Context: an optimization exercise on an open-source flow, tuned for small area, a short achievable clock period and few clock cycles per item. The choices shown serve that exercise and are no tape-out recipe.
Where RTL was checked, it was by simulation tests only, not by an equivalence proof against the original.
Not every run is shown, and edits may drop behaviour that the tests do not exercise.
The RTL of run 10 was laid out without a check of its function.

==> flow/config.mk <==
export PLATFORM = sky130hd
export DESIGN_NAME = llnn_wrapper
export DESIGN_NICKNAME = llnn_wrapper
export VERILOG_FILES = /design/flow/design.v
export SDC_FILE = /design/flow/constraint.sdc
export NUM_CORES = 4
export LEC_CHECK = 0
export CAP_MARGIN = 20
export CORE_MARGIN = 2
export CORE_UTILIZATION = 40
export SLEW_MARGIN = 20
==> flow/constraint.sdc <==
create_clock -name core_clock -period 20.0 [get_ports {clk}]
set_input_delay 4.0000 -clock core_clock [delete_from_list [all_inputs] [get_ports {clk}]]
set_output_delay 4.0000 -clock core_clock [all_outputs]
set_load 0.01 [all_outputs]
==> flow/design.v <==
module SoftLUT5 (
    input logic clk,
    input  logic [4:0] lut_in,
    output logic       lut_out,
    input  logic cfg_ce,
    input  logic cfg_data,
    output logic cfg_out
);
  logic [31:0] init_reg;
  assign lut_out = init_reg[lut_in];
  assign cfg_out = init_reg[31];
  always_ff @(posedge clk) begin
    if (cfg_ce) begin
      init_reg <= {init_reg[30:0], cfg_data};
    end
  end
endmodule
module axi_lut_ctrl #(
    parameter TOTAL_GATES = 1512,
    parameter NET_INPUTS = 400,
    parameter NET_OUTPUTS = 4,
    parameter ADDR_W = 16,
    parameter DATA_W = 32,
    parameter GATE_SEL_W = (TOTAL_GATES > 1) ? $clog2(TOTAL_GATES) : 1
) (
    input logic S_AXI_ACLK,
    input logic S_AXI_ARESETN,
    input  logic [ADDR_W-1:0] S_AXI_AWADDR,
    input  logic S_AXI_AWVALID,
    output logic S_AXI_AWREADY,
    input  logic [DATA_W-1:0] S_AXI_WDATA,
    input  logic [3:0] S_AXI_WSTRB,
    input  logic S_AXI_WVALID,
    output logic S_AXI_WREADY,
    output logic [1:0] S_AXI_BRESP,
    output logic S_AXI_BVALID,
    input  logic S_AXI_BREADY,
    input  logic [ADDR_W-1:0] S_AXI_ARADDR,
    input  logic S_AXI_ARVALID,
    output logic S_AXI_ARREADY,
    output logic [DATA_W-1:0] S_AXI_RDATA,
    output logic [1:0] S_AXI_RRESP,
    output logic S_AXI_RVALID,
    input  logic S_AXI_RREADY,
    output logic [GATE_SEL_W-1:0] cfg_gate_sel,
    output logic cfg_ce,
    output logic cfg_data,
    output logic [NET_INPUTS-1:0] net_i,
    input  logic [NET_OUTPUTS-1:0] net_o
);
  localparam NUM_INPUT_WORDS = (NET_INPUTS + 31) / 32;
  localparam [ADDR_W-1:0] ADDR_INPUT_BASE = ADDR_W'(16'h9000);
  localparam [ADDR_W-1:0] ADDR_OUTPUT     = ADDR_INPUT_BASE + ADDR_W'(NUM_INPUT_WORDS * 4);
  logic [DATA_W-1:0] input_regs [NUM_INPUT_WORDS];
  genvar gi;
  generate
    for (gi = 0; gi < NUM_INPUT_WORDS; gi++) begin : pack_input
      if ((gi + 1) * 32 <= NET_INPUTS) begin
        assign net_i[gi*32+:32] = input_regs[gi];
      end else begin
        assign net_i[NET_INPUTS-1 : gi*32] = input_regs[gi][NET_INPUTS-1-gi*32:0];
      end
    end
  endgenerate
  logic b_pend;                        
  logic shifting;                      
  logic [4:0] bit_cnt;
  logic [DATA_W-1:0] shift_reg;
  logic [GATE_SEL_W-1:0] gate_sel_r;
  wire wr_fire     = S_AXI_AWVALID & S_AXI_WVALID;
  wire wr_is_gate  = ~S_AXI_AWADDR[15];
  wire wr_is_input = (S_AXI_AWADDR >= ADDR_INPUT_BASE) && (S_AXI_AWADDR < ADDR_OUTPUT);
  wire shift_last  = shifting & (bit_cnt == 5'd31);
  assign S_AXI_AWREADY = S_AXI_WVALID;
  assign S_AXI_WREADY  = S_AXI_AWVALID;
  assign S_AXI_BRESP   = 2'b00;
  assign S_AXI_BVALID  = b_pend | (wr_fire & ~wr_is_gate);
  assign cfg_gate_sel = gate_sel_r;
  assign cfg_data     = shift_reg[31];             
  assign cfg_ce       = shifting;
  always_ff @(posedge S_AXI_ACLK) begin
    if (!S_AXI_ARESETN) begin
      b_pend   <= 1'b0;
      shifting <= 1'b0;
    end else begin
      b_pend <= (S_AXI_BVALID & ~S_AXI_BREADY) | shift_last;
      if (wr_fire & wr_is_gate) shifting <= 1'b1;
      else if (shift_last)      shifting <= 1'b0;
    end
  end
  always_ff @(posedge S_AXI_ACLK) begin
    if (wr_fire & wr_is_gate) begin
      gate_sel_r <= S_AXI_AWADDR[GATE_SEL_W+1:2];
      shift_reg  <= S_AXI_WDATA;
      bit_cnt    <= '0;
    end else begin
      shift_reg <= {shift_reg[DATA_W-2:0], 1'b0};
      bit_cnt   <= bit_cnt + 1'b1;
    end
  end
  wire [DATA_W-1:0] in_wdata = S_AXI_WDATA & {DATA_W{S_AXI_ARESETN}};
  wire [3:0] in_widx = S_AXI_AWADDR[5:2];
  generate
    for (gi = 0; gi < NUM_INPUT_WORDS; gi++) begin : in_word
      wire we = (wr_fire & wr_is_input & (in_widx == gi)) | ~S_AXI_ARESETN;
      always_ff @(posedge S_AXI_ACLK) begin
        if (we) input_regs[gi] <= in_wdata;
      end
    end
  endgenerate
  logic s_axi_rvalid_reg;
  logic [DATA_W-1:0] s_axi_rdata_reg;
  assign S_AXI_ARREADY = 1'b1;
  assign S_AXI_RVALID  = s_axi_rvalid_reg;
  assign S_AXI_RDATA   = s_axi_rdata_reg;
  assign S_AXI_RRESP   = 2'b00;
  always_ff @(posedge S_AXI_ACLK) begin
    if (!S_AXI_ARESETN) begin
      s_axi_rvalid_reg <= 1'b0;
    end else if (S_AXI_ARVALID) begin
      s_axi_rvalid_reg <= 1'b1;
    end else if (S_AXI_RREADY) begin
      s_axi_rvalid_reg <= 1'b0;
    end
  end
  always_ff @(posedge S_AXI_ACLK) begin
    if (S_AXI_ARVALID) begin
      if (S_AXI_ARADDR == ADDR_W'(16'h8000)) begin
        s_axi_rdata_reg <= '0;
      end else if (S_AXI_ARADDR == ADDR_W'(16'h8004)) begin
        s_axi_rdata_reg <= TOTAL_GATES;
      end else if (S_AXI_ARADDR >= ADDR_INPUT_BASE && S_AXI_ARADDR < ADDR_OUTPUT) begin
        s_axi_rdata_reg <= input_regs[S_AXI_ARADDR[5:2]];
      end else if (S_AXI_ARADDR == ADDR_OUTPUT) begin
        s_axi_rdata_reg <= {{(DATA_W - NET_OUTPUTS){1'b0}}, net_o};
      end else begin
        s_axi_rdata_reg <= 32'hDEAD_BEEF;
      end
    end
  end
endmodule
module comparator (
	input  logic [7:0] in1,
	input  logic [7:0] in2,
	output logic       gt
);
	assign gt = |(in1 & ~in2);
endmodule : comparator
module layer0 (
	input  logic             clk,
	input  logic [399:0] in,
	output logic [127:0]  out,
	input  logic [7:0]   cfg_gate_sel,
	input  logic             cfg_ce,
	input  logic             cfg_data
);
	localparam NET_INPUTS      = 400;
	localparam L0_NEURONS     = 128;
	localparam L1_NEURONS     = 80;
	localparam CLASS_OUTS      = 8;
	localparam NET_OUTPUT_BITS = 4;
	localparam TOTAL_GATES     = 208;
	localparam L0_GATE_BASE    = 0;
	localparam L1_GATE_BASE    = 128;
	localparam GATE_SEL_W      = $clog2(TOTAL_GATES);
	wire [L0_NEURONS-1:0] local_ce;
	genvar g;
	generate
		for (g = 0; g < L0_NEURONS; g = g + 1) begin : ce_decode
			assign local_ce[g] = cfg_ce & (cfg_gate_sel == L0_GATE_BASE + g);
		end
	endgenerate
	logic [4:0] lut_in_0;
	assign lut_in_0[4] = in[149];
	assign lut_in_0[3] = in[304];
	assign lut_in_0[2] = in[230];
	assign lut_in_0[1] = in[130];
	assign lut_in_0[0] = in[29];
	SoftLUT5 slut_0 (
		.clk      (clk),
		.lut_in   (lut_in_0),
		.lut_out  (out[0]),
		.cfg_ce   (local_ce[0]),
		.cfg_data (cfg_data),
		.cfg_out  ()   
	);
	logic [4:0] lut_in_1;
	assign lut_in_1[4] = in[187];
	assign lut_in_1[3] = in[120];
	assign lut_in_1[2] = in[24];
	assign lut_in_1[1] = in[281];
	assign lut_in_1[0] = in[242];
	SoftLUT5 slut_1 (
		.clk      (clk),
		.lut_in   (lut_in_1),
		.lut_out  (out[1]),
		.cfg_ce   (local_ce[1]),
		.cfg_data (cfg_data),
		.cfg_out  ()   
	);
	logic [4:0] lut_in_2;
	assign lut_in_2[4] = in[277];
	assign lut_in_2[3] = in[76];
	assign lut_in_2[2] = in[81];
	assign lut_in_2[1] = in[128];
	assign lut_in_2[0] = in[84];
	SoftLUT5 slut_2 (
		.clk      (clk),
		.lut_in   (lut_in_2),
		.lut_out  (out[2]),
		.cfg_ce   (local_ce[2]),
		.cfg_data (cfg_data),
		.cfg_out  ()   
	);
	logic [4:0] lut_in_3;
	assign lut_in_3[4] = in[194];
	assign lut_in_3[3] = in[312];
	assign lut_in_3[2] = in[274];
	assign lut_in_3[1] = in[316];
	assign lut_in_3[0] = in[28];
	SoftLUT5 slut_3 (
		.clk      (clk),
		.lut_in   (lut_in_3),
		.lut_out  (out[3]),
		.cfg_ce   (local_ce[3]),
		.cfg_data (cfg_data),
		.cfg_out  ()   
	);
	logic [4:0] lut_in_4;
	assign lut_in_4[4] = in[58];
	assign lut_in_4[3] = in[148];
	assign lut_in_4[2] = in[188];
	assign lut_in_4[1] = in[182];
	assign lut_in_4[0] = in[229];
	SoftLUT5 slut_4 (
		.clk      (clk),
		.lut_in   (lut_in_4),
		.lut_out  (out[4]),
		.cfg_ce   (local_ce[4]),
		.cfg_data (cfg_data),
		.cfg_out  ()   
	);
	logic [4:0] lut_in_5;
	assign lut_in_5[4] = in[94];
	assign lut_in_5[3] = in[248];
	assign lut_in_5[2] = in[283];
	assign lut_in_5[1] = in[129];
	assign lut_in_5[0] = in[108];
	SoftLUT5 slut_5 (
		.clk      (clk),
		.lut_in   (lut_in_5),
		.lut_out  (out[5]),
		.cfg_ce   (local_ce[5]),
		.cfg_data (cfg_data),
		.cfg_out  ()   
	);
	logic [4:0] lut_in_6;
	assign lut_in_6[4] = in[170];
	assign lut_in_6[3] = in[142];
	assign lut_in_6[2] = in[137];
	assign lut_in_6[1] = in[69];
	assign lut_in_6[0] = in[87];
	SoftLUT5 slut_6 (
		.clk      (clk),
		.lut_in   (lut_in_6),
		.lut_out  (out[6]),
		.cfg_ce   (local_ce[6]),
		.cfg_data (cfg_data),
		.cfg_out  ()   
	);
	logic [4:0] lut_in_7;
	assign lut_in_7[4] = in[371];
	assign lut_in_7[3] = in[333];
	assign lut_in_7[2] = in[199];
	assign lut_in_7[1] = in[80];
	assign lut_in_7[0] = in[150];
	SoftLUT5 slut_7 (
		.clk      (clk),
		.lut_in   (lut_in_7),
		.lut_out  (out[7]),
		.cfg_ce   (local_ce[7]),
		.cfg_data (cfg_data),
		.cfg_out  ()   
	);
	logic [4:0] lut_in_8;
	assign lut_in_8[4] = in[240];
	assign lut_in_8[3] = in[261];
	assign lut_in_8[2] = in[268];
	assign lut_in_8[1] = in[251];
	assign lut_in_8[0] = in[377];
	SoftLUT5 slut_8 (
		.clk      (clk),
		.lut_in   (lut_in_8),
		.lut_out  (out[8]),
		.cfg_ce   (local_ce[8]),
		.cfg_data (cfg_data),
		.cfg_out  ()   
	);
	logic [4:0] lut_in_9;
	assign lut_in_9[4] = in[320];
	assign lut_in_9[3] = in[339];
	assign lut_in_9[2] = in[282];
	assign lut_in_9[1] = in[205];
	assign lut_in_9[0] = in[358];
	SoftLUT5 slut_9 (
		.clk      (clk),
		.lut_in   (lut_in_9),
		.lut_out  (out[9]),
		.cfg_ce   (local_ce[9]),
		.cfg_data (cfg_data),
		.cfg_out  ()   
	);
	logic [4:0] lut_in_10;
	assign lut_in_10[4] = in[56];
	assign lut_in_10[3] = in[236];
	assign lut_in_10[2] = in[127];
	assign lut_in_10[1] = in[386];
	assign lut_in_10[0] = in[250];
	SoftLUT5 slut_10 (
		.clk      (clk),
		.lut_in   (lut_in_10),
		.lut_out  (out[10]),
		.cfg_ce   (local_ce[10]),
		.cfg_data (cfg_data),
		.cfg_out  ()   
	);
	logic [4:0] lut_in_11;
	assign lut_in_11[4] = in[147];
	assign lut_in_11[3] = in[11];
	assign lut_in_11[2] = in[50];
	assign lut_in_11[1] = in[155];
	assign lut_in_11[0] = in[305];
	SoftLUT5 slut_11 (
		.clk      (clk),
		.lut_in   (lut_in_11),
		.lut_out  (out[11]),
		.cfg_ce   (local_ce[11]),
		.cfg_data (cfg_data),
		.cfg_out  ()   
	);
	logic [4:0] lut_in_12;
	assign lut_in_12[4] = in[369];
	assign lut_in_12[3] = in[168];
	assign lut_in_12[2] = in[368];
	assign lut_in_12[1] = in[212];
	assign lut_in_12[0] = in[120];
	SoftLUT5 slut_12 (
		.clk      (clk),
		.lut_in   (lut_in_12),
		.lut_out  (out[12]),
		.cfg_ce   (local_ce[12]),
		.cfg_data (cfg_data),
		.cfg_out  ()   
	);
	logic [4:0] lut_in_13;
	assign lut_in_13[4] = in[32];
	assign lut_in_13[3] = in[332];
	assign lut_in_13[2] = in[361];
	assign lut_in_13[1] = in[179];
	assign lut_in_13[0] = in[35];
	SoftLUT5 slut_13 (
		.clk      (clk),
		.lut_in   (lut_in_13),
		.lut_out  (out[13]),
		.cfg_ce   (local_ce[13]),
		.cfg_data (cfg_data),
		.cfg_out  ()   
	);
	logic [4:0] lut_in_14;
	assign lut_in_14[4] = in[357];
	assign lut_in_14[3] = in[370];
	assign lut_in_14[2] = in[258];
	assign lut_in_14[1] = in[189];
	assign lut_in_14[0] = in[173];
	SoftLUT5 slut_14 (
		.clk      (clk),
		.lut_in   (lut_in_14),
		.lut_out  (out[14]),
		.cfg_ce   (local_ce[14]),
		.cfg_data (cfg_data),
		.cfg_out  ()   
	);
	logic [4:0] lut_in_15;
	assign lut_in_15[4] = in[58];
	assign lut_in_15[3] = in[305];
	assign lut_in_15[2] = in[0];
	assign lut_in_15[1] = in[101];
	assign lut_in_15[0] = in[343];
	SoftLUT5 slut_15 (
		.clk      (clk),
		.lut_in   (lut_in_15),
		.lut_out  (out[15]),
		.cfg_ce   (local_ce[15]),
		.cfg_data (cfg_data),
		.cfg_out  ()   
	);
	logic [4:0] lut_in_16;
	assign lut_in_16[4] = in[34];
	assign lut_in_16[3] = in[172];
	assign lut_in_16[2] = in[97];
	assign lut_in_16[1] = in[308];
	assign lut_in_16[0] = in[213];
	SoftLUT5 slut_16 (
		.clk      (clk),
		.lut_in   (lut_in_16),
		.lut_out  (out[16]),
		.cfg_ce   (local_ce[16]),
		.cfg_data (cfg_data),
		.cfg_out  ()   
	);
	logic [4:0] lut_in_17;
	assign lut_in_17[4] = in[150];
	assign lut_in_17[3] = in[288];
	assign lut_in_17[2] = in[320];
	assign lut_in_17[1] = in[299];
	assign lut_in_17[0] = in[109];
	SoftLUT5 slut_17 (
		.clk      (clk),
		.lut_in   (lut_in_17),
		.lut_out  (out[17]),
		.cfg_ce   (local_ce[17]),
		.cfg_data (cfg_data),
		.cfg_out  ()   
	);
	logic [4:0] lut_in_18;
	assign lut_in_18[4] = in[264];
	assign lut_in_18[3] = in[330];
	assign lut_in_18[2] = in[179];
	assign lut_in_18[1] = in[6];
	assign lut_in_18[0] = in[204];
	SoftLUT5 slut_18 (
		.clk      (clk),
		.lut_in   (lut_in_18),
		.lut_out  (out[18]),
		.cfg_ce   (local_ce[18]),
		.cfg_data (cfg_data),
		.cfg_out  ()   
	);
	logic [4:0] lut_in_19;
	assign lut_in_19[4] = in[243];
	assign lut_in_19[3] = in[104];
	assign lut_in_19[2] = in[114];
	assign lut_in_19[1] = in[13];
	assign lut_in_19[0] = in[391];
	SoftLUT5 slut_19 (
		.clk      (clk),
		.lut_in   (lut_in_19),
		.lut_out  (out[19]),
		.cfg_ce   (local_ce[19]),
		.cfg_data (cfg_data),
		.cfg_out  ()   
	);
	logic [4:0] lut_in_20;
	assign lut_in_20[4] = in[294];
	assign lut_in_20[3] = in[384];
	assign lut_in_20[2] = in[362];
	assign lut_in_20[1] = in[208];
	assign lut_in_20[0] = in[285];
	SoftLUT5 slut_20 (
		.clk      (clk),
		.lut_in   (lut_in_20),
		.lut_out  (out[20]),
		.cfg_ce   (local_ce[20]),
		.cfg_data (cfg_data),
		.cfg_out  ()   
	);
	logic [4:0] lut_in_21;
	assign lut_in_21[4] = in[331];
	assign lut_in_21[3] = in[257];
	assign lut_in_21[2] = in[316];
	assign lut_in_21[1] = in[226];
	assign lut_in_21[0] = in[279];
	SoftLUT5 slut_21 (
		.clk      (clk),
		.lut_in   (lut_in_21),
		.lut_out  (out[21]),
		.cfg_ce   (local_ce[21]),
		.cfg_data (cfg_data),
		.cfg_out  ()   
	);
	logic [4:0] lut_in_22;
	assign lut_in_22[4] = in[373];
	assign lut_in_22[3] = in[247];
	assign lut_in_22[2] = in[358];
	assign lut_in_22[1] = in[212];
	assign lut_in_22[0] = in[93];
	SoftLUT5 slut_22 (
		.clk      (clk),
		.lut_in   (lut_in_22),
		.lut_out  (out[22]),
		.cfg_ce   (local_ce[22]),
		.cfg_data (cfg_data),
		.cfg_out  ()   
	);
	logic [4:0] lut_in_23;
	assign lut_in_23[4] = in[2];
	assign lut_in_23[3] = in[167];
	assign lut_in_23[2] = in[47];
	assign lut_in_23[1] = in[344];
	assign lut_in_23[0] = in[238];
	SoftLUT5 slut_23 (
		.clk      (clk),
		.lut_in   (lut_in_23),
		.lut_out  (out[23]),
		.cfg_ce   (local_ce[23]),
		.cfg_data (cfg_data),
		.cfg_out  ()   
	);
	logic [4:0] lut_in_24;
	assign lut_in_24[4] = in[347];
	assign lut_in_24[3] = in[387];
	assign lut_in_24[2] = in[39];
	assign lut_in_24[1] = in[286];
	assign lut_in_24[0] = in[4];
	SoftLUT5 slut_24 (
		.clk      (clk),
		.lut_in   (lut_in_24),
		.lut_out  (out[24]),
		.cfg_ce   (local_ce[24]),
		.cfg_data (cfg_data),
		.cfg_out  ()   
	);
	logic [4:0] lut_in_25;
	assign lut_in_25[4] = in[208];
	assign lut_in_25[3] = in[259];
	assign lut_in_25[2] = in[37];
	assign lut_in_25[1] = in[99];
	assign lut_in_25[0] = in[26];
	SoftLUT5 slut_25 (
		.clk      (clk),
		.lut_in   (lut_in_25),
		.lut_out  (out[25]),
		.cfg_ce   (local_ce[25]),
		.cfg_data (cfg_data),
		.cfg_out  ()   
	);
	logic [4:0] lut_in_26;
	assign lut_in_26[4] = in[363];
	assign lut_in_26[3] = in[105];
	assign lut_in_26[2] = in[141];
	assign lut_in_26[1] = in[232];
	assign lut_in_26[0] = in[234];
	SoftLUT5 slut_26 (
		.clk      (clk),
		.lut_in   (lut_in_26),
		.lut_out  (out[26]),
		.cfg_ce   (local_ce[26]),
		.cfg_data (cfg_data),
		.cfg_out  ()   
	);
	logic [4:0] lut_in_27;
	assign lut_in_27[4] = in[399];
	assign lut_in_27[3] = in[45];
	assign lut_in_27[2] = in[130];
	assign lut_in_27[1] = in[12];
	assign lut_in_27[0] = in[139];
	SoftLUT5 slut_27 (
		.clk      (clk),
		.lut_in   (lut_in_27),
		.lut_out  (out[27]),
		.cfg_ce   (local_ce[27]),
		.cfg_data (cfg_data),
		.cfg_out  ()   
	);
	logic [4:0] lut_in_28;
	assign lut_in_28[4] = in[180];
	assign lut_in_28[3] = in[322];
	assign lut_in_28[2] = in[17];
	assign lut_in_28[1] = in[18];
	assign lut_in_28[0] = in[30];
	SoftLUT5 slut_28 (
		.clk      (clk),
		.lut_in   (lut_in_28),
		.lut_out  (out[28]),
		.cfg_ce   (local_ce[28]),
		.cfg_data (cfg_data),
		.cfg_out  ()   
	);
	logic [4:0] lut_in_29;
	assign lut_in_29[4] = in[239];
	assign lut_in_29[3] = in[51];
	assign lut_in_29[2] = in[39];
	assign lut_in_29[1] = in[25];
	assign lut_in_29[0] = in[225];
	SoftLUT5 slut_29 (
		.clk      (clk),
		.lut_in   (lut_in_29),
		.lut_out  (out[29]),
		.cfg_ce   (local_ce[29]),
		.cfg_data (cfg_data),
		.cfg_out  ()   
	);
	logic [4:0] lut_in_30;
	assign lut_in_30[4] = in[324];
	assign lut_in_30[3] = in[145];
	assign lut_in_30[2] = in[211];
	assign lut_in_30[1] = in[173];
	assign lut_in_30[0] = in[93];
	SoftLUT5 slut_30 (
		.clk      (clk),
		.lut_in   (lut_in_30),
		.lut_out  (out[30]),
		.cfg_ce   (local_ce[30]),
		.cfg_data (cfg_data),
		.cfg_out  ()   
	);
	logic [4:0] lut_in_31;
	assign lut_in_31[4] = in[90];
	assign lut_in_31[3] = in[3];
	assign lut_in_31[2] = in[386];
	assign lut_in_31[1] = in[92];
	assign lut_in_31[0] = in[218];
	SoftLUT5 slut_31 (
		.clk      (clk),
		.lut_in   (lut_in_31),
		.lut_out  (out[31]),
		.cfg_ce   (local_ce[31]),
		.cfg_data (cfg_data),
		.cfg_out  ()   
	);
	logic [4:0] lut_in_32;
	assign lut_in_32[4] = in[119];
	assign lut_in_32[3] = in[280];
	assign lut_in_32[2] = in[272];
	assign lut_in_32[1] = in[149];
	assign lut_in_32[0] = in[22];
	SoftLUT5 slut_32 (
		.clk      (clk),
		.lut_in   (lut_in_32),
		.lut_out  (out[32]),
		.cfg_ce   (local_ce[32]),
		.cfg_data (cfg_data),
		.cfg_out  ()   
	);
	logic [4:0] lut_in_33;
	assign lut_in_33[4] = in[253];
	assign lut_in_33[3] = in[143];
	assign lut_in_33[2] = in[385];
	assign lut_in_33[1] = in[169];
	assign lut_in_33[0] = in[156];
	SoftLUT5 slut_33 (
		.clk      (clk),
		.lut_in   (lut_in_33),
		.lut_out  (out[33]),
		.cfg_ce   (local_ce[33]),
		.cfg_data (cfg_data),
		.cfg_out  ()   
	);
	logic [4:0] lut_in_34;
	assign lut_in_34[4] = in[91];
	assign lut_in_34[3] = in[385];
	assign lut_in_34[2] = in[256];
	assign lut_in_34[1] = in[317];
	assign lut_in_34[0] = in[217];
	SoftLUT5 slut_34 (
		.clk      (clk),
		.lut_in   (lut_in_34),
		.lut_out  (out[34]),
		.cfg_ce   (local_ce[34]),
		.cfg_data (cfg_data),
		.cfg_out  ()   
	);
	logic [4:0] lut_in_35;
	assign lut_in_35[4] = in[334];
	assign lut_in_35[3] = in[210];
	assign lut_in_35[2] = in[285];
	assign lut_in_35[1] = in[191];
	assign lut_in_35[0] = in[336];
	SoftLUT5 slut_35 (
		.clk      (clk),
		.lut_in   (lut_in_35),
		.lut_out  (out[35]),
		.cfg_ce   (local_ce[35]),
		.cfg_data (cfg_data),
		.cfg_out  ()   
	);
	logic [4:0] lut_in_36;
	assign lut_in_36[4] = in[125];
	assign lut_in_36[3] = in[313];
	assign lut_in_36[2] = in[222];
	assign lut_in_36[1] = in[152];
	assign lut_in_36[0] = in[190];
	SoftLUT5 slut_36 (
		.clk      (clk),
		.lut_in   (lut_in_36),
		.lut_out  (out[36]),
		.cfg_ce   (local_ce[36]),
		.cfg_data (cfg_data),
		.cfg_out  ()   
	);
	logic [4:0] lut_in_37;
	assign lut_in_37[4] = in[338];
	assign lut_in_37[3] = in[389];
	assign lut_in_37[2] = in[183];
	assign lut_in_37[1] = in[273];
	assign lut_in_37[0] = in[109];
	SoftLUT5 slut_37 (
		.clk      (clk),
		.lut_in   (lut_in_37),
		.lut_out  (out[37]),
		.cfg_ce   (local_ce[37]),
		.cfg_data (cfg_data),
		.cfg_out  ()   
	);
	logic [4:0] lut_in_38;
	assign lut_in_38[4] = in[95];
	assign lut_in_38[3] = in[375];
	assign lut_in_38[2] = in[273];
	assign lut_in_38[1] = in[233];
	assign lut_in_38[0] = in[246];
	SoftLUT5 slut_38 (
		.clk      (clk),
		.lut_in   (lut_in_38),
		.lut_out  (out[38]),
		.cfg_ce   (local_ce[38]),
		.cfg_data (cfg_data),
		.cfg_out  ()   
	);
	logic [4:0] lut_in_39;
	assign lut_in_39[4] = in[50];
	assign lut_in_39[3] = in[390];
	assign lut_in_39[2] = in[155];
	assign lut_in_39[1] = in[233];
	assign lut_in_39[0] = in[275];
	SoftLUT5 slut_39 (
		.clk      (clk),
		.lut_in   (lut_in_39),
		.lut_out  (out[39]),
		.cfg_ce   (local_ce[39]),
		.cfg_data (cfg_data),
		.cfg_out  ()   
	);
	logic [4:0] lut_in_40;
	assign lut_in_40[4] = in[346];
	assign lut_in_40[3] = in[237];
	assign lut_in_40[2] = in[202];
	assign lut_in_40[1] = in[62];
	assign lut_in_40[0] = in[111];
	SoftLUT5 slut_40 (
		.clk      (clk),
		.lut_in   (lut_in_40),
		.lut_out  (out[40]),
		.cfg_ce   (local_ce[40]),
		.cfg_data (cfg_data),
		.cfg_out  ()   
	);
	logic [4:0] lut_in_41;
	assign lut_in_41[4] = in[140];
	assign lut_in_41[3] = in[97];
	assign lut_in_41[2] = in[332];
	assign lut_in_41[1] = in[271];
	assign lut_in_41[0] = in[217];
	SoftLUT5 slut_41 (
		.clk      (clk),
		.lut_in   (lut_in_41),
		.lut_out  (out[41]),
		.cfg_ce   (local_ce[41]),
		.cfg_data (cfg_data),
		.cfg_out  ()   
	);
	logic [4:0] lut_in_42;
	assign lut_in_42[4] = in[237];
	assign lut_in_42[3] = in[252];
	assign lut_in_42[2] = in[148];
	assign lut_in_42[1] = in[103];
	assign lut_in_42[0] = in[106];
	SoftLUT5 slut_42 (
		.clk      (clk),
		.lut_in   (lut_in_42),
		.lut_out  (out[42]),
		.cfg_ce   (local_ce[42]),
		.cfg_data (cfg_data),
		.cfg_out  ()   
	);
	logic [4:0] lut_in_43;
	assign lut_in_43[4] = in[207];
	assign lut_in_43[3] = in[194];
	assign lut_in_43[2] = in[321];
	assign lut_in_43[1] = in[55];
	assign lut_in_43[0] = in[8];
	SoftLUT5 slut_43 (
		.clk      (clk),
		.lut_in   (lut_in_43),
		.lut_out  (out[43]),
		.cfg_ce   (local_ce[43]),
		.cfg_data (cfg_data),
		.cfg_out  ()   
	);
	logic [4:0] lut_in_44;
	assign lut_in_44[4] = in[26];
	assign lut_in_44[3] = in[190];
	assign lut_in_44[2] = in[14];
	assign lut_in_44[1] = in[159];
	assign lut_in_44[0] = in[132];
	SoftLUT5 slut_44 (
		.clk      (clk),
		.lut_in   (lut_in_44),
		.lut_out  (out[44]),
		.cfg_ce   (local_ce[44]),
		.cfg_data (cfg_data),
		.cfg_out  ()   
	);
	logic [4:0] lut_in_45;
	assign lut_in_45[4] = in[199];
	assign lut_in_45[3] = in[315];
	assign lut_in_45[2] = in[55];
	assign lut_in_45[1] = in[319];
	assign lut_in_45[0] = in[145];
	SoftLUT5 slut_45 (
		.clk      (clk),
		.lut_in   (lut_in_45),
		.lut_out  (out[45]),
		.cfg_ce   (local_ce[45]),
		.cfg_data (cfg_data),
		.cfg_out  ()   
	);
	logic [4:0] lut_in_46;
	assign lut_in_46[4] = in[154];
	assign lut_in_46[3] = in[203];
	assign lut_in_46[2] = in[158];
	assign lut_in_46[1] = in[18];
	assign lut_in_46[0] = in[94];
	SoftLUT5 slut_46 (
		.clk      (clk),
		.lut_in   (lut_in_46),
		.lut_out  (out[46]),
		.cfg_ce   (local_ce[46]),
		.cfg_data (cfg_data),
		.cfg_out  ()   
	);
	logic [4:0] lut_in_47;
	assign lut_in_47[4] = in[340];
	assign lut_in_47[3] = in[248];
	assign lut_in_47[2] = in[89];
	assign lut_in_47[1] = in[59];
	assign lut_in_47[0] = in[227];
	SoftLUT5 slut_47 (
		.clk      (clk),
		.lut_in   (lut_in_47),
		.lut_out  (out[47]),
		.cfg_ce   (local_ce[47]),
		.cfg_data (cfg_data),
		.cfg_out  ()   
	);
	logic [4:0] lut_in_48;
	assign lut_in_48[4] = in[146];
	assign lut_in_48[3] = in[244];
	assign lut_in_48[2] = in[220];
	assign lut_in_48[1] = in[298];
	assign lut_in_48[0] = in[378];
	SoftLUT5 slut_48 (
		.clk      (clk),
		.lut_in   (lut_in_48),
		.lut_out  (out[48]),
		.cfg_ce   (local_ce[48]),
		.cfg_data (cfg_data),
		.cfg_out  ()   
	);
	logic [4:0] lut_in_49;
	assign lut_in_49[4] = in[49];
	assign lut_in_49[3] = in[170];
	assign lut_in_49[2] = in[178];
	assign lut_in_49[1] = in[5];
	assign lut_in_49[0] = in[69];
	SoftLUT5 slut_49 (
		.clk      (clk),
		.lut_in   (lut_in_49),
		.lut_out  (out[49]),
		.cfg_ce   (local_ce[49]),
		.cfg_data (cfg_data),
		.cfg_out  ()   
	);
	logic [4:0] lut_in_50;
	assign lut_in_50[4] = in[48];
	assign lut_in_50[3] = in[68];
	assign lut_in_50[2] = in[89];
	assign lut_in_50[1] = in[214];
	assign lut_in_50[0] = in[158];
	SoftLUT5 slut_50 (
		.clk      (clk),
		.lut_in   (lut_in_50),
		.lut_out  (out[50]),
		.cfg_ce   (local_ce[50]),
		.cfg_data (cfg_data),
		.cfg_out  ()   
	);
	logic [4:0] lut_in_51;
	assign lut_in_51[4] = in[15];
	assign lut_in_51[3] = in[304];
	assign lut_in_51[2] = in[134];
	assign lut_in_51[1] = in[195];
	assign lut_in_51[0] = in[110];
	SoftLUT5 slut_51 (
		.clk      (clk),
		.lut_in   (lut_in_51),
		.lut_out  (out[51]),
		.cfg_ce   (local_ce[51]),
		.cfg_data (cfg_data),
		.cfg_out  ()   
	);
	logic [4:0] lut_in_52;
	assign lut_in_52[4] = in[63];
	assign lut_in_52[3] = in[271];
	assign lut_in_52[2] = in[330];
	assign lut_in_52[1] = in[42];
	assign lut_in_52[0] = in[394];
	SoftLUT5 slut_52 (
		.clk      (clk),
		.lut_in   (lut_in_52),
		.lut_out  (out[52]),
		.cfg_ce   (local_ce[52]),
		.cfg_data (cfg_data),
		.cfg_out  ()   
	);
	logic [4:0] lut_in_53;
	assign lut_in_53[4] = in[395];
	assign lut_in_53[3] = in[226];
	assign lut_in_53[2] = in[160];
	assign lut_in_53[1] = in[27];
	assign lut_in_53[0] = in[280];
	SoftLUT5 slut_53 (
		.clk      (clk),
		.lut_in   (lut_in_53),
		.lut_out  (out[53]),
		.cfg_ce   (local_ce[53]),
		.cfg_data (cfg_data),
		.cfg_out  ()   
	);
	logic [4:0] lut_in_54;
	assign lut_in_54[4] = in[328];
	assign lut_in_54[3] = in[128];
	assign lut_in_54[2] = in[19];
	assign lut_in_54[1] = in[151];
	assign lut_in_54[0] = in[143];
	SoftLUT5 slut_54 (
		.clk      (clk),
		.lut_in   (lut_in_54),
		.lut_out  (out[54]),
		.cfg_ce   (local_ce[54]),
		.cfg_data (cfg_data),
		.cfg_out  ()   
	);
	logic [4:0] lut_in_55;
	assign lut_in_55[4] = in[21];
	assign lut_in_55[3] = in[326];
	assign lut_in_55[2] = in[157];
	assign lut_in_55[1] = in[191];
	assign lut_in_55[0] = in[59];
	SoftLUT5 slut_55 (
		.clk      (clk),
		.lut_in   (lut_in_55),
		.lut_out  (out[55]),
		.cfg_ce   (local_ce[55]),
		.cfg_data (cfg_data),
		.cfg_out  ()   
	);
	logic [4:0] lut_in_56;
	assign lut_in_56[4] = in[181];
	assign lut_in_56[3] = in[291];
	assign lut_in_56[2] = in[241];
	assign lut_in_56[1] = in[27];
	assign lut_in_56[0] = in[344];
	SoftLUT5 slut_56 (
		.clk      (clk),
		.lut_in   (lut_in_56),
		.lut_out  (out[56]),
		.cfg_ce   (local_ce[56]),
		.cfg_data (cfg_data),
		.cfg_out  ()   
	);
	logic [4:0] lut_in_57;
	assign lut_in_57[4] = in[323];
	assign lut_in_57[3] = in[103];
	assign lut_in_57[2] = in[392];
	assign lut_in_57[1] = in[383];
	assign lut_in_57[0] = in[342];
	SoftLUT5 slut_57 (
		.clk      (clk),
		.lut_in   (lut_in_57),
		.lut_out  (out[57]),
		.cfg_ce   (local_ce[57]),
		.cfg_data (cfg_data),
		.cfg_out  ()   
	);
	logic [4:0] lut_in_58;
	assign lut_in_58[4] = in[235];
	assign lut_in_58[3] = in[392];
	assign lut_in_58[2] = in[88];
	assign lut_in_58[1] = in[362];
	assign lut_in_58[0] = in[33];
	SoftLUT5 slut_58 (
		.clk      (clk),
		.lut_in   (lut_in_58),
		.lut_out  (out[58]),
		.cfg_ce   (local_ce[58]),
		.cfg_data (cfg_data),
		.cfg_out  ()   
	);
	logic [4:0] lut_in_59;
	assign lut_in_59[4] = in[7];
	assign lut_in_59[3] = in[228];
	assign lut_in_59[2] = in[46];
	assign lut_in_59[1] = in[174];
	assign lut_in_59[0] = in[1];
	SoftLUT5 slut_59 (
		.clk      (clk),
		.lut_in   (lut_in_59),
		.lut_out  (out[59]),
		.cfg_ce   (local_ce[59]),
		.cfg_data (cfg_data),
		.cfg_out  ()   
	);
	logic [4:0] lut_in_60;
	assign lut_in_60[4] = in[335];
	assign lut_in_60[3] = in[12];
	assign lut_in_60[2] = in[61];
	assign lut_in_60[1] = in[325];
	assign lut_in_60[0] = in[177];
	SoftLUT5 slut_60 (
		.clk      (clk),
		.lut_in   (lut_in_60),
		.lut_out  (out[60]),
		.cfg_ce   (local_ce[60]),
		.cfg_data (cfg_data),
		.cfg_out  ()   
	);
	logic [4:0] lut_in_61;
	assign lut_in_61[4] = in[369];
	assign lut_in_61[3] = in[303];
	assign lut_in_61[2] = in[48];
	assign lut_in_61[1] = in[31];
	assign lut_in_61[0] = in[376];
	SoftLUT5 slut_61 (
		.clk      (clk),
		.lut_in   (lut_in_61),
		.lut_out  (out[61]),
		.cfg_ce   (local_ce[61]),
		.cfg_data (cfg_data),
		.cfg_out  ()   
	);
	logic [4:0] lut_in_62;
	assign lut_in_62[4] = in[254];
	assign lut_in_62[3] = in[287];
	assign lut_in_62[2] = in[14];
	assign lut_in_62[1] = in[359];
	assign lut_in_62[0] = in[107];
	SoftLUT5 slut_62 (
		.clk      (clk),
		.lut_in   (lut_in_62),
		.lut_out  (out[62]),
		.cfg_ce   (local_ce[62]),
		.cfg_data (cfg_data),
		.cfg_out  ()   
	);
	logic [4:0] lut_in_63;
	assign lut_in_63[4] = in[169];
	assign lut_in_63[3] = in[232];
	assign lut_in_63[2] = in[116];
	assign lut_in_63[1] = in[300];
	assign lut_in_63[0] = in[307];
	SoftLUT5 slut_63 (
		.clk      (clk),
		.lut_in   (lut_in_63),
		.lut_out  (out[63]),
		.cfg_ce   (local_ce[63]),
		.cfg_data (cfg_data),
		.cfg_out  ()   
	);
	logic [4:0] lut_in_64;
	assign lut_in_64[4] = in[30];
	assign lut_in_64[3] = in[67];
	assign lut_in_64[2] = in[6];
	assign lut_in_64[1] = in[33];
	assign lut_in_64[0] = in[126];
	SoftLUT5 slut_64 (
		.clk      (clk),
		.lut_in   (lut_in_64),
		.lut_out  (out[64]),
		.cfg_ce   (local_ce[64]),
		.cfg_data (cfg_data),
		.cfg_out  ()   
	);
	logic [4:0] lut_in_65;
	assign lut_in_65[4] = in[390];
	assign lut_in_65[3] = in[265];
	assign lut_in_65[2] = in[105];
	assign lut_in_65[1] = in[171];
	assign lut_in_65[0] = in[262];
	SoftLUT5 slut_65 (
		.clk      (clk),
		.lut_in   (lut_in_65),
		.lut_out  (out[65]),
		.cfg_ce   (local_ce[65]),
		.cfg_data (cfg_data),
		.cfg_out  ()   
	);
	logic [4:0] lut_in_66;
	assign lut_in_66[4] = in[70];
	assign lut_in_66[3] = in[380];
	assign lut_in_66[2] = in[54];
	assign lut_in_66[1] = in[54];
	assign lut_in_66[0] = in[124];
	SoftLUT5 slut_66 (
		.clk      (clk),
		.lut_in   (lut_in_66),
		.lut_out  (out[66]),
		.cfg_ce   (local_ce[66]),
		.cfg_data (cfg_data),
		.cfg_out  ()   
	);
	logic [4:0] lut_in_67;
	assign lut_in_67[4] = in[216];
	assign lut_in_67[3] = in[378];
	assign lut_in_67[2] = in[329];
	assign lut_in_67[1] = in[317];
	assign lut_in_67[0] = in[90];
	SoftLUT5 slut_67 (
		.clk      (clk),
		.lut_in   (lut_in_67),
		.lut_out  (out[67]),
		.cfg_ce   (local_ce[67]),
		.cfg_data (cfg_data),
		.cfg_out  ()   
	);
	logic [4:0] lut_in_68;
	assign lut_in_68[4] = in[294];
	assign lut_in_68[3] = in[37];
	assign lut_in_68[2] = in[188];
	assign lut_in_68[1] = in[314];
	assign lut_in_68[0] = in[133];
	SoftLUT5 slut_68 (
		.clk      (clk),
		.lut_in   (lut_in_68),
		.lut_out  (out[68]),
		.cfg_ce   (local_ce[68]),
		.cfg_data (cfg_data),
		.cfg_out  ()   
	);
	logic [4:0] lut_in_69;
	assign lut_in_69[4] = in[380];
	assign lut_in_69[3] = in[366];
	assign lut_in_69[2] = in[297];
	assign lut_in_69[1] = in[387];
	assign lut_in_69[0] = in[79];
	SoftLUT5 slut_69 (
		.clk      (clk),
		.lut_in   (lut_in_69),
		.lut_out  (out[69]),
		.cfg_ce   (local_ce[69]),
		.cfg_data (cfg_data),
		.cfg_out  ()   
	);
	logic [4:0] lut_in_70;
	assign lut_in_70[4] = in[19];
	assign lut_in_70[3] = in[308];
	assign lut_in_70[2] = in[175];
	assign lut_in_70[1] = in[57];
	assign lut_in_70[0] = in[343];
	SoftLUT5 slut_70 (
		.clk      (clk),
		.lut_in   (lut_in_70),
		.lut_out  (out[70]),
		.cfg_ce   (local_ce[70]),
		.cfg_data (cfg_data),
		.cfg_out  ()   
	);
	logic [4:0] lut_in_71;
	assign lut_in_71[4] = in[210];
	assign lut_in_71[3] = in[38];
	assign lut_in_71[2] = in[309];
	assign lut_in_71[1] = in[372];
	assign lut_in_71[0] = in[52];
	SoftLUT5 slut_71 (
		.clk      (clk),
		.lut_in   (lut_in_71),
		.lut_out  (out[71]),
		.cfg_ce   (local_ce[71]),
		.cfg_data (cfg_data),
		.cfg_out  ()   
	);
	logic [4:0] lut_in_72;
	assign lut_in_72[4] = in[267];
	assign lut_in_72[3] = in[85];
	assign lut_in_72[2] = in[108];
	assign lut_in_72[1] = in[270];
	assign lut_in_72[0] = in[151];
	SoftLUT5 slut_72 (
		.clk      (clk),
		.lut_in   (lut_in_72),
		.lut_out  (out[72]),
		.cfg_ce   (local_ce[72]),
		.cfg_data (cfg_data),
		.cfg_out  ()   
	);
	logic [4:0] lut_in_73;
	assign lut_in_73[4] = in[342];
	assign lut_in_73[3] = in[91];
	assign lut_in_73[2] = in[382];
	assign lut_in_73[1] = in[28];
	assign lut_in_73[0] = in[98];
	SoftLUT5 slut_73 (
		.clk      (clk),
		.lut_in   (lut_in_73),
		.lut_out  (out[73]),
		.cfg_ce   (local_ce[73]),
		.cfg_data (cfg_data),
		.cfg_out  ()   
	);
	logic [4:0] lut_in_74;
	assign lut_in_74[4] = in[38];
	assign lut_in_74[3] = in[178];
	assign lut_in_74[2] = in[259];
	assign lut_in_74[1] = in[7];
	assign lut_in_74[0] = in[284];
	SoftLUT5 slut_74 (
		.clk      (clk),
		.lut_in   (lut_in_74),
		.lut_out  (out[74]),
		.cfg_ce   (local_ce[74]),
		.cfg_data (cfg_data),
		.cfg_out  ()   
	);
	logic [4:0] lut_in_75;
	assign lut_in_75[4] = in[2];
	assign lut_in_75[3] = in[219];
	assign lut_in_75[2] = in[60];
	assign lut_in_75[1] = in[396];
	assign lut_in_75[0] = in[289];
	SoftLUT5 slut_75 (
		.clk      (clk),
		.lut_in   (lut_in_75),
		.lut_out  (out[75]),
		.cfg_ce   (local_ce[75]),
		.cfg_data (cfg_data),
		.cfg_out  ()   
	);
	logic [4:0] lut_in_76;
	assign lut_in_76[4] = in[43];
	assign lut_in_76[3] = in[83];
	assign lut_in_76[2] = in[281];
	assign lut_in_76[1] = in[206];
	assign lut_in_76[0] = in[345];
	SoftLUT5 slut_76 (
		.clk      (clk),
		.lut_in   (lut_in_76),
		.lut_out  (out[76]),
		.cfg_ce   (local_ce[76]),
		.cfg_data (cfg_data),
		.cfg_out  ()   
	);
	logic [4:0] lut_in_77;
	assign lut_in_77[4] = in[197];
	assign lut_in_77[3] = in[76];
	assign lut_in_77[2] = in[244];
	assign lut_in_77[1] = in[324];
	assign lut_in_77[0] = in[224];
	SoftLUT5 slut_77 (
		.clk      (clk),
		.lut_in   (lut_in_77),
		.lut_out  (out[77]),
		.cfg_ce   (local_ce[77]),
		.cfg_data (cfg_data),
		.cfg_out  ()   
	);
	logic [4:0] lut_in_78;
	assign lut_in_78[4] = in[75];
	assign lut_in_78[3] = in[311];
	assign lut_in_78[2] = in[40];
	assign lut_in_78[1] = in[202];
	assign lut_in_78[0] = in[125];
	SoftLUT5 slut_78 (
		.clk      (clk),
		.lut_in   (lut_in_78),
		.lut_out  (out[78]),
		.cfg_ce   (local_ce[78]),
		.cfg_data (cfg_data),
		.cfg_out  ()   
	);
	logic [4:0] lut_in_79;
	assign lut_in_79[4] = in[0];
	assign lut_in_79[3] = in[260];
	assign lut_in_79[2] = in[345];
	assign lut_in_79[1] = in[198];
	assign lut_in_79[0] = in[131];
	SoftLUT5 slut_79 (
		.clk      (clk),
		.lut_in   (lut_in_79),
		.lut_out  (out[79]),
		.cfg_ce   (local_ce[79]),
		.cfg_data (cfg_data),
		.cfg_out  ()   
	);
	logic [4:0] lut_in_80;
	assign lut_in_80[4] = in[114];
	assign lut_in_80[3] = in[382];
	assign lut_in_80[2] = in[302];
	assign lut_in_80[1] = in[192];
	assign lut_in_80[0] = in[161];
	SoftLUT5 slut_80 (
		.clk      (clk),
		.lut_in   (lut_in_80),
		.lut_out  (out[80]),
		.cfg_ce   (local_ce[80]),
		.cfg_data (cfg_data),
		.cfg_out  ()   
	);
	logic [4:0] lut_in_81;
	assign lut_in_81[4] = in[221];
	assign lut_in_81[3] = in[171];
	assign lut_in_81[2] = in[377];
	assign lut_in_81[1] = in[201];
	assign lut_in_81[0] = in[201];
	SoftLUT5 slut_81 (
		.clk      (clk),
		.lut_in   (lut_in_81),
		.lut_out  (out[81]),
		.cfg_ce   (local_ce[81]),
		.cfg_data (cfg_data),
		.cfg_out  ()   
	);
	logic [4:0] lut_in_82;
	assign lut_in_82[4] = in[63];
	assign lut_in_82[3] = in[186];
	assign lut_in_82[2] = in[379];
	assign lut_in_82[1] = in[117];
	assign lut_in_82[0] = in[182];
	SoftLUT5 slut_82 (
		.clk      (clk),
		.lut_in   (lut_in_82),
		.lut_out  (out[82]),
		.cfg_ce   (local_ce[82]),
		.cfg_data (cfg_data),
		.cfg_out  ()   
	);
	logic [4:0] lut_in_83;
	assign lut_in_83[4] = in[57];
	assign lut_in_83[3] = in[337];
	assign lut_in_83[2] = in[200];
	assign lut_in_83[1] = in[34];
	assign lut_in_83[0] = in[274];
	SoftLUT5 slut_83 (
		.clk      (clk),
		.lut_in   (lut_in_83),
		.lut_out  (out[83]),
		.cfg_ce   (local_ce[83]),
		.cfg_data (cfg_data),
		.cfg_out  ()   
	);
	logic [4:0] lut_in_84;
	assign lut_in_84[4] = in[360];
	assign lut_in_84[3] = in[166];
	assign lut_in_84[2] = in[136];
	assign lut_in_84[1] = in[47];
	assign lut_in_84[0] = in[162];
	SoftLUT5 slut_84 (
		.clk      (clk),
		.lut_in   (lut_in_84),
		.lut_out  (out[84]),
		.cfg_ce   (local_ce[84]),
		.cfg_data (cfg_data),
		.cfg_out  ()   
	);
	logic [4:0] lut_in_85;
	assign lut_in_85[4] = in[86];
	assign lut_in_85[3] = in[96];
	assign lut_in_85[2] = in[266];
	assign lut_in_85[1] = in[352];
	assign lut_in_85[0] = in[256];
	SoftLUT5 slut_85 (
		.clk      (clk),
		.lut_in   (lut_in_85),
		.lut_out  (out[85]),
		.cfg_ce   (local_ce[85]),
		.cfg_data (cfg_data),
		.cfg_out  ()   
	);
	logic [4:0] lut_in_86;
	assign lut_in_86[4] = in[291];
	assign lut_in_86[3] = in[220];
	assign lut_in_86[2] = in[181];
	assign lut_in_86[1] = in[364];
	assign lut_in_86[0] = in[219];
	SoftLUT5 slut_86 (
		.clk      (clk),
		.lut_in   (lut_in_86),
		.lut_out  (out[86]),
		.cfg_ce   (local_ce[86]),
		.cfg_data (cfg_data),
		.cfg_out  ()   
	);
	logic [4:0] lut_in_87;
	assign lut_in_87[4] = in[198];
	assign lut_in_87[3] = in[193];
	assign lut_in_87[2] = in[135];
	assign lut_in_87[1] = in[336];
	assign lut_in_87[0] = in[261];
	SoftLUT5 slut_87 (
		.clk      (clk),
		.lut_in   (lut_in_87),
		.lut_out  (out[87]),
		.cfg_ce   (local_ce[87]),
		.cfg_data (cfg_data),
		.cfg_out  ()   
	);
	logic [4:0] lut_in_88;
	assign lut_in_88[4] = in[350];
	assign lut_in_88[3] = in[242];
	assign lut_in_88[2] = in[85];
	assign lut_in_88[1] = in[264];
	assign lut_in_88[0] = in[165];
	SoftLUT5 slut_88 (
		.clk      (clk),
		.lut_in   (lut_in_88),
		.lut_out  (out[88]),
		.cfg_ce   (local_ce[88]),
		.cfg_data (cfg_data),
		.cfg_out  ()   
	);
	logic [4:0] lut_in_89;
	assign lut_in_89[4] = in[355];
	assign lut_in_89[3] = in[5];
	assign lut_in_89[2] = in[23];
	assign lut_in_89[1] = in[250];
	assign lut_in_89[0] = in[180];
	SoftLUT5 slut_89 (
		.clk      (clk),
		.lut_in   (lut_in_89),
		.lut_out  (out[89]),
		.cfg_ce   (local_ce[89]),
		.cfg_data (cfg_data),
		.cfg_out  ()   
	);
	logic [4:0] lut_in_90;
	assign lut_in_90[4] = in[365];
	assign lut_in_90[3] = in[138];
	assign lut_in_90[2] = in[353];
	assign lut_in_90[1] = in[25];
	assign lut_in_90[0] = in[240];
	SoftLUT5 slut_90 (
		.clk      (clk),
		.lut_in   (lut_in_90),
		.lut_out  (out[90]),
		.cfg_ce   (local_ce[90]),
		.cfg_data (cfg_data),
		.cfg_out  ()   
	);
	logic [4:0] lut_in_91;
	assign lut_in_91[4] = in[367];
	assign lut_in_91[3] = in[349];
	assign lut_in_91[2] = in[3];
	assign lut_in_91[1] = in[122];
	assign lut_in_91[0] = in[310];
	SoftLUT5 slut_91 (
		.clk      (clk),
		.lut_in   (lut_in_91),
		.lut_out  (out[91]),
		.cfg_ce   (local_ce[91]),
		.cfg_data (cfg_data),
		.cfg_out  ()   
	);
	logic [4:0] lut_in_92;
	assign lut_in_92[4] = in[189];
	assign lut_in_92[3] = in[118];
	assign lut_in_92[2] = in[290];
	assign lut_in_92[1] = in[129];
	assign lut_in_92[0] = in[35];
	SoftLUT5 slut_92 (
		.clk      (clk),
		.lut_in   (lut_in_92),
		.lut_out  (out[92]),
		.cfg_ce   (local_ce[92]),
		.cfg_data (cfg_data),
		.cfg_out  ()   
	);
	logic [4:0] lut_in_93;
	assign lut_in_93[4] = in[84];
	assign lut_in_93[3] = in[381];
	assign lut_in_93[2] = in[200];
	assign lut_in_93[1] = in[4];
	assign lut_in_93[0] = in[278];
	SoftLUT5 slut_93 (
		.clk      (clk),
		.lut_in   (lut_in_93),
		.lut_out  (out[93]),
		.cfg_ce   (local_ce[93]),
		.cfg_data (cfg_data),
		.cfg_out  ()   
	);
	logic [4:0] lut_in_94;
	assign lut_in_94[4] = in[110];
	assign lut_in_94[3] = in[360];
	assign lut_in_94[2] = in[147];
	assign lut_in_94[1] = in[132];
	assign lut_in_94[0] = in[185];
	SoftLUT5 slut_94 (
		.clk      (clk),
		.lut_in   (lut_in_94),
		.lut_out  (out[94]),
		.cfg_ce   (local_ce[94]),
		.cfg_data (cfg_data),
		.cfg_out  ()   
	);
	logic [4:0] lut_in_95;
	assign lut_in_95[4] = in[206];
	assign lut_in_95[3] = in[36];
	assign lut_in_95[2] = in[74];
	assign lut_in_95[1] = in[258];
	assign lut_in_95[0] = in[82];
	SoftLUT5 slut_95 (
		.clk      (clk),
		.lut_in   (lut_in_95),
		.lut_out  (out[95]),
		.cfg_ce   (local_ce[95]),
		.cfg_data (cfg_data),
		.cfg_out  ()   
	);
	logic [4:0] lut_in_96;
	assign lut_in_96[4] = in[207];
	assign lut_in_96[3] = in[71];
	assign lut_in_96[2] = in[302];
	assign lut_in_96[1] = in[372];
	assign lut_in_96[0] = in[53];
	SoftLUT5 slut_96 (
		.clk      (clk),
		.lut_in   (lut_in_96),
		.lut_out  (out[96]),
		.cfg_ce   (local_ce[96]),
		.cfg_data (cfg_data),
		.cfg_out  ()   
	);
	logic [4:0] lut_in_97;
	assign lut_in_97[4] = in[221];
	assign lut_in_97[3] = in[119];
	assign lut_in_97[2] = in[301];
	assign lut_in_97[1] = in[255];
	assign lut_in_97[0] = in[255];
	SoftLUT5 slut_97 (
		.clk      (clk),
		.lut_in   (lut_in_97),
		.lut_out  (out[97]),
		.cfg_ce   (local_ce[97]),
		.cfg_data (cfg_data),
		.cfg_out  ()   
	);
	logic [4:0] lut_in_98;
	assign lut_in_98[4] = in[325];
	assign lut_in_98[3] = in[163];
	assign lut_in_98[2] = in[284];
	assign lut_in_98[1] = in[87];
	assign lut_in_98[0] = in[279];
	SoftLUT5 slut_98 (
		.clk      (clk),
		.lut_in   (lut_in_98),
		.lut_out  (out[98]),
		.cfg_ce   (local_ce[98]),
		.cfg_data (cfg_data),
		.cfg_out  ()   
	);
	logic [4:0] lut_in_99;
	assign lut_in_99[4] = in[293];
	assign lut_in_99[3] = in[229];
	assign lut_in_99[2] = in[396];
	assign lut_in_99[1] = in[276];
	assign lut_in_99[0] = in[313];
	SoftLUT5 slut_99 (
		.clk      (clk),
		.lut_in   (lut_in_99),
		.lut_out  (out[99]),
		.cfg_ce   (local_ce[99]),
		.cfg_data (cfg_data),
		.cfg_out  ()   
	);
	logic [4:0] lut_in_100;
	assign lut_in_100[4] = in[32];
	assign lut_in_100[3] = in[73];
	assign lut_in_100[2] = in[269];
	assign lut_in_100[1] = in[287];
	assign lut_in_100[0] = in[56];
	SoftLUT5 slut_100 (
		.clk      (clk),
		.lut_in   (lut_in_100),
		.lut_out  (out[100]),
		.cfg_ce   (local_ce[100]),
		.cfg_data (cfg_data),
		.cfg_out  ()   
	);
	logic [4:0] lut_in_101;
	assign lut_in_101[4] = in[374];
	assign lut_in_101[3] = in[215];
	assign lut_in_101[2] = in[333];
	assign lut_in_101[1] = in[357];
	assign lut_in_101[0] = in[292];
	SoftLUT5 slut_101 (
		.clk      (clk),
		.lut_in   (lut_in_101),
		.lut_out  (out[101]),
		.cfg_ce   (local_ce[101]),
		.cfg_data (cfg_data),
		.cfg_out  ()   
	);
	logic [4:0] lut_in_102;
	assign lut_in_102[4] = in[245];
	assign lut_in_102[3] = in[10];
	assign lut_in_102[2] = in[153];
	assign lut_in_102[1] = in[203];
	assign lut_in_102[0] = in[228];
	SoftLUT5 slut_102 (
		.clk      (clk),
		.lut_in   (lut_in_102),
		.lut_out  (out[102]),
		.cfg_ce   (local_ce[102]),
		.cfg_data (cfg_data),
		.cfg_out  ()   
	);
	logic [4:0] lut_in_103;
	assign lut_in_103[4] = in[21];
	assign lut_in_103[3] = in[373];
	assign lut_in_103[2] = in[78];
	assign lut_in_103[1] = in[397];
	assign lut_in_103[0] = in[68];
	SoftLUT5 slut_103 (
		.clk      (clk),
		.lut_in   (lut_in_103),
		.lut_out  (out[103]),
		.cfg_ce   (local_ce[103]),
		.cfg_data (cfg_data),
		.cfg_out  ()   
	);
	logic [4:0] lut_in_104;
	assign lut_in_104[4] = in[296];
	assign lut_in_104[3] = in[154];
	assign lut_in_104[2] = in[353];
	assign lut_in_104[1] = in[157];
	assign lut_in_104[0] = in[152];
	SoftLUT5 slut_104 (
		.clk      (clk),
		.lut_in   (lut_in_104),
		.lut_out  (out[104]),
		.cfg_ce   (local_ce[104]),
		.cfg_data (cfg_data),
		.cfg_out  ()   
	);
	logic [4:0] lut_in_105;
	assign lut_in_105[4] = in[142];
	assign lut_in_105[3] = in[146];
	assign lut_in_105[2] = in[160];
	assign lut_in_105[1] = in[44];
	assign lut_in_105[0] = in[126];
	SoftLUT5 slut_105 (
		.clk      (clk),
		.lut_in   (lut_in_105),
		.lut_out  (out[105]),
		.cfg_ce   (local_ce[105]),
		.cfg_data (cfg_data),
		.cfg_out  ()   
	);
	logic [4:0] lut_in_106;
	assign lut_in_106[4] = in[183];
	assign lut_in_106[3] = in[67];
	assign lut_in_106[2] = in[92];
	assign lut_in_106[1] = in[234];
	assign lut_in_106[0] = in[398];
	SoftLUT5 slut_106 (
		.clk      (clk),
		.lut_in   (lut_in_106),
		.lut_out  (out[106]),
		.cfg_ce   (local_ce[106]),
		.cfg_data (cfg_data),
		.cfg_out  ()   
	);
	logic [4:0] lut_in_107;
	assign lut_in_107[4] = in[112];
	assign lut_in_107[3] = in[117];
	assign lut_in_107[2] = in[77];
	assign lut_in_107[1] = in[100];
	assign lut_in_107[0] = in[45];
	SoftLUT5 slut_107 (
		.clk      (clk),
		.lut_in   (lut_in_107),
		.lut_out  (out[107]),
		.cfg_ce   (local_ce[107]),
		.cfg_data (cfg_data),
		.cfg_out  ()   
	);
	logic [4:0] lut_in_108;
	assign lut_in_108[4] = in[223];
	assign lut_in_108[3] = in[303];
	assign lut_in_108[2] = in[139];
	assign lut_in_108[1] = in[113];
	assign lut_in_108[0] = in[51];
	SoftLUT5 slut_108 (
		.clk      (clk),
		.lut_in   (lut_in_108),
		.lut_out  (out[108]),
		.cfg_ce   (local_ce[108]),
		.cfg_data (cfg_data),
		.cfg_out  ()   
	);
	logic [4:0] lut_in_109;
	assign lut_in_109[4] = in[329];
	assign lut_in_109[3] = in[339];
	assign lut_in_109[2] = in[196];
	assign lut_in_109[1] = in[41];
	assign lut_in_109[0] = in[1];
	SoftLUT5 slut_109 (
		.clk      (clk),
		.lut_in   (lut_in_109),
		.lut_out  (out[109]),
		.cfg_ce   (local_ce[109]),
		.cfg_data (cfg_data),
		.cfg_out  ()   
	);
	logic [4:0] lut_in_110;
	assign lut_in_110[4] = in[215];
	assign lut_in_110[3] = in[9];
	assign lut_in_110[2] = in[300];
	assign lut_in_110[1] = in[121];
	assign lut_in_110[0] = in[375];
	SoftLUT5 slut_110 (
		.clk      (clk),
		.lut_in   (lut_in_110),
		.lut_out  (out[110]),
		.cfg_ce   (local_ce[110]),
		.cfg_data (cfg_data),
		.cfg_out  ()   
	);
	logic [4:0] lut_in_111;
	assign lut_in_111[4] = in[327];
	assign lut_in_111[3] = in[65];
	assign lut_in_111[2] = in[231];
	assign lut_in_111[1] = in[222];
	assign lut_in_111[0] = in[64];
	SoftLUT5 slut_111 (
		.clk      (clk),
		.lut_in   (lut_in_111),
		.lut_out  (out[111]),
		.cfg_ce   (local_ce[111]),
		.cfg_data (cfg_data),
		.cfg_out  ()   
	);
	logic [4:0] lut_in_112;
	assign lut_in_112[4] = in[72];
	assign lut_in_112[3] = in[184];
	assign lut_in_112[2] = in[319];
	assign lut_in_112[1] = in[249];
	assign lut_in_112[0] = in[15];
	SoftLUT5 slut_112 (
		.clk      (clk),
		.lut_in   (lut_in_112),
		.lut_out  (out[112]),
		.cfg_ce   (local_ce[112]),
		.cfg_data (cfg_data),
		.cfg_out  ()   
	);
	logic [4:0] lut_in_113;
	assign lut_in_113[4] = in[352];
	assign lut_in_113[3] = in[318];
	assign lut_in_113[2] = in[246];
	assign lut_in_113[1] = in[395];
	assign lut_in_113[0] = in[351];
	SoftLUT5 slut_113 (
		.clk      (clk),
		.lut_in   (lut_in_113),
		.lut_out  (out[113]),
		.cfg_ce   (local_ce[113]),
		.cfg_data (cfg_data),
		.cfg_out  ()   
	);
	logic [4:0] lut_in_114;
	assign lut_in_114[4] = in[66];
	assign lut_in_114[3] = in[205];
	assign lut_in_114[2] = in[394];
	assign lut_in_114[1] = in[289];
	assign lut_in_114[0] = in[185];
	SoftLUT5 slut_114 (
		.clk      (clk),
		.lut_in   (lut_in_114),
		.lut_out  (out[114]),
		.cfg_ce   (local_ce[114]),
		.cfg_data (cfg_data),
		.cfg_out  ()   
	);
	logic [4:0] lut_in_115;
	assign lut_in_115[4] = in[17];
	assign lut_in_115[3] = in[23];
	assign lut_in_115[2] = in[209];
	assign lut_in_115[1] = in[275];
	assign lut_in_115[0] = in[133];
	SoftLUT5 slut_115 (
		.clk      (clk),
		.lut_in   (lut_in_115),
		.lut_out  (out[115]),
		.cfg_ce   (local_ce[115]),
		.cfg_data (cfg_data),
		.cfg_out  ()   
	);
	logic [4:0] lut_in_116;
	assign lut_in_116[4] = in[346];
	assign lut_in_116[3] = in[36];
	assign lut_in_116[2] = in[295];
	assign lut_in_116[1] = in[370];
	assign lut_in_116[0] = in[298];
	SoftLUT5 slut_116 (
		.clk      (clk),
		.lut_in   (lut_in_116),
		.lut_out  (out[116]),
		.cfg_ce   (local_ce[116]),
		.cfg_data (cfg_data),
		.cfg_out  ()   
	);
	logic [4:0] lut_in_117;
	assign lut_in_117[4] = in[81];
	assign lut_in_117[3] = in[135];
	assign lut_in_117[2] = in[230];
	assign lut_in_117[1] = in[338];
	assign lut_in_117[0] = in[348];
	SoftLUT5 slut_117 (
		.clk      (clk),
		.lut_in   (lut_in_117),
		.lut_out  (out[117]),
		.cfg_ce   (local_ce[117]),
		.cfg_data (cfg_data),
		.cfg_out  ()   
	);
	logic [4:0] lut_in_118;
	assign lut_in_118[4] = in[144];
	assign lut_in_118[3] = in[282];
	assign lut_in_118[2] = in[388];
	assign lut_in_118[1] = in[399];
	assign lut_in_118[0] = in[350];
	SoftLUT5 slut_118 (
		.clk      (clk),
		.lut_in   (lut_in_118),
		.lut_out  (out[118]),
		.cfg_ce   (local_ce[118]),
		.cfg_data (cfg_data),
		.cfg_out  ()   
	);
	logic [4:0] lut_in_119;
	assign lut_in_119[4] = in[266];
	assign lut_in_119[3] = in[296];
	assign lut_in_119[2] = in[162];
	assign lut_in_119[1] = in[239];
	assign lut_in_119[0] = in[20];
	SoftLUT5 slut_119 (
		.clk      (clk),
		.lut_in   (lut_in_119),
		.lut_out  (out[119]),
		.cfg_ce   (local_ce[119]),
		.cfg_data (cfg_data),
		.cfg_out  ()   
	);
	logic [4:0] lut_in_120;
	assign lut_in_120[4] = in[398];
	assign lut_in_120[3] = in[115];
	assign lut_in_120[2] = in[176];
	assign lut_in_120[1] = in[127];
	assign lut_in_120[0] = in[61];
	SoftLUT5 slut_120 (
		.clk      (clk),
		.lut_in   (lut_in_120),
		.lut_out  (out[120]),
		.cfg_ce   (local_ce[120]),
		.cfg_data (cfg_data),
		.cfg_out  ()   
	);
	logic [4:0] lut_in_121;
	assign lut_in_121[4] = in[306];
	assign lut_in_121[3] = in[86];
	assign lut_in_121[2] = in[70];
	assign lut_in_121[1] = in[49];
	assign lut_in_121[0] = in[16];
	SoftLUT5 slut_121 (
		.clk      (clk),
		.lut_in   (lut_in_121),
		.lut_out  (out[121]),
		.cfg_ce   (local_ce[121]),
		.cfg_data (cfg_data),
		.cfg_out  ()   
	);
	logic [4:0] lut_in_122;
	assign lut_in_122[4] = in[116];
	assign lut_in_122[3] = in[253];
	assign lut_in_122[2] = in[231];
	assign lut_in_122[1] = in[354];
	assign lut_in_122[0] = in[161];
	SoftLUT5 slut_122 (
		.clk      (clk),
		.lut_in   (lut_in_122),
		.lut_out  (out[122]),
		.cfg_ce   (local_ce[122]),
		.cfg_data (cfg_data),
		.cfg_out  ()   
	);
	logic [4:0] lut_in_123;
	assign lut_in_123[4] = in[164];
	assign lut_in_123[3] = in[277];
	assign lut_in_123[2] = in[66];
	assign lut_in_123[1] = in[365];
	assign lut_in_123[0] = in[384];
	SoftLUT5 slut_123 (
		.clk      (clk),
		.lut_in   (lut_in_123),
		.lut_out  (out[123]),
		.cfg_ce   (local_ce[123]),
		.cfg_data (cfg_data),
		.cfg_out  ()   
	);
	logic [4:0] lut_in_124;
	assign lut_in_124[4] = in[388];
	assign lut_in_124[3] = in[341];
	assign lut_in_124[2] = in[102];
	assign lut_in_124[1] = in[356];
	assign lut_in_124[0] = in[263];
	SoftLUT5 slut_124 (
		.clk      (clk),
		.lut_in   (lut_in_124),
		.lut_out  (out[124]),
		.cfg_ce   (local_ce[124]),
		.cfg_data (cfg_data),
		.cfg_out  ()   
	);
	logic [4:0] lut_in_125;
	assign lut_in_125[4] = in[123];
	assign lut_in_125[3] = in[24];
	assign lut_in_125[2] = in[29];
	assign lut_in_125[1] = in[374];
	assign lut_in_125[0] = in[321];
	SoftLUT5 slut_125 (
		.clk      (clk),
		.lut_in   (lut_in_125),
		.lut_out  (out[125]),
		.cfg_ce   (local_ce[125]),
		.cfg_data (cfg_data),
		.cfg_out  ()   
	);
	logic [4:0] lut_in_126;
	assign lut_in_126[4] = in[269];
	assign lut_in_126[3] = in[327];
	assign lut_in_126[2] = in[168];
	assign lut_in_126[1] = in[393];
	assign lut_in_126[0] = in[31];
	SoftLUT5 slut_126 (
		.clk      (clk),
		.lut_in   (lut_in_126),
		.lut_out  (out[126]),
		.cfg_ce   (local_ce[126]),
		.cfg_data (cfg_data),
		.cfg_out  ()   
	);
	logic [4:0] lut_in_127;
	assign lut_in_127[4] = in[262];
	assign lut_in_127[3] = in[301];
	assign lut_in_127[2] = in[286];
	assign lut_in_127[1] = in[137];
	assign lut_in_127[0] = in[299];
	SoftLUT5 slut_127 (
		.clk      (clk),
		.lut_in   (lut_in_127),
		.lut_out  (out[127]),
		.cfg_ce   (local_ce[127]),
		.cfg_data (cfg_data),
		.cfg_out  ()   
	);
endmodule : layer0
module layer1 (
	input  logic             clk,
	input  logic [127:0] in,
	output logic [79:0]  out,
	input  logic [7:0]   cfg_gate_sel,
	input  logic             cfg_ce,
	input  logic             cfg_data
);
	localparam NET_INPUTS      = 400;
	localparam L0_NEURONS     = 128;
	localparam L1_NEURONS     = 80;
	localparam CLASS_OUTS      = 8;
	localparam NET_OUTPUT_BITS = 4;
	localparam TOTAL_GATES     = 208;
	localparam L0_GATE_BASE    = 0;
	localparam L1_GATE_BASE    = 128;
	localparam GATE_SEL_W      = $clog2(TOTAL_GATES);
	wire [L1_NEURONS-1:0] local_ce;
	genvar g;
	generate
		for (g = 0; g < L1_NEURONS; g = g + 1) begin : ce_decode
			assign local_ce[g] = cfg_ce & (cfg_gate_sel == L1_GATE_BASE + g);
		end
	endgenerate
	logic [4:0] lut_in_0;
	assign lut_in_0[4] = in[114];
	assign lut_in_0[3] = in[84];
	assign lut_in_0[2] = in[71];
	assign lut_in_0[1] = in[62];
	assign lut_in_0[0] = in[7];
	SoftLUT5 slut_0 (
		.clk      (clk),
		.lut_in   (lut_in_0),
		.lut_out  (out[0]),
		.cfg_ce   (local_ce[0]),
		.cfg_data (cfg_data),
		.cfg_out  ()   
	);
	logic [4:0] lut_in_1;
	assign lut_in_1[4] = in[39];
	assign lut_in_1[3] = in[3];
	assign lut_in_1[2] = in[6];
	assign lut_in_1[1] = in[38];
	assign lut_in_1[0] = in[53];
	SoftLUT5 slut_1 (
		.clk      (clk),
		.lut_in   (lut_in_1),
		.lut_out  (out[1]),
		.cfg_ce   (local_ce[1]),
		.cfg_data (cfg_data),
		.cfg_out  ()   
	);
	logic [4:0] lut_in_2;
	assign lut_in_2[4] = in[50];
	assign lut_in_2[3] = in[76];
	assign lut_in_2[2] = in[67];
	assign lut_in_2[1] = in[4];
	assign lut_in_2[0] = in[8];
	SoftLUT5 slut_2 (
		.clk      (clk),
		.lut_in   (lut_in_2),
		.lut_out  (out[2]),
		.cfg_ce   (local_ce[2]),
		.cfg_data (cfg_data),
		.cfg_out  ()   
	);
	logic [4:0] lut_in_3;
	assign lut_in_3[4] = in[10];
	assign lut_in_3[3] = in[36];
	assign lut_in_3[2] = in[34];
	assign lut_in_3[1] = in[95];
	assign lut_in_3[0] = in[71];
	SoftLUT5 slut_3 (
		.clk      (clk),
		.lut_in   (lut_in_3),
		.lut_out  (out[3]),
		.cfg_ce   (local_ce[3]),
		.cfg_data (cfg_data),
		.cfg_out  ()   
	);
	logic [4:0] lut_in_4;
	assign lut_in_4[4] = in[27];
	assign lut_in_4[3] = in[47];
	assign lut_in_4[2] = in[26];
	assign lut_in_4[1] = in[27];
	assign lut_in_4[0] = in[108];
	SoftLUT5 slut_4 (
		.clk      (clk),
		.lut_in   (lut_in_4),
		.lut_out  (out[4]),
		.cfg_ce   (local_ce[4]),
		.cfg_data (cfg_data),
		.cfg_out  ()   
	);
	logic [4:0] lut_in_5;
	assign lut_in_5[4] = in[26];
	assign lut_in_5[3] = in[34];
	assign lut_in_5[2] = in[22];
	assign lut_in_5[1] = in[24];
	assign lut_in_5[0] = in[29];
	SoftLUT5 slut_5 (
		.clk      (clk),
		.lut_in   (lut_in_5),
		.lut_out  (out[5]),
		.cfg_ce   (local_ce[5]),
		.cfg_data (cfg_data),
		.cfg_out  ()   
	);
	logic [4:0] lut_in_6;
	assign lut_in_6[4] = in[86];
	assign lut_in_6[3] = in[100];
	assign lut_in_6[2] = in[116];
	assign lut_in_6[1] = in[12];
	assign lut_in_6[0] = in[30];
	SoftLUT5 slut_6 (
		.clk      (clk),
		.lut_in   (lut_in_6),
		.lut_out  (out[6]),
		.cfg_ce   (local_ce[6]),
		.cfg_data (cfg_data),
		.cfg_out  ()   
	);
	logic [4:0] lut_in_7;
	assign lut_in_7[4] = in[1];
	assign lut_in_7[3] = in[54];
	assign lut_in_7[2] = in[14];
	assign lut_in_7[1] = in[28];
	assign lut_in_7[0] = in[17];
	SoftLUT5 slut_7 (
		.clk      (clk),
		.lut_in   (lut_in_7),
		.lut_out  (out[7]),
		.cfg_ce   (local_ce[7]),
		.cfg_data (cfg_data),
		.cfg_out  ()   
	);
	logic [4:0] lut_in_8;
	assign lut_in_8[4] = in[8];
	assign lut_in_8[3] = in[56];
	assign lut_in_8[2] = in[123];
	assign lut_in_8[1] = in[64];
	assign lut_in_8[0] = in[21];
	SoftLUT5 slut_8 (
		.clk      (clk),
		.lut_in   (lut_in_8),
		.lut_out  (out[8]),
		.cfg_ce   (local_ce[8]),
		.cfg_data (cfg_data),
		.cfg_out  ()   
	);
	logic [4:0] lut_in_9;
	assign lut_in_9[4] = in[98];
	assign lut_in_9[3] = in[117];
	assign lut_in_9[2] = in[72];
	assign lut_in_9[1] = in[57];
	assign lut_in_9[0] = in[22];
	SoftLUT5 slut_9 (
		.clk      (clk),
		.lut_in   (lut_in_9),
		.lut_out  (out[9]),
		.cfg_ce   (local_ce[9]),
		.cfg_data (cfg_data),
		.cfg_out  ()   
	);
	logic [4:0] lut_in_10;
	assign lut_in_10[4] = in[91];
	assign lut_in_10[3] = in[121];
	assign lut_in_10[2] = in[65];
	assign lut_in_10[1] = in[92];
	assign lut_in_10[0] = in[103];
	SoftLUT5 slut_10 (
		.clk      (clk),
		.lut_in   (lut_in_10),
		.lut_out  (out[10]),
		.cfg_ce   (local_ce[10]),
		.cfg_data (cfg_data),
		.cfg_out  ()   
	);
	logic [4:0] lut_in_11;
	assign lut_in_11[4] = in[23];
	assign lut_in_11[3] = in[94];
	assign lut_in_11[2] = in[41];
	assign lut_in_11[1] = in[77];
	assign lut_in_11[0] = in[16];
	SoftLUT5 slut_11 (
		.clk      (clk),
		.lut_in   (lut_in_11),
		.lut_out  (out[11]),
		.cfg_ce   (local_ce[11]),
		.cfg_data (cfg_data),
		.cfg_out  ()   
	);
	logic [4:0] lut_in_12;
	assign lut_in_12[4] = in[17];
	assign lut_in_12[3] = in[53];
	assign lut_in_12[2] = in[94];
	assign lut_in_12[1] = in[42];
	assign lut_in_12[0] = in[2];
	SoftLUT5 slut_12 (
		.clk      (clk),
		.lut_in   (lut_in_12),
		.lut_out  (out[12]),
		.cfg_ce   (local_ce[12]),
		.cfg_data (cfg_data),
		.cfg_out  ()   
	);
	logic [4:0] lut_in_13;
	assign lut_in_13[4] = in[21];
	assign lut_in_13[3] = in[28];
	assign lut_in_13[2] = in[46];
	assign lut_in_13[1] = in[127];
	assign lut_in_13[0] = in[58];
	SoftLUT5 slut_13 (
		.clk      (clk),
		.lut_in   (lut_in_13),
		.lut_out  (out[13]),
		.cfg_ce   (local_ce[13]),
		.cfg_data (cfg_data),
		.cfg_out  ()   
	);
	logic [4:0] lut_in_14;
	assign lut_in_14[4] = in[124];
	assign lut_in_14[3] = in[117];
	assign lut_in_14[2] = in[14];
	assign lut_in_14[1] = in[58];
	assign lut_in_14[0] = in[36];
	SoftLUT5 slut_14 (
		.clk      (clk),
		.lut_in   (lut_in_14),
		.lut_out  (out[14]),
		.cfg_ce   (local_ce[14]),
		.cfg_data (cfg_data),
		.cfg_out  ()   
	);
	logic [4:0] lut_in_15;
	assign lut_in_15[4] = in[94];
	assign lut_in_15[3] = in[32];
	assign lut_in_15[2] = in[68];
	assign lut_in_15[1] = in[108];
	assign lut_in_15[0] = in[9];
	SoftLUT5 slut_15 (
		.clk      (clk),
		.lut_in   (lut_in_15),
		.lut_out  (out[15]),
		.cfg_ce   (local_ce[15]),
		.cfg_data (cfg_data),
		.cfg_out  ()   
	);
	logic [4:0] lut_in_16;
	assign lut_in_16[4] = in[92];
	assign lut_in_16[3] = in[88];
	assign lut_in_16[2] = in[24];
	assign lut_in_16[1] = in[35];
	assign lut_in_16[0] = in[60];
	SoftLUT5 slut_16 (
		.clk      (clk),
		.lut_in   (lut_in_16),
		.lut_out  (out[16]),
		.cfg_ce   (local_ce[16]),
		.cfg_data (cfg_data),
		.cfg_out  ()   
	);
	logic [4:0] lut_in_17;
	assign lut_in_17[4] = in[71];
	assign lut_in_17[3] = in[91];
	assign lut_in_17[2] = in[49];
	assign lut_in_17[1] = in[90];
	assign lut_in_17[0] = in[6];
	SoftLUT5 slut_17 (
		.clk      (clk),
		.lut_in   (lut_in_17),
		.lut_out  (out[17]),
		.cfg_ce   (local_ce[17]),
		.cfg_data (cfg_data),
		.cfg_out  ()   
	);
	logic [4:0] lut_in_18;
	assign lut_in_18[4] = in[102];
	assign lut_in_18[3] = in[118];
	assign lut_in_18[2] = in[25];
	assign lut_in_18[1] = in[110];
	assign lut_in_18[0] = in[77];
	SoftLUT5 slut_18 (
		.clk      (clk),
		.lut_in   (lut_in_18),
		.lut_out  (out[18]),
		.cfg_ce   (local_ce[18]),
		.cfg_data (cfg_data),
		.cfg_out  ()   
	);
	logic [4:0] lut_in_19;
	assign lut_in_19[4] = in[120];
	assign lut_in_19[3] = in[99];
	assign lut_in_19[2] = in[53];
	assign lut_in_19[1] = in[104];
	assign lut_in_19[0] = in[14];
	SoftLUT5 slut_19 (
		.clk      (clk),
		.lut_in   (lut_in_19),
		.lut_out  (out[19]),
		.cfg_ce   (local_ce[19]),
		.cfg_data (cfg_data),
		.cfg_out  ()   
	);
	logic [4:0] lut_in_20;
	assign lut_in_20[4] = in[89];
	assign lut_in_20[3] = in[15];
	assign lut_in_20[2] = in[84];
	assign lut_in_20[1] = in[65];
	assign lut_in_20[0] = in[75];
	SoftLUT5 slut_20 (
		.clk      (clk),
		.lut_in   (lut_in_20),
		.lut_out  (out[20]),
		.cfg_ce   (local_ce[20]),
		.cfg_data (cfg_data),
		.cfg_out  ()   
	);
	logic [4:0] lut_in_21;
	assign lut_in_21[4] = in[82];
	assign lut_in_21[3] = in[31];
	assign lut_in_21[2] = in[126];
	assign lut_in_21[1] = in[83];
	assign lut_in_21[0] = in[48];
	SoftLUT5 slut_21 (
		.clk      (clk),
		.lut_in   (lut_in_21),
		.lut_out  (out[21]),
		.cfg_ce   (local_ce[21]),
		.cfg_data (cfg_data),
		.cfg_out  ()   
	);
	logic [4:0] lut_in_22;
	assign lut_in_22[4] = in[95];
	assign lut_in_22[3] = in[100];
	assign lut_in_22[2] = in[121];
	assign lut_in_22[1] = in[67];
	assign lut_in_22[0] = in[18];
	SoftLUT5 slut_22 (
		.clk      (clk),
		.lut_in   (lut_in_22),
		.lut_out  (out[22]),
		.cfg_ce   (local_ce[22]),
		.cfg_data (cfg_data),
		.cfg_out  ()   
	);
	logic [4:0] lut_in_23;
	assign lut_in_23[4] = in[51];
	assign lut_in_23[3] = in[95];
	assign lut_in_23[2] = in[109];
	assign lut_in_23[1] = in[40];
	assign lut_in_23[0] = in[107];
	SoftLUT5 slut_23 (
		.clk      (clk),
		.lut_in   (lut_in_23),
		.lut_out  (out[23]),
		.cfg_ce   (local_ce[23]),
		.cfg_data (cfg_data),
		.cfg_out  ()   
	);
	logic [4:0] lut_in_24;
	assign lut_in_24[4] = in[33];
	assign lut_in_24[3] = in[26];
	assign lut_in_24[2] = in[29];
	assign lut_in_24[1] = in[44];
	assign lut_in_24[0] = in[2];
	SoftLUT5 slut_24 (
		.clk      (clk),
		.lut_in   (lut_in_24),
		.lut_out  (out[24]),
		.cfg_ce   (local_ce[24]),
		.cfg_data (cfg_data),
		.cfg_out  ()   
	);
	logic [4:0] lut_in_25;
	assign lut_in_25[4] = in[96];
	assign lut_in_25[3] = in[109];
	assign lut_in_25[2] = in[87];
	assign lut_in_25[1] = in[37];
	assign lut_in_25[0] = in[35];
	SoftLUT5 slut_25 (
		.clk      (clk),
		.lut_in   (lut_in_25),
		.lut_out  (out[25]),
		.cfg_ce   (local_ce[25]),
		.cfg_data (cfg_data),
		.cfg_out  ()   
	);
	logic [4:0] lut_in_26;
	assign lut_in_26[4] = in[97];
	assign lut_in_26[3] = in[1];
	assign lut_in_26[2] = in[102];
	assign lut_in_26[1] = in[70];
	assign lut_in_26[0] = in[7];
	SoftLUT5 slut_26 (
		.clk      (clk),
		.lut_in   (lut_in_26),
		.lut_out  (out[26]),
		.cfg_ce   (local_ce[26]),
		.cfg_data (cfg_data),
		.cfg_out  ()   
	);
	logic [4:0] lut_in_27;
	assign lut_in_27[4] = in[74];
	assign lut_in_27[3] = in[16];
	assign lut_in_27[2] = in[75];
	assign lut_in_27[1] = in[76];
	assign lut_in_27[0] = in[16];
	SoftLUT5 slut_27 (
		.clk      (clk),
		.lut_in   (lut_in_27),
		.lut_out  (out[27]),
		.cfg_ce   (local_ce[27]),
		.cfg_data (cfg_data),
		.cfg_out  ()   
	);
	logic [4:0] lut_in_28;
	assign lut_in_28[4] = in[13];
	assign lut_in_28[3] = in[18];
	assign lut_in_28[2] = in[82];
	assign lut_in_28[1] = in[87];
	assign lut_in_28[0] = in[66];
	SoftLUT5 slut_28 (
		.clk      (clk),
		.lut_in   (lut_in_28),
		.lut_out  (out[28]),
		.cfg_ce   (local_ce[28]),
		.cfg_data (cfg_data),
		.cfg_out  ()   
	);
	logic [4:0] lut_in_29;
	assign lut_in_29[4] = in[34];
	assign lut_in_29[3] = in[61];
	assign lut_in_29[2] = in[79];
	assign lut_in_29[1] = in[118];
	assign lut_in_29[0] = in[2];
	SoftLUT5 slut_29 (
		.clk      (clk),
		.lut_in   (lut_in_29),
		.lut_out  (out[29]),
		.cfg_ce   (local_ce[29]),
		.cfg_data (cfg_data),
		.cfg_out  ()   
	);
	logic [4:0] lut_in_30;
	assign lut_in_30[4] = in[19];
	assign lut_in_30[3] = in[15];
	assign lut_in_30[2] = in[85];
	assign lut_in_30[1] = in[9];
	assign lut_in_30[0] = in[58];
	SoftLUT5 slut_30 (
		.clk      (clk),
		.lut_in   (lut_in_30),
		.lut_out  (out[30]),
		.cfg_ce   (local_ce[30]),
		.cfg_data (cfg_data),
		.cfg_out  ()   
	);
	logic [4:0] lut_in_31;
	assign lut_in_31[4] = in[64];
	assign lut_in_31[3] = in[22];
	assign lut_in_31[2] = in[104];
	assign lut_in_31[1] = in[50];
	assign lut_in_31[0] = in[116];
	SoftLUT5 slut_31 (
		.clk      (clk),
		.lut_in   (lut_in_31),
		.lut_out  (out[31]),
		.cfg_ce   (local_ce[31]),
		.cfg_data (cfg_data),
		.cfg_out  ()   
	);
	logic [4:0] lut_in_32;
	assign lut_in_32[4] = in[119];
	assign lut_in_32[3] = in[55];
	assign lut_in_32[2] = in[118];
	assign lut_in_32[1] = in[5];
	assign lut_in_32[0] = in[61];
	SoftLUT5 slut_32 (
		.clk      (clk),
		.lut_in   (lut_in_32),
		.lut_out  (out[32]),
		.cfg_ce   (local_ce[32]),
		.cfg_data (cfg_data),
		.cfg_out  ()   
	);
	logic [4:0] lut_in_33;
	assign lut_in_33[4] = in[111];
	assign lut_in_33[3] = in[93];
	assign lut_in_33[2] = in[51];
	assign lut_in_33[1] = in[13];
	assign lut_in_33[0] = in[123];
	SoftLUT5 slut_33 (
		.clk      (clk),
		.lut_in   (lut_in_33),
		.lut_out  (out[33]),
		.cfg_ce   (local_ce[33]),
		.cfg_data (cfg_data),
		.cfg_out  ()   
	);
	logic [4:0] lut_in_34;
	assign lut_in_34[4] = in[109];
	assign lut_in_34[3] = in[31];
	assign lut_in_34[2] = in[74];
	assign lut_in_34[1] = in[49];
	assign lut_in_34[0] = in[54];
	SoftLUT5 slut_34 (
		.clk      (clk),
		.lut_in   (lut_in_34),
		.lut_out  (out[34]),
		.cfg_ce   (local_ce[34]),
		.cfg_data (cfg_data),
		.cfg_out  ()   
	);
	logic [4:0] lut_in_35;
	assign lut_in_35[4] = in[76];
	assign lut_in_35[3] = in[113];
	assign lut_in_35[2] = in[105];
	assign lut_in_35[1] = in[89];
	assign lut_in_35[0] = in[7];
	SoftLUT5 slut_35 (
		.clk      (clk),
		.lut_in   (lut_in_35),
		.lut_out  (out[35]),
		.cfg_ce   (local_ce[35]),
		.cfg_data (cfg_data),
		.cfg_out  ()   
	);
	logic [4:0] lut_in_36;
	assign lut_in_36[4] = in[101];
	assign lut_in_36[3] = in[19];
	assign lut_in_36[2] = in[12];
	assign lut_in_36[1] = in[48];
	assign lut_in_36[0] = in[61];
	SoftLUT5 slut_36 (
		.clk      (clk),
		.lut_in   (lut_in_36),
		.lut_out  (out[36]),
		.cfg_ce   (local_ce[36]),
		.cfg_data (cfg_data),
		.cfg_out  ()   
	);
	logic [4:0] lut_in_37;
	assign lut_in_37[4] = in[52];
	assign lut_in_37[3] = in[62];
	assign lut_in_37[2] = in[63];
	assign lut_in_37[1] = in[51];
	assign lut_in_37[0] = in[120];
	SoftLUT5 slut_37 (
		.clk      (clk),
		.lut_in   (lut_in_37),
		.lut_out  (out[37]),
		.cfg_ce   (local_ce[37]),
		.cfg_data (cfg_data),
		.cfg_out  ()   
	);
	logic [4:0] lut_in_38;
	assign lut_in_38[4] = in[48];
	assign lut_in_38[3] = in[0];
	assign lut_in_38[2] = in[100];
	assign lut_in_38[1] = in[97];
	assign lut_in_38[0] = in[101];
	SoftLUT5 slut_38 (
		.clk      (clk),
		.lut_in   (lut_in_38),
		.lut_out  (out[38]),
		.cfg_ce   (local_ce[38]),
		.cfg_data (cfg_data),
		.cfg_out  ()   
	);
	logic [4:0] lut_in_39;
	assign lut_in_39[4] = in[103];
	assign lut_in_39[3] = in[11];
	assign lut_in_39[2] = in[87];
	assign lut_in_39[1] = in[100];
	assign lut_in_39[0] = in[122];
	SoftLUT5 slut_39 (
		.clk      (clk),
		.lut_in   (lut_in_39),
		.lut_out  (out[39]),
		.cfg_ce   (local_ce[39]),
		.cfg_data (cfg_data),
		.cfg_out  ()   
	);
	logic [4:0] lut_in_40;
	assign lut_in_40[4] = in[55];
	assign lut_in_40[3] = in[127];
	assign lut_in_40[2] = in[112];
	assign lut_in_40[1] = in[28];
	assign lut_in_40[0] = in[106];
	SoftLUT5 slut_40 (
		.clk      (clk),
		.lut_in   (lut_in_40),
		.lut_out  (out[40]),
		.cfg_ce   (local_ce[40]),
		.cfg_data (cfg_data),
		.cfg_out  ()   
	);
	logic [4:0] lut_in_41;
	assign lut_in_41[4] = in[107];
	assign lut_in_41[3] = in[43];
	assign lut_in_41[2] = in[56];
	assign lut_in_41[1] = in[57];
	assign lut_in_41[0] = in[116];
	SoftLUT5 slut_41 (
		.clk      (clk),
		.lut_in   (lut_in_41),
		.lut_out  (out[41]),
		.cfg_ce   (local_ce[41]),
		.cfg_data (cfg_data),
		.cfg_out  ()   
	);
	logic [4:0] lut_in_42;
	assign lut_in_42[4] = in[60];
	assign lut_in_42[3] = in[36];
	assign lut_in_42[2] = in[64];
	assign lut_in_42[1] = in[88];
	assign lut_in_42[0] = in[86];
	SoftLUT5 slut_42 (
		.clk      (clk),
		.lut_in   (lut_in_42),
		.lut_out  (out[42]),
		.cfg_ce   (local_ce[42]),
		.cfg_data (cfg_data),
		.cfg_out  ()   
	);
	logic [4:0] lut_in_43;
	assign lut_in_43[4] = in[127];
	assign lut_in_43[3] = in[126];
	assign lut_in_43[2] = in[59];
	assign lut_in_43[1] = in[90];
	assign lut_in_43[0] = in[74];
	SoftLUT5 slut_43 (
		.clk      (clk),
		.lut_in   (lut_in_43),
		.lut_out  (out[43]),
		.cfg_ce   (local_ce[43]),
		.cfg_data (cfg_data),
		.cfg_out  ()   
	);
	logic [4:0] lut_in_44;
	assign lut_in_44[4] = in[73];
	assign lut_in_44[3] = in[69];
	assign lut_in_44[2] = in[52];
	assign lut_in_44[1] = in[124];
	assign lut_in_44[0] = in[59];
	SoftLUT5 slut_44 (
		.clk      (clk),
		.lut_in   (lut_in_44),
		.lut_out  (out[44]),
		.cfg_ce   (local_ce[44]),
		.cfg_data (cfg_data),
		.cfg_out  ()   
	);
	logic [4:0] lut_in_45;
	assign lut_in_45[4] = in[1];
	assign lut_in_45[3] = in[20];
	assign lut_in_45[2] = in[97];
	assign lut_in_45[1] = in[32];
	assign lut_in_45[0] = in[44];
	SoftLUT5 slut_45 (
		.clk      (clk),
		.lut_in   (lut_in_45),
		.lut_out  (out[45]),
		.cfg_ce   (local_ce[45]),
		.cfg_data (cfg_data),
		.cfg_out  ()   
	);
	logic [4:0] lut_in_46;
	assign lut_in_46[4] = in[31];
	assign lut_in_46[3] = in[37];
	assign lut_in_46[2] = in[28];
	assign lut_in_46[1] = in[85];
	assign lut_in_46[0] = in[39];
	SoftLUT5 slut_46 (
		.clk      (clk),
		.lut_in   (lut_in_46),
		.lut_out  (out[46]),
		.cfg_ce   (local_ce[46]),
		.cfg_data (cfg_data),
		.cfg_out  ()   
	);
	logic [4:0] lut_in_47;
	assign lut_in_47[4] = in[67];
	assign lut_in_47[3] = in[45];
	assign lut_in_47[2] = in[38];
	assign lut_in_47[1] = in[119];
	assign lut_in_47[0] = in[125];
	SoftLUT5 slut_47 (
		.clk      (clk),
		.lut_in   (lut_in_47),
		.lut_out  (out[47]),
		.cfg_ce   (local_ce[47]),
		.cfg_data (cfg_data),
		.cfg_out  ()   
	);
	logic [4:0] lut_in_48;
	assign lut_in_48[4] = in[73];
	assign lut_in_48[3] = in[96];
	assign lut_in_48[2] = in[30];
	assign lut_in_48[1] = in[30];
	assign lut_in_48[0] = in[98];
	SoftLUT5 slut_48 (
		.clk      (clk),
		.lut_in   (lut_in_48),
		.lut_out  (out[48]),
		.cfg_ce   (local_ce[48]),
		.cfg_data (cfg_data),
		.cfg_out  ()   
	);
	logic [4:0] lut_in_49;
	assign lut_in_49[4] = in[76];
	assign lut_in_49[3] = in[121];
	assign lut_in_49[2] = in[120];
	assign lut_in_49[1] = in[69];
	assign lut_in_49[0] = in[83];
	SoftLUT5 slut_49 (
		.clk      (clk),
		.lut_in   (lut_in_49),
		.lut_out  (out[49]),
		.cfg_ce   (local_ce[49]),
		.cfg_data (cfg_data),
		.cfg_out  ()   
	);
	logic [4:0] lut_in_50;
	assign lut_in_50[4] = in[122];
	assign lut_in_50[3] = in[104];
	assign lut_in_50[2] = in[123];
	assign lut_in_50[1] = in[112];
	assign lut_in_50[0] = in[105];
	SoftLUT5 slut_50 (
		.clk      (clk),
		.lut_in   (lut_in_50),
		.lut_out  (out[50]),
		.cfg_ce   (local_ce[50]),
		.cfg_data (cfg_data),
		.cfg_out  ()   
	);
	logic [4:0] lut_in_51;
	assign lut_in_51[4] = in[115];
	assign lut_in_51[3] = in[68];
	assign lut_in_51[2] = in[11];
	assign lut_in_51[1] = in[6];
	assign lut_in_51[0] = in[114];
	SoftLUT5 slut_51 (
		.clk      (clk),
		.lut_in   (lut_in_51),
		.lut_out  (out[51]),
		.cfg_ce   (local_ce[51]),
		.cfg_data (cfg_data),
		.cfg_out  ()   
	);
	logic [4:0] lut_in_52;
	assign lut_in_52[4] = in[33];
	assign lut_in_52[3] = in[45];
	assign lut_in_52[2] = in[9];
	assign lut_in_52[1] = in[88];
	assign lut_in_52[0] = in[84];
	SoftLUT5 slut_52 (
		.clk      (clk),
		.lut_in   (lut_in_52),
		.lut_out  (out[52]),
		.cfg_ce   (local_ce[52]),
		.cfg_data (cfg_data),
		.cfg_out  ()   
	);
	logic [4:0] lut_in_53;
	assign lut_in_53[4] = in[115];
	assign lut_in_53[3] = in[83];
	assign lut_in_53[2] = in[106];
	assign lut_in_53[1] = in[83];
	assign lut_in_53[0] = in[94];
	SoftLUT5 slut_53 (
		.clk      (clk),
		.lut_in   (lut_in_53),
		.lut_out  (out[53]),
		.cfg_ce   (local_ce[53]),
		.cfg_data (cfg_data),
		.cfg_out  ()   
	);
	logic [4:0] lut_in_54;
	assign lut_in_54[4] = in[122];
	assign lut_in_54[3] = in[43];
	assign lut_in_54[2] = in[33];
	assign lut_in_54[1] = in[10];
	assign lut_in_54[0] = in[125];
	SoftLUT5 slut_54 (
		.clk      (clk),
		.lut_in   (lut_in_54),
		.lut_out  (out[54]),
		.cfg_ce   (local_ce[54]),
		.cfg_data (cfg_data),
		.cfg_out  ()   
	);
	logic [4:0] lut_in_55;
	assign lut_in_55[4] = in[115];
	assign lut_in_55[3] = in[96];
	assign lut_in_55[2] = in[80];
	assign lut_in_55[1] = in[93];
	assign lut_in_55[0] = in[37];
	SoftLUT5 slut_55 (
		.clk      (clk),
		.lut_in   (lut_in_55),
		.lut_out  (out[55]),
		.cfg_ce   (local_ce[55]),
		.cfg_data (cfg_data),
		.cfg_out  ()   
	);
	logic [4:0] lut_in_56;
	assign lut_in_56[4] = in[81];
	assign lut_in_56[3] = in[70];
	assign lut_in_56[2] = in[113];
	assign lut_in_56[1] = in[39];
	assign lut_in_56[0] = in[38];
	SoftLUT5 slut_56 (
		.clk      (clk),
		.lut_in   (lut_in_56),
		.lut_out  (out[56]),
		.cfg_ce   (local_ce[56]),
		.cfg_data (cfg_data),
		.cfg_out  ()   
	);
	logic [4:0] lut_in_57;
	assign lut_in_57[4] = in[27];
	assign lut_in_57[3] = in[78];
	assign lut_in_57[2] = in[73];
	assign lut_in_57[1] = in[40];
	assign lut_in_57[0] = in[25];
	SoftLUT5 slut_57 (
		.clk      (clk),
		.lut_in   (lut_in_57),
		.lut_out  (out[57]),
		.cfg_ce   (local_ce[57]),
		.cfg_data (cfg_data),
		.cfg_out  ()   
	);
	logic [4:0] lut_in_58;
	assign lut_in_58[4] = in[72];
	assign lut_in_58[3] = in[93];
	assign lut_in_58[2] = in[47];
	assign lut_in_58[1] = in[56];
	assign lut_in_58[0] = in[110];
	SoftLUT5 slut_58 (
		.clk      (clk),
		.lut_in   (lut_in_58),
		.lut_out  (out[58]),
		.cfg_ce   (local_ce[58]),
		.cfg_data (cfg_data),
		.cfg_out  ()   
	);
	logic [4:0] lut_in_59;
	assign lut_in_59[4] = in[43];
	assign lut_in_59[3] = in[4];
	assign lut_in_59[2] = in[35];
	assign lut_in_59[1] = in[99];
	assign lut_in_59[0] = in[77];
	SoftLUT5 slut_59 (
		.clk      (clk),
		.lut_in   (lut_in_59),
		.lut_out  (out[59]),
		.cfg_ce   (local_ce[59]),
		.cfg_data (cfg_data),
		.cfg_out  ()   
	);
	logic [4:0] lut_in_60;
	assign lut_in_60[4] = in[127];
	assign lut_in_60[3] = in[25];
	assign lut_in_60[2] = in[21];
	assign lut_in_60[1] = in[82];
	assign lut_in_60[0] = in[42];
	SoftLUT5 slut_60 (
		.clk      (clk),
		.lut_in   (lut_in_60),
		.lut_out  (out[60]),
		.cfg_ce   (local_ce[60]),
		.cfg_data (cfg_data),
		.cfg_out  ()   
	);
	logic [4:0] lut_in_61;
	assign lut_in_61[4] = in[92];
	assign lut_in_61[3] = in[57];
	assign lut_in_61[2] = in[49];
	assign lut_in_61[1] = in[66];
	assign lut_in_61[0] = in[19];
	SoftLUT5 slut_61 (
		.clk      (clk),
		.lut_in   (lut_in_61),
		.lut_out  (out[61]),
		.cfg_ce   (local_ce[61]),
		.cfg_data (cfg_data),
		.cfg_out  ()   
	);
	logic [4:0] lut_in_62;
	assign lut_in_62[4] = in[79];
	assign lut_in_62[3] = in[65];
	assign lut_in_62[2] = in[113];
	assign lut_in_62[1] = in[79];
	assign lut_in_62[0] = in[17];
	SoftLUT5 slut_62 (
		.clk      (clk),
		.lut_in   (lut_in_62),
		.lut_out  (out[62]),
		.cfg_ce   (local_ce[62]),
		.cfg_data (cfg_data),
		.cfg_out  ()   
	);
	logic [4:0] lut_in_63;
	assign lut_in_63[4] = in[117];
	assign lut_in_63[3] = in[80];
	assign lut_in_63[2] = in[99];
	assign lut_in_63[1] = in[78];
	assign lut_in_63[0] = in[103];
	SoftLUT5 slut_63 (
		.clk      (clk),
		.lut_in   (lut_in_63),
		.lut_out  (out[63]),
		.cfg_ce   (local_ce[63]),
		.cfg_data (cfg_data),
		.cfg_out  ()   
	);
	logic [4:0] lut_in_64;
	assign lut_in_64[4] = in[11];
	assign lut_in_64[3] = in[89];
	assign lut_in_64[2] = in[47];
	assign lut_in_64[1] = in[102];
	assign lut_in_64[0] = in[67];
	SoftLUT5 slut_64 (
		.clk      (clk),
		.lut_in   (lut_in_64),
		.lut_out  (out[64]),
		.cfg_ce   (local_ce[64]),
		.cfg_data (cfg_data),
		.cfg_out  ()   
	);
	logic [4:0] lut_in_65;
	assign lut_in_65[4] = in[70];
	assign lut_in_65[3] = in[18];
	assign lut_in_65[2] = in[63];
	assign lut_in_65[1] = in[91];
	assign lut_in_65[0] = in[29];
	SoftLUT5 slut_65 (
		.clk      (clk),
		.lut_in   (lut_in_65),
		.lut_out  (out[65]),
		.cfg_ce   (local_ce[65]),
		.cfg_data (cfg_data),
		.cfg_out  ()   
	);
	logic [4:0] lut_in_66;
	assign lut_in_66[4] = in[23];
	assign lut_in_66[3] = in[81];
	assign lut_in_66[2] = in[20];
	assign lut_in_66[1] = in[60];
	assign lut_in_66[0] = in[5];
	SoftLUT5 slut_66 (
		.clk      (clk),
		.lut_in   (lut_in_66),
		.lut_out  (out[66]),
		.cfg_ce   (local_ce[66]),
		.cfg_data (cfg_data),
		.cfg_out  ()   
	);
	logic [4:0] lut_in_67;
	assign lut_in_67[4] = in[20];
	assign lut_in_67[3] = in[116];
	assign lut_in_67[2] = in[112];
	assign lut_in_67[1] = in[69];
	assign lut_in_67[0] = in[106];
	SoftLUT5 slut_67 (
		.clk      (clk),
		.lut_in   (lut_in_67),
		.lut_out  (out[67]),
		.cfg_ce   (local_ce[67]),
		.cfg_data (cfg_data),
		.cfg_out  ()   
	);
	logic [4:0] lut_in_68;
	assign lut_in_68[4] = in[25];
	assign lut_in_68[3] = in[59];
	assign lut_in_68[2] = in[80];
	assign lut_in_68[1] = in[85];
	assign lut_in_68[0] = in[111];
	SoftLUT5 slut_68 (
		.clk      (clk),
		.lut_in   (lut_in_68),
		.lut_out  (out[68]),
		.cfg_ce   (local_ce[68]),
		.cfg_data (cfg_data),
		.cfg_out  ()   
	);
	logic [4:0] lut_in_69;
	assign lut_in_69[4] = in[45];
	assign lut_in_69[3] = in[108];
	assign lut_in_69[2] = in[81];
	assign lut_in_69[1] = in[3];
	assign lut_in_69[0] = in[57];
	SoftLUT5 slut_69 (
		.clk      (clk),
		.lut_in   (lut_in_69),
		.lut_out  (out[69]),
		.cfg_ce   (local_ce[69]),
		.cfg_data (cfg_data),
		.cfg_out  ()   
	);
	logic [4:0] lut_in_70;
	assign lut_in_70[4] = in[24];
	assign lut_in_70[3] = in[73];
	assign lut_in_70[2] = in[5];
	assign lut_in_70[1] = in[66];
	assign lut_in_70[0] = in[50];
	SoftLUT5 slut_70 (
		.clk      (clk),
		.lut_in   (lut_in_70),
		.lut_out  (out[70]),
		.cfg_ce   (local_ce[70]),
		.cfg_data (cfg_data),
		.cfg_out  ()   
	);
	logic [4:0] lut_in_71;
	assign lut_in_71[4] = in[110];
	assign lut_in_71[3] = in[119];
	assign lut_in_71[2] = in[78];
	assign lut_in_71[1] = in[107];
	assign lut_in_71[0] = in[40];
	SoftLUT5 slut_71 (
		.clk      (clk),
		.lut_in   (lut_in_71),
		.lut_out  (out[71]),
		.cfg_ce   (local_ce[71]),
		.cfg_data (cfg_data),
		.cfg_out  ()   
	);
	logic [4:0] lut_in_72;
	assign lut_in_72[4] = in[98];
	assign lut_in_72[3] = in[54];
	assign lut_in_72[2] = in[42];
	assign lut_in_72[1] = in[32];
	assign lut_in_72[0] = in[63];
	SoftLUT5 slut_72 (
		.clk      (clk),
		.lut_in   (lut_in_72),
		.lut_out  (out[72]),
		.cfg_ce   (local_ce[72]),
		.cfg_data (cfg_data),
		.cfg_out  ()   
	);
	logic [4:0] lut_in_73;
	assign lut_in_73[4] = in[15];
	assign lut_in_73[3] = in[0];
	assign lut_in_73[2] = in[105];
	assign lut_in_73[1] = in[124];
	assign lut_in_73[0] = in[22];
	SoftLUT5 slut_73 (
		.clk      (clk),
		.lut_in   (lut_in_73),
		.lut_out  (out[73]),
		.cfg_ce   (local_ce[73]),
		.cfg_data (cfg_data),
		.cfg_out  ()   
	);
	logic [4:0] lut_in_74;
	assign lut_in_74[4] = in[10];
	assign lut_in_74[3] = in[114];
	assign lut_in_74[2] = in[68];
	assign lut_in_74[1] = in[90];
	assign lut_in_74[0] = in[44];
	SoftLUT5 slut_74 (
		.clk      (clk),
		.lut_in   (lut_in_74),
		.lut_out  (out[74]),
		.cfg_ce   (local_ce[74]),
		.cfg_data (cfg_data),
		.cfg_out  ()   
	);
	logic [4:0] lut_in_75;
	assign lut_in_75[4] = in[86];
	assign lut_in_75[3] = in[3];
	assign lut_in_75[2] = in[23];
	assign lut_in_75[1] = in[101];
	assign lut_in_75[0] = in[0];
	SoftLUT5 slut_75 (
		.clk      (clk),
		.lut_in   (lut_in_75),
		.lut_out  (out[75]),
		.cfg_ce   (local_ce[75]),
		.cfg_data (cfg_data),
		.cfg_out  ()   
	);
	logic [4:0] lut_in_76;
	assign lut_in_76[4] = in[72];
	assign lut_in_76[3] = in[111];
	assign lut_in_76[2] = in[7];
	assign lut_in_76[1] = in[75];
	assign lut_in_76[0] = in[46];
	SoftLUT5 slut_76 (
		.clk      (clk),
		.lut_in   (lut_in_76),
		.lut_out  (out[76]),
		.cfg_ce   (local_ce[76]),
		.cfg_data (cfg_data),
		.cfg_out  ()   
	);
	logic [4:0] lut_in_77;
	assign lut_in_77[4] = in[13];
	assign lut_in_77[3] = in[41];
	assign lut_in_77[2] = in[69];
	assign lut_in_77[1] = in[55];
	assign lut_in_77[0] = in[12];
	SoftLUT5 slut_77 (
		.clk      (clk),
		.lut_in   (lut_in_77),
		.lut_out  (out[77]),
		.cfg_ce   (local_ce[77]),
		.cfg_data (cfg_data),
		.cfg_out  ()   
	);
	logic [4:0] lut_in_78;
	assign lut_in_78[4] = in[12];
	assign lut_in_78[3] = in[4];
	assign lut_in_78[2] = in[82];
	assign lut_in_78[1] = in[126];
	assign lut_in_78[0] = in[62];
	SoftLUT5 slut_78 (
		.clk      (clk),
		.lut_in   (lut_in_78),
		.lut_out  (out[78]),
		.cfg_ce   (local_ce[78]),
		.cfg_data (cfg_data),
		.cfg_out  ()   
	);
	logic [4:0] lut_in_79;
	assign lut_in_79[4] = in[8];
	assign lut_in_79[3] = in[41];
	assign lut_in_79[2] = in[125];
	assign lut_in_79[1] = in[52];
	assign lut_in_79[0] = in[46];
	SoftLUT5 slut_79 (
		.clk      (clk),
		.lut_in   (lut_in_79),
		.lut_out  (out[79]),
		.cfg_ce   (local_ce[79]),
		.cfg_data (cfg_data),
		.cfg_out  ()   
	);
endmodule : layer1
module top (
	input  logic        clk,
	input  logic        rst_n,
	input  logic [15:0] S_AXI_AWADDR,
	input  logic        S_AXI_AWVALID,
	output logic        S_AXI_AWREADY,
	input  logic [31:0] S_AXI_WDATA,
	input  logic [3:0]  S_AXI_WSTRB,
	input  logic        S_AXI_WVALID,
	output logic        S_AXI_WREADY,
	output logic [1:0]  S_AXI_BRESP,
	output logic        S_AXI_BVALID,
	input  logic        S_AXI_BREADY,
	input  logic [15:0] S_AXI_ARADDR,
	input  logic        S_AXI_ARVALID,
	output logic        S_AXI_ARREADY,
	output logic [31:0] S_AXI_RDATA,
	output logic [1:0]  S_AXI_RRESP,
	output logic        S_AXI_RVALID,
	input  logic        S_AXI_RREADY
);
	localparam NET_INPUTS      = 400;
	localparam L0_NEURONS     = 128;
	localparam L1_NEURONS     = 80;
	localparam CLASS_OUTS      = 8;
	localparam NET_OUTPUT_BITS = 4;
	localparam TOTAL_GATES     = 208;
	localparam L0_GATE_BASE    = 0;
	localparam L1_GATE_BASE    = 128;
	localparam GATE_SEL_W      = $clog2(TOTAL_GATES);
	logic [NET_INPUTS-1:0] NET_I;
	logic [3:0] NET_O;
	logic [GATE_SEL_W-1:0] cfg_gate_sel;
	logic cfg_ce, cfg_data;
	logic [L0_NEURONS-1:0] F_L0;
	logic [L1_NEURONS-1:0] F_L1;
	axi_lut_ctrl #(
		.TOTAL_GATES  (TOTAL_GATES),
		.NET_INPUTS   (NET_INPUTS),
		.NET_OUTPUTS  (4)
	) u_axi_ctrl (
		.S_AXI_ACLK    (clk),
		.S_AXI_ARESETN (rst_n),
		.S_AXI_AWADDR     (S_AXI_AWADDR),
		.S_AXI_AWVALID    (S_AXI_AWVALID),
		.S_AXI_AWREADY    (S_AXI_AWREADY),
		.S_AXI_WDATA      (S_AXI_WDATA),
		.S_AXI_WSTRB      (S_AXI_WSTRB),
		.S_AXI_WVALID     (S_AXI_WVALID),
		.S_AXI_WREADY     (S_AXI_WREADY),
		.S_AXI_BRESP      (S_AXI_BRESP),
		.S_AXI_BVALID     (S_AXI_BVALID),
		.S_AXI_BREADY     (S_AXI_BREADY),
		.S_AXI_ARADDR     (S_AXI_ARADDR),
		.S_AXI_ARVALID    (S_AXI_ARVALID),
		.S_AXI_ARREADY    (S_AXI_ARREADY),
		.S_AXI_RDATA      (S_AXI_RDATA),
		.S_AXI_RRESP      (S_AXI_RRESP),
		.S_AXI_RVALID     (S_AXI_RVALID),
		.S_AXI_RREADY     (S_AXI_RREADY),
		.cfg_gate_sel  (cfg_gate_sel),
		.cfg_ce        (cfg_ce),
		.cfg_data      (cfg_data),
		.net_i         (NET_I),
		.net_o         (NET_O)
	);
	layer0 L0 (
		.clk          (clk),
		.in           (NET_I),
		.out          (F_L0),
		.cfg_gate_sel (cfg_gate_sel),
		.cfg_ce       (cfg_ce),
		.cfg_data     (cfg_data)
	);
	layer1 L1 (
		.clk          (clk),
		.in           (F_L0),
		.out          (F_L1),
		.cfg_gate_sel (cfg_gate_sel),
		.cfg_ce       (cfg_ce),
		.cfg_data     (cfg_data)
	);
	function automatic [7:0] therm8;
		input [7:0] v;
		logic [7:0] s;
		logic hi, lo;
		begin
			s = v;
			hi = s[0] | s[2]; lo = s[0] & s[2]; s[0] = hi; s[2] = lo;
			hi = s[1] | s[3]; lo = s[1] & s[3]; s[1] = hi; s[3] = lo;
			hi = s[4] | s[6]; lo = s[4] & s[6]; s[4] = hi; s[6] = lo;
			hi = s[5] | s[7]; lo = s[5] & s[7]; s[5] = hi; s[7] = lo;
			hi = s[0] | s[4]; lo = s[0] & s[4]; s[0] = hi; s[4] = lo;
			hi = s[1] | s[5]; lo = s[1] & s[5]; s[1] = hi; s[5] = lo;
			hi = s[2] | s[6]; lo = s[2] & s[6]; s[2] = hi; s[6] = lo;
			hi = s[3] | s[7]; lo = s[3] & s[7]; s[3] = hi; s[7] = lo;
			hi = s[0] | s[1]; lo = s[0] & s[1]; s[0] = hi; s[1] = lo;
			hi = s[2] | s[3]; lo = s[2] & s[3]; s[2] = hi; s[3] = lo;
			hi = s[4] | s[5]; lo = s[4] & s[5]; s[4] = hi; s[5] = lo;
			hi = s[6] | s[7]; lo = s[6] & s[7]; s[6] = hi; s[7] = lo;
			hi = s[2] | s[4]; lo = s[2] & s[4]; s[2] = hi; s[4] = lo;
			hi = s[3] | s[5]; lo = s[3] & s[5]; s[3] = hi; s[5] = lo;
			hi = s[1] | s[4]; lo = s[1] & s[4]; s[1] = hi; s[4] = lo;
			hi = s[3] | s[6]; lo = s[3] & s[6]; s[3] = hi; s[6] = lo;
			hi = s[1] | s[2]; lo = s[1] & s[2]; s[1] = hi; s[2] = lo;
			hi = s[3] | s[4]; lo = s[3] & s[4]; s[3] = hi; s[4] = lo;
			hi = s[5] | s[6]; lo = s[5] & s[6]; s[5] = hi; s[6] = lo;
			therm8 = s;
		end
	endfunction
	logic [7:0] T [10];
	genvar gc;
	generate
		for (gc = 0; gc < 10; gc = gc + 1) begin : cnt
			assign T[gc] = therm8(F_L1[8*gc +: 8]);
		end
	endgenerate
	logic [9:0] gt [10];
	genvar gk, gj;
	generate
		for (gk = 0; gk < 10; gk = gk + 1) begin : cmp_k
			for (gj = 0; gj < 10; gj = gj + 1) begin : cmp_j
				if (gj < gk) begin : lower
					comparator CMP (.in1(T[gk]), .in2(T[gj]), .gt(gt[gk][gj]));
				end else begin : none
					assign gt[gk][gj] = 1'b0;
				end
			end
		end
	endgenerate
	logic [9:0] win;
	always_comb begin
		for (int k = 0; k < 10; k++) begin
			win[k] = 1'b1;
			for (int j = 0; j < 10; j++) begin
				if (j < k) win[k] = win[k] & gt[k][j];
				else if (j > k) win[k] = win[k] & ~gt[j][k];
			end
		end
	end
	assign NET_O[0] = win[1] | win[3] | win[5] | win[7] | win[9];
	assign NET_O[1] = win[2] | win[3] | win[6] | win[7];
	assign NET_O[2] = win[4] | win[5] | win[6] | win[7];
	assign NET_O[3] = win[8] | win[9];
endmodule : top
module llnn_wrapper (
    input  logic        clk,
    input  logic        rst_n,
    input  logic [15:0] S_AXI_AWADDR,
    input  logic        S_AXI_AWVALID,
    output logic        S_AXI_AWREADY,
    input  logic [31:0] S_AXI_WDATA,
    input  logic [3:0]  S_AXI_WSTRB,
    input  logic        S_AXI_WVALID,
    output logic        S_AXI_WREADY,
    output logic [1:0]  S_AXI_BRESP,
    output logic        S_AXI_BVALID,
    input  logic        S_AXI_BREADY,
    input  logic [15:0] S_AXI_ARADDR,
    input  logic        S_AXI_ARVALID,
    output logic        S_AXI_ARREADY,
    output logic [31:0] S_AXI_RDATA,
    output logic [1:0]  S_AXI_RRESP,
    output logic        S_AXI_RVALID,
    input  logic        S_AXI_RREADY
);
    top u_net (
        .clk           (clk),
        .rst_n         (rst_n),
        .S_AXI_AWADDR  (S_AXI_AWADDR),
        .S_AXI_AWVALID (S_AXI_AWVALID),
        .S_AXI_AWREADY (S_AXI_AWREADY),
        .S_AXI_WDATA   (S_AXI_WDATA),
        .S_AXI_WSTRB   (S_AXI_WSTRB),
        .S_AXI_WVALID  (S_AXI_WVALID),
        .S_AXI_WREADY  (S_AXI_WREADY),
        .S_AXI_BRESP   (S_AXI_BRESP),
        .S_AXI_BVALID  (S_AXI_BVALID),
        .S_AXI_BREADY  (S_AXI_BREADY),
        .S_AXI_ARADDR  (S_AXI_ARADDR),
        .S_AXI_ARVALID (S_AXI_ARVALID),
        .S_AXI_ARREADY (S_AXI_ARREADY),
        .S_AXI_RDATA   (S_AXI_RDATA),
        .S_AXI_RRESP   (S_AXI_RRESP),
        .S_AXI_RVALID  (S_AXI_RVALID),
        .S_AXI_RREADY  (S_AXI_RREADY)
    );
endmodule
==> flow/run.sh <==
#!/bin/bash
# synth_recipe.tcl (not shown) runs the flow's synth.tcl, then flattens the netlist and writes it again
# the make line also repeats each setting of config.mk as NAME=value (left out here)
make -C /OpenROAD-flow-scripts/flow DESIGN_CONFIG=/design/flow/config.mk WORK_HOME=/design/flow/orfs CLKGATE_MAP_FILE= SYNTH_SCRIPT=/design/flow/synth_recipe.tcl finish
Fig. 1: run 1, met2 routing
Scale: 1 px per um.
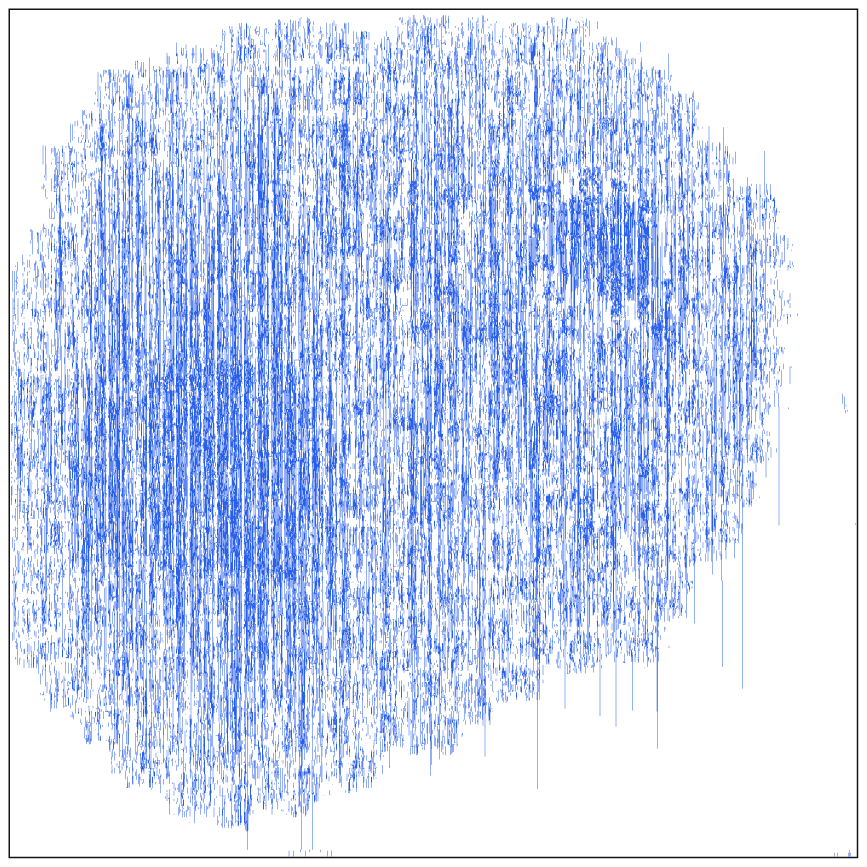
The layer holds 42% of the routed length. 14830 nets have wire on it.

Fig. 2: run 1, cell area per tile
Scale: 0.5 px per um. 21 x 21 tiles, from dark purple (low) to yellow (high), 0 to 100% covered.
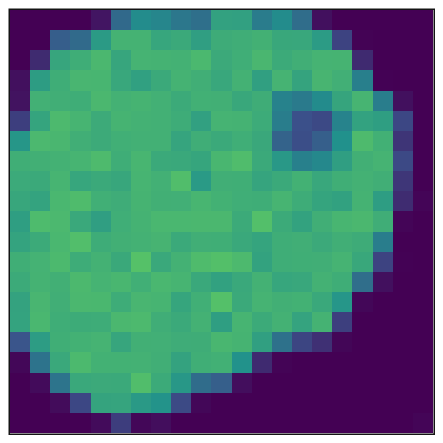
The emptiest ninth of the die: bottom right. The mean over all tiles is 43%. The fullest tile reaches 71%. 23% of the tiles are nearly empty.
core region area: 0.7079 mm^2
Initial Util: 0.4013
final design utilization: 0.4560

==> out/qor.yml, run 1 <==
status: "finished clean"
worstPathRequired_ps: 16000
vias: 158200
crit_chain: "clkdlybuf4s50_1 -> and3_1 -> or2_2 -> clkdlybuf4s50_1"
synth_commonest_cells: "edfxtp_1 (7112), mux2i_1 (1860), nand2_1 (816)"
drc: 0
place_congestion: 0.9494
largest_register: "u_net.u_axi_ctrl.input_regs"
fp-row-count: 309
cp_slowest_cell: "clkdlybuf4s50_1"
grt_pass1_wl_um: 1138000
synth_area_per_cell_um2: 17.95
cts_tree: "yes"
finalMaxSlewViolations: 0
cts_max_level: 6
critical_path.top_delay_family: "buffers and inverters"
cts_root_buf: "clkbuf_16"
area_growth_pct: 13.63
ys.flop_type: "edfxtp_1"
grt_pass1_vias: 149300
critPathArrivalTime_ps: 5440
grt.overflow.total: 0
synthArstFlopShare: 0
synth_largest_area_cell: "edfxtp_1"
synthMuxAreaShare: 0.1278
clk_pin_slew_ps: 60
worst_pin_slew_ps: 1261
ant_nets: 0
placed_area_mm2: 0.2999
final_cell_mix: "edfxtp_1 (7112), mux2i_1 (1820), nand2_1 (796), clkbuf_16 (735), mux4_2 (619)"
wirelength_um: 825500
synthTopCellsByArea: "edfxtp_1 (75%), mux2i_1 (6.6%), mux4_2 (4.9%)"
rsz0062_at_grt: "no"
fillers: 60230
ioPinCount: 116
finalWorstSetupSlack_ps: 10560
port_buffers: 104
syn-cell-area_mm2: 0.2841
post_cts_buffers: 0
hpwlAfterDp_um: 566900
firstDrtPassIters: 9
final_common_cell: "edfxtp_1"
seq_area_mm2: 0.2144
end_kind: "output port"
hold_class: "register to register"
finalCriticalPeriod_ps: 9444
synth_compound_gate_area_share: 0.05525
grt_util_all_layers: 0.2212
grt_max_degree: 52
final.period_utilization: 0.4722
clk_path_buf_depth: 4
setup_viol: 0
synth_seq_cells: 7152
routedWlPerCell_um: 30.96
Testbench counts for the RTL of run 1, summed over its fixed seeds: cycles 5,760, inferences 384.
Fig. 3: run 1, full-chip view from the flow's report step
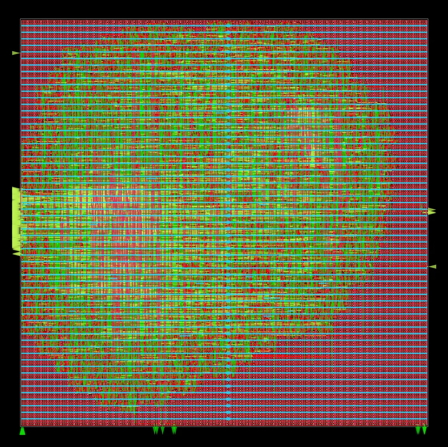
Die ar.: 0.7170 mm^2
DIE HEIGHT: 846.8 um
Die Width: 846.8 um

Fig. 4: run 1, clock wires, drivers and flops
Scale: 1 px per um.
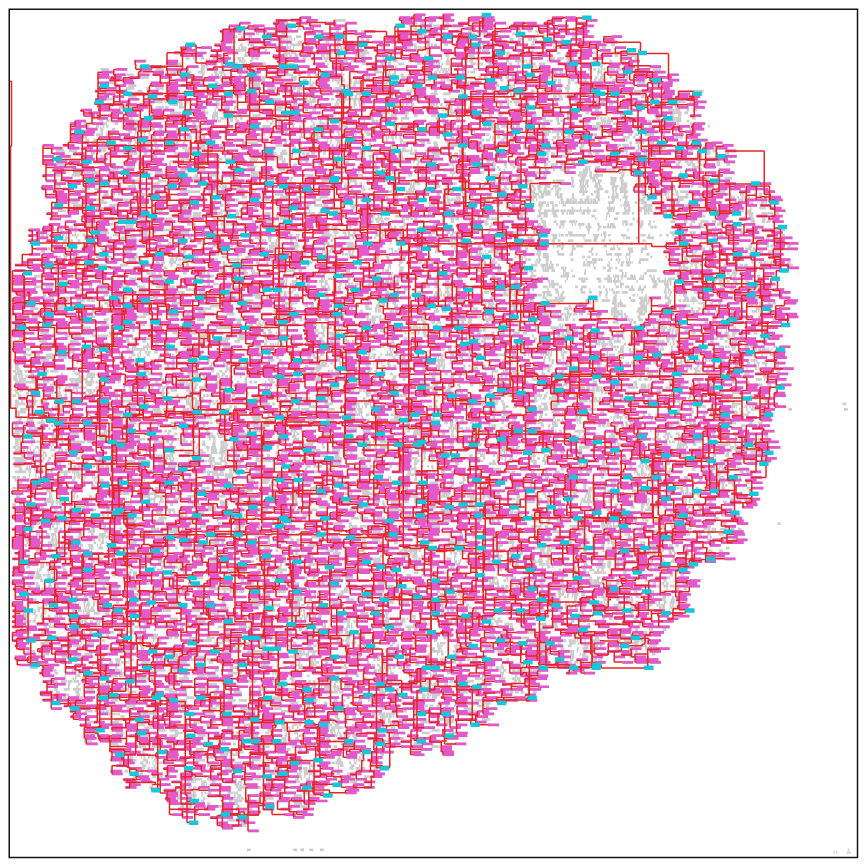
Magenta stands for flip-flops, count 7152. Cyan stands for cells driving clock nets, count 727. Red stands for clock wires, length 87.7 mm.
There are 728 routed clock nets.
worst-skew pair later-pin latency: 1180 ps
clock skew: 122.3 ps

run 1: worst reg2reg max path: cells and delay by family (launching register included):
kind	cells	cell delay [ps]
buffers and inverters	1	290
and+or+nand+nor	7	3220
DFF	1	1000
AOI/OAI and AO/OA	10	4250
run 1: routing by layer:
metal | vias to the layer above | global-route usage | wire (um)
met2 | 8235 | 0.3155 | 348100
met4 | 30 | 0.1000 | 44450
li1 | 66050 | - | -
met3 | 1397 | 0.05935 | 88610
met5 | - | 0 | 209
met1 | 82510 | 0.3175 | 344100
run 1: cell families (layout without fill, tap and decap cells):
logic type,after synthesis,after routing
AO/OA/AOI/OAI,2181,2181
XOR/XNOR,2,2
flip-flops,7152,7152
buffers and inverters,794,2100
AND/OR/NAND/NOR,2880,2880
other,2,43
adder cells (fa/ha/maj),14,14
multiplexers,2806,2806
run 1: stage by stage:
step	hold WS (ps)
after floorplan	398.8
after global placement	400.5
after detailed placement	404.5
after CTS	392.5
after global routing	397.8
final	387.4
run 1: cell type report:
class / instances / share of cell area
well taps: 9485 / 0.03676
clock buffers: 903 / 0.05896
diodes: 38 / 0.0002946
flip-flops and latches: 7152 / 0.6640
clock inverters: 418 / 0.01139
inverters: 133 / 0.001562
repair buffers: 646 / 0.01600
multi-input cells: 7888 / 0.2110
run 1: worst paths after layout:
kind                                                    startpoint                                   to  slack, ps  depth (start not counted)
worst min-delay path                 u_net.L0.slut_45.init_reg[18]        u_net.L0.slut_45.init_reg[19]        390                          0
worst min register to register       u_net.L0.slut_45.init_reg[18]        u_net.L0.slut_45.init_reg[19]        390                          0
worst max register to register  u_net.u_axi_ctrl.input_regs[5][10]  u_net.u_axi_ctrl.s_axi_rdata_reg[0]      10740                         18
worst max-delay path                                 S_AXI_AWVALID                         S_AXI_BVALID      10560                          4
--- run 2: outline of the changes from run 1 ---
flow/design.v: 3298 -> 3320 lines; modules unchanged: 2
  SoftLUT5: edited, 17 -> 28 lines
  axi_lut_ctrl: edited, 124 -> 144 lines
  layer0: edited, 1817 -> 1810 lines
  layer1: edited, 1145 -> 1138 lines
  top: edited, 145 -> 150 lines
==> module axi_lut_ctrl as of run 2 <==
module axi_lut_ctrl #(
    parameter TOTAL_GATES = 1512,
    parameter NET_INPUTS = 400,
    parameter NET_OUTPUTS = 4,
    parameter ADDR_W = 16,
    parameter DATA_W = 32,
    parameter GATE_SEL_W = (TOTAL_GATES > 1) ? $clog2(TOTAL_GATES) : 1
) (
    input logic S_AXI_ACLK,
    input logic S_AXI_ARESETN,
    input  logic [ADDR_W-1:0] S_AXI_AWADDR,
    input  logic S_AXI_AWVALID,
    output logic S_AXI_AWREADY,
    input  logic [DATA_W-1:0] S_AXI_WDATA,
    input  logic [3:0] S_AXI_WSTRB,
    input  logic S_AXI_WVALID,
    output logic S_AXI_WREADY,
    output logic [1:0] S_AXI_BRESP,
    output logic S_AXI_BVALID,
    input  logic S_AXI_BREADY,
    input  logic [ADDR_W-1:0] S_AXI_ARADDR,
    input  logic S_AXI_ARVALID,
    output logic S_AXI_ARREADY,
    output logic [DATA_W-1:0] S_AXI_RDATA,
    output logic [1:0] S_AXI_RRESP,
    output logic S_AXI_RVALID,
    input  logic S_AXI_RREADY,
    output logic [GATE_SEL_W-1:0] cfg_gate_sel,
    output logic cfg_ce,
    output logic [3:0] cfg_data,
    output logic [6:0] phase,
    output logic [NET_INPUTS-1:0] net_i,
    input  logic [NET_OUTPUTS-1:0] net_o
);
  localparam NUM_INPUT_WORDS = (NET_INPUTS + 31) / 32;
  localparam [ADDR_W-1:0] ADDR_INPUT_BASE = ADDR_W'(16'h9000);
  localparam [ADDR_W-1:0] ADDR_OUTPUT     = ADDR_INPUT_BASE + ADDR_W'(NUM_INPUT_WORDS * 4);
  logic [DATA_W-1:0] input_regs [NUM_INPUT_WORDS];
  genvar gi;
  generate
    for (gi = 0; gi < NUM_INPUT_WORDS; gi++) begin : pack_input
      if ((gi + 1) * 32 <= NET_INPUTS) begin
        assign net_i[gi*32+:32] = input_regs[gi];
      end else begin
        assign net_i[NET_INPUTS-1 : gi*32] = input_regs[gi][NET_INPUTS-1-gi*32:0];
      end
    end
  endgenerate
  logic b_pend;                        
  logic shifting;                      
  logic [2:0] bit_cnt;
  logic [DATA_W-1:0] shift_reg;        
  logic [2:0] phase_r;                 
  logic [6:0] phase_d;                 
  logic [GATE_SEL_W-1:0] gate_sel_r;
  wire wr_fire     = S_AXI_AWVALID & S_AXI_WVALID;
  wire wr_is_gate  = ~S_AXI_AWADDR[15];
  wire wr_is_input = (S_AXI_AWADDR >= ADDR_INPUT_BASE) && (S_AXI_AWADDR < ADDR_OUTPUT);
  wire shift_last  = shifting & (bit_cnt == 3'd7);
  assign S_AXI_AWREADY = S_AXI_WVALID;
  assign S_AXI_WREADY  = S_AXI_AWVALID;
  assign S_AXI_BRESP   = 2'b00;
  assign S_AXI_BVALID  = b_pend | (wr_fire & ~wr_is_gate);
  assign cfg_gate_sel = gate_sel_r;
  assign cfg_ce       = shifting;
  assign phase        = phase_d;
  wire [2:0] phase_nx = S_AXI_ARESETN ? phase_r + 1'b1 : 3'd0;
  always_ff @(posedge S_AXI_ACLK) begin
    phase_d <= {phase_nx[2] ^ (phase_nx[1] | phase_nx[0]),
                phase_nx[2] ^ phase_nx[1],
                phase_nx[2] ^ (phase_nx[1] & phase_nx[0]),
                phase_nx[2],
                phase_nx[1] ^ phase_nx[0],
                phase_nx[1],
                phase_nx[0]};
  end
  genvar gr;
  generate
    for (gr = 0; gr < 4; gr++) begin : cfg_bits
      assign cfg_data[gr] = shift_reg[{~phase_r, 2'(gr)}];
    end
  endgenerate
  always_ff @(posedge S_AXI_ACLK) begin
    if (!S_AXI_ARESETN) begin
      b_pend   <= 1'b0;
      shifting <= 1'b0;
      phase_r  <= '0;
    end else begin
      phase_r <= phase_nx;
      b_pend <= (S_AXI_BVALID & ~S_AXI_BREADY) | shift_last;
      if (wr_fire & wr_is_gate) shifting <= 1'b1;
      else if (shift_last)      shifting <= 1'b0;
    end
  end
  always_ff @(posedge S_AXI_ACLK) begin
    if (wr_fire & wr_is_gate) begin
      gate_sel_r <= S_AXI_AWADDR[GATE_SEL_W+1:2];
      shift_reg  <= S_AXI_WDATA;
      bit_cnt    <= '0;
    end else begin
      bit_cnt   <= bit_cnt + 1'b1;
    end
  end
  wire [DATA_W-1:0] in_wdata = S_AXI_WDATA & {DATA_W{S_AXI_ARESETN}};
  wire [3:0] in_widx = S_AXI_AWADDR[5:2];
  generate
    for (gi = 0; gi < NUM_INPUT_WORDS; gi++) begin : in_word
      wire we = (wr_fire & wr_is_input & (in_widx == gi)) | ~S_AXI_ARESETN;
      always_ff @(posedge S_AXI_ACLK) begin
        if (we) input_regs[gi] <= in_wdata;
      end
    end
  endgenerate
  logic s_axi_rvalid_reg;
  logic [DATA_W-1:0] s_axi_rdata_reg;
  assign S_AXI_ARREADY = 1'b1;
  assign S_AXI_RVALID  = s_axi_rvalid_reg;
  assign S_AXI_RDATA   = s_axi_rdata_reg;
  assign S_AXI_RRESP   = 2'b00;
  always_ff @(posedge S_AXI_ACLK) begin
    if (!S_AXI_ARESETN) begin
      s_axi_rvalid_reg <= 1'b0;
    end else if (S_AXI_ARVALID) begin
      s_axi_rvalid_reg <= 1'b1;
    end else if (S_AXI_RREADY) begin
      s_axi_rvalid_reg <= 1'b0;
    end
  end
  always_ff @(posedge S_AXI_ACLK) begin
    if (S_AXI_ARVALID) begin
      if (S_AXI_ARADDR == ADDR_W'(16'h8000)) begin
        s_axi_rdata_reg <= '0;
      end else if (S_AXI_ARADDR == ADDR_W'(16'h8004)) begin
        s_axi_rdata_reg <= TOTAL_GATES;
      end else if (S_AXI_ARADDR >= ADDR_INPUT_BASE && S_AXI_ARADDR < ADDR_OUTPUT) begin
        s_axi_rdata_reg <= input_regs[S_AXI_ARADDR[5:2]];
      end else if (S_AXI_ARADDR == ADDR_OUTPUT) begin
        s_axi_rdata_reg <= {{(DATA_W - NET_OUTPUTS){1'b0}}, net_o};
      end else begin
        s_axi_rdata_reg <= 32'hDEAD_BEEF;
      end
    end
  end
endmodule
==> module top as of run 2 <==
module top (
	input  logic        clk,
	input  logic        rst_n,
	input  logic [15:0] S_AXI_AWADDR,
	input  logic        S_AXI_AWVALID,
	output logic        S_AXI_AWREADY,
	input  logic [31:0] S_AXI_WDATA,
	input  logic [3:0]  S_AXI_WSTRB,
	input  logic        S_AXI_WVALID,
	output logic        S_AXI_WREADY,
	output logic [1:0]  S_AXI_BRESP,
	output logic        S_AXI_BVALID,
	input  logic        S_AXI_BREADY,
	input  logic [15:0] S_AXI_ARADDR,
	input  logic        S_AXI_ARVALID,
	output logic        S_AXI_ARREADY,
	output logic [31:0] S_AXI_RDATA,
	output logic [1:0]  S_AXI_RRESP,
	output logic        S_AXI_RVALID,
	input  logic        S_AXI_RREADY
);
	localparam NET_INPUTS      = 400;
	localparam L0_NEURONS     = 128;
	localparam L1_NEURONS     = 80;
	localparam CLASS_OUTS      = 8;
	localparam NET_OUTPUT_BITS = 4;
	localparam TOTAL_GATES     = 208;
	localparam L0_GATE_BASE    = 0;
	localparam L1_GATE_BASE    = 128;
	localparam GATE_SEL_W      = $clog2(TOTAL_GATES);
	logic [NET_INPUTS-1:0] NET_I;
	logic [3:0] NET_O;
	logic [GATE_SEL_W-1:0] cfg_gate_sel;
	logic cfg_ce;
	logic [3:0] cfg_data;
	logic [6:0] phase;
	logic [L0_NEURONS-1:0] F_L0;
	logic [L1_NEURONS-1:0] F_L1;
	axi_lut_ctrl #(
		.TOTAL_GATES  (TOTAL_GATES),
		.NET_INPUTS   (NET_INPUTS),
		.NET_OUTPUTS  (4)
	) u_axi_ctrl (
		.S_AXI_ACLK    (clk),
		.S_AXI_ARESETN (rst_n),
		.S_AXI_AWADDR     (S_AXI_AWADDR),
		.S_AXI_AWVALID    (S_AXI_AWVALID),
		.S_AXI_AWREADY    (S_AXI_AWREADY),
		.S_AXI_WDATA      (S_AXI_WDATA),
		.S_AXI_WSTRB      (S_AXI_WSTRB),
		.S_AXI_WVALID     (S_AXI_WVALID),
		.S_AXI_WREADY     (S_AXI_WREADY),
		.S_AXI_BRESP      (S_AXI_BRESP),
		.S_AXI_BVALID     (S_AXI_BVALID),
		.S_AXI_BREADY     (S_AXI_BREADY),
		.S_AXI_ARADDR     (S_AXI_ARADDR),
		.S_AXI_ARVALID    (S_AXI_ARVALID),
		.S_AXI_ARREADY    (S_AXI_ARREADY),
		.S_AXI_RDATA      (S_AXI_RDATA),
		.S_AXI_RRESP      (S_AXI_RRESP),
		.S_AXI_RVALID     (S_AXI_RVALID),
		.S_AXI_RREADY     (S_AXI_RREADY),
		.cfg_gate_sel  (cfg_gate_sel),
		.cfg_ce        (cfg_ce),
		.cfg_data      (cfg_data),
		.phase         (phase),
		.net_i         (NET_I),
		.net_o         (NET_O)
	);
	layer0 L0 (
		.clk          (clk),
		.in           (NET_I),
		.out          (F_L0),
		.cfg_gate_sel (cfg_gate_sel),
		.cfg_ce       (cfg_ce),
		.cfg_data     (cfg_data),
		.phase        (phase)
	);
	layer1 L1 (
		.clk          (clk),
		.in           (F_L0),
		.out          (F_L1),
		.cfg_gate_sel (cfg_gate_sel),
		.cfg_ce       (cfg_ce),
		.cfg_data     (cfg_data),
		.phase        (phase)
	);
	function automatic [7:0] therm8;
		input [7:0] v;
		logic [7:0] s;
		logic hi, lo;
		begin
			s = v;
			hi = s[0] | s[2]; lo = s[0] & s[2]; s[0] = hi; s[2] = lo;
			hi = s[1] | s[3]; lo = s[1] & s[3]; s[1] = hi; s[3] = lo;
			hi = s[4] | s[6]; lo = s[4] & s[6]; s[4] = hi; s[6] = lo;
			hi = s[5] | s[7]; lo = s[5] & s[7]; s[5] = hi; s[7] = lo;
			hi = s[0] | s[4]; lo = s[0] & s[4]; s[0] = hi; s[4] = lo;
			hi = s[1] | s[5]; lo = s[1] & s[5]; s[1] = hi; s[5] = lo;
			hi = s[2] | s[6]; lo = s[2] & s[6]; s[2] = hi; s[6] = lo;
			hi = s[3] | s[7]; lo = s[3] & s[7]; s[3] = hi; s[7] = lo;
			hi = s[0] | s[1]; lo = s[0] & s[1]; s[0] = hi; s[1] = lo;
			hi = s[2] | s[3]; lo = s[2] & s[3]; s[2] = hi; s[3] = lo;
			hi = s[4] | s[5]; lo = s[4] & s[5]; s[4] = hi; s[5] = lo;
			hi = s[6] | s[7]; lo = s[6] & s[7]; s[6] = hi; s[7] = lo;
			hi = s[2] | s[4]; lo = s[2] & s[4]; s[2] = hi; s[4] = lo;
			hi = s[3] | s[5]; lo = s[3] & s[5]; s[3] = hi; s[5] = lo;
			hi = s[1] | s[4]; lo = s[1] & s[4]; s[1] = hi; s[4] = lo;
			hi = s[3] | s[6]; lo = s[3] & s[6]; s[3] = hi; s[6] = lo;
			hi = s[1] | s[2]; lo = s[1] & s[2]; s[1] = hi; s[2] = lo;
			hi = s[3] | s[4]; lo = s[3] & s[4]; s[3] = hi; s[4] = lo;
			hi = s[5] | s[6]; lo = s[5] & s[6]; s[5] = hi; s[6] = lo;
			therm8 = s;
		end
	endfunction
	logic [7:0] T [10];
	genvar gc;
	generate
		for (gc = 0; gc < 10; gc = gc + 1) begin : cnt
			assign T[gc] = therm8(F_L1[8*gc +: 8]);
		end
	endgenerate
	logic [9:0] gt [10];
	genvar gk, gj;
	generate
		for (gk = 0; gk < 10; gk = gk + 1) begin : cmp_k
			for (gj = 0; gj < 10; gj = gj + 1) begin : cmp_j
				if (gj < gk) begin : lower
					comparator CMP (.in1(T[gk]), .in2(T[gj]), .gt(gt[gk][gj]));
				end else begin : none
					assign gt[gk][gj] = 1'b0;
				end
			end
		end
	endgenerate
	logic [9:0] win;
	always_comb begin
		for (int k = 0; k < 10; k++) begin
			win[k] = 1'b1;
			for (int j = 0; j < 10; j++) begin
				if (j < k) win[k] = win[k] & gt[k][j];
				else if (j > k) win[k] = win[k] & ~gt[j][k];
			end
		end
	end
	assign NET_O[0] = win[1] | win[3] | win[5] | win[7] | win[9];
	assign NET_O[1] = win[2] | win[3] | win[6] | win[7];
	assign NET_O[2] = win[4] | win[5] | win[6] | win[7];
	assign NET_O[3] = win[8] | win[9];
endmodule : top
==> module SoftLUT5 as of run 2 <==
module SoftLUT5 (
    input logic clk,
    input  logic [4:0] lut_in,
    output logic       lut_out,
    input  logic       cfg_ce,
    input  logic [3:0] cfg_data,
    input  logic [6:0] phase    
);
  logic [7:0] ring [4];
  genvar r;
  generate
    for (r = 0; r < 4; r++) begin : rings
      always_ff @(posedge clk) begin
        ring[r] <= {ring[r][6:0], cfg_ce ? cfg_data[r] : ring[r][7]};
      end
    end
  endgenerate
  logic [7:0] col;
  always_comb begin
    for (int j = 0; j < 8; j++) col[j] = ring[lut_in[1:0]][j];
  end
  wire [2:0] b = lut_in[4:2];
  wire [2:0] pos;
  assign pos[0] = b[0] ^ phase[0];
  assign pos[1] = b[1] ^ phase[1 + b[0]];
  assign pos[2] = b[2] ^ phase[3 + b[1:0]];
  assign lut_out = col[pos];
endmodule
==> run 2 against run 1 <==
Still clean on timing, DRC and antenna. Sequential share of layout area down 14 points. First-iteration DRC count decreased by 11%. Via count increased by 7.7%. Highest routed layer unchanged.
==> out/qor.yml, run 2 <==
status: "finished clean"
grt_pass1_wl_um: 1214000  # +6.6%
die_h_um: 787.8  # -7.0%
cts_root_buf: "clkbuf_16"
finalWorstSetupSlack_ps: 8705  # -1851 ps
critical_path.top_delay_family: "simple AND/OR/NAND/NOR gates"
cp_slowest_cell: "buf_4"
end_kind: "register"
fin_skew_ps: 74.09  # -48.24 ps
synthArstFlopShare: 0  # unchanged
area_growth_pct: 14.78
grt_util_all_layers: 0.2713  # +0.05017
syn-cell-area_mm2: 0.2458  # -13%
largest_register: "u_net.u_axi_ctrl.input_regs"
ys.flop_type: "dfxtp_1"
ioPinCount: 116  # unchanged
firstDrtPassIters: 9  # unchanged
placed_area_mm2: 0.2578  # -14%
finalCriticalPeriod_ps: 11290  # +1851 ps
final.period_utilization: 0.5647  # +0.09254
seq_area_mm2: 0.1476  # -31%
cts_max_level: 6  # unchanged
synthTopCellsByArea: "dfxtp_1 (54%), mux2i_1 (6.5%), mux4_2 (6.3%)"
core_mm2: 0.6115  # -14%
port_buffers: 104  # unchanged
clk_pin_slew_ps: 60  # about the same
hold_path_depth: 0  # unchanged
synth_seq_cells: 7128  # -0.34%
routedWlPerCell_um: 29.92  # -3.4%
place_congestion: 0.9790  # +3.1%
clk_latency_ps: 1150  # -30 ps
hold_class: "register to register"
grt_pass1_vias: 161800  # +8.4%
fillers: 54720  # -9.1%
final_cell_mix: "dfxtp_1 (6633), mux2i_1 (1562), nand2_1 (1371), nor2_1 (1245), a21oi_1 (1070)"
min_from: "u_net.L0.slut_44.ring[0][6]"
r2r_start: "u_net.u_axi_ctrl.phase_d[0]"
synth_area_per_cell_um2: 12.04  # -33%
rr_worst_depth: 22  # +4
fin_hold_ws_ps: 290.9  # -96.43 ps
grt.overflow.total: 0  # unchanged
grt_max_degree: 81  # +56%
startpoint: "u_net.u_axi_ctrl.phase_d[0]"
final_common_cell: "dfxtp_1"
synth_commonest_cells: "dfxtp_1 (6640), mux2i_1 (1584), nand2_1 (1385)"
dieArea_mm2: 0.6207  # -13%
crit_chain: "buf_4 -> buf_4 -> buf_4 -> xnor2_1 -> mux2i_1 -> o221ai_1 -> a41oi_1 -> nand2_1 -> xnor2_1 -> a211o_1 -> nand4_1 -> inv_1 -> nor2_1 -> o21ai_0 -> nand2_1 -> maj3_1 -> a22o_1 -> nor4_1 -> nand3_1 -> nor4_2 -> a41oi_1 -> a41oi_1"
start_util: 0.4019  # +0.0005330
worstPathRequired_ps: 20890  # +4890 ps
worst_pin_slew_ps: 1430  # +168.2 ps
Testbench counts for the RTL of run 2, summed over its fixed seeds: cycles 5,760, inferences 384.
## run 2: changes by cell type after synthesis, moves of 273 or more
cell,delta
nor2_1,+725
clkbuf_1,+428
a21oi_1,+752
dfxtp_1,+6600
mux2i_1,-276
edfxtp_1,-6624
mux2_2,+273
o21ai_0,+387
nand2_1,+569
xnor2_1,+446
a22oi_1,-280
## run 2: final cells by class
cell class,instances,share of cell area
repair buffers,639,0.01849
clock inverters,273,0.01377
multi-input cells,12010,0.3345
inverters,187,0.002515
diodes,39,0.0003460
clock buffers,993,0.07118
flip-flops and latches,7128,0.5233
well taps,8092,0.03589
## run 2: worst register-to-register path, cell delays in order (launching register included)
cell,delay (ps)
dfxtp_4,680
buf_4,610
buf_4,760
buf_4,790
xnor2_1,420
mux2i_1,270
o221ai_1,190
a41oi_1,610
nand2_1,670
xnor2_1,450
a211o_1,130
nand4_1,630
inv_1,310
nor2_1,90
o21ai_0,610
nand2_1,610
maj3_1,520
a22o_1,190
nor4_1,570
nand3_1,170
nor4_2,740
a41oi_1,420
a41oi_1,600
## run 2: layer usage
metal / GRT usage / share of wire / up-vias / wire length (um)
li1: - / - / 75190 / -
met1: 0.3561 / 0.41 / 84830 / 356300
met2: 0.3973 / 0.42 / 8356 / 366200
met3: 0.07429 / 0.10 / 2052 / 91680
met4: 0.1664 / 0.073 / 44 / 64170
met5: 0 / 0.00033 / - / 288
## run 2: kinds of logic after synthesis
| family | synth area share |
|---|---|
| DFF | 0.6005 |
| and+or+nand+nor | 0.08204 |
| xor gates and xnor gates | 0.02710 |
| other | 0.00003056 |
| buffers and inverters | 0.02130 |
| muxes | 0.1546 |
| adders and majority gates | 0.0008248 |
| AOI/OAI and AO/OA | 0.1136 |
Fig. 5: run 2, clock wires, drivers and flops
Scale: 1 px per um.
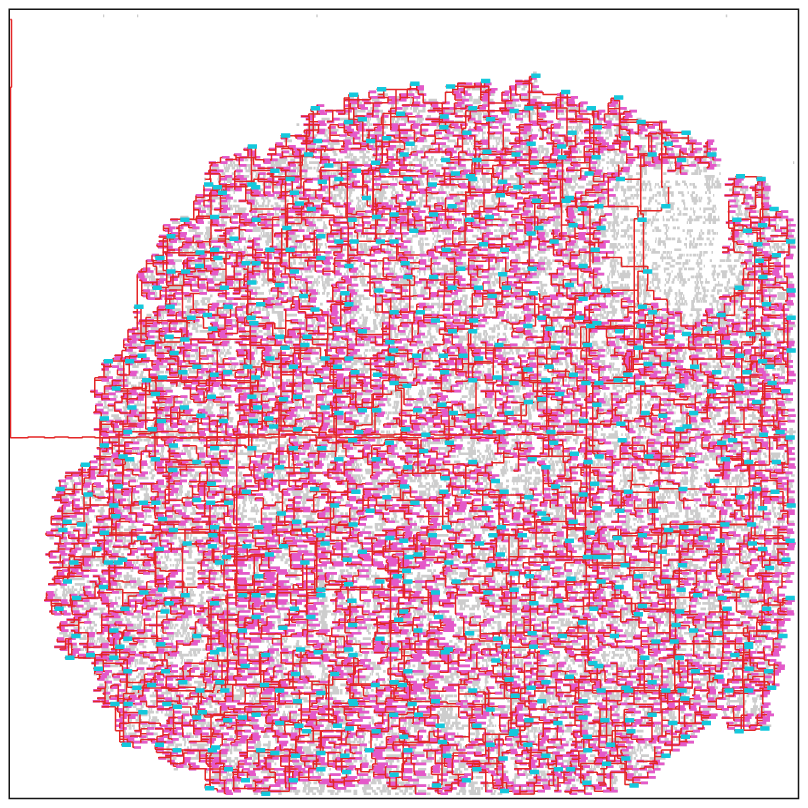
Magenta stands for flip-flops, count 7128. Red stands for clock wires, length 79.0 mm. Cyan stands for cells driving clock nets, count 693.
There are 694 routed clock nets. Position of the flops: spread over the die.

Fig. 6: run 2, full-chip view from the flow's report step
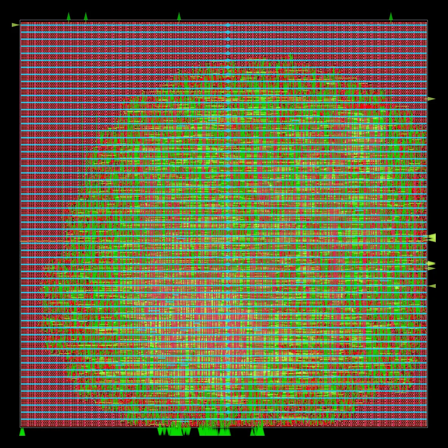
site row count: 287
Routed WL: 878700 um

--- run 3 (diff from run 2) ---
--- a/flow/design.v
+++ b/flow/design.v
@@ -65,11 +65,12 @@
   localparam [ADDR_W-1:0] ADDR_OUTPUT     = ADDR_INPUT_BASE + ADDR_W'(NUM_INPUT_WORDS * 4);
   logic [DATA_W-1:0] input_regs [NUM_INPUT_WORDS];
+  logic [DATA_W-1:0] input_next [NUM_INPUT_WORDS];
   genvar gi;
   generate
     for (gi = 0; gi < NUM_INPUT_WORDS; gi++) begin : pack_input
       if ((gi + 1) * 32 <= NET_INPUTS) begin
-        assign net_i[gi*32+:32] = input_regs[gi];
+        assign net_i[gi*32+:32] = input_next[gi];
       end else begin
-        assign net_i[NET_INPUTS-1 : gi*32] = input_regs[gi][NET_INPUTS-1-gi*32:0];
+        assign net_i[NET_INPUTS-1 : gi*32] = input_next[gi][NET_INPUTS-1-gi*32:0];
       end
     end
@@ -84,5 +85,4 @@
   wire wr_fire     = S_AXI_AWVALID & S_AXI_WVALID;
   wire wr_is_gate  = ~S_AXI_AWADDR[15];
-  wire wr_is_input = (S_AXI_AWADDR >= ADDR_INPUT_BASE) && (S_AXI_AWADDR < ADDR_OUTPUT);
   wire shift_last  = shifting & (bit_cnt == 3'd7);
   assign S_AXI_AWREADY = S_AXI_WVALID;
@@ -132,9 +132,11 @@
   wire [DATA_W-1:0] in_wdata = S_AXI_WDATA & {DATA_W{S_AXI_ARESETN}};
   wire [3:0] in_widx = S_AXI_AWADDR[5:2];
+  wire wr_in_region = (S_AXI_AWADDR[15:6] == 10'(16'h9000 >> 6));
   generate
     for (gi = 0; gi < NUM_INPUT_WORDS; gi++) begin : in_word
-      wire we = (wr_fire & wr_is_input & (in_widx == gi)) | ~S_AXI_ARESETN;
+      wire we = (wr_fire & wr_in_region & (in_widx == gi)) | ~S_AXI_ARESETN;
+      assign input_next[gi] = (in_wdata & {DATA_W{we}}) | (input_regs[gi] & {DATA_W{~we}});
       always_ff @(posedge S_AXI_ACLK) begin
-        if (we) input_regs[gi] <= in_wdata;
+        input_regs[gi] <= input_next[gi];
       end
     end
@@ -3162,5 +3164,6 @@
 	logic [3:0] cfg_data;
 	logic [6:0] phase;
-	logic [L0_NEURONS-1:0] F_L0;
+	logic [L0_NEURONS-1:0] F_L0;      
+	logic [L0_NEURONS-1:0] F_L0_q;    
 	logic [L1_NEURONS-1:0] F_L1;
 	axi_lut_ctrl #(
@@ -3206,5 +3209,5 @@
 	layer1 L1 (
 		.clk          (clk),
-		.in           (F_L0),
+		.in           (F_L0_q),
 		.out          (F_L1),
 		.cfg_gate_sel (cfg_gate_sel),
@@ -3213,4 +3216,5 @@
 		.phase        (phase)
 	);
+	always_ff @(posedge clk) F_L0_q <= F_L0;
 	function automatic [7:0] therm8;
 		input [7:0] v;
==> flow/flow/run.sh (new file) <==
#!/bin/bash
# The standard layout (standard.sh: the unchanged standard synthesis, then
# ORFS through finish) with two changes to how the layout is optimised:
#  * the port buffers inserted before global placement are
#    sky130_fd_sc_hd__buf_4 instead of the default pick (a delay buffer,
#    clkdlybuf4s50_1, ~0.5 ns each on every input-to-output path);
#  * repair_timing aims for 11.5 ns of setup slack on the 20 ns clock (the
#    design's paths are ~8.5 ns long; with the default margin nothing on them
#    is ever sized for speed);
#  * clock tree synthesis clusters flip-flops up to 60 um across (30 at most
#    per leaf buffer) and inserts no dummy loads, for a smaller clock tree.
# The clock, its period and every constraint are the standard flow's own.
set -euo pipefail
cd "$(dirname "$0")/.."
bash standard.sh "BUFFER_PORTS_ARGS=-buffer_cell sky130_fd_sc_hd__buf_4" \
  "SETUP_SLACK_MARGIN=11.5" \
  "CTS_ARGS=-sink_clustering_enable -repair_clock_nets -dont_use_dummy_load -sink_clustering_size 30 -sink_clustering_max_diameter 60" \
  finish > flow_make.log 2>&1
==> flow/standard.sh (new file) <==
#!/bin/bash
# synth_recipe.tcl (not shown) runs the flow's synth.tcl, then flattens the netlist and writes it again
# the make line also repeats each setting of config.mk as NAME=value (left out here)
make -C /OpenROAD-flow-scripts/flow DESIGN_CONFIG=/design/flow/config.mk WORK_HOME=/design/flow/orfs CLKGATE_MAP_FILE= SYNTH_SCRIPT=/design/flow/synth_recipe.tcl "${@:-finish}"
--- a/flow/config.mk
+++ b/flow/config.mk
@@ -8,4 +8,4 @@
 export CAP_MARGIN = 20
 export CORE_MARGIN = 2
-export CORE_UTILIZATION = 40
+export CORE_UTILIZATION = 60
 export SLEW_MARGIN = 20
removed: flow/run.sh
==> run 3 against run 2 <==
The layout now fails its checks (antenna rules). Fmax rose by 31%. Highest routed layer unchanged. Setup slack improved by 2700 ps. Design area shrank 6.0%. Largest cell class unchanged. Clock-buffer cell count decreased by 526.
==> out/qor.yml, run 3 <==
firstDrtPassIters: 10  # +1
place_congestion: 1.024  # +4.6%
synth_commonest_cells: "dfxtp_1 (7168), mux2i_1 (2309), nand2_1 (1997)"
syn-cell-area_mm2: 0.2439  # -0.75%
grt_max_degree: 125  # +54%
synthArstFlopShare: 0  # unchanged
final_common_cell: "dfxtp_1"
fin_skew_ps: 149.9  # +75.77 ps
port_buffers: 104  # unchanged
finalWorstSetupSlack_ps: 11360  # +2658 ps
worst_pin_slew_ps: 1427  # -2.694 ps
cts_root_buf: "clkbuf_16"
routedWlPerCell_um: 30.72  # +2.7%
ys.flop_type: "dfxtp_1"
ant_nets: 1
check-failures: "antenna rules"
end_kind: "register"
final.period_utilization: 0.4318  # -0.1329
synth_area_per_cell_um2: 12.02  # -0.19%
status: "finished with violations"
synthTopCellsByArea: "dfxtp_1 (59%), mux2i_1 (9.5%), mux4_2 (7.5%)"
cts_max_level: 5  # -1
clk_pin_slew_ps: 80  # +20 ps
cp_max_fo: 24
grt.overflow.total: 0  # unchanged
numCtsBuffers: 467
finalMaxSlewViolations: 0
fp-row-count: 234  # -18%
hold_class: "register to register"
worstPathRequired_ps: 20790  # -100 ps
grt_util_all_layers: 0.3776  # +0.1063
finalCriticalPeriod_ps: 8637  # -2658 ps
final_cell_mix: "dfxtp_1 (7135), mux2i_1 (2304), nand2_1 (1985), nor2_1 (1030), a21oi_1 (933)"
synth_seq_cells: 7256  # +1.8%
grt_pass1_wl_um: 1105000  # -8.9%
hold_violations: 0
area_growth_pct: 8.759
ioPinCount: 116  # unchanged
grt_pass1_vias: 153200  # -5.3%
drt_iter0_drc: 17620
die_h_um: 641.6  # -19%
dieArea_mm2: 0.4116  # -34%
largest_register: "u_net.u_axi_ctrl.input_regs"
clk_latency_ps: 1060  # -90 ps
Testbench counts for the RTL of run 3, summed over its fixed seeds: cycles 5,760, inferences 384.
==> run 3: area by class of cell <==
cell class	instances	area (um^2)
Sequential cell	7256	146200
Fill cell	31640	140200
Multi-Input combinational cell	11810	94460
Clock buffer	467	11690
Tap cell	5428	6792
Timing Repair Buffer	700	5449
Inverter	111	425.4
Antenna cell	102	255.2
Timing Repair inverter	1	5.005
==> run 3: per-stage QoR <==
step / hold slack [ps] / instance area [um^2]
finish: 231.7 / 265300
global route: 222.8 / 265100
CTS: 213.6 / 264700
detailed placement: 328.5 / 253000
global placement: 324.9 / 252900
floorplan: 322.4 / 243900
==> run 3: what timing repair did <==
item | in CTS | in global routing
buffers inserted | 0 | 5
hold endpoints to repair | 0 | 0
cloned | 0 | 2
resized for setup | 5 | 22
setup endpoints to repair | 6 | 34
pin swaps | 1 | 3
==> run 3: path summary, 6_finish.rpt <==
kind                                     from                                   to  slack [ps]  cells past startpoint
hold / removal    u_net.L1.slut_62.ring[1][2]          u_net.L1.slut_62.ring[1][3]         230                      0
setup reg to reg  u_net.u_axi_ctrl.phase_d[0]  u_net.u_axi_ctrl.s_axi_rdata_reg[2]       11640                     16
setup / recovery             S_AXI_AWADDR[11]                      u_net.F_L0_q[3]       11360                     15
hold reg to reg   u_net.L1.slut_62.ring[1][2]          u_net.L1.slut_62.ring[1][3]         230                      0
==> run 3: metal layers <==
layer	up-vias	track usage	routed length, um	part of all wire
met3	1891	0.08953	70550	0.089
li1	72180	-	-	-
met5	-	0	702	0.00088
met1	79500	0.4832	317700	0.40
met4	72	0.2587	64510	0.081
met2	6636	0.5681	341500	0.43
==> run 3: logic make-up after synthesis <==
| family | share of synthesized area |
|---|---|
| XOR/XNOR | 0.02514 |
| AND/OR/NAND/NOR | 0.06967 |
| AO/OA/AOI/OAI | 0.09800 |
| adder cells (fa/ha/maj) | 0.0008721 |
| buffers and inverters | 0.02011 |
| multiplexers | 0.1870 |
| other | 0.00003079 |
| flip-flops | 0.5992 |
==> run 3: critical path, stage by stage <==
cell	delay (ps)
buf_4	100
or4_1	550
nor4_2	280
buf_4	270
and2_1	230
nand2_1	250
nor2_4	440
buf_6	400
nand2_1	110
a21boi_1	850
mux2_2	420
o21ai_0	200
xor2_1	270
mux2_2	370
o21ai_1	650
Fig. 7: run 3, met2 routing
Scale: 1 px per um.
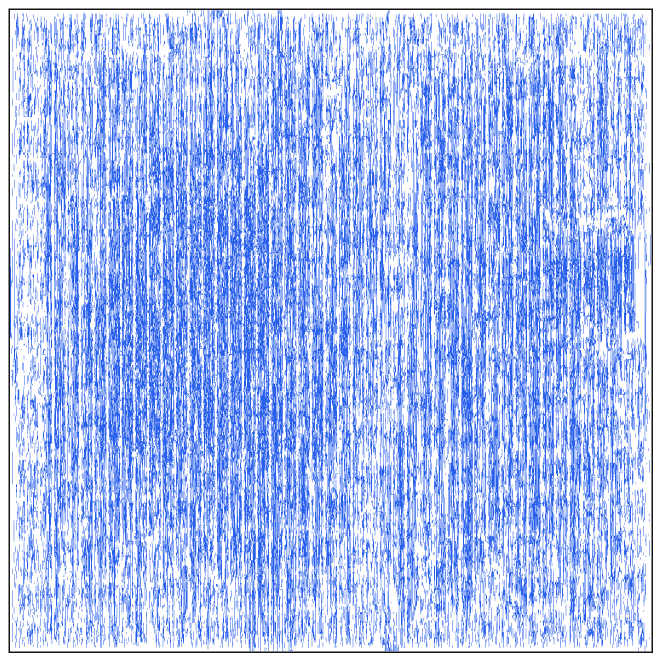
The layer carries 342 mm of wire. The wires run mostly vertical. The longest straight run is 266 um. 17689 nets have wire on it. The layer holds 43% of the routed length.
routed via count: 160300
met2 global-route usage: 0.5681
Routed WL: 795000 um

Fig. 8: run 3, cell area per tile
Scale: 0.5 px per um. 32 x 32 tiles, from dark purple (low) to yellow (high), 0 to 100% covered.
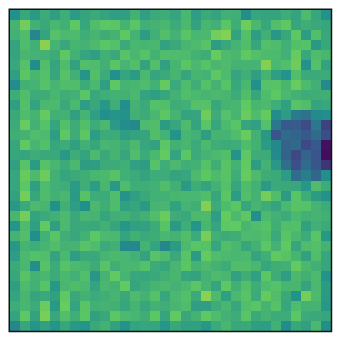
4.1% of the tiles are over 75% full. The emptiest ninth of the die: right middle. The fullest tile reaches 82%. The mean over all tiles is 63%.
core region area: 0.4055 mm^2
final design utilization: 0.6542
Initial Util: 0.6015

--- run 4 (diff from run 3) ---
--- a/flow/flow/run.sh
+++ b/flow/flow/run.sh
@@ -1,5 +1,5 @@
 #!/bin/bash
 # The standard layout (standard.sh: the unchanged standard synthesis, then
-# ORFS through finish) with two changes to how the layout is optimised:
+# ORFS through finish) with these changes to how the layout is optimised:
 #  * the port buffers inserted before global placement are
 #    sky130_fd_sc_hd__buf_4 instead of the default pick (a delay buffer,
--- a/flow/config.mk
+++ b/flow/config.mk
@@ -6,6 +6,6 @@
 export NUM_CORES = 4
 export LEC_CHECK = 0
-export CAP_MARGIN = 20
+export CAP_MARGIN = 35
 export CORE_MARGIN = 2
 export CORE_UTILIZATION = 60
-export SLEW_MARGIN = 20
+export SLEW_MARGIN = 35
==> run 4 against run 3 <==
The run now finishes clean. Synthesized area did not move. Sequential share of layout area decreased by 0.16 points. Design area rose by 0.31%. First-iteration DRC count fell by 2.4%. Critical path type unchanged. Largest cell class unchanged.
==> out/qor.yml, run 4 <==
synthMuxAreaShare: 0.1870  # unchanged
core_mm2: 0.4055  # unchanged
port_buffers: 104  # unchanged
end_kind: "register"
cts_max_level: 5  # unchanged
synth_commonest_cells: "dfxtp_1 (7168), mux2i_1 (2309), nand2_1 (1997)"
fin_skew_ps: 157.0  # +7.189 ps
reg2reg_slack_ps: 11730  # +90 ps
start_util: 0.6015  # unchanged
ys.flop_type: "dfxtp_1"
synth_seq_cells: 7256  # unchanged
seq_area_mm2: 0.1462  # about the same
finalMaxSlewViolations: 0  # unchanged
status: "finished clean"
final_area_mm2: 0.2661  # +0.31%
hold_class: "register to register"
vias: 160600  # +0.20%
final_cell_mix: "dfxtp_1 (7130), mux2i_1 (2304), nand2_1 (1984), nor2_1 (1026), a21oi_1 (927)"
grt_pass1_vias: 153600  # +0.23%
fin_hold_ws_ps: 232.4  # +0.6650 ps
worstHoldEndpoint: "u_net.L1.slut_62.ring[1][3]"
hold_path_depth: 0  # unchanged
firstDrtPassIters: 8  # -2
synth_top_family_by_area: "multiplexers"
dieArea_mm2: 0.4116  # unchanged
largest_register: "u_net.u_axi_ctrl.input_regs"
rr_worst_depth: 16  # unchanged
synth-simple-area-share: 0.06967  # unchanged
cpMostUsedCell: "buf_4"
synthAdderAreaFrac: 0.0008721  # unchanged
cp_max_fo: 29  # +21%
worstPathRequired_ps: 20870  # +80 ps
ioPinCount: 116  # unchanged
place_congestion: 1.024  # unchanged
final.period_utilization: 0.4285  # -0.003280
run 4: cell counts after synthesis:
Identical to the previous run, type by type.
run 4: worst max-delay path by stage:
stage | end | start | cells past startpoint
2_1_floorplan | S_AXI_BVALID | S_AXI_AWADDR[15] | 2
3_3_place_gp | u_net.F_L0_q[88] | S_AXI_AWADDR[11] | 15
3_5_place_dp | u_net.F_L0_q[105] | S_AXI_AWADDR[11] | 17
4_1_cts | S_AXI_BVALID | S_AXI_AWADDR[15] | 4
5_1_grt | u_net.u_axi_ctrl.s_axi_rdata_reg[2] | u_net.u_axi_ctrl.phase_d[0] | 16
6_report | u_net.F_L0_q[58] | S_AXI_AWADDR[11] | 15
run 4: layout make-up:
type | count | share of cell area
Sequential cell | 7256 | 0.5495
Multi-Input combinational cell | 11810 | 0.3566
Inverter | 111 | 0.001594
Timing Repair Buffer | 711 | 0.02143
Timing Repair inverter | 1 | 0.00001881
Tap cell | 5428 | 0.02552
Antenna cell | 112 | 0.001053
Clock buffer | 471 | 0.04430
run 4: per-layer routing:
metal  GRT usage  wire (um)  vias up
met3     0.09363      71720     2013
met4      0.2604      64730       54
li1            -          -    72210
met1      0.4816     318000    79490
met5           0        343        -
met2      0.5667     341700     6833
run 4: worst max-delay path, delay by kind of cell:
family	cells	cell delay, ps
buffers and inverters	3	1040
and+or+nand+nor	5	1620
xor gates and xnor gates	1	540
AOI/OAI and AO/OA	5	1940
muxes	1	220
run 4: stage by stage:
stage / utilization
final: 0.6562
after global routing: 0.6556
after CTS: 0.6549
after detailed placement: 0.6258
after global placement: 0.6237
after floorplan: -
run 4: cell families after synthesis:
group                    count (synthesis)
adder cells (fa/ha/maj)                 20
flip-flops                            7256
AND/OR/NAND/NOR                       3956
buffers and inverters                 1236
multiplexers                          3492
AO/OA/AOI/OAI                         3670
XOR/XNOR                               667
other                                    2
run 4: timing repair:
item                       4_1_cts  5_1_grt
setup endpoints to repair        3       13
hold endpoints to repair         0        0
setup buffers                    1        5
pin swaps                        1        1
gates resized for setup          2        8
cloned                           0        1
Fig. 9: run 4, cell area per tile
Scale: 0.5 px per um. 32 x 32 tiles, from dark purple (low) to yellow (high), 0 to 100% covered.
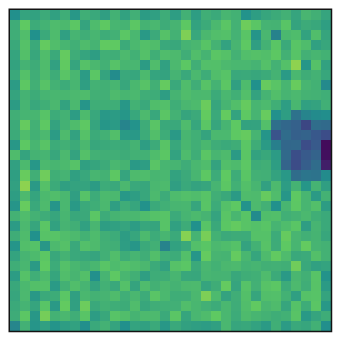
3.9% of the tiles are over 75% full. The mean over all tiles is 63%. The fullest tile reaches 83%. The emptiest ninth of the die: right middle.

Fig. 10: run 4, met2 routing
Scale: 1 px per um.
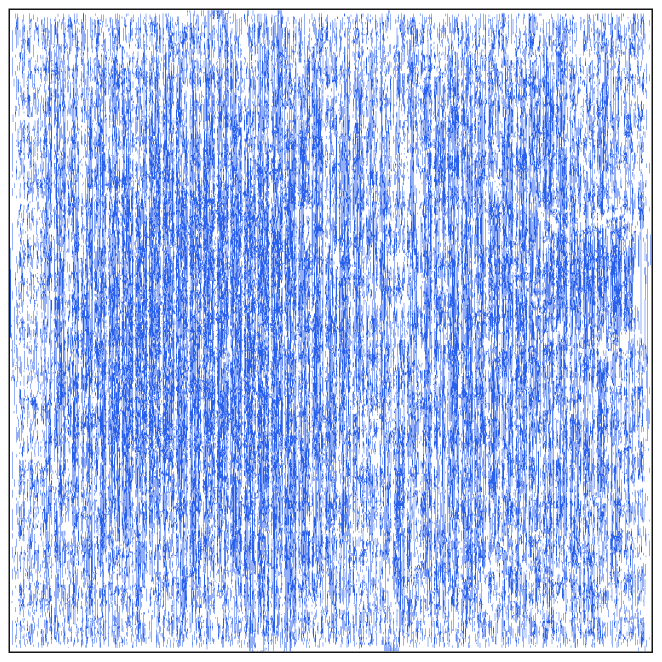
17661 nets have wire on it. The wires run mostly vertical. The layer holds 43% of the routed length. The longest straight run is 228 um.

--- run 5 (diff from run 4) ---
--- a/flow/design.v
+++ b/flow/design.v
@@ -133,16 +133,24 @@
   wire [3:0] in_widx = S_AXI_AWADDR[5:2];
   wire wr_in_region = (S_AXI_AWADDR[15:6] == 10'(16'h9000 >> 6));
+  wire wr_is_input  = wr_in_region & (in_widx < 4'(NUM_INPUT_WORDS));
   generate
     for (gi = 0; gi < NUM_INPUT_WORDS; gi++) begin : in_word
       wire we = (wr_fire & wr_in_region & (in_widx == gi)) | ~S_AXI_ARESETN;
-      assign input_next[gi] = (in_wdata & {DATA_W{we}}) | (input_regs[gi] & {DATA_W{~we}});
+      wire we_l0 = wr_fire & (in_widx == gi);
       always_ff @(posedge S_AXI_ACLK) begin
-        input_regs[gi] <= input_next[gi];
+        input_regs[gi] <= (in_wdata & {DATA_W{we}}) | (input_regs[gi] & {DATA_W{~we}});
       end
+      assign input_next[gi] = we_l0 ? S_AXI_WDATA : input_regs[gi];
     end
   endgenerate
   logic s_axi_rvalid_reg;
   logic [DATA_W-1:0] s_axi_rdata_reg;
-  assign S_AXI_ARREADY = 1'b1;
+  logic ar_block;                      
+  wire  rd_fire = S_AXI_ARVALID & ~ar_block;
+  always_ff @(posedge S_AXI_ACLK) begin
+    if (!S_AXI_ARESETN) ar_block <= 1'b0;
+    else                ar_block <= wr_fire & ~wr_is_input;
+  end
+  assign S_AXI_ARREADY = ~ar_block;
   assign S_AXI_RVALID  = s_axi_rvalid_reg;
   assign S_AXI_RDATA   = s_axi_rdata_reg;
@@ -151,5 +159,5 @@
     if (!S_AXI_ARESETN) begin
       s_axi_rvalid_reg <= 1'b0;
-    end else if (S_AXI_ARVALID) begin
+    end else if (rd_fire) begin
       s_axi_rvalid_reg <= 1'b1;
     end else if (S_AXI_RREADY) begin
@@ -158,5 +166,5 @@
   end
   always_ff @(posedge S_AXI_ACLK) begin
-    if (S_AXI_ARVALID) begin
+    if (rd_fire) begin
       if (S_AXI_ARADDR == ADDR_W'(16'h8000)) begin
         s_axi_rdata_reg <= '0;
==> run 5 against run 4 <==
Highest routed layer unchanged. Sequential share of layout area rose by 1.0 points. Still clean on timing, DRC and antenna. Critical endpoint is now S_AXI_BVALID. Synthesized area is 0.73% higher. First-iteration DRC count is 17% higher. Via count increased by 2.5%. Largest cell class unchanged.
==> out/qor.yml, run 5 <==
status: "finished clean"
use_met2: 0.5769  # +0.01018
grt_use_met1: 0.4970  # +0.01538
rr_worst_depth: 18  # +2
fin_skew_ps: 112.1  # -44.95 ps
final_cells: 25750
end_kind: "output port"
maxUsedRoutingLayer: "met5"
port_buffers: 105  # +0.96%
ys.flop_type: "dfxtp_1"
reg2reg_slack_ps: 11900  # +170 ps
worstPathRequired_ps: 16000  # -4870 ps
route.met2.wl_um: 352300  # +3.1%
grt.busiest_layer: "met2"
dieArea_mm2: 0.4146  # +0.72%
finalMaxSlewViolations: 0  # unchanged
cpMostUsedCell: "buf_6"
final_cell_mix: "dfxtp_1 (6721), mux2i_1 (1555), nand2_1 (1495), a21oi_1 (1295), nor2_1 (1235)"
place_congestion: 1.024  # about the same
drc: 0
synth_seq_cells: 7257  # +0.014%
worstHoldEndpoint: "u_net.L0.slut_75.ring[1][2]"
crit_buf_inv: 2  # -1
final.period_utilization: 0.4265  # -0.002040
cts_max_level: 5  # unchanged
startpoint: "S_AXI_WVALID"
synth_commonest_cells: "dfxtp_1 (6769), mux2i_1 (1778), nand2_1 (1515)"
hold_path_depth: 0  # unchanged
ioPinCount: 116  # unchanged
firstDrtPassIters: 7  # -1
hold_class: "register to register"
largest_register: "u_net.F_L0_q"
wl_met3_um: 80130  # +12%
critical_path.top_delay_family: "buffers and inverters"
Testbench counts for the RTL of run 5, summed over its fixed seeds: cycles 5,760, inferences 384.
[run 5: cell types whose count changed after synthesis, sizes merged, moves of 62 or more]
cell | before | now
a21boi | 371 | 19
edfxtp | 88 | 488
nor2 | 1052 | 1259
o21ai | 808 | 978
a311oi | 46 | 117
and2 | 94 | 156
nand2 | 1997 | 1515
mux2i | 2309 | 1778
a21oi | 937 | 1306
mux4 | 815 | 893
clkbuf | 853 | 758
nand3 | 158 | 244
dfxtp | 7168 | 6769
[run 5: what timing repair did]
| item | in CTS | in global routing |
|---|---|---|
| endpoints found under the hold margin | 0 | 0 |
| cloned | 0 | 0 |
| buffers inserted | 3 | 0 |
| gates resized for setup | 5 | 0 |
| endpoints found under the setup margin | 1 | 1 |
| pin swaps | 2 | 0 |
[run 5: per-stage QoR]
| stage | hold slack [ps] | instance area [um^2] | utilization |
|---|---|---|---|
| 3_3_place_gp | 325.9 | 255200 | 0.6270 |
| 3_5_place_dp | 327.1 | 256100 | 0.6292 |
| 6_report | 296.3 | 268500 | 0.6598 |
| 2_1_floorplan | 322.6 | 245700 | - |
| 5_1_grt | 295.6 | 268300 | 0.6594 |
| 4_1_cts | 297.4 | 268000 | 0.6584 |
[run 5: worst max-delay path by stage]
stage	to	slack, ps	cells past startpoint
after CTS	S_AXI_BVALID	11470	4
after floorplan	S_AXI_BVALID	11630	2
final	S_AXI_BVALID	11470	4
after global placement	u_net.F_L0_q[19]	10660	11
after detailed placement	u_net.F_L0_q[38]	10720	12
after global routing	S_AXI_BVALID	11450	4
[run 5: layout make-up]
class                           count  share of cell area
Sequential cell                  7257              0.5596
Multi-Input combinational cell  11690              0.3477
Clock buffer                      474             0.04418
Tap cell                         5428             0.02529
Timing Repair Buffer              692             0.02073
Inverter                          119            0.001692
Antenna cell                       89           0.0008295
[run 5: kinds of logic after synthesis]
| kind of cell | share of synthesized area |
|---|---|
| other | 0.00001526 |
| buffers and inverters | 0.01783 |
| AND/OR/NAND/NOR | 0.06877 |
| AO/OA/AOI/OAI | 0.1051 |
| adder cells (fa/ha/maj) | 0.0005806 |
| multiplexers | 0.1703 |
| XOR/XNOR | 0.02620 |
| flip-flops | 0.6112 |
Fig. 11: run 5, cell area per tile
Scale: 0.5 px per um. 32 x 32 tiles, from dark purple (low) to yellow (high), 0 to 100% covered.
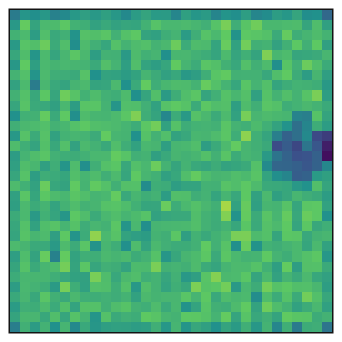
5.7% of the tiles are over 75% full. The fullest tile reaches 87%. The emptiest ninth of the die: right middle. The mean over all tiles is 63%.
Initial Util: 0.6037
core region area: 0.4070 mm^2

Fig. 12: run 5, met2 routing
Scale: 1 px per um.
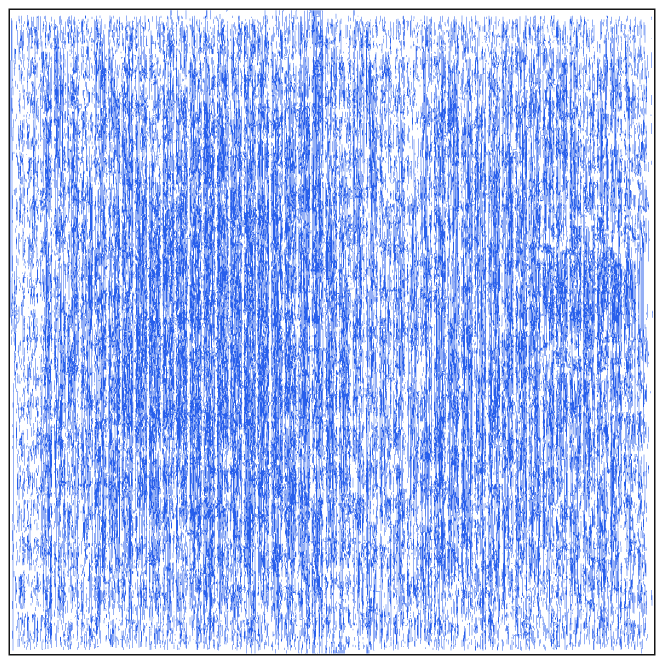
The layer carries 352 mm of wire. 17580 nets have wire on it. The longest straight run is 272 um. The layer holds 43% of the routed length.

--- run 6 (diff from run 5) ---
--- a/flow/config.mk
+++ b/flow/config.mk
@@ -8,4 +8,4 @@
 export CAP_MARGIN = 35
 export CORE_MARGIN = 2
-export CORE_UTILIZATION = 60
+export CORE_UTILIZATION = 65
 export SLEW_MARGIN = 35
==> run 6 against run 5 <==
Register-to-register slack improved by 180 ps. Utilization increased by 5.1 points. Synthesized area unchanged. Non-clock buffer count decreased by 22. Setup slack got worse by 6.0 ps. Fmax about the same. Sequential share of layout area increased by 0.31 points. Critical endpoint unchanged.
==> out/qor.yml, run 6 <==
status: "finished clean"
synthXorXnorAreaFrac: 0.02620  # unchanged
max_freq_mhz: 117.2
finalCriticalPeriod_ps: 8536
critical_path.top_delay_family: "buffers and inverters"
rr_worst_depth: 17  # -1
synth_commonest_cells: "dfxtp_1 (6769), mux2i_1 (1778), nand2_1 (1515)"
final.period_utilization: 0.4268  # about the same
final_cell_mix: "dfxtp_1 (6727), mux2i_1 (1570), nand2_1 (1493), a21oi_1 (1293), nor2_1 (1233)"
firstDrtPassIters: 9  # +2
start_util: 0.6537  # +0.05001
ioPinCount: 116  # unchanged
ys.flop_type: "dfxtp_1"
synth_top_family_by_area: "multiplexers"
finalMaxSlewViolations: 0  # unchanged
cpMostUsedCell: "buf_6"
setup_viol: 0
core_mm2: 0.3758  # -7.7%
synth_compound_gate_area_share: 0.1051  # unchanged
crit_buf_inv: 2  # unchanged
worstPathRequired_ps: 16000  # about the same
grt.overflow.total: 0
hold_class: "register to register"
end_kind: "output port"
worst-path-stages: 4  # unchanged
drc: 0  # unchanged
place_congestion: 1.052  # +2.7%
synth_seq_cells: 7257  # unchanged
dieArea_mm2: 0.3829  # -7.6%
port_buffers: 105  # unchanged
synthMuxAreaShare: 0.1703  # unchanged
synth-simple-area-share: 0.06876  # unchanged
hold_path_depth: 0  # unchanged
largest_register: "u_net.F_L0_q"
run 6: cell types whose count changed in the layout (fill, tap and decap cells not counted), sizes merged:
cell	change
diode	+7
buf	-24
clkbuf	-27
run 6: worst paths after layout:
kind / from / end / slack (ps)
max: S_AXI_WVALID / S_AXI_BVALID / 11460
min: u_net.L1.slut_0.ring[0][6] / u_net.L1.slut_0.ring[0][7] / 270
max reg2reg: u_net.u_axi_ctrl.phase_d[0] / u_net.u_axi_ctrl.s_axi_rdata_reg[2] / 12080
min reg2reg: u_net.L1.slut_0.ring[0][6] / u_net.L1.slut_0.ring[0][7] / 270
run 6: timing repair:
item,CTS,global route
endpoints found under the setup margin,1,1
buffers inserted,2,0
pin swaps,2,0
resized for setup,5,0
run 6: cell families after synthesis:
kind of cell	Yosys count
mux	3018
flops	7257
simple gates	3863
fa+ha+maj	13
xor+xnor	707
buf+inv	1100
other cells	1
compound gates	4085
run 6: area by class of cell:
cell class | instances | area [um^2] | share of cell area
inverters | 119 | 454.2 | 0.001701
clock buffers | 445 | 11140 | 0.04171
well taps | 4994 | 6248 | 0.02340
repair buffers | 670 | 5383 | 0.02016
diodes | 96 | 240.2 | 0.0008998
multi-input cells | 11690 | 93300 | 0.3494
flip-flops and latches | 7257 | 150200 | 0.5627
run 6: worst register-to-register path, cell delays in order (launching register included):
cell       delay, ps
dfxtp_4          770
buf_4            630
buf_12           420
xor2_1           950
o21ai_0          160
a221oi_1         450
nor2_1            80
o22ai_1          780
o21ai_1          310
o21ai_0          480
a21boi_1         160
o21ai_2          620
o22ai_1          180
a2111oi_2        720
nor4_1           160
a31oi_1          300
nand2_1          100
o311a_1          350
run 6: per-layer routing:
layer	wire length (um)	global-route usage	vias to the layer above
met4	78020	0.3276	62
met3	92920	0.1369	2416
met5	403	0	-
met2	339800	0.6057	8974
met1	300600	0.5101	81420
li1	-	-	72660
run 6: per-stage QoR:
| step | utilization | setup slack [ps] | hold slack (ps) | instance area, um^2 |
|---|---|---|---|---|
| finish | 0.7104 | 11460 | 274.0 | 267000 |
| global route | 0.7099 | 11450 | 282.9 | 266800 |
| CTS | 0.7089 | 11470 | 272.7 | 266400 |
| detailed placement | 0.6792 | 10530 | 328.6 | 255300 |
| global placement | 0.6768 | 10460 | 325.2 | 254400 |
| floorplan | - | 11630 | 322.6 | 245700 |
Fig. 13: run 6, full-chip view from the flow's report step
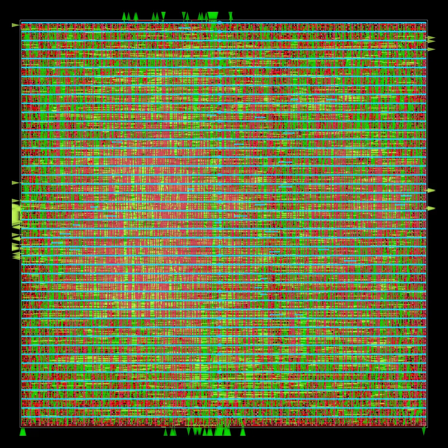
Layout Cells excl Fill: 25270
Die Width: 618.8 um
DIE HEIGHT: 618.8 um

Fig. 14: run 6, clock wires, drivers and flops
Scale: 1 px per um.
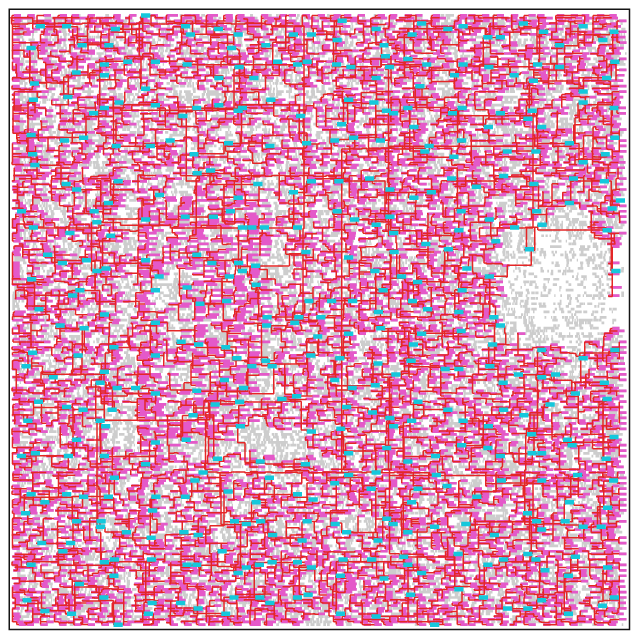
Cyan stands for cells driving clock nets, count 445. Magenta stands for flip-flops, count 7257. Red stands for clock wires, length 66.6 mm.
Position of the flops: spread over the die. There are 446 routed clock nets.
clock skew: 133.3 ps
worst-skew pair later-pin latency: 1060 ps

--- run 7 (diff from run 6) ---
--- a/flow/flow/run.sh
+++ b/flow/flow/run.sh
@@ -5,6 +5,6 @@
 #    sky130_fd_sc_hd__buf_4 instead of the default pick (a delay buffer,
 #    clkdlybuf4s50_1, ~0.5 ns each on every input-to-output path);
-#  * repair_timing aims for 11.5 ns of setup slack on the 20 ns clock (the
-#    design's paths are ~8.5 ns long; with the default margin nothing on them
+#  * repair_timing aims for 12 ns of setup slack on the 20 ns clock (the
+#    design's paths are ~8.5 ns long, and routing adds some; with the default margin nothing on them
 #    is ever sized for speed);
 #  * clock tree synthesis clusters flip-flops up to 60 um across (30 at most
@@ -14,5 +14,5 @@
 cd "$(dirname "$0")/.."
 bash standard.sh "BUFFER_PORTS_ARGS=-buffer_cell sky130_fd_sc_hd__buf_4" \
-  "SETUP_SLACK_MARGIN=11.5" \
+  "SETUP_SLACK_MARGIN=12" \
   "CTS_ARGS=-sink_clustering_enable -repair_clock_nets -dont_use_dummy_load -sink_clustering_size 30 -sink_clustering_max_diameter 60" \
   finish > flow_make.log 2>&1
--- a/flow/config.mk
+++ b/flow/config.mk
@@ -8,4 +8,4 @@
 export CAP_MARGIN = 35
 export CORE_MARGIN = 2
-export CORE_UTILIZATION = 65
+export CORE_UTILIZATION = 60
 export SLEW_MARGIN = 35
==> run 7 against run 6 <==
First-iteration DRC count shrank 0.24%. Setup slack gained 5.9 ps. Global-route usage shrank 2.4 points. Non-clock buffer count grew 24. Still clean. Utilization shrank 5.1 points. Critical path type unchanged. Clock-buffer cell count grew 22.
==> out/qor.yml, run 7 <==
synth_commonest_cells: "dfxtp_1 (6769), mux2i_1 (1778), nand2_1 (1515)"
hold_class: "register to register"
worst-path-stages: 4  # unchanged
setup_viol: 0  # unchanged
grt_use_met1: 0.4927  # -0.01739
r2r_start: "u_net.u_axi_ctrl.phase_d[0]"
final_cell_mix: "dfxtp_1 (6724), mux2i_1 (1557), nand2_1 (1494), a21oi_1 (1296), nor2_1 (1227)"
startpoint: "S_AXI_AWVALID"
dieWidth_um: 643.9  # +4.1%
finalMaxSlewViolations: 0  # unchanged
place_congestion: 1.015  # -3.5%
crit_buf_inv: 2  # unchanged
cp-endpoint: "S_AXI_BVALID"
core_mm2: 0.4070  # +8.3%
max_freq_mhz: 117.2  # about the same
start_util: 0.6037  # -0.05001
multiInputGateArea_mm2: 0.09353  # +0.25%
pre_cts_ws_ps: 11010  # +473.6 ps
port_buffers: 105  # unchanged
status: "finished clean"
ys.flop_type: "dfxtp_1"
wl_met3_um: 83280  # -10%
reg2reg_slack_ps: 12170  # +90 ps
placed_area_mm2: 0.2561  # +0.35%
end_kind: "output port"
final_area_mm2: 0.2685  # +0.57%
drc: 0  # unchanged
final_cells: 25730  # +1.8%
ioPinCount: 116  # unchanged
grt.busiest_layer: "met2"
use_met3: 0.09943  # -0.03743
worstPathRequired_ps: 16000  # about the same
maxUsedRoutingLayer: "met5"
r2r_end: "u_net.u_axi_ctrl.s_axi_rdata_reg[2]"
routedLengthMet1_um: 316100  # +5.1%
largest_register: "u_net.F_L0_q"
die_h_um: 643.9  # +4.1%
-- run 7: cell counts after synthesis --
Identical to the previous run, type by type.
-- run 7: cells by family (layout without fill, tap and decap cells) --
group	count (synthesis)	after routing	synth area share
and+or+nand+nor	3863	3863	0.06877
muxes	3018	3018	0.1703
DFF	7257	7257	0.6112
AOI/OAI and AO/OA	4085	4085	0.1051
other	1	79	0.00001526
buffers and inverters	1100	1280	0.01783
adders and majority gates	13	13	0.0005806
xor gates and xnor gates	707	707	0.02620
-- run 7: worst reg2reg max path, stage by stage (launching register included) --
cell and delay [ps]:
dfxtp_4 620, buf_12 520, buf_12 550, buf_4 680, xor2_1 640, mux4_2 610
mux2i_1 170, mux2_2 250, o21a_1 330, and3_1 320, a31oi_1 110, o31ai_1 250
o211ai_1 400, a2111oi_0 1010, o2111ai_1 350, nand3_1 170, or3_1 120, nand2_1 50
o311a_1 410
-- run 7: layout make-up --
cell class	count	share of cell area
diodes	75	0.0006990
clock buffers	467	0.04352
repair buffers	694	0.02084
multi-input cells	11690	0.3483
inverters	119	0.001691
flip-flops and latches	7257	0.5596
well taps	5428	0.02529
-- run 7: repair_timing --
action | CTS | global route
cloned | 0 | 0
hold buffers | 0 | 0
buffers inserted | 3 | 2
setup endpoints to repair | 5 | 12
gates resized for setup | 5 | 11
pin swaps | 3 | 2
-- run 7: worst min-delay path by stage --
stage                                       startpoint                            to  slack, ps  depth (start not counted)
final                      u_net.L0.slut_68.ring[2][0]   u_net.L0.slut_68.ring[2][1]        260                          0
after global routing       u_net.L0.slut_68.ring[2][0]   u_net.L0.slut_68.ring[2][1]        270                          0
after CTS                  u_net.L0.slut_94.ring[3][2]   u_net.L0.slut_94.ring[3][3]        280                          0
after detailed placement   u_net.L0.slut_78.ring[2][1]   u_net.L0.slut_78.ring[2][2]        330                          0
after global placement     u_net.L0.slut_89.ring[0][6]   u_net.L0.slut_89.ring[0][7]        320                          0
after floorplan           u_net.L0.slut_112.ring[1][3]  u_net.L0.slut_112.ring[1][4]        320                          0
Fig. 15: run 7, clock wires, drivers and flops
Scale: 1 px per um.
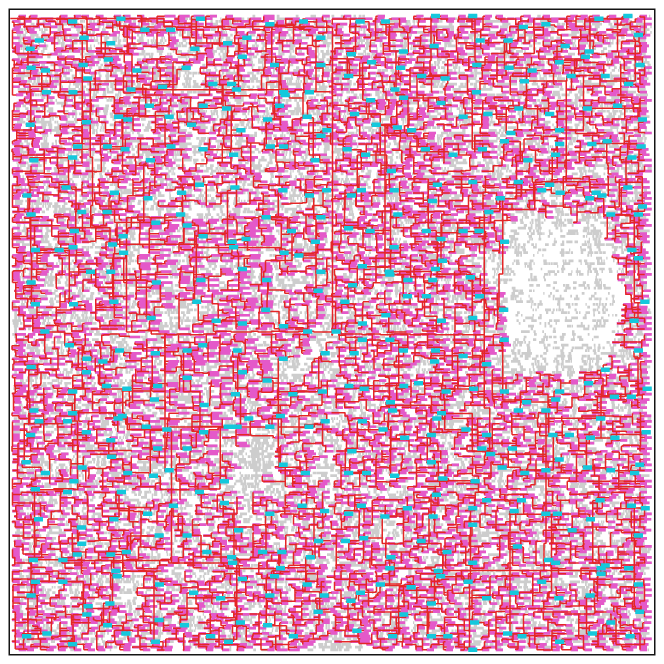
Magenta stands for flip-flops, count 7257. Cyan stands for cells driving clock nets, count 467. Red stands for clock wires, length 68.9 mm.
There are 468 routed clock nets.
clock skew: 107.2 ps
worst-skew pair later-pin latency: 1090 ps

Fig. 16: run 7, met2 routing
Scale: 1 px per um.
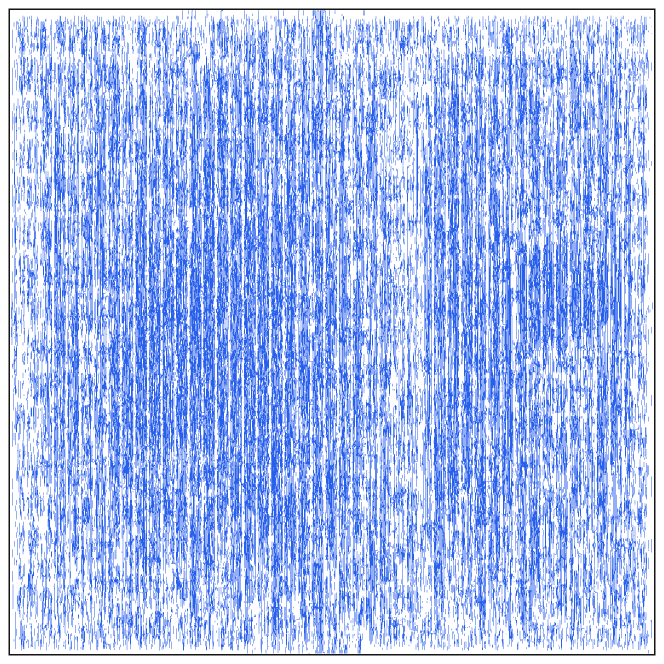
The longest straight run is 281 um. The layer holds 43% of the routed length.
met2 global-route usage: 0.5799
Routed WL: 829000 um
routed via count: 164600

--- run 8 (diff from run 7) ---
--- a/flow/design.v
+++ b/flow/design.v
@@ -16,8 +16,4 @@
     end
   endgenerate
-  logic [7:0] col;
-  always_comb begin
-    for (int j = 0; j < 8; j++) col[j] = ring[lut_in[1:0]][j];
-  end
   wire [2:0] b = lut_in[4:2];
   wire [2:0] pos;
@@ -25,5 +21,14 @@
   assign pos[1] = b[1] ^ phase[1 + b[0]];
   assign pos[2] = b[2] ^ phase[3 + b[1:0]];
-  assign lut_out = col[pos];
+  function automatic logic mux4(input logic [3:0] d, input logic [1:0] s);
+    mux4 = s[1] ? (s[0] ? d[3] : d[2]) : (s[0] ? d[1] : d[0]);
+  endfunction
+  logic [7:0] col;
+  always_comb begin
+    for (int j = 0; j < 8; j++) col[j] = mux4({ring[3][j], ring[2][j], ring[1][j], ring[0][j]}, lut_in[1:0]);
+  end
+  wire lo = mux4(col[3:0], pos[1:0]);
+  wire hi = mux4(col[7:4], pos[1:0]);
+  assign lut_out = pos[2] ? hi : lo;
 endmodule
 module axi_lut_ctrl #(
--- a/flow/flow/run.sh
+++ b/flow/flow/run.sh
@@ -5,6 +5,6 @@
 #    sky130_fd_sc_hd__buf_4 instead of the default pick (a delay buffer,
 #    clkdlybuf4s50_1, ~0.5 ns each on every input-to-output path);
-#  * repair_timing aims for 12 ns of setup slack on the 20 ns clock (the
-#    design's paths are ~8.5 ns long, and routing adds some; with the default margin nothing on them
+#  * repair_timing aims for 11.5 ns of setup slack on the 20 ns clock (the
+#    design's paths are ~8.5 ns long; with the default margin nothing on them
 #    is ever sized for speed);
 #  * clock tree synthesis clusters flip-flops up to 60 um across (30 at most
@@ -14,5 +14,5 @@
 cd "$(dirname "$0")/.."
 bash standard.sh "BUFFER_PORTS_ARGS=-buffer_cell sky130_fd_sc_hd__buf_4" \
-  "SETUP_SLACK_MARGIN=12" \
+  "SETUP_SLACK_MARGIN=11.5" \
   "CTS_ARGS=-sink_clustering_enable -repair_clock_nets -dont_use_dummy_load -sink_clustering_size 30 -sink_clustering_max_diameter 60" \
   finish > flow_make.log 2>&1
==> run 8 against run 7 <==
Synthesized cell count shrank 13%. Worst hold slack gained 12 ps. Global-route usage shrank 2.1 points. Critical path depth is the same.
==> out/qor.yml, run 8 <==
end_kind: "output port"
status: "finished clean"
buffer_area_frac: 0.02086  # +0.00002658
seq_share: 0.5659  # +0.006283
start_util: 0.6017  # -0.001988
ctsHoldBuffers: 0  # unchanged
antenna_cells: 102  # +36%
final_cell_mix: "dfxtp_1 (6714), mux2i_1 (2299), mux4_2 (1340), nor2_1 (940), a21oi_1 (816)"
seq_cells: 7257  # unchanged
grt_use_met1: 0.4736  # -0.01910
finalMaxSlewViolations: 0  # unchanged
multi_input_area_share: 0.3426  # -0.005721
synth_commonest_cells: "dfxtp_1 (6769), mux2i_1 (2539), mux4_2 (1340)"
hold_class: "register to register"
grt.busiest_layer: "met2"
multiInputGateArea_mm2: 0.09097  # -2.7%
core_mm2: 0.4023  # -1.1%
max_freq_mhz: 117.1  # about the same
place_congestion: 1.038  # +2.2%
tap_cells: 5287  # -2.6%
dieWidth_um: 639.2  # -0.73%
inverters: 65  # -45%
n_clock_buffer: 465  # -0.43%
ys.flop_type: "dfxtp_1"
setup_viol: 0  # unchanged
crit_buf_inv: 2  # unchanged
die_h_um: 639.2  # -0.73%
drc: 0  # unchanged
largest_register: "u_net.F_L0_q"
Testbench counts for the RTL of run 8, summed over its fixed seeds: cycles 5,760, inferences 384.
-- run 8: cell types whose count changed in the layout (fill, tap and decap cells not counted), moves of 287 or more --
cell,delta
nand2_1,-784
mux2i_1,+742
a21oi_1,-480
o21ai_0,-463
mux4_2,+450
nor2_1,-287
-- run 8: final timing paths --
check	start	endpoint	slack (ps)	depth (start not counted)
max	S_AXI_WVALID	S_AXI_BVALID	11460	4
min	u_net.L0.slut_27.ring[1][6]	u_net.L0.slut_27.ring[1][7]	270	0
max reg2reg	u_net.u_axi_ctrl.phase_d[0]	u_net.u_axi_ctrl.s_axi_rdata_reg[2]	11810	16
min reg2reg	u_net.L0.slut_27.ring[1][6]	u_net.L0.slut_27.ring[1][7]	270	0
-- run 8: routing by layer --
layer  part of all wire  wire, um
met1               0.40    303100
met2               0.43    333300
met3              0.088     67710
met4              0.081     61770
met5            0.00064       487
-- run 8: worst register-to-register path: stages, from the launching register on --
cell and delay [ps]:
dfxtp_4 660, buf_4 650, buf_6 570, xor2_2 700
mux4_2 610, mux2i_1 420, mux2i_1 360, a31oi_1 710
nand2_1 240, o21ai_1 270, nand2_1 400, a311o_1 400
nor4_1 700, nor4_1 210, a41oi_1 600, a221oi_1 160
buf_4 230
-- run 8: metrics by stage --
stage / cells / util / hold slack [ps] / worst slack, ps / area, um^2
2_1_floorplan: 17400 / - / 323.5 / 11520 / 242100
3_3_place_gp: 22490 / 0.6265 / 325.9 / 10630 / 252000
3_5_place_dp: 22540 / 0.6298 / 329.7 / 10760 / 253400
4_1_cts: 23000 / 0.6588 / 271.9 / 11460 / 265000
5_1_grt: 23030 / 0.6595 / 282.0 / 11450 / 265300
6_report: 23110 / 0.6600 / 272.1 / 11460 / 265500
-- run 8: cells by family (layout without fill, tap and decap cells) --
| logic type | after synthesis | after routing | synth area share |
|---|---|---|---|
| flip-flops | 7257 | 7257 | 0.6203 |
| multiplexers | 4143 | 4143 | 0.2422 |
| AND/OR/NAND/NOR | 2302 | 2302 | 0.04173 |
| AO/OA/AOI/OAI | 2148 | 2148 | 0.05479 |
| buffers and inverters | 878 | 1200 | 0.01507 |
| XOR/XNOR | 643 | 643 | 0.02485 |
| adder cells (fa/ha/maj) | 23 | 23 | 0.001013 |
| other | 1 | 106 | 0.00001549 |
-- run 8: what timing repair did --
action                     CTS  global route
setup buffers                3             0
gates resized for setup      5             4
hold endpoints to repair     0             0
setup endpoints to repair    1             2
pin swaps                    2             1
Fig. 17: run 8, met2 routing
Scale: 1 px per um.
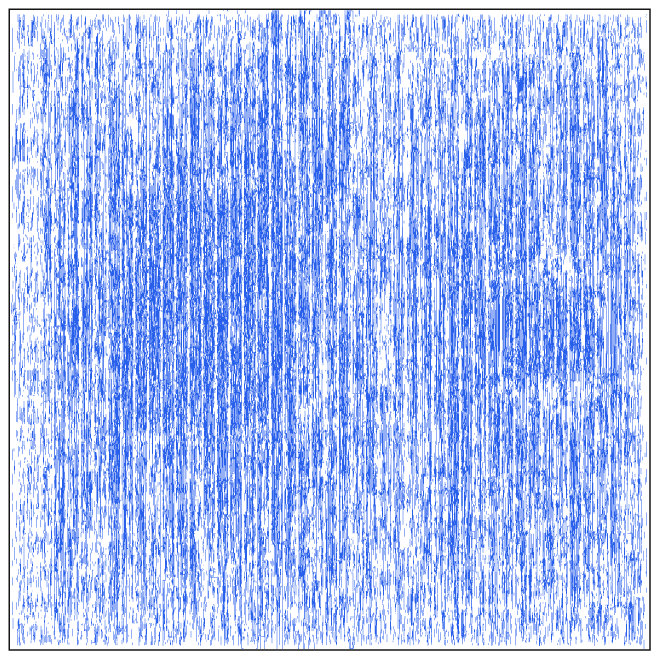
The longest straight run is 277 um. 15745 nets have wire on it. The wires run mostly vertical. The layer holds 43% of the routed length. The layer carries 333 mm of wire.
routed via count: 145000
Routed WL: 766400 um
met2 global-route usage: 0.5576

Fig. 18: run 8, clock wires, drivers and flops
Scale: 1 px per um.
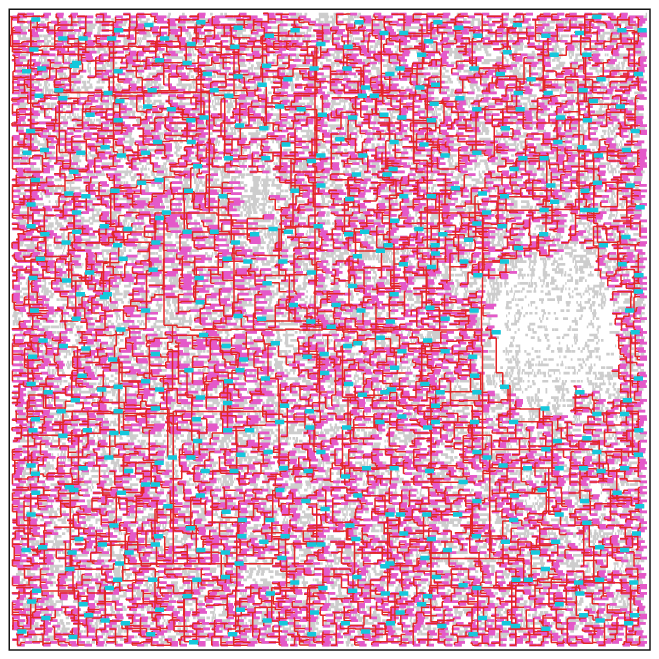
Magenta stands for flip-flops, count 7257. Red stands for clock wires, length 68.6 mm. Cyan stands for cells driving clock nets, count 465.
There are 466 routed clock nets. Position of the flops: spread over the die.
worst-skew pair later-pin latency: 1060 ps
clock skew: 103.2 ps

--- run 9 (diff from run 8) ---
--- a/flow/config.mk
+++ b/flow/config.mk
@@ -8,4 +8,4 @@
 export CAP_MARGIN = 35
 export CORE_MARGIN = 2
-export CORE_UTILIZATION = 60
+export CORE_UTILIZATION = 65
 export SLEW_MARGIN = 35
==> run 9 against run 8 <==
Still clean. Wire length is 1.9% lower. Utilization increased by 5.2 points. Register-to-register slack gained 780 ps. Global-route usage is 2.2 points higher. Sequential share of layout area increased by 0.27 points. Critical path type unchanged. Critical endpoint unchanged. Highest routed layer unchanged.
==> out/qor.yml, run 9 <==
grt_util_all_layers: 0.3919
start_util: 0.6518  # +0.05015
clk_latency_ps: 1080  # +20 ps
ys.flop_type: "dfxtp_1"
synth_commonest_cells: "dfxtp_1 (6769), mux2i_1 (2539), mux4_2 (1340)"
core_mm2: 0.3714  # -7.7%
final_cells: 22770  # -1.5%
synthMuxAreaShare: 0.2422  # unchanged
status: "finished clean"
hold_class: "register to register"
synth_top_family_by_area: "multiplexers"
die_h_um: 614.3  # -3.9%
cts_max_level: 5
setup_viol: 0  # unchanged
drc: 0  # unchanged
antenna_found_initial: 94
critical_path.top_delay_family: "buffers and inverters"
drive_gt1_frac: 0.1798
max_freq_mhz: 115.6  # -1.3%
wirelength_um: 751700  # -1.9%
synthAdderAreaFrac: 0.001013  # unchanged
final_cell_mix: "dfxtp_1 (6719), mux2i_1 (2310), mux4_2 (1340), nor2_1 (945), a21oi_1 (815)"
place_congestion: 1.044  # +0.67%
finalWorstSetupSlack_ps: 11350  # -109.9 ps
dieWidth_um: 614.3  # -3.9%
reg2reg_slack_ps: 12590  # +780 ps
grt_pass1_vias: 143200
crit_buf_inv: 3  # +1
finalCriticalPeriod_ps: 8647
end_kind: "output port"
finalMaxSlewViolations: 0  # unchanged
synth-simple-area-share: 0.04173  # unchanged
fin_skew_ps: 130.5  # +27.27 ps
pre_cts_ws_ps: 11160  # +400.4 ps
final_util: 0.7116  # +0.05162
clk_path_buf_depth: 4
synthXorXnorAreaFrac: 0.02485  # unchanged
largest_register: "u_net.F_L0_q"
vias: 146400  # +0.97%
synth_compound_gate_area_share: 0.05479  # unchanged
synth_top_area_share: 0.5598
## run 9: cell counts after synthesis
Identical to the previous run, type by type.
## run 9: cells by family after synthesis
logic type	Yosys count
adder cells (fa/ha/maj)	23
XOR/XNOR	643
buffers and inverters	878
other	1
multiplexers	4143
AND/OR/NAND/NOR	2302
flip-flops	7257
AO/OA/AOI/OAI	2148
## run 9: final timing paths
| kind | start | endpoint | cells past startpoint |
|---|---|---|---|
| hold reg to reg | u_net.L0.slut_116.ring[0][2] | u_net.L0.slut_116.ring[0][3] | 0 |
| setup reg to reg | u_net.u_axi_ctrl.phase_d[0] | u_net.u_axi_ctrl.s_axi_rdata_reg[2] | 17 |
| hold / removal | u_net.L0.slut_116.ring[0][2] | u_net.L0.slut_116.ring[0][3] | 0 |
| setup / recovery | S_AXI_WVALID | S_AXI_BVALID | 5 |
## run 9: layout make-up
cell class,count,area (um^2)
diodes,93,232.7
clock buffers,447,11190
fillers,25520,107100
inverters,65,244.0
multi-input cells,9263,90610
flip-flops and latches,7257,150300
well taps,4972,6221
repair buffers,675,5518
## run 9: worst reg2reg max path, cell delays in order (launching register included)
cell and delay [ps]:
dfxtp_4 800, buf_4 590, buf_4 590, xor2_1 610, a2111oi_0 160, a31oi_1 200
nand4_1 140, a31oi_1 740, nand2_1 170, o21ai_1 550, nand2_1 330, a31oi_1 330
o211ai_1 160, a2111oi_1 640, nand4bb_1 260, nor4_1 490, a41oi_1 100, a221oi_1 320
## run 9: timing repair
action | CTS | global route
resized for setup | 5 | 0
pin swaps | 2 | 1
hold buffers | 0 | 0
endpoints found under the setup margin | 1 | 1
setup buffers | 3 | 0
## run 9: through the flow
| stage | area [um^2] | hold WS [ps] |
|---|---|---|
| after floorplan | 242100 | 323.5 |
| after global placement | 251500 | 325.0 |
| after detailed placement | 252600 | 329.3 |
| after CTS | 263800 | 270.7 |
| after global routing | 264100 | 280.8 |
| final | 264300 | 284.5 |
## run 9: routing by layer
layer	up-vias	track usage	wire length, um	share of wire
met5	-	0	355	0.00047
met4	48	0.2852	67140	0.089
met3	2034	0.1006	72410	0.096
met2	7247	0.5827	324100	0.43
met1	73240	0.4997	287700	0.38
li1	63800	-	-	-
Fig. 19: run 9, met2 routing
Scale: 1 px per um.
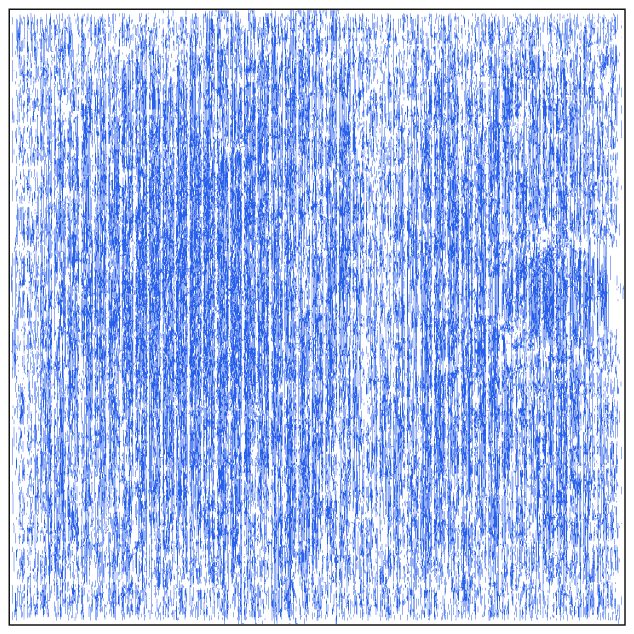
The wires run mostly vertical. 15826 nets have wire on it. The layer holds 43% of the routed length. The longest straight run is 258 um. The layer carries 324 mm of wire.

Fig. 20: run 9, clock wires, drivers and flops
Scale: 1 px per um.
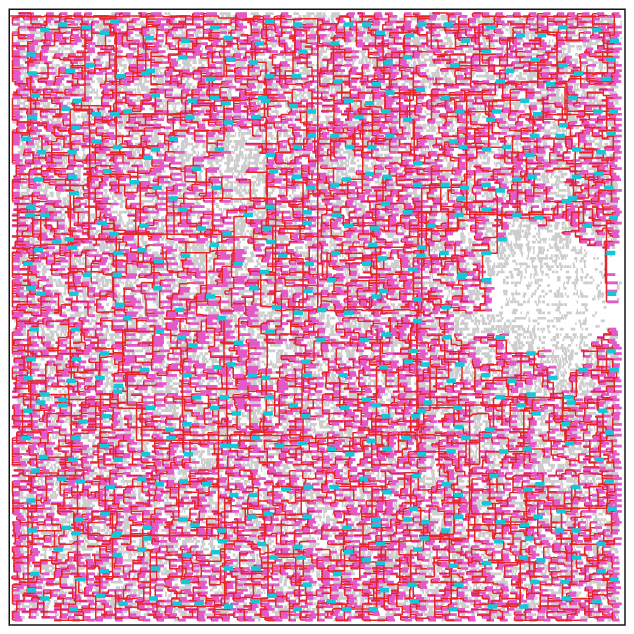
Magenta stands for flip-flops, count 7257. Red stands for clock wires, length 66.5 mm. Cyan stands for cells driving clock nets, count 447.
There are 448 routed clock nets. Position of the flops: spread over the die.

## Run 10: large edit since run 9, in outline
flow/design.v: 3337 -> 3411 lines; modules unchanged: 1
  SoftLUT5: edited, 33 -> 17 lines
  axi_lut_ctrl: edited, 154 -> 177 lines
  comparator: edited, 7 -> 16 lines
  layer0: edited, 1810 -> 1817 lines
  layer1: edited, 1138 -> 1145 lines
  top: edited, 152 -> 196 lines
==> module comparator as of run 10 <==
module comparator (
	input  logic [3:0] in1,
	input  logic [3:0] in2,
	output logic [3:0] max,
	output logic       idx
);
	always_comb begin
		if (in1 >= in2) begin
			idx = 1'b0;
			max = in1;
		end else begin
			idx = 1'b1;
			max = in2;
		end
	end
endmodule : comparator
==> module axi_lut_ctrl as of run 10 <==
module axi_lut_ctrl #(
    parameter TOTAL_GATES = 1512,
    parameter NET_INPUTS = 400,
    parameter NET_OUTPUTS = 4,
    parameter ADDR_W = 16,
    parameter DATA_W = 32,
    parameter GATE_SEL_W = (TOTAL_GATES > 1) ? $clog2(TOTAL_GATES) : 1
) (
    input logic S_AXI_ACLK,
    input logic S_AXI_ARESETN,
    input  logic [ADDR_W-1:0] S_AXI_AWADDR,
    input  logic S_AXI_AWVALID,
    output logic S_AXI_AWREADY,
    input  logic [DATA_W-1:0] S_AXI_WDATA,
    input  logic [3:0] S_AXI_WSTRB,
    input  logic S_AXI_WVALID,
    output logic S_AXI_WREADY,
    output logic [1:0] S_AXI_BRESP,
    output logic S_AXI_BVALID,
    input  logic S_AXI_BREADY,
    input  logic [ADDR_W-1:0] S_AXI_ARADDR,
    input  logic S_AXI_ARVALID,
    output logic S_AXI_ARREADY,
    output logic [DATA_W-1:0] S_AXI_RDATA,
    output logic [1:0] S_AXI_RRESP,
    output logic S_AXI_RVALID,
    input  logic S_AXI_RREADY,
    output logic [GATE_SEL_W-1:0] cfg_gate_sel,
    output logic cfg_ce,
    output logic cfg_data,
    output logic [NET_INPUTS-1:0] net_i,
    input  logic [NET_OUTPUTS-1:0] net_o
);
  localparam NUM_INPUT_WORDS = (NET_INPUTS + 31) / 32;
  localparam [ADDR_W-1:0] ADDR_INPUT_BASE = ADDR_W'(16'h9000);
  localparam [ADDR_W-1:0] ADDR_OUTPUT     = ADDR_INPUT_BASE + ADDR_W'(NUM_INPUT_WORDS * 4);
  logic [DATA_W-1:0] input_regs [NUM_INPUT_WORDS];
  genvar gi;
  generate
    for (gi = 0; gi < NUM_INPUT_WORDS; gi++) begin : pack_input
      if ((gi + 1) * 32 <= NET_INPUTS) begin
        assign net_i[gi*32+:32] = input_regs[gi];
      end else begin
        assign net_i[NET_INPUTS-1 : gi*32] = input_regs[gi][NET_INPUTS-1-gi*32:0];
      end
    end
  endgenerate
  typedef enum logic [1:0] { IDLE, SHIFTING, RESPOND } cfg_state_t;
  cfg_state_t cfg_state;
  logic [DATA_W-1:0] shift_reg;
  logic [5:0] bit_cnt;
  logic [GATE_SEL_W-1:0] gate_sel_r;
  assign cfg_gate_sel = gate_sel_r;
  assign cfg_data     = shift_reg[31];             
  assign cfg_ce       = (cfg_state == SHIFTING);
  logic s_axi_awready_reg;
  logic s_axi_wready_reg;
  logic s_axi_bvalid_reg;
  logic aw_captured;
  logic w_captured;
  logic [ADDR_W-1:0] aw_addr_latched;
  logic [DATA_W-1:0] w_data_latched;
  assign S_AXI_AWREADY = s_axi_awready_reg;
  assign S_AXI_WREADY  = s_axi_wready_reg;
  assign S_AXI_BRESP   = 2'b00;
  assign S_AXI_BVALID  = s_axi_bvalid_reg;
  wire wr_addr_is_gate  = (aw_addr_latched < ADDR_W'(16'h8000));
  wire wr_addr_is_input = (aw_addr_latched >= ADDR_INPUT_BASE)
                        && (aw_addr_latched <  ADDR_OUTPUT);
  always_ff @(posedge S_AXI_ACLK) begin
    if (!S_AXI_ARESETN) begin
      s_axi_awready_reg <= 1'b0;
      s_axi_wready_reg  <= 1'b0;
      s_axi_bvalid_reg  <= 1'b0;
      aw_captured        <= 1'b0;
      w_captured         <= 1'b0;
      cfg_state          <= IDLE;
      bit_cnt            <= '0;
      shift_reg          <= '0;
      gate_sel_r         <= '0;
      for (int i = 0; i < NUM_INPUT_WORDS; i++) input_regs[i] <= '0;
    end else begin
      if (S_AXI_AWVALID && !aw_captured) begin
        s_axi_awready_reg <= 1'b1;
        aw_addr_latched   <= S_AXI_AWADDR;
        aw_captured       <= 1'b1;
      end else begin
        s_axi_awready_reg <= 1'b0;
      end
      if (S_AXI_WVALID && !w_captured) begin
        s_axi_wready_reg <= 1'b1;
        w_data_latched   <= S_AXI_WDATA;
        w_captured       <= 1'b1;
      end else begin
        s_axi_wready_reg <= 1'b0;
      end
      if (s_axi_bvalid_reg && S_AXI_BREADY) begin
        s_axi_bvalid_reg <= 1'b0;
      end
      case (cfg_state)
        IDLE: begin
          if (aw_captured && w_captured && !s_axi_bvalid_reg) begin
            if (wr_addr_is_gate) begin
              gate_sel_r       <= aw_addr_latched[GATE_SEL_W+1:2];
              shift_reg        <= w_data_latched;
              bit_cnt          <= '0;
              cfg_state        <= SHIFTING;
              aw_captured      <= 1'b0;
              w_captured       <= 1'b0;
            end else begin
              if (wr_addr_is_input) begin
                input_regs[(aw_addr_latched - ADDR_INPUT_BASE) >> 2] <= w_data_latched;
              end
              s_axi_bvalid_reg <= 1'b1;
              aw_captured      <= 1'b0;
              w_captured       <= 1'b0;
            end
          end
        end
        SHIFTING: begin
          shift_reg <= {shift_reg[DATA_W-2:0], 1'b0};   
          bit_cnt   <= bit_cnt + 1'b1;
          if (bit_cnt == 6'd31) begin
            cfg_state <= RESPOND;
          end
        end
        RESPOND: begin
          s_axi_bvalid_reg <= 1'b1;
          cfg_state        <= IDLE;
        end
        default: cfg_state <= IDLE;
      endcase
    end
  end
  logic s_axi_arready_reg, s_axi_arready_next;
  logic s_axi_rvalid_reg, s_axi_rvalid_next;
  logic [DATA_W-1:0] s_axi_rdata_reg;
  logic mem_rd_en;
  assign S_AXI_ARREADY = s_axi_arready_reg;
  assign S_AXI_RVALID  = s_axi_rvalid_reg;
  assign S_AXI_RDATA   = s_axi_rdata_reg;
  assign S_AXI_RRESP   = 2'b00;
  always_comb begin
    mem_rd_en = 1'b0;
    s_axi_arready_next = 1'b0;
    s_axi_rvalid_next  = s_axi_rvalid_reg && !S_AXI_RREADY;
    if (S_AXI_ARVALID
        && (!S_AXI_RVALID || S_AXI_RREADY)
        && (!s_axi_arready_reg)) begin
      s_axi_arready_next = 1'b1;
      s_axi_rvalid_next  = 1'b1;
      mem_rd_en           = 1'b1;
    end
  end
  always_ff @(posedge S_AXI_ACLK) begin
    s_axi_arready_reg <= s_axi_arready_next;
    s_axi_rvalid_reg  <= s_axi_rvalid_next;
    if (mem_rd_en) begin
      if (S_AXI_ARADDR == ADDR_W'(16'h8000)) begin
        s_axi_rdata_reg <= {31'b0, (cfg_state != IDLE)};
      end else if (S_AXI_ARADDR == ADDR_W'(16'h8004)) begin
        s_axi_rdata_reg <= TOTAL_GATES;
      end else if (S_AXI_ARADDR >= ADDR_INPUT_BASE && S_AXI_ARADDR < ADDR_OUTPUT) begin
        s_axi_rdata_reg <= input_regs[(S_AXI_ARADDR - ADDR_INPUT_BASE) >> 2];
      end else if (S_AXI_ARADDR == ADDR_OUTPUT) begin
        s_axi_rdata_reg <= {{(DATA_W - NET_OUTPUTS){1'b0}}, net_o};
      end else begin
        s_axi_rdata_reg <= 32'hDEAD_BEEF;
      end
    end
    if (!S_AXI_ARESETN) begin
      s_axi_arready_reg <= 1'b0;
      s_axi_rvalid_reg  <= 1'b0;
      s_axi_rdata_reg   <= '0;
    end
  end
endmodule
==> module SoftLUT5 as of run 10 <==
module SoftLUT5 (
    input logic clk,
    input  logic [4:0] lut_in,
    output logic       lut_out,
    input  logic cfg_ce,
    input  logic cfg_data,
    output logic cfg_out
);
  logic [31:0] init_reg;
  assign lut_out = init_reg[lut_in];
  assign cfg_out = init_reg[31];
  always_ff @(posedge clk) begin
    if (cfg_ce) begin
      init_reg <= {init_reg[30:0], cfg_data};
    end
  end
endmodule
==> flow/run.sh (new file) <==
#!/bin/bash
# synth_recipe.tcl (not shown) runs the flow's synth.tcl, then flattens the netlist and writes it again
# the make line also repeats each setting of config.mk as NAME=value (left out here)
make -C /OpenROAD-flow-scripts/flow DESIGN_CONFIG=/design/flow/config.mk WORK_HOME=/design/flow/orfs CLKGATE_MAP_FILE= SYNTH_SCRIPT=/design/flow/synth_recipe.tcl finish
--- a/flow/config.mk
+++ b/flow/config.mk
@@ -6,6 +6,6 @@
 export NUM_CORES = 4
 export LEC_CHECK = 0
-export CAP_MARGIN = 35
+export CAP_MARGIN = 20
 export CORE_MARGIN = 2
-export CORE_UTILIZATION = 65
-export SLEW_MARGIN = 35
+export CORE_UTILIZATION = 40
+export SLEW_MARGIN = 20
removed: flow/flow/run.sh
removed: flow/standard.sh
==> run 10 against run 9 <==
Register-to-register slack worse by 12000 ps. Synthesized area is 19% higher. Wire length is 4.5% higher. Clock-buffer cell count is 443 higher. Global-route usage is 18 points lower. Die area is 93% higher. Worst hold slack better by 79 ps. Via count is 0.26% higher. Design area is 24% higher. Largest cell class unchanged.
==> out/qor.yml, run 10 <==
drt_iter0_drc: 20670
max_freq_mhz: 52.64  # -54%
grt_util_all_layers: 0.2088  # -0.1831
core_mm2: 0.7172  # +93%
post-synth-top-count-cell: "edfxtp_1"
layout.nets: 15200
hold_class: "register to register"
tns_ps: 0
synth_largest_area_cell: "edfxtp_1"
cts_max_level: 6  # +1
cpPeakStageDelay_ps: 550
grt_pass1_vias: 141200  # -1.4%
finalMaxSlewViolations: 0  # unchanged
finalCriticalPeriod_ps: 19000  # +10350 ps
cp_max_fo: 8
fin_skew_ps: 160.0  # +29.48 ps
max_cap_violations: 0
clk_pin_slew_ps: 60
synth_commonest_cells: "edfxtp_1 (7208), mux2i_1 (1308), mux4_2 (1223)"
startpoint_type: "register"
ioPinCount: 116
ant_nets: 0
grt.overflow.total: 0
hold_violations: 0
largest_register: "u_net.u_axi_ctrl.input_regs"
vias_per_cell: 5.819
fin_hold_ws_ps: 363.9  # +79.42 ps
antenna_found_initial: 91  # -3.2%
clk_path_buf_depth: 4  # unchanged
clk_latency_ps: 1210  # +130 ps
cts_tree: "yes"
status: "finished clean"
start_util: 0.4015  # -0.2504
drc: 0  # unchanged
synth_top_area_share: 0.7518  # +0.1920
synth_seq_cells: 7295
yosysWarnings: 4
ys.flop_type: "edfxtp_1"
fillers: 59940  # +130%
placed_area_mm2: 0.3037  # +20%
die_h_um: 852.4  # +39%
dieWidth_um: 852.4  # +39%
final_cell_mix: "edfxtp_1 (7208), mux2i_1 (1284), mux4_2 (1223), clkbuf_16 (731), buf_4 (587)"
cp_slowest_cell: "edfxtp_1"
crit_type: "register to register"
end_kind: "register"
ys_seq_area_frac: 0.7579
final_area_mm2: 0.3278  # +24%
final_util: 0.4571  # -0.2545
port_buffers: 105
worstPathRequired_ps: 21030
setup_viol: 0  # unchanged
place_congestion: 0.8896  # -15%
drive_gt1_frac: 0.2403  # +0.06052
dieArea_mm2: 0.7266
[run 10: cell families after synthesis]
logic type               synth area share
AO/OA/AOI/OAI                     0.02843
XOR/XNOR                        0.0003651
adder cells (fa/ha/maj)          0.005432
buffers and inverters             0.01357
flip-flops                         0.7579
multiplexers                       0.1630
other                          0.00001303
AND/OR/NAND/NOR                   0.03133
[run 10: path summary, 6_finish.rpt]
check	from	end	slack (ps)	depth (start not counted)
min reg2reg	u_net.L0.slut_52.init_reg[14]	u_net.L0.slut_52.init_reg[15]	360	0
max	u_net.u_axi_ctrl.input_regs[2][29]	u_net.u_axi_ctrl.s_axi_rdata_reg[0]	1000	77
min	u_net.L0.slut_52.init_reg[14]	u_net.L0.slut_52.init_reg[15]	360	0
max reg2reg	u_net.u_axi_ctrl.input_regs[2][29]	u_net.u_axi_ctrl.s_axi_rdata_reg[0]	1000	77
[run 10: critical path, delay by kind of cell, from the launching register on]
family	cells	cell delay [ps]
and+or+nand+nor	21	3250
buffers and inverters	5	650
adders and majority gates	14	4800
muxes	8	2760
AOI/OAI and AO/OA	28	6680
xor gates and xnor gates	1	170
DFF	1	550
[run 10: metal layers]
layer | GRT usage | up-vias | part of all wire
met1 | 0.2988 | 77990 | 0.42
li1 | - | 60070 | -
met2 | 0.2996 | 7344 | 0.43
met3 | 0.05388 | 1322 | 0.10
met5 | 0.001115 | - | 0.00034
met4 | 0.09830 | 24 | 0.054
[run 10: what timing repair did]
action,CTS,global route
endpoints found under the hold margin,0,0
resized for setup,0,5
endpoints found under the setup margin,0,4
hold buffers,0,0
setup buffers,0,60
[run 10: cell type report]
type,count,area (um^2),area share
inverter,76,285.3,0.0008702
timing repair buffer,724,6123,0.01868
multi-input combinational,6205,67970,0.2073
tap,9546,11940,0.03643
clock inverter,442,4244,0.01295
clock buffer,890,18990,0.05792
sequential,7295,218200,0.6655
antenna,40,100.1,0.0003053
[run 10: per-stage QoR]
step	std cells	setup slack [ps]
floorplan	14310	2749
CTS	25110	212.3
detailed placement	23780	404.9
finish	25220	1001
global placement	23770	298.5
global route	25180	76.41
Fig. 21: run 10, clock wires, drivers and flops
Scale: 1 px per um.
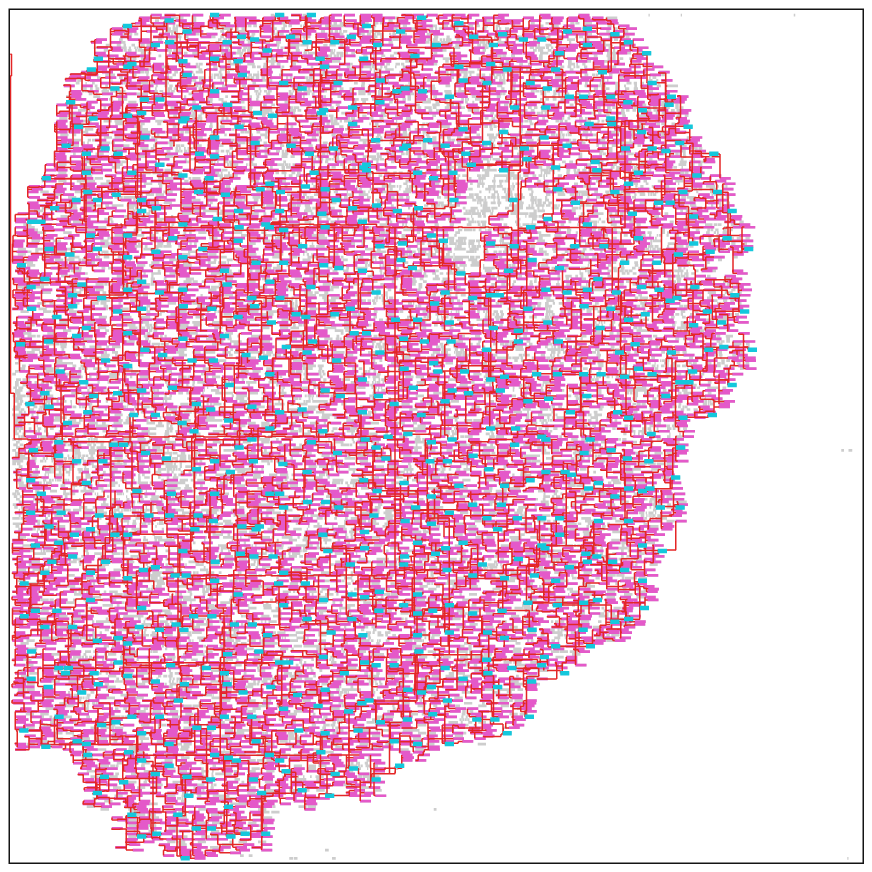
Red stands for clock wires, length 88.1 mm. Cyan stands for cells driving clock nets, count 723. Magenta stands for flip-flops, count 7295.
Position of the flops: spread over the die. There are 724 routed clock nets.

Fig. 22: run 10, met2 routing
Scale: 1 px per um.
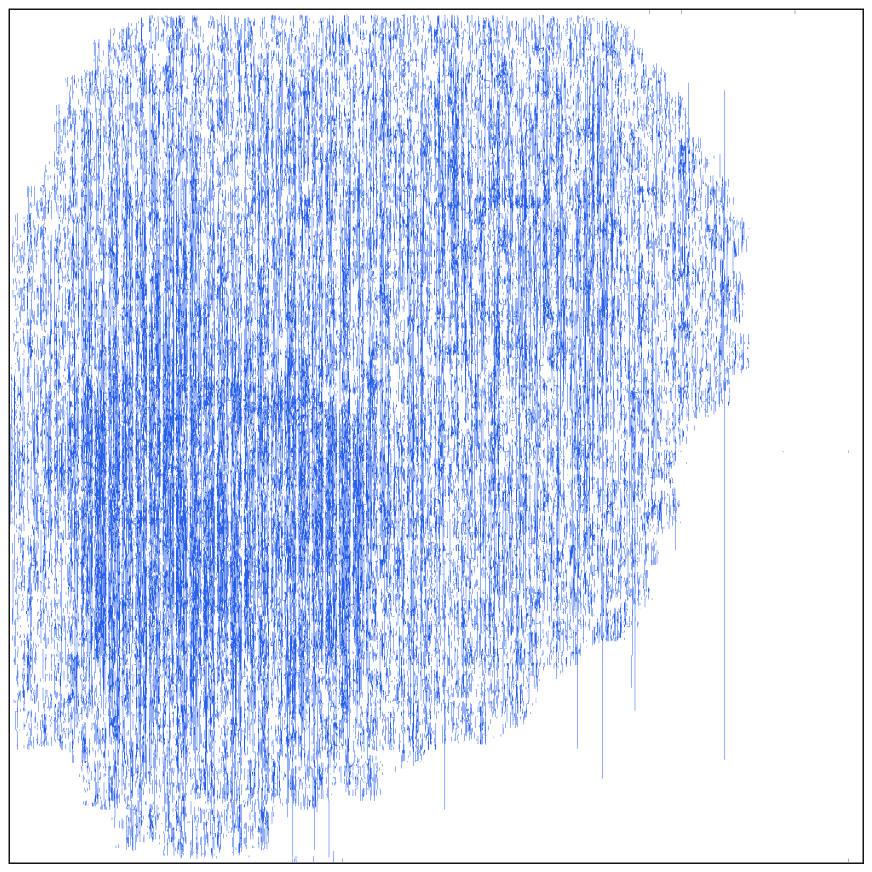
The layer holds 43% of the routed length. The layer carries 336 mm of wire. The longest straight run is 483 um. 13741 nets have wire on it.
Routed WL: 785200 um
routed via count: 146800

-- port drivers added, routing unchanged --
No port has a modelled driver above. Below, the same layouts with a new extraction and two added sets of constraints. Step 1 assumes that a clkbuf_16 drives the clock port and a buf_2 every other input. Step 2 moves the port delays by t, midway between the first and last clock arrival at a register: inputs arrive t later, outputs are due t later. That takes back most of the time a late clock gives input paths. Slacks: ideal / step 1 / step 2; pairs: ideal / step 1.
| run | shift t [ns] | setup slack, ns | latest minus earliest clock arrival (ns) |
|---|---|---|---|
| run 1 | 1.257 | 10.556 / 10.526 / 10.526 | 0.142 / 0.142 |
| run 2 | 1.252 | 8.705 / 8.705 / 8.705 | 0.092 / 0.093 |
| run 3 | 1.121 | 11.364 / 11.460 / 10.339 | 0.168 / 0.168 |
| run 4 | 1.133 | 11.429 / 11.503 / 10.394 | 0.169 / 0.169 |
| run 5 | 1.152 | 11.470 / 11.437 / 10.660 | 0.124 / 0.124 |
| run 6 | 1.127 | 11.464 / 11.432 / 10.436 | 0.139 / 0.139 |
| run 7 | 1.158 | 11.470 / 11.430 / 10.905 | 0.114 / 0.114 |
| run 8 | 1.159 | 11.463 / 11.431 / 10.825 | 0.133 / 0.133 |
| run 9 | 1.137 | 11.353 / 11.321 / 10.821 | 0.141 / 0.142 |
| run 10 | 1.260 | 1.001 / 1.001 / 1.001 | 0.162 / 0.161 |
The setup slack of run 4, which loses most, moves by +0.074 ns with the drivers and by -1.035 ns with both steps.
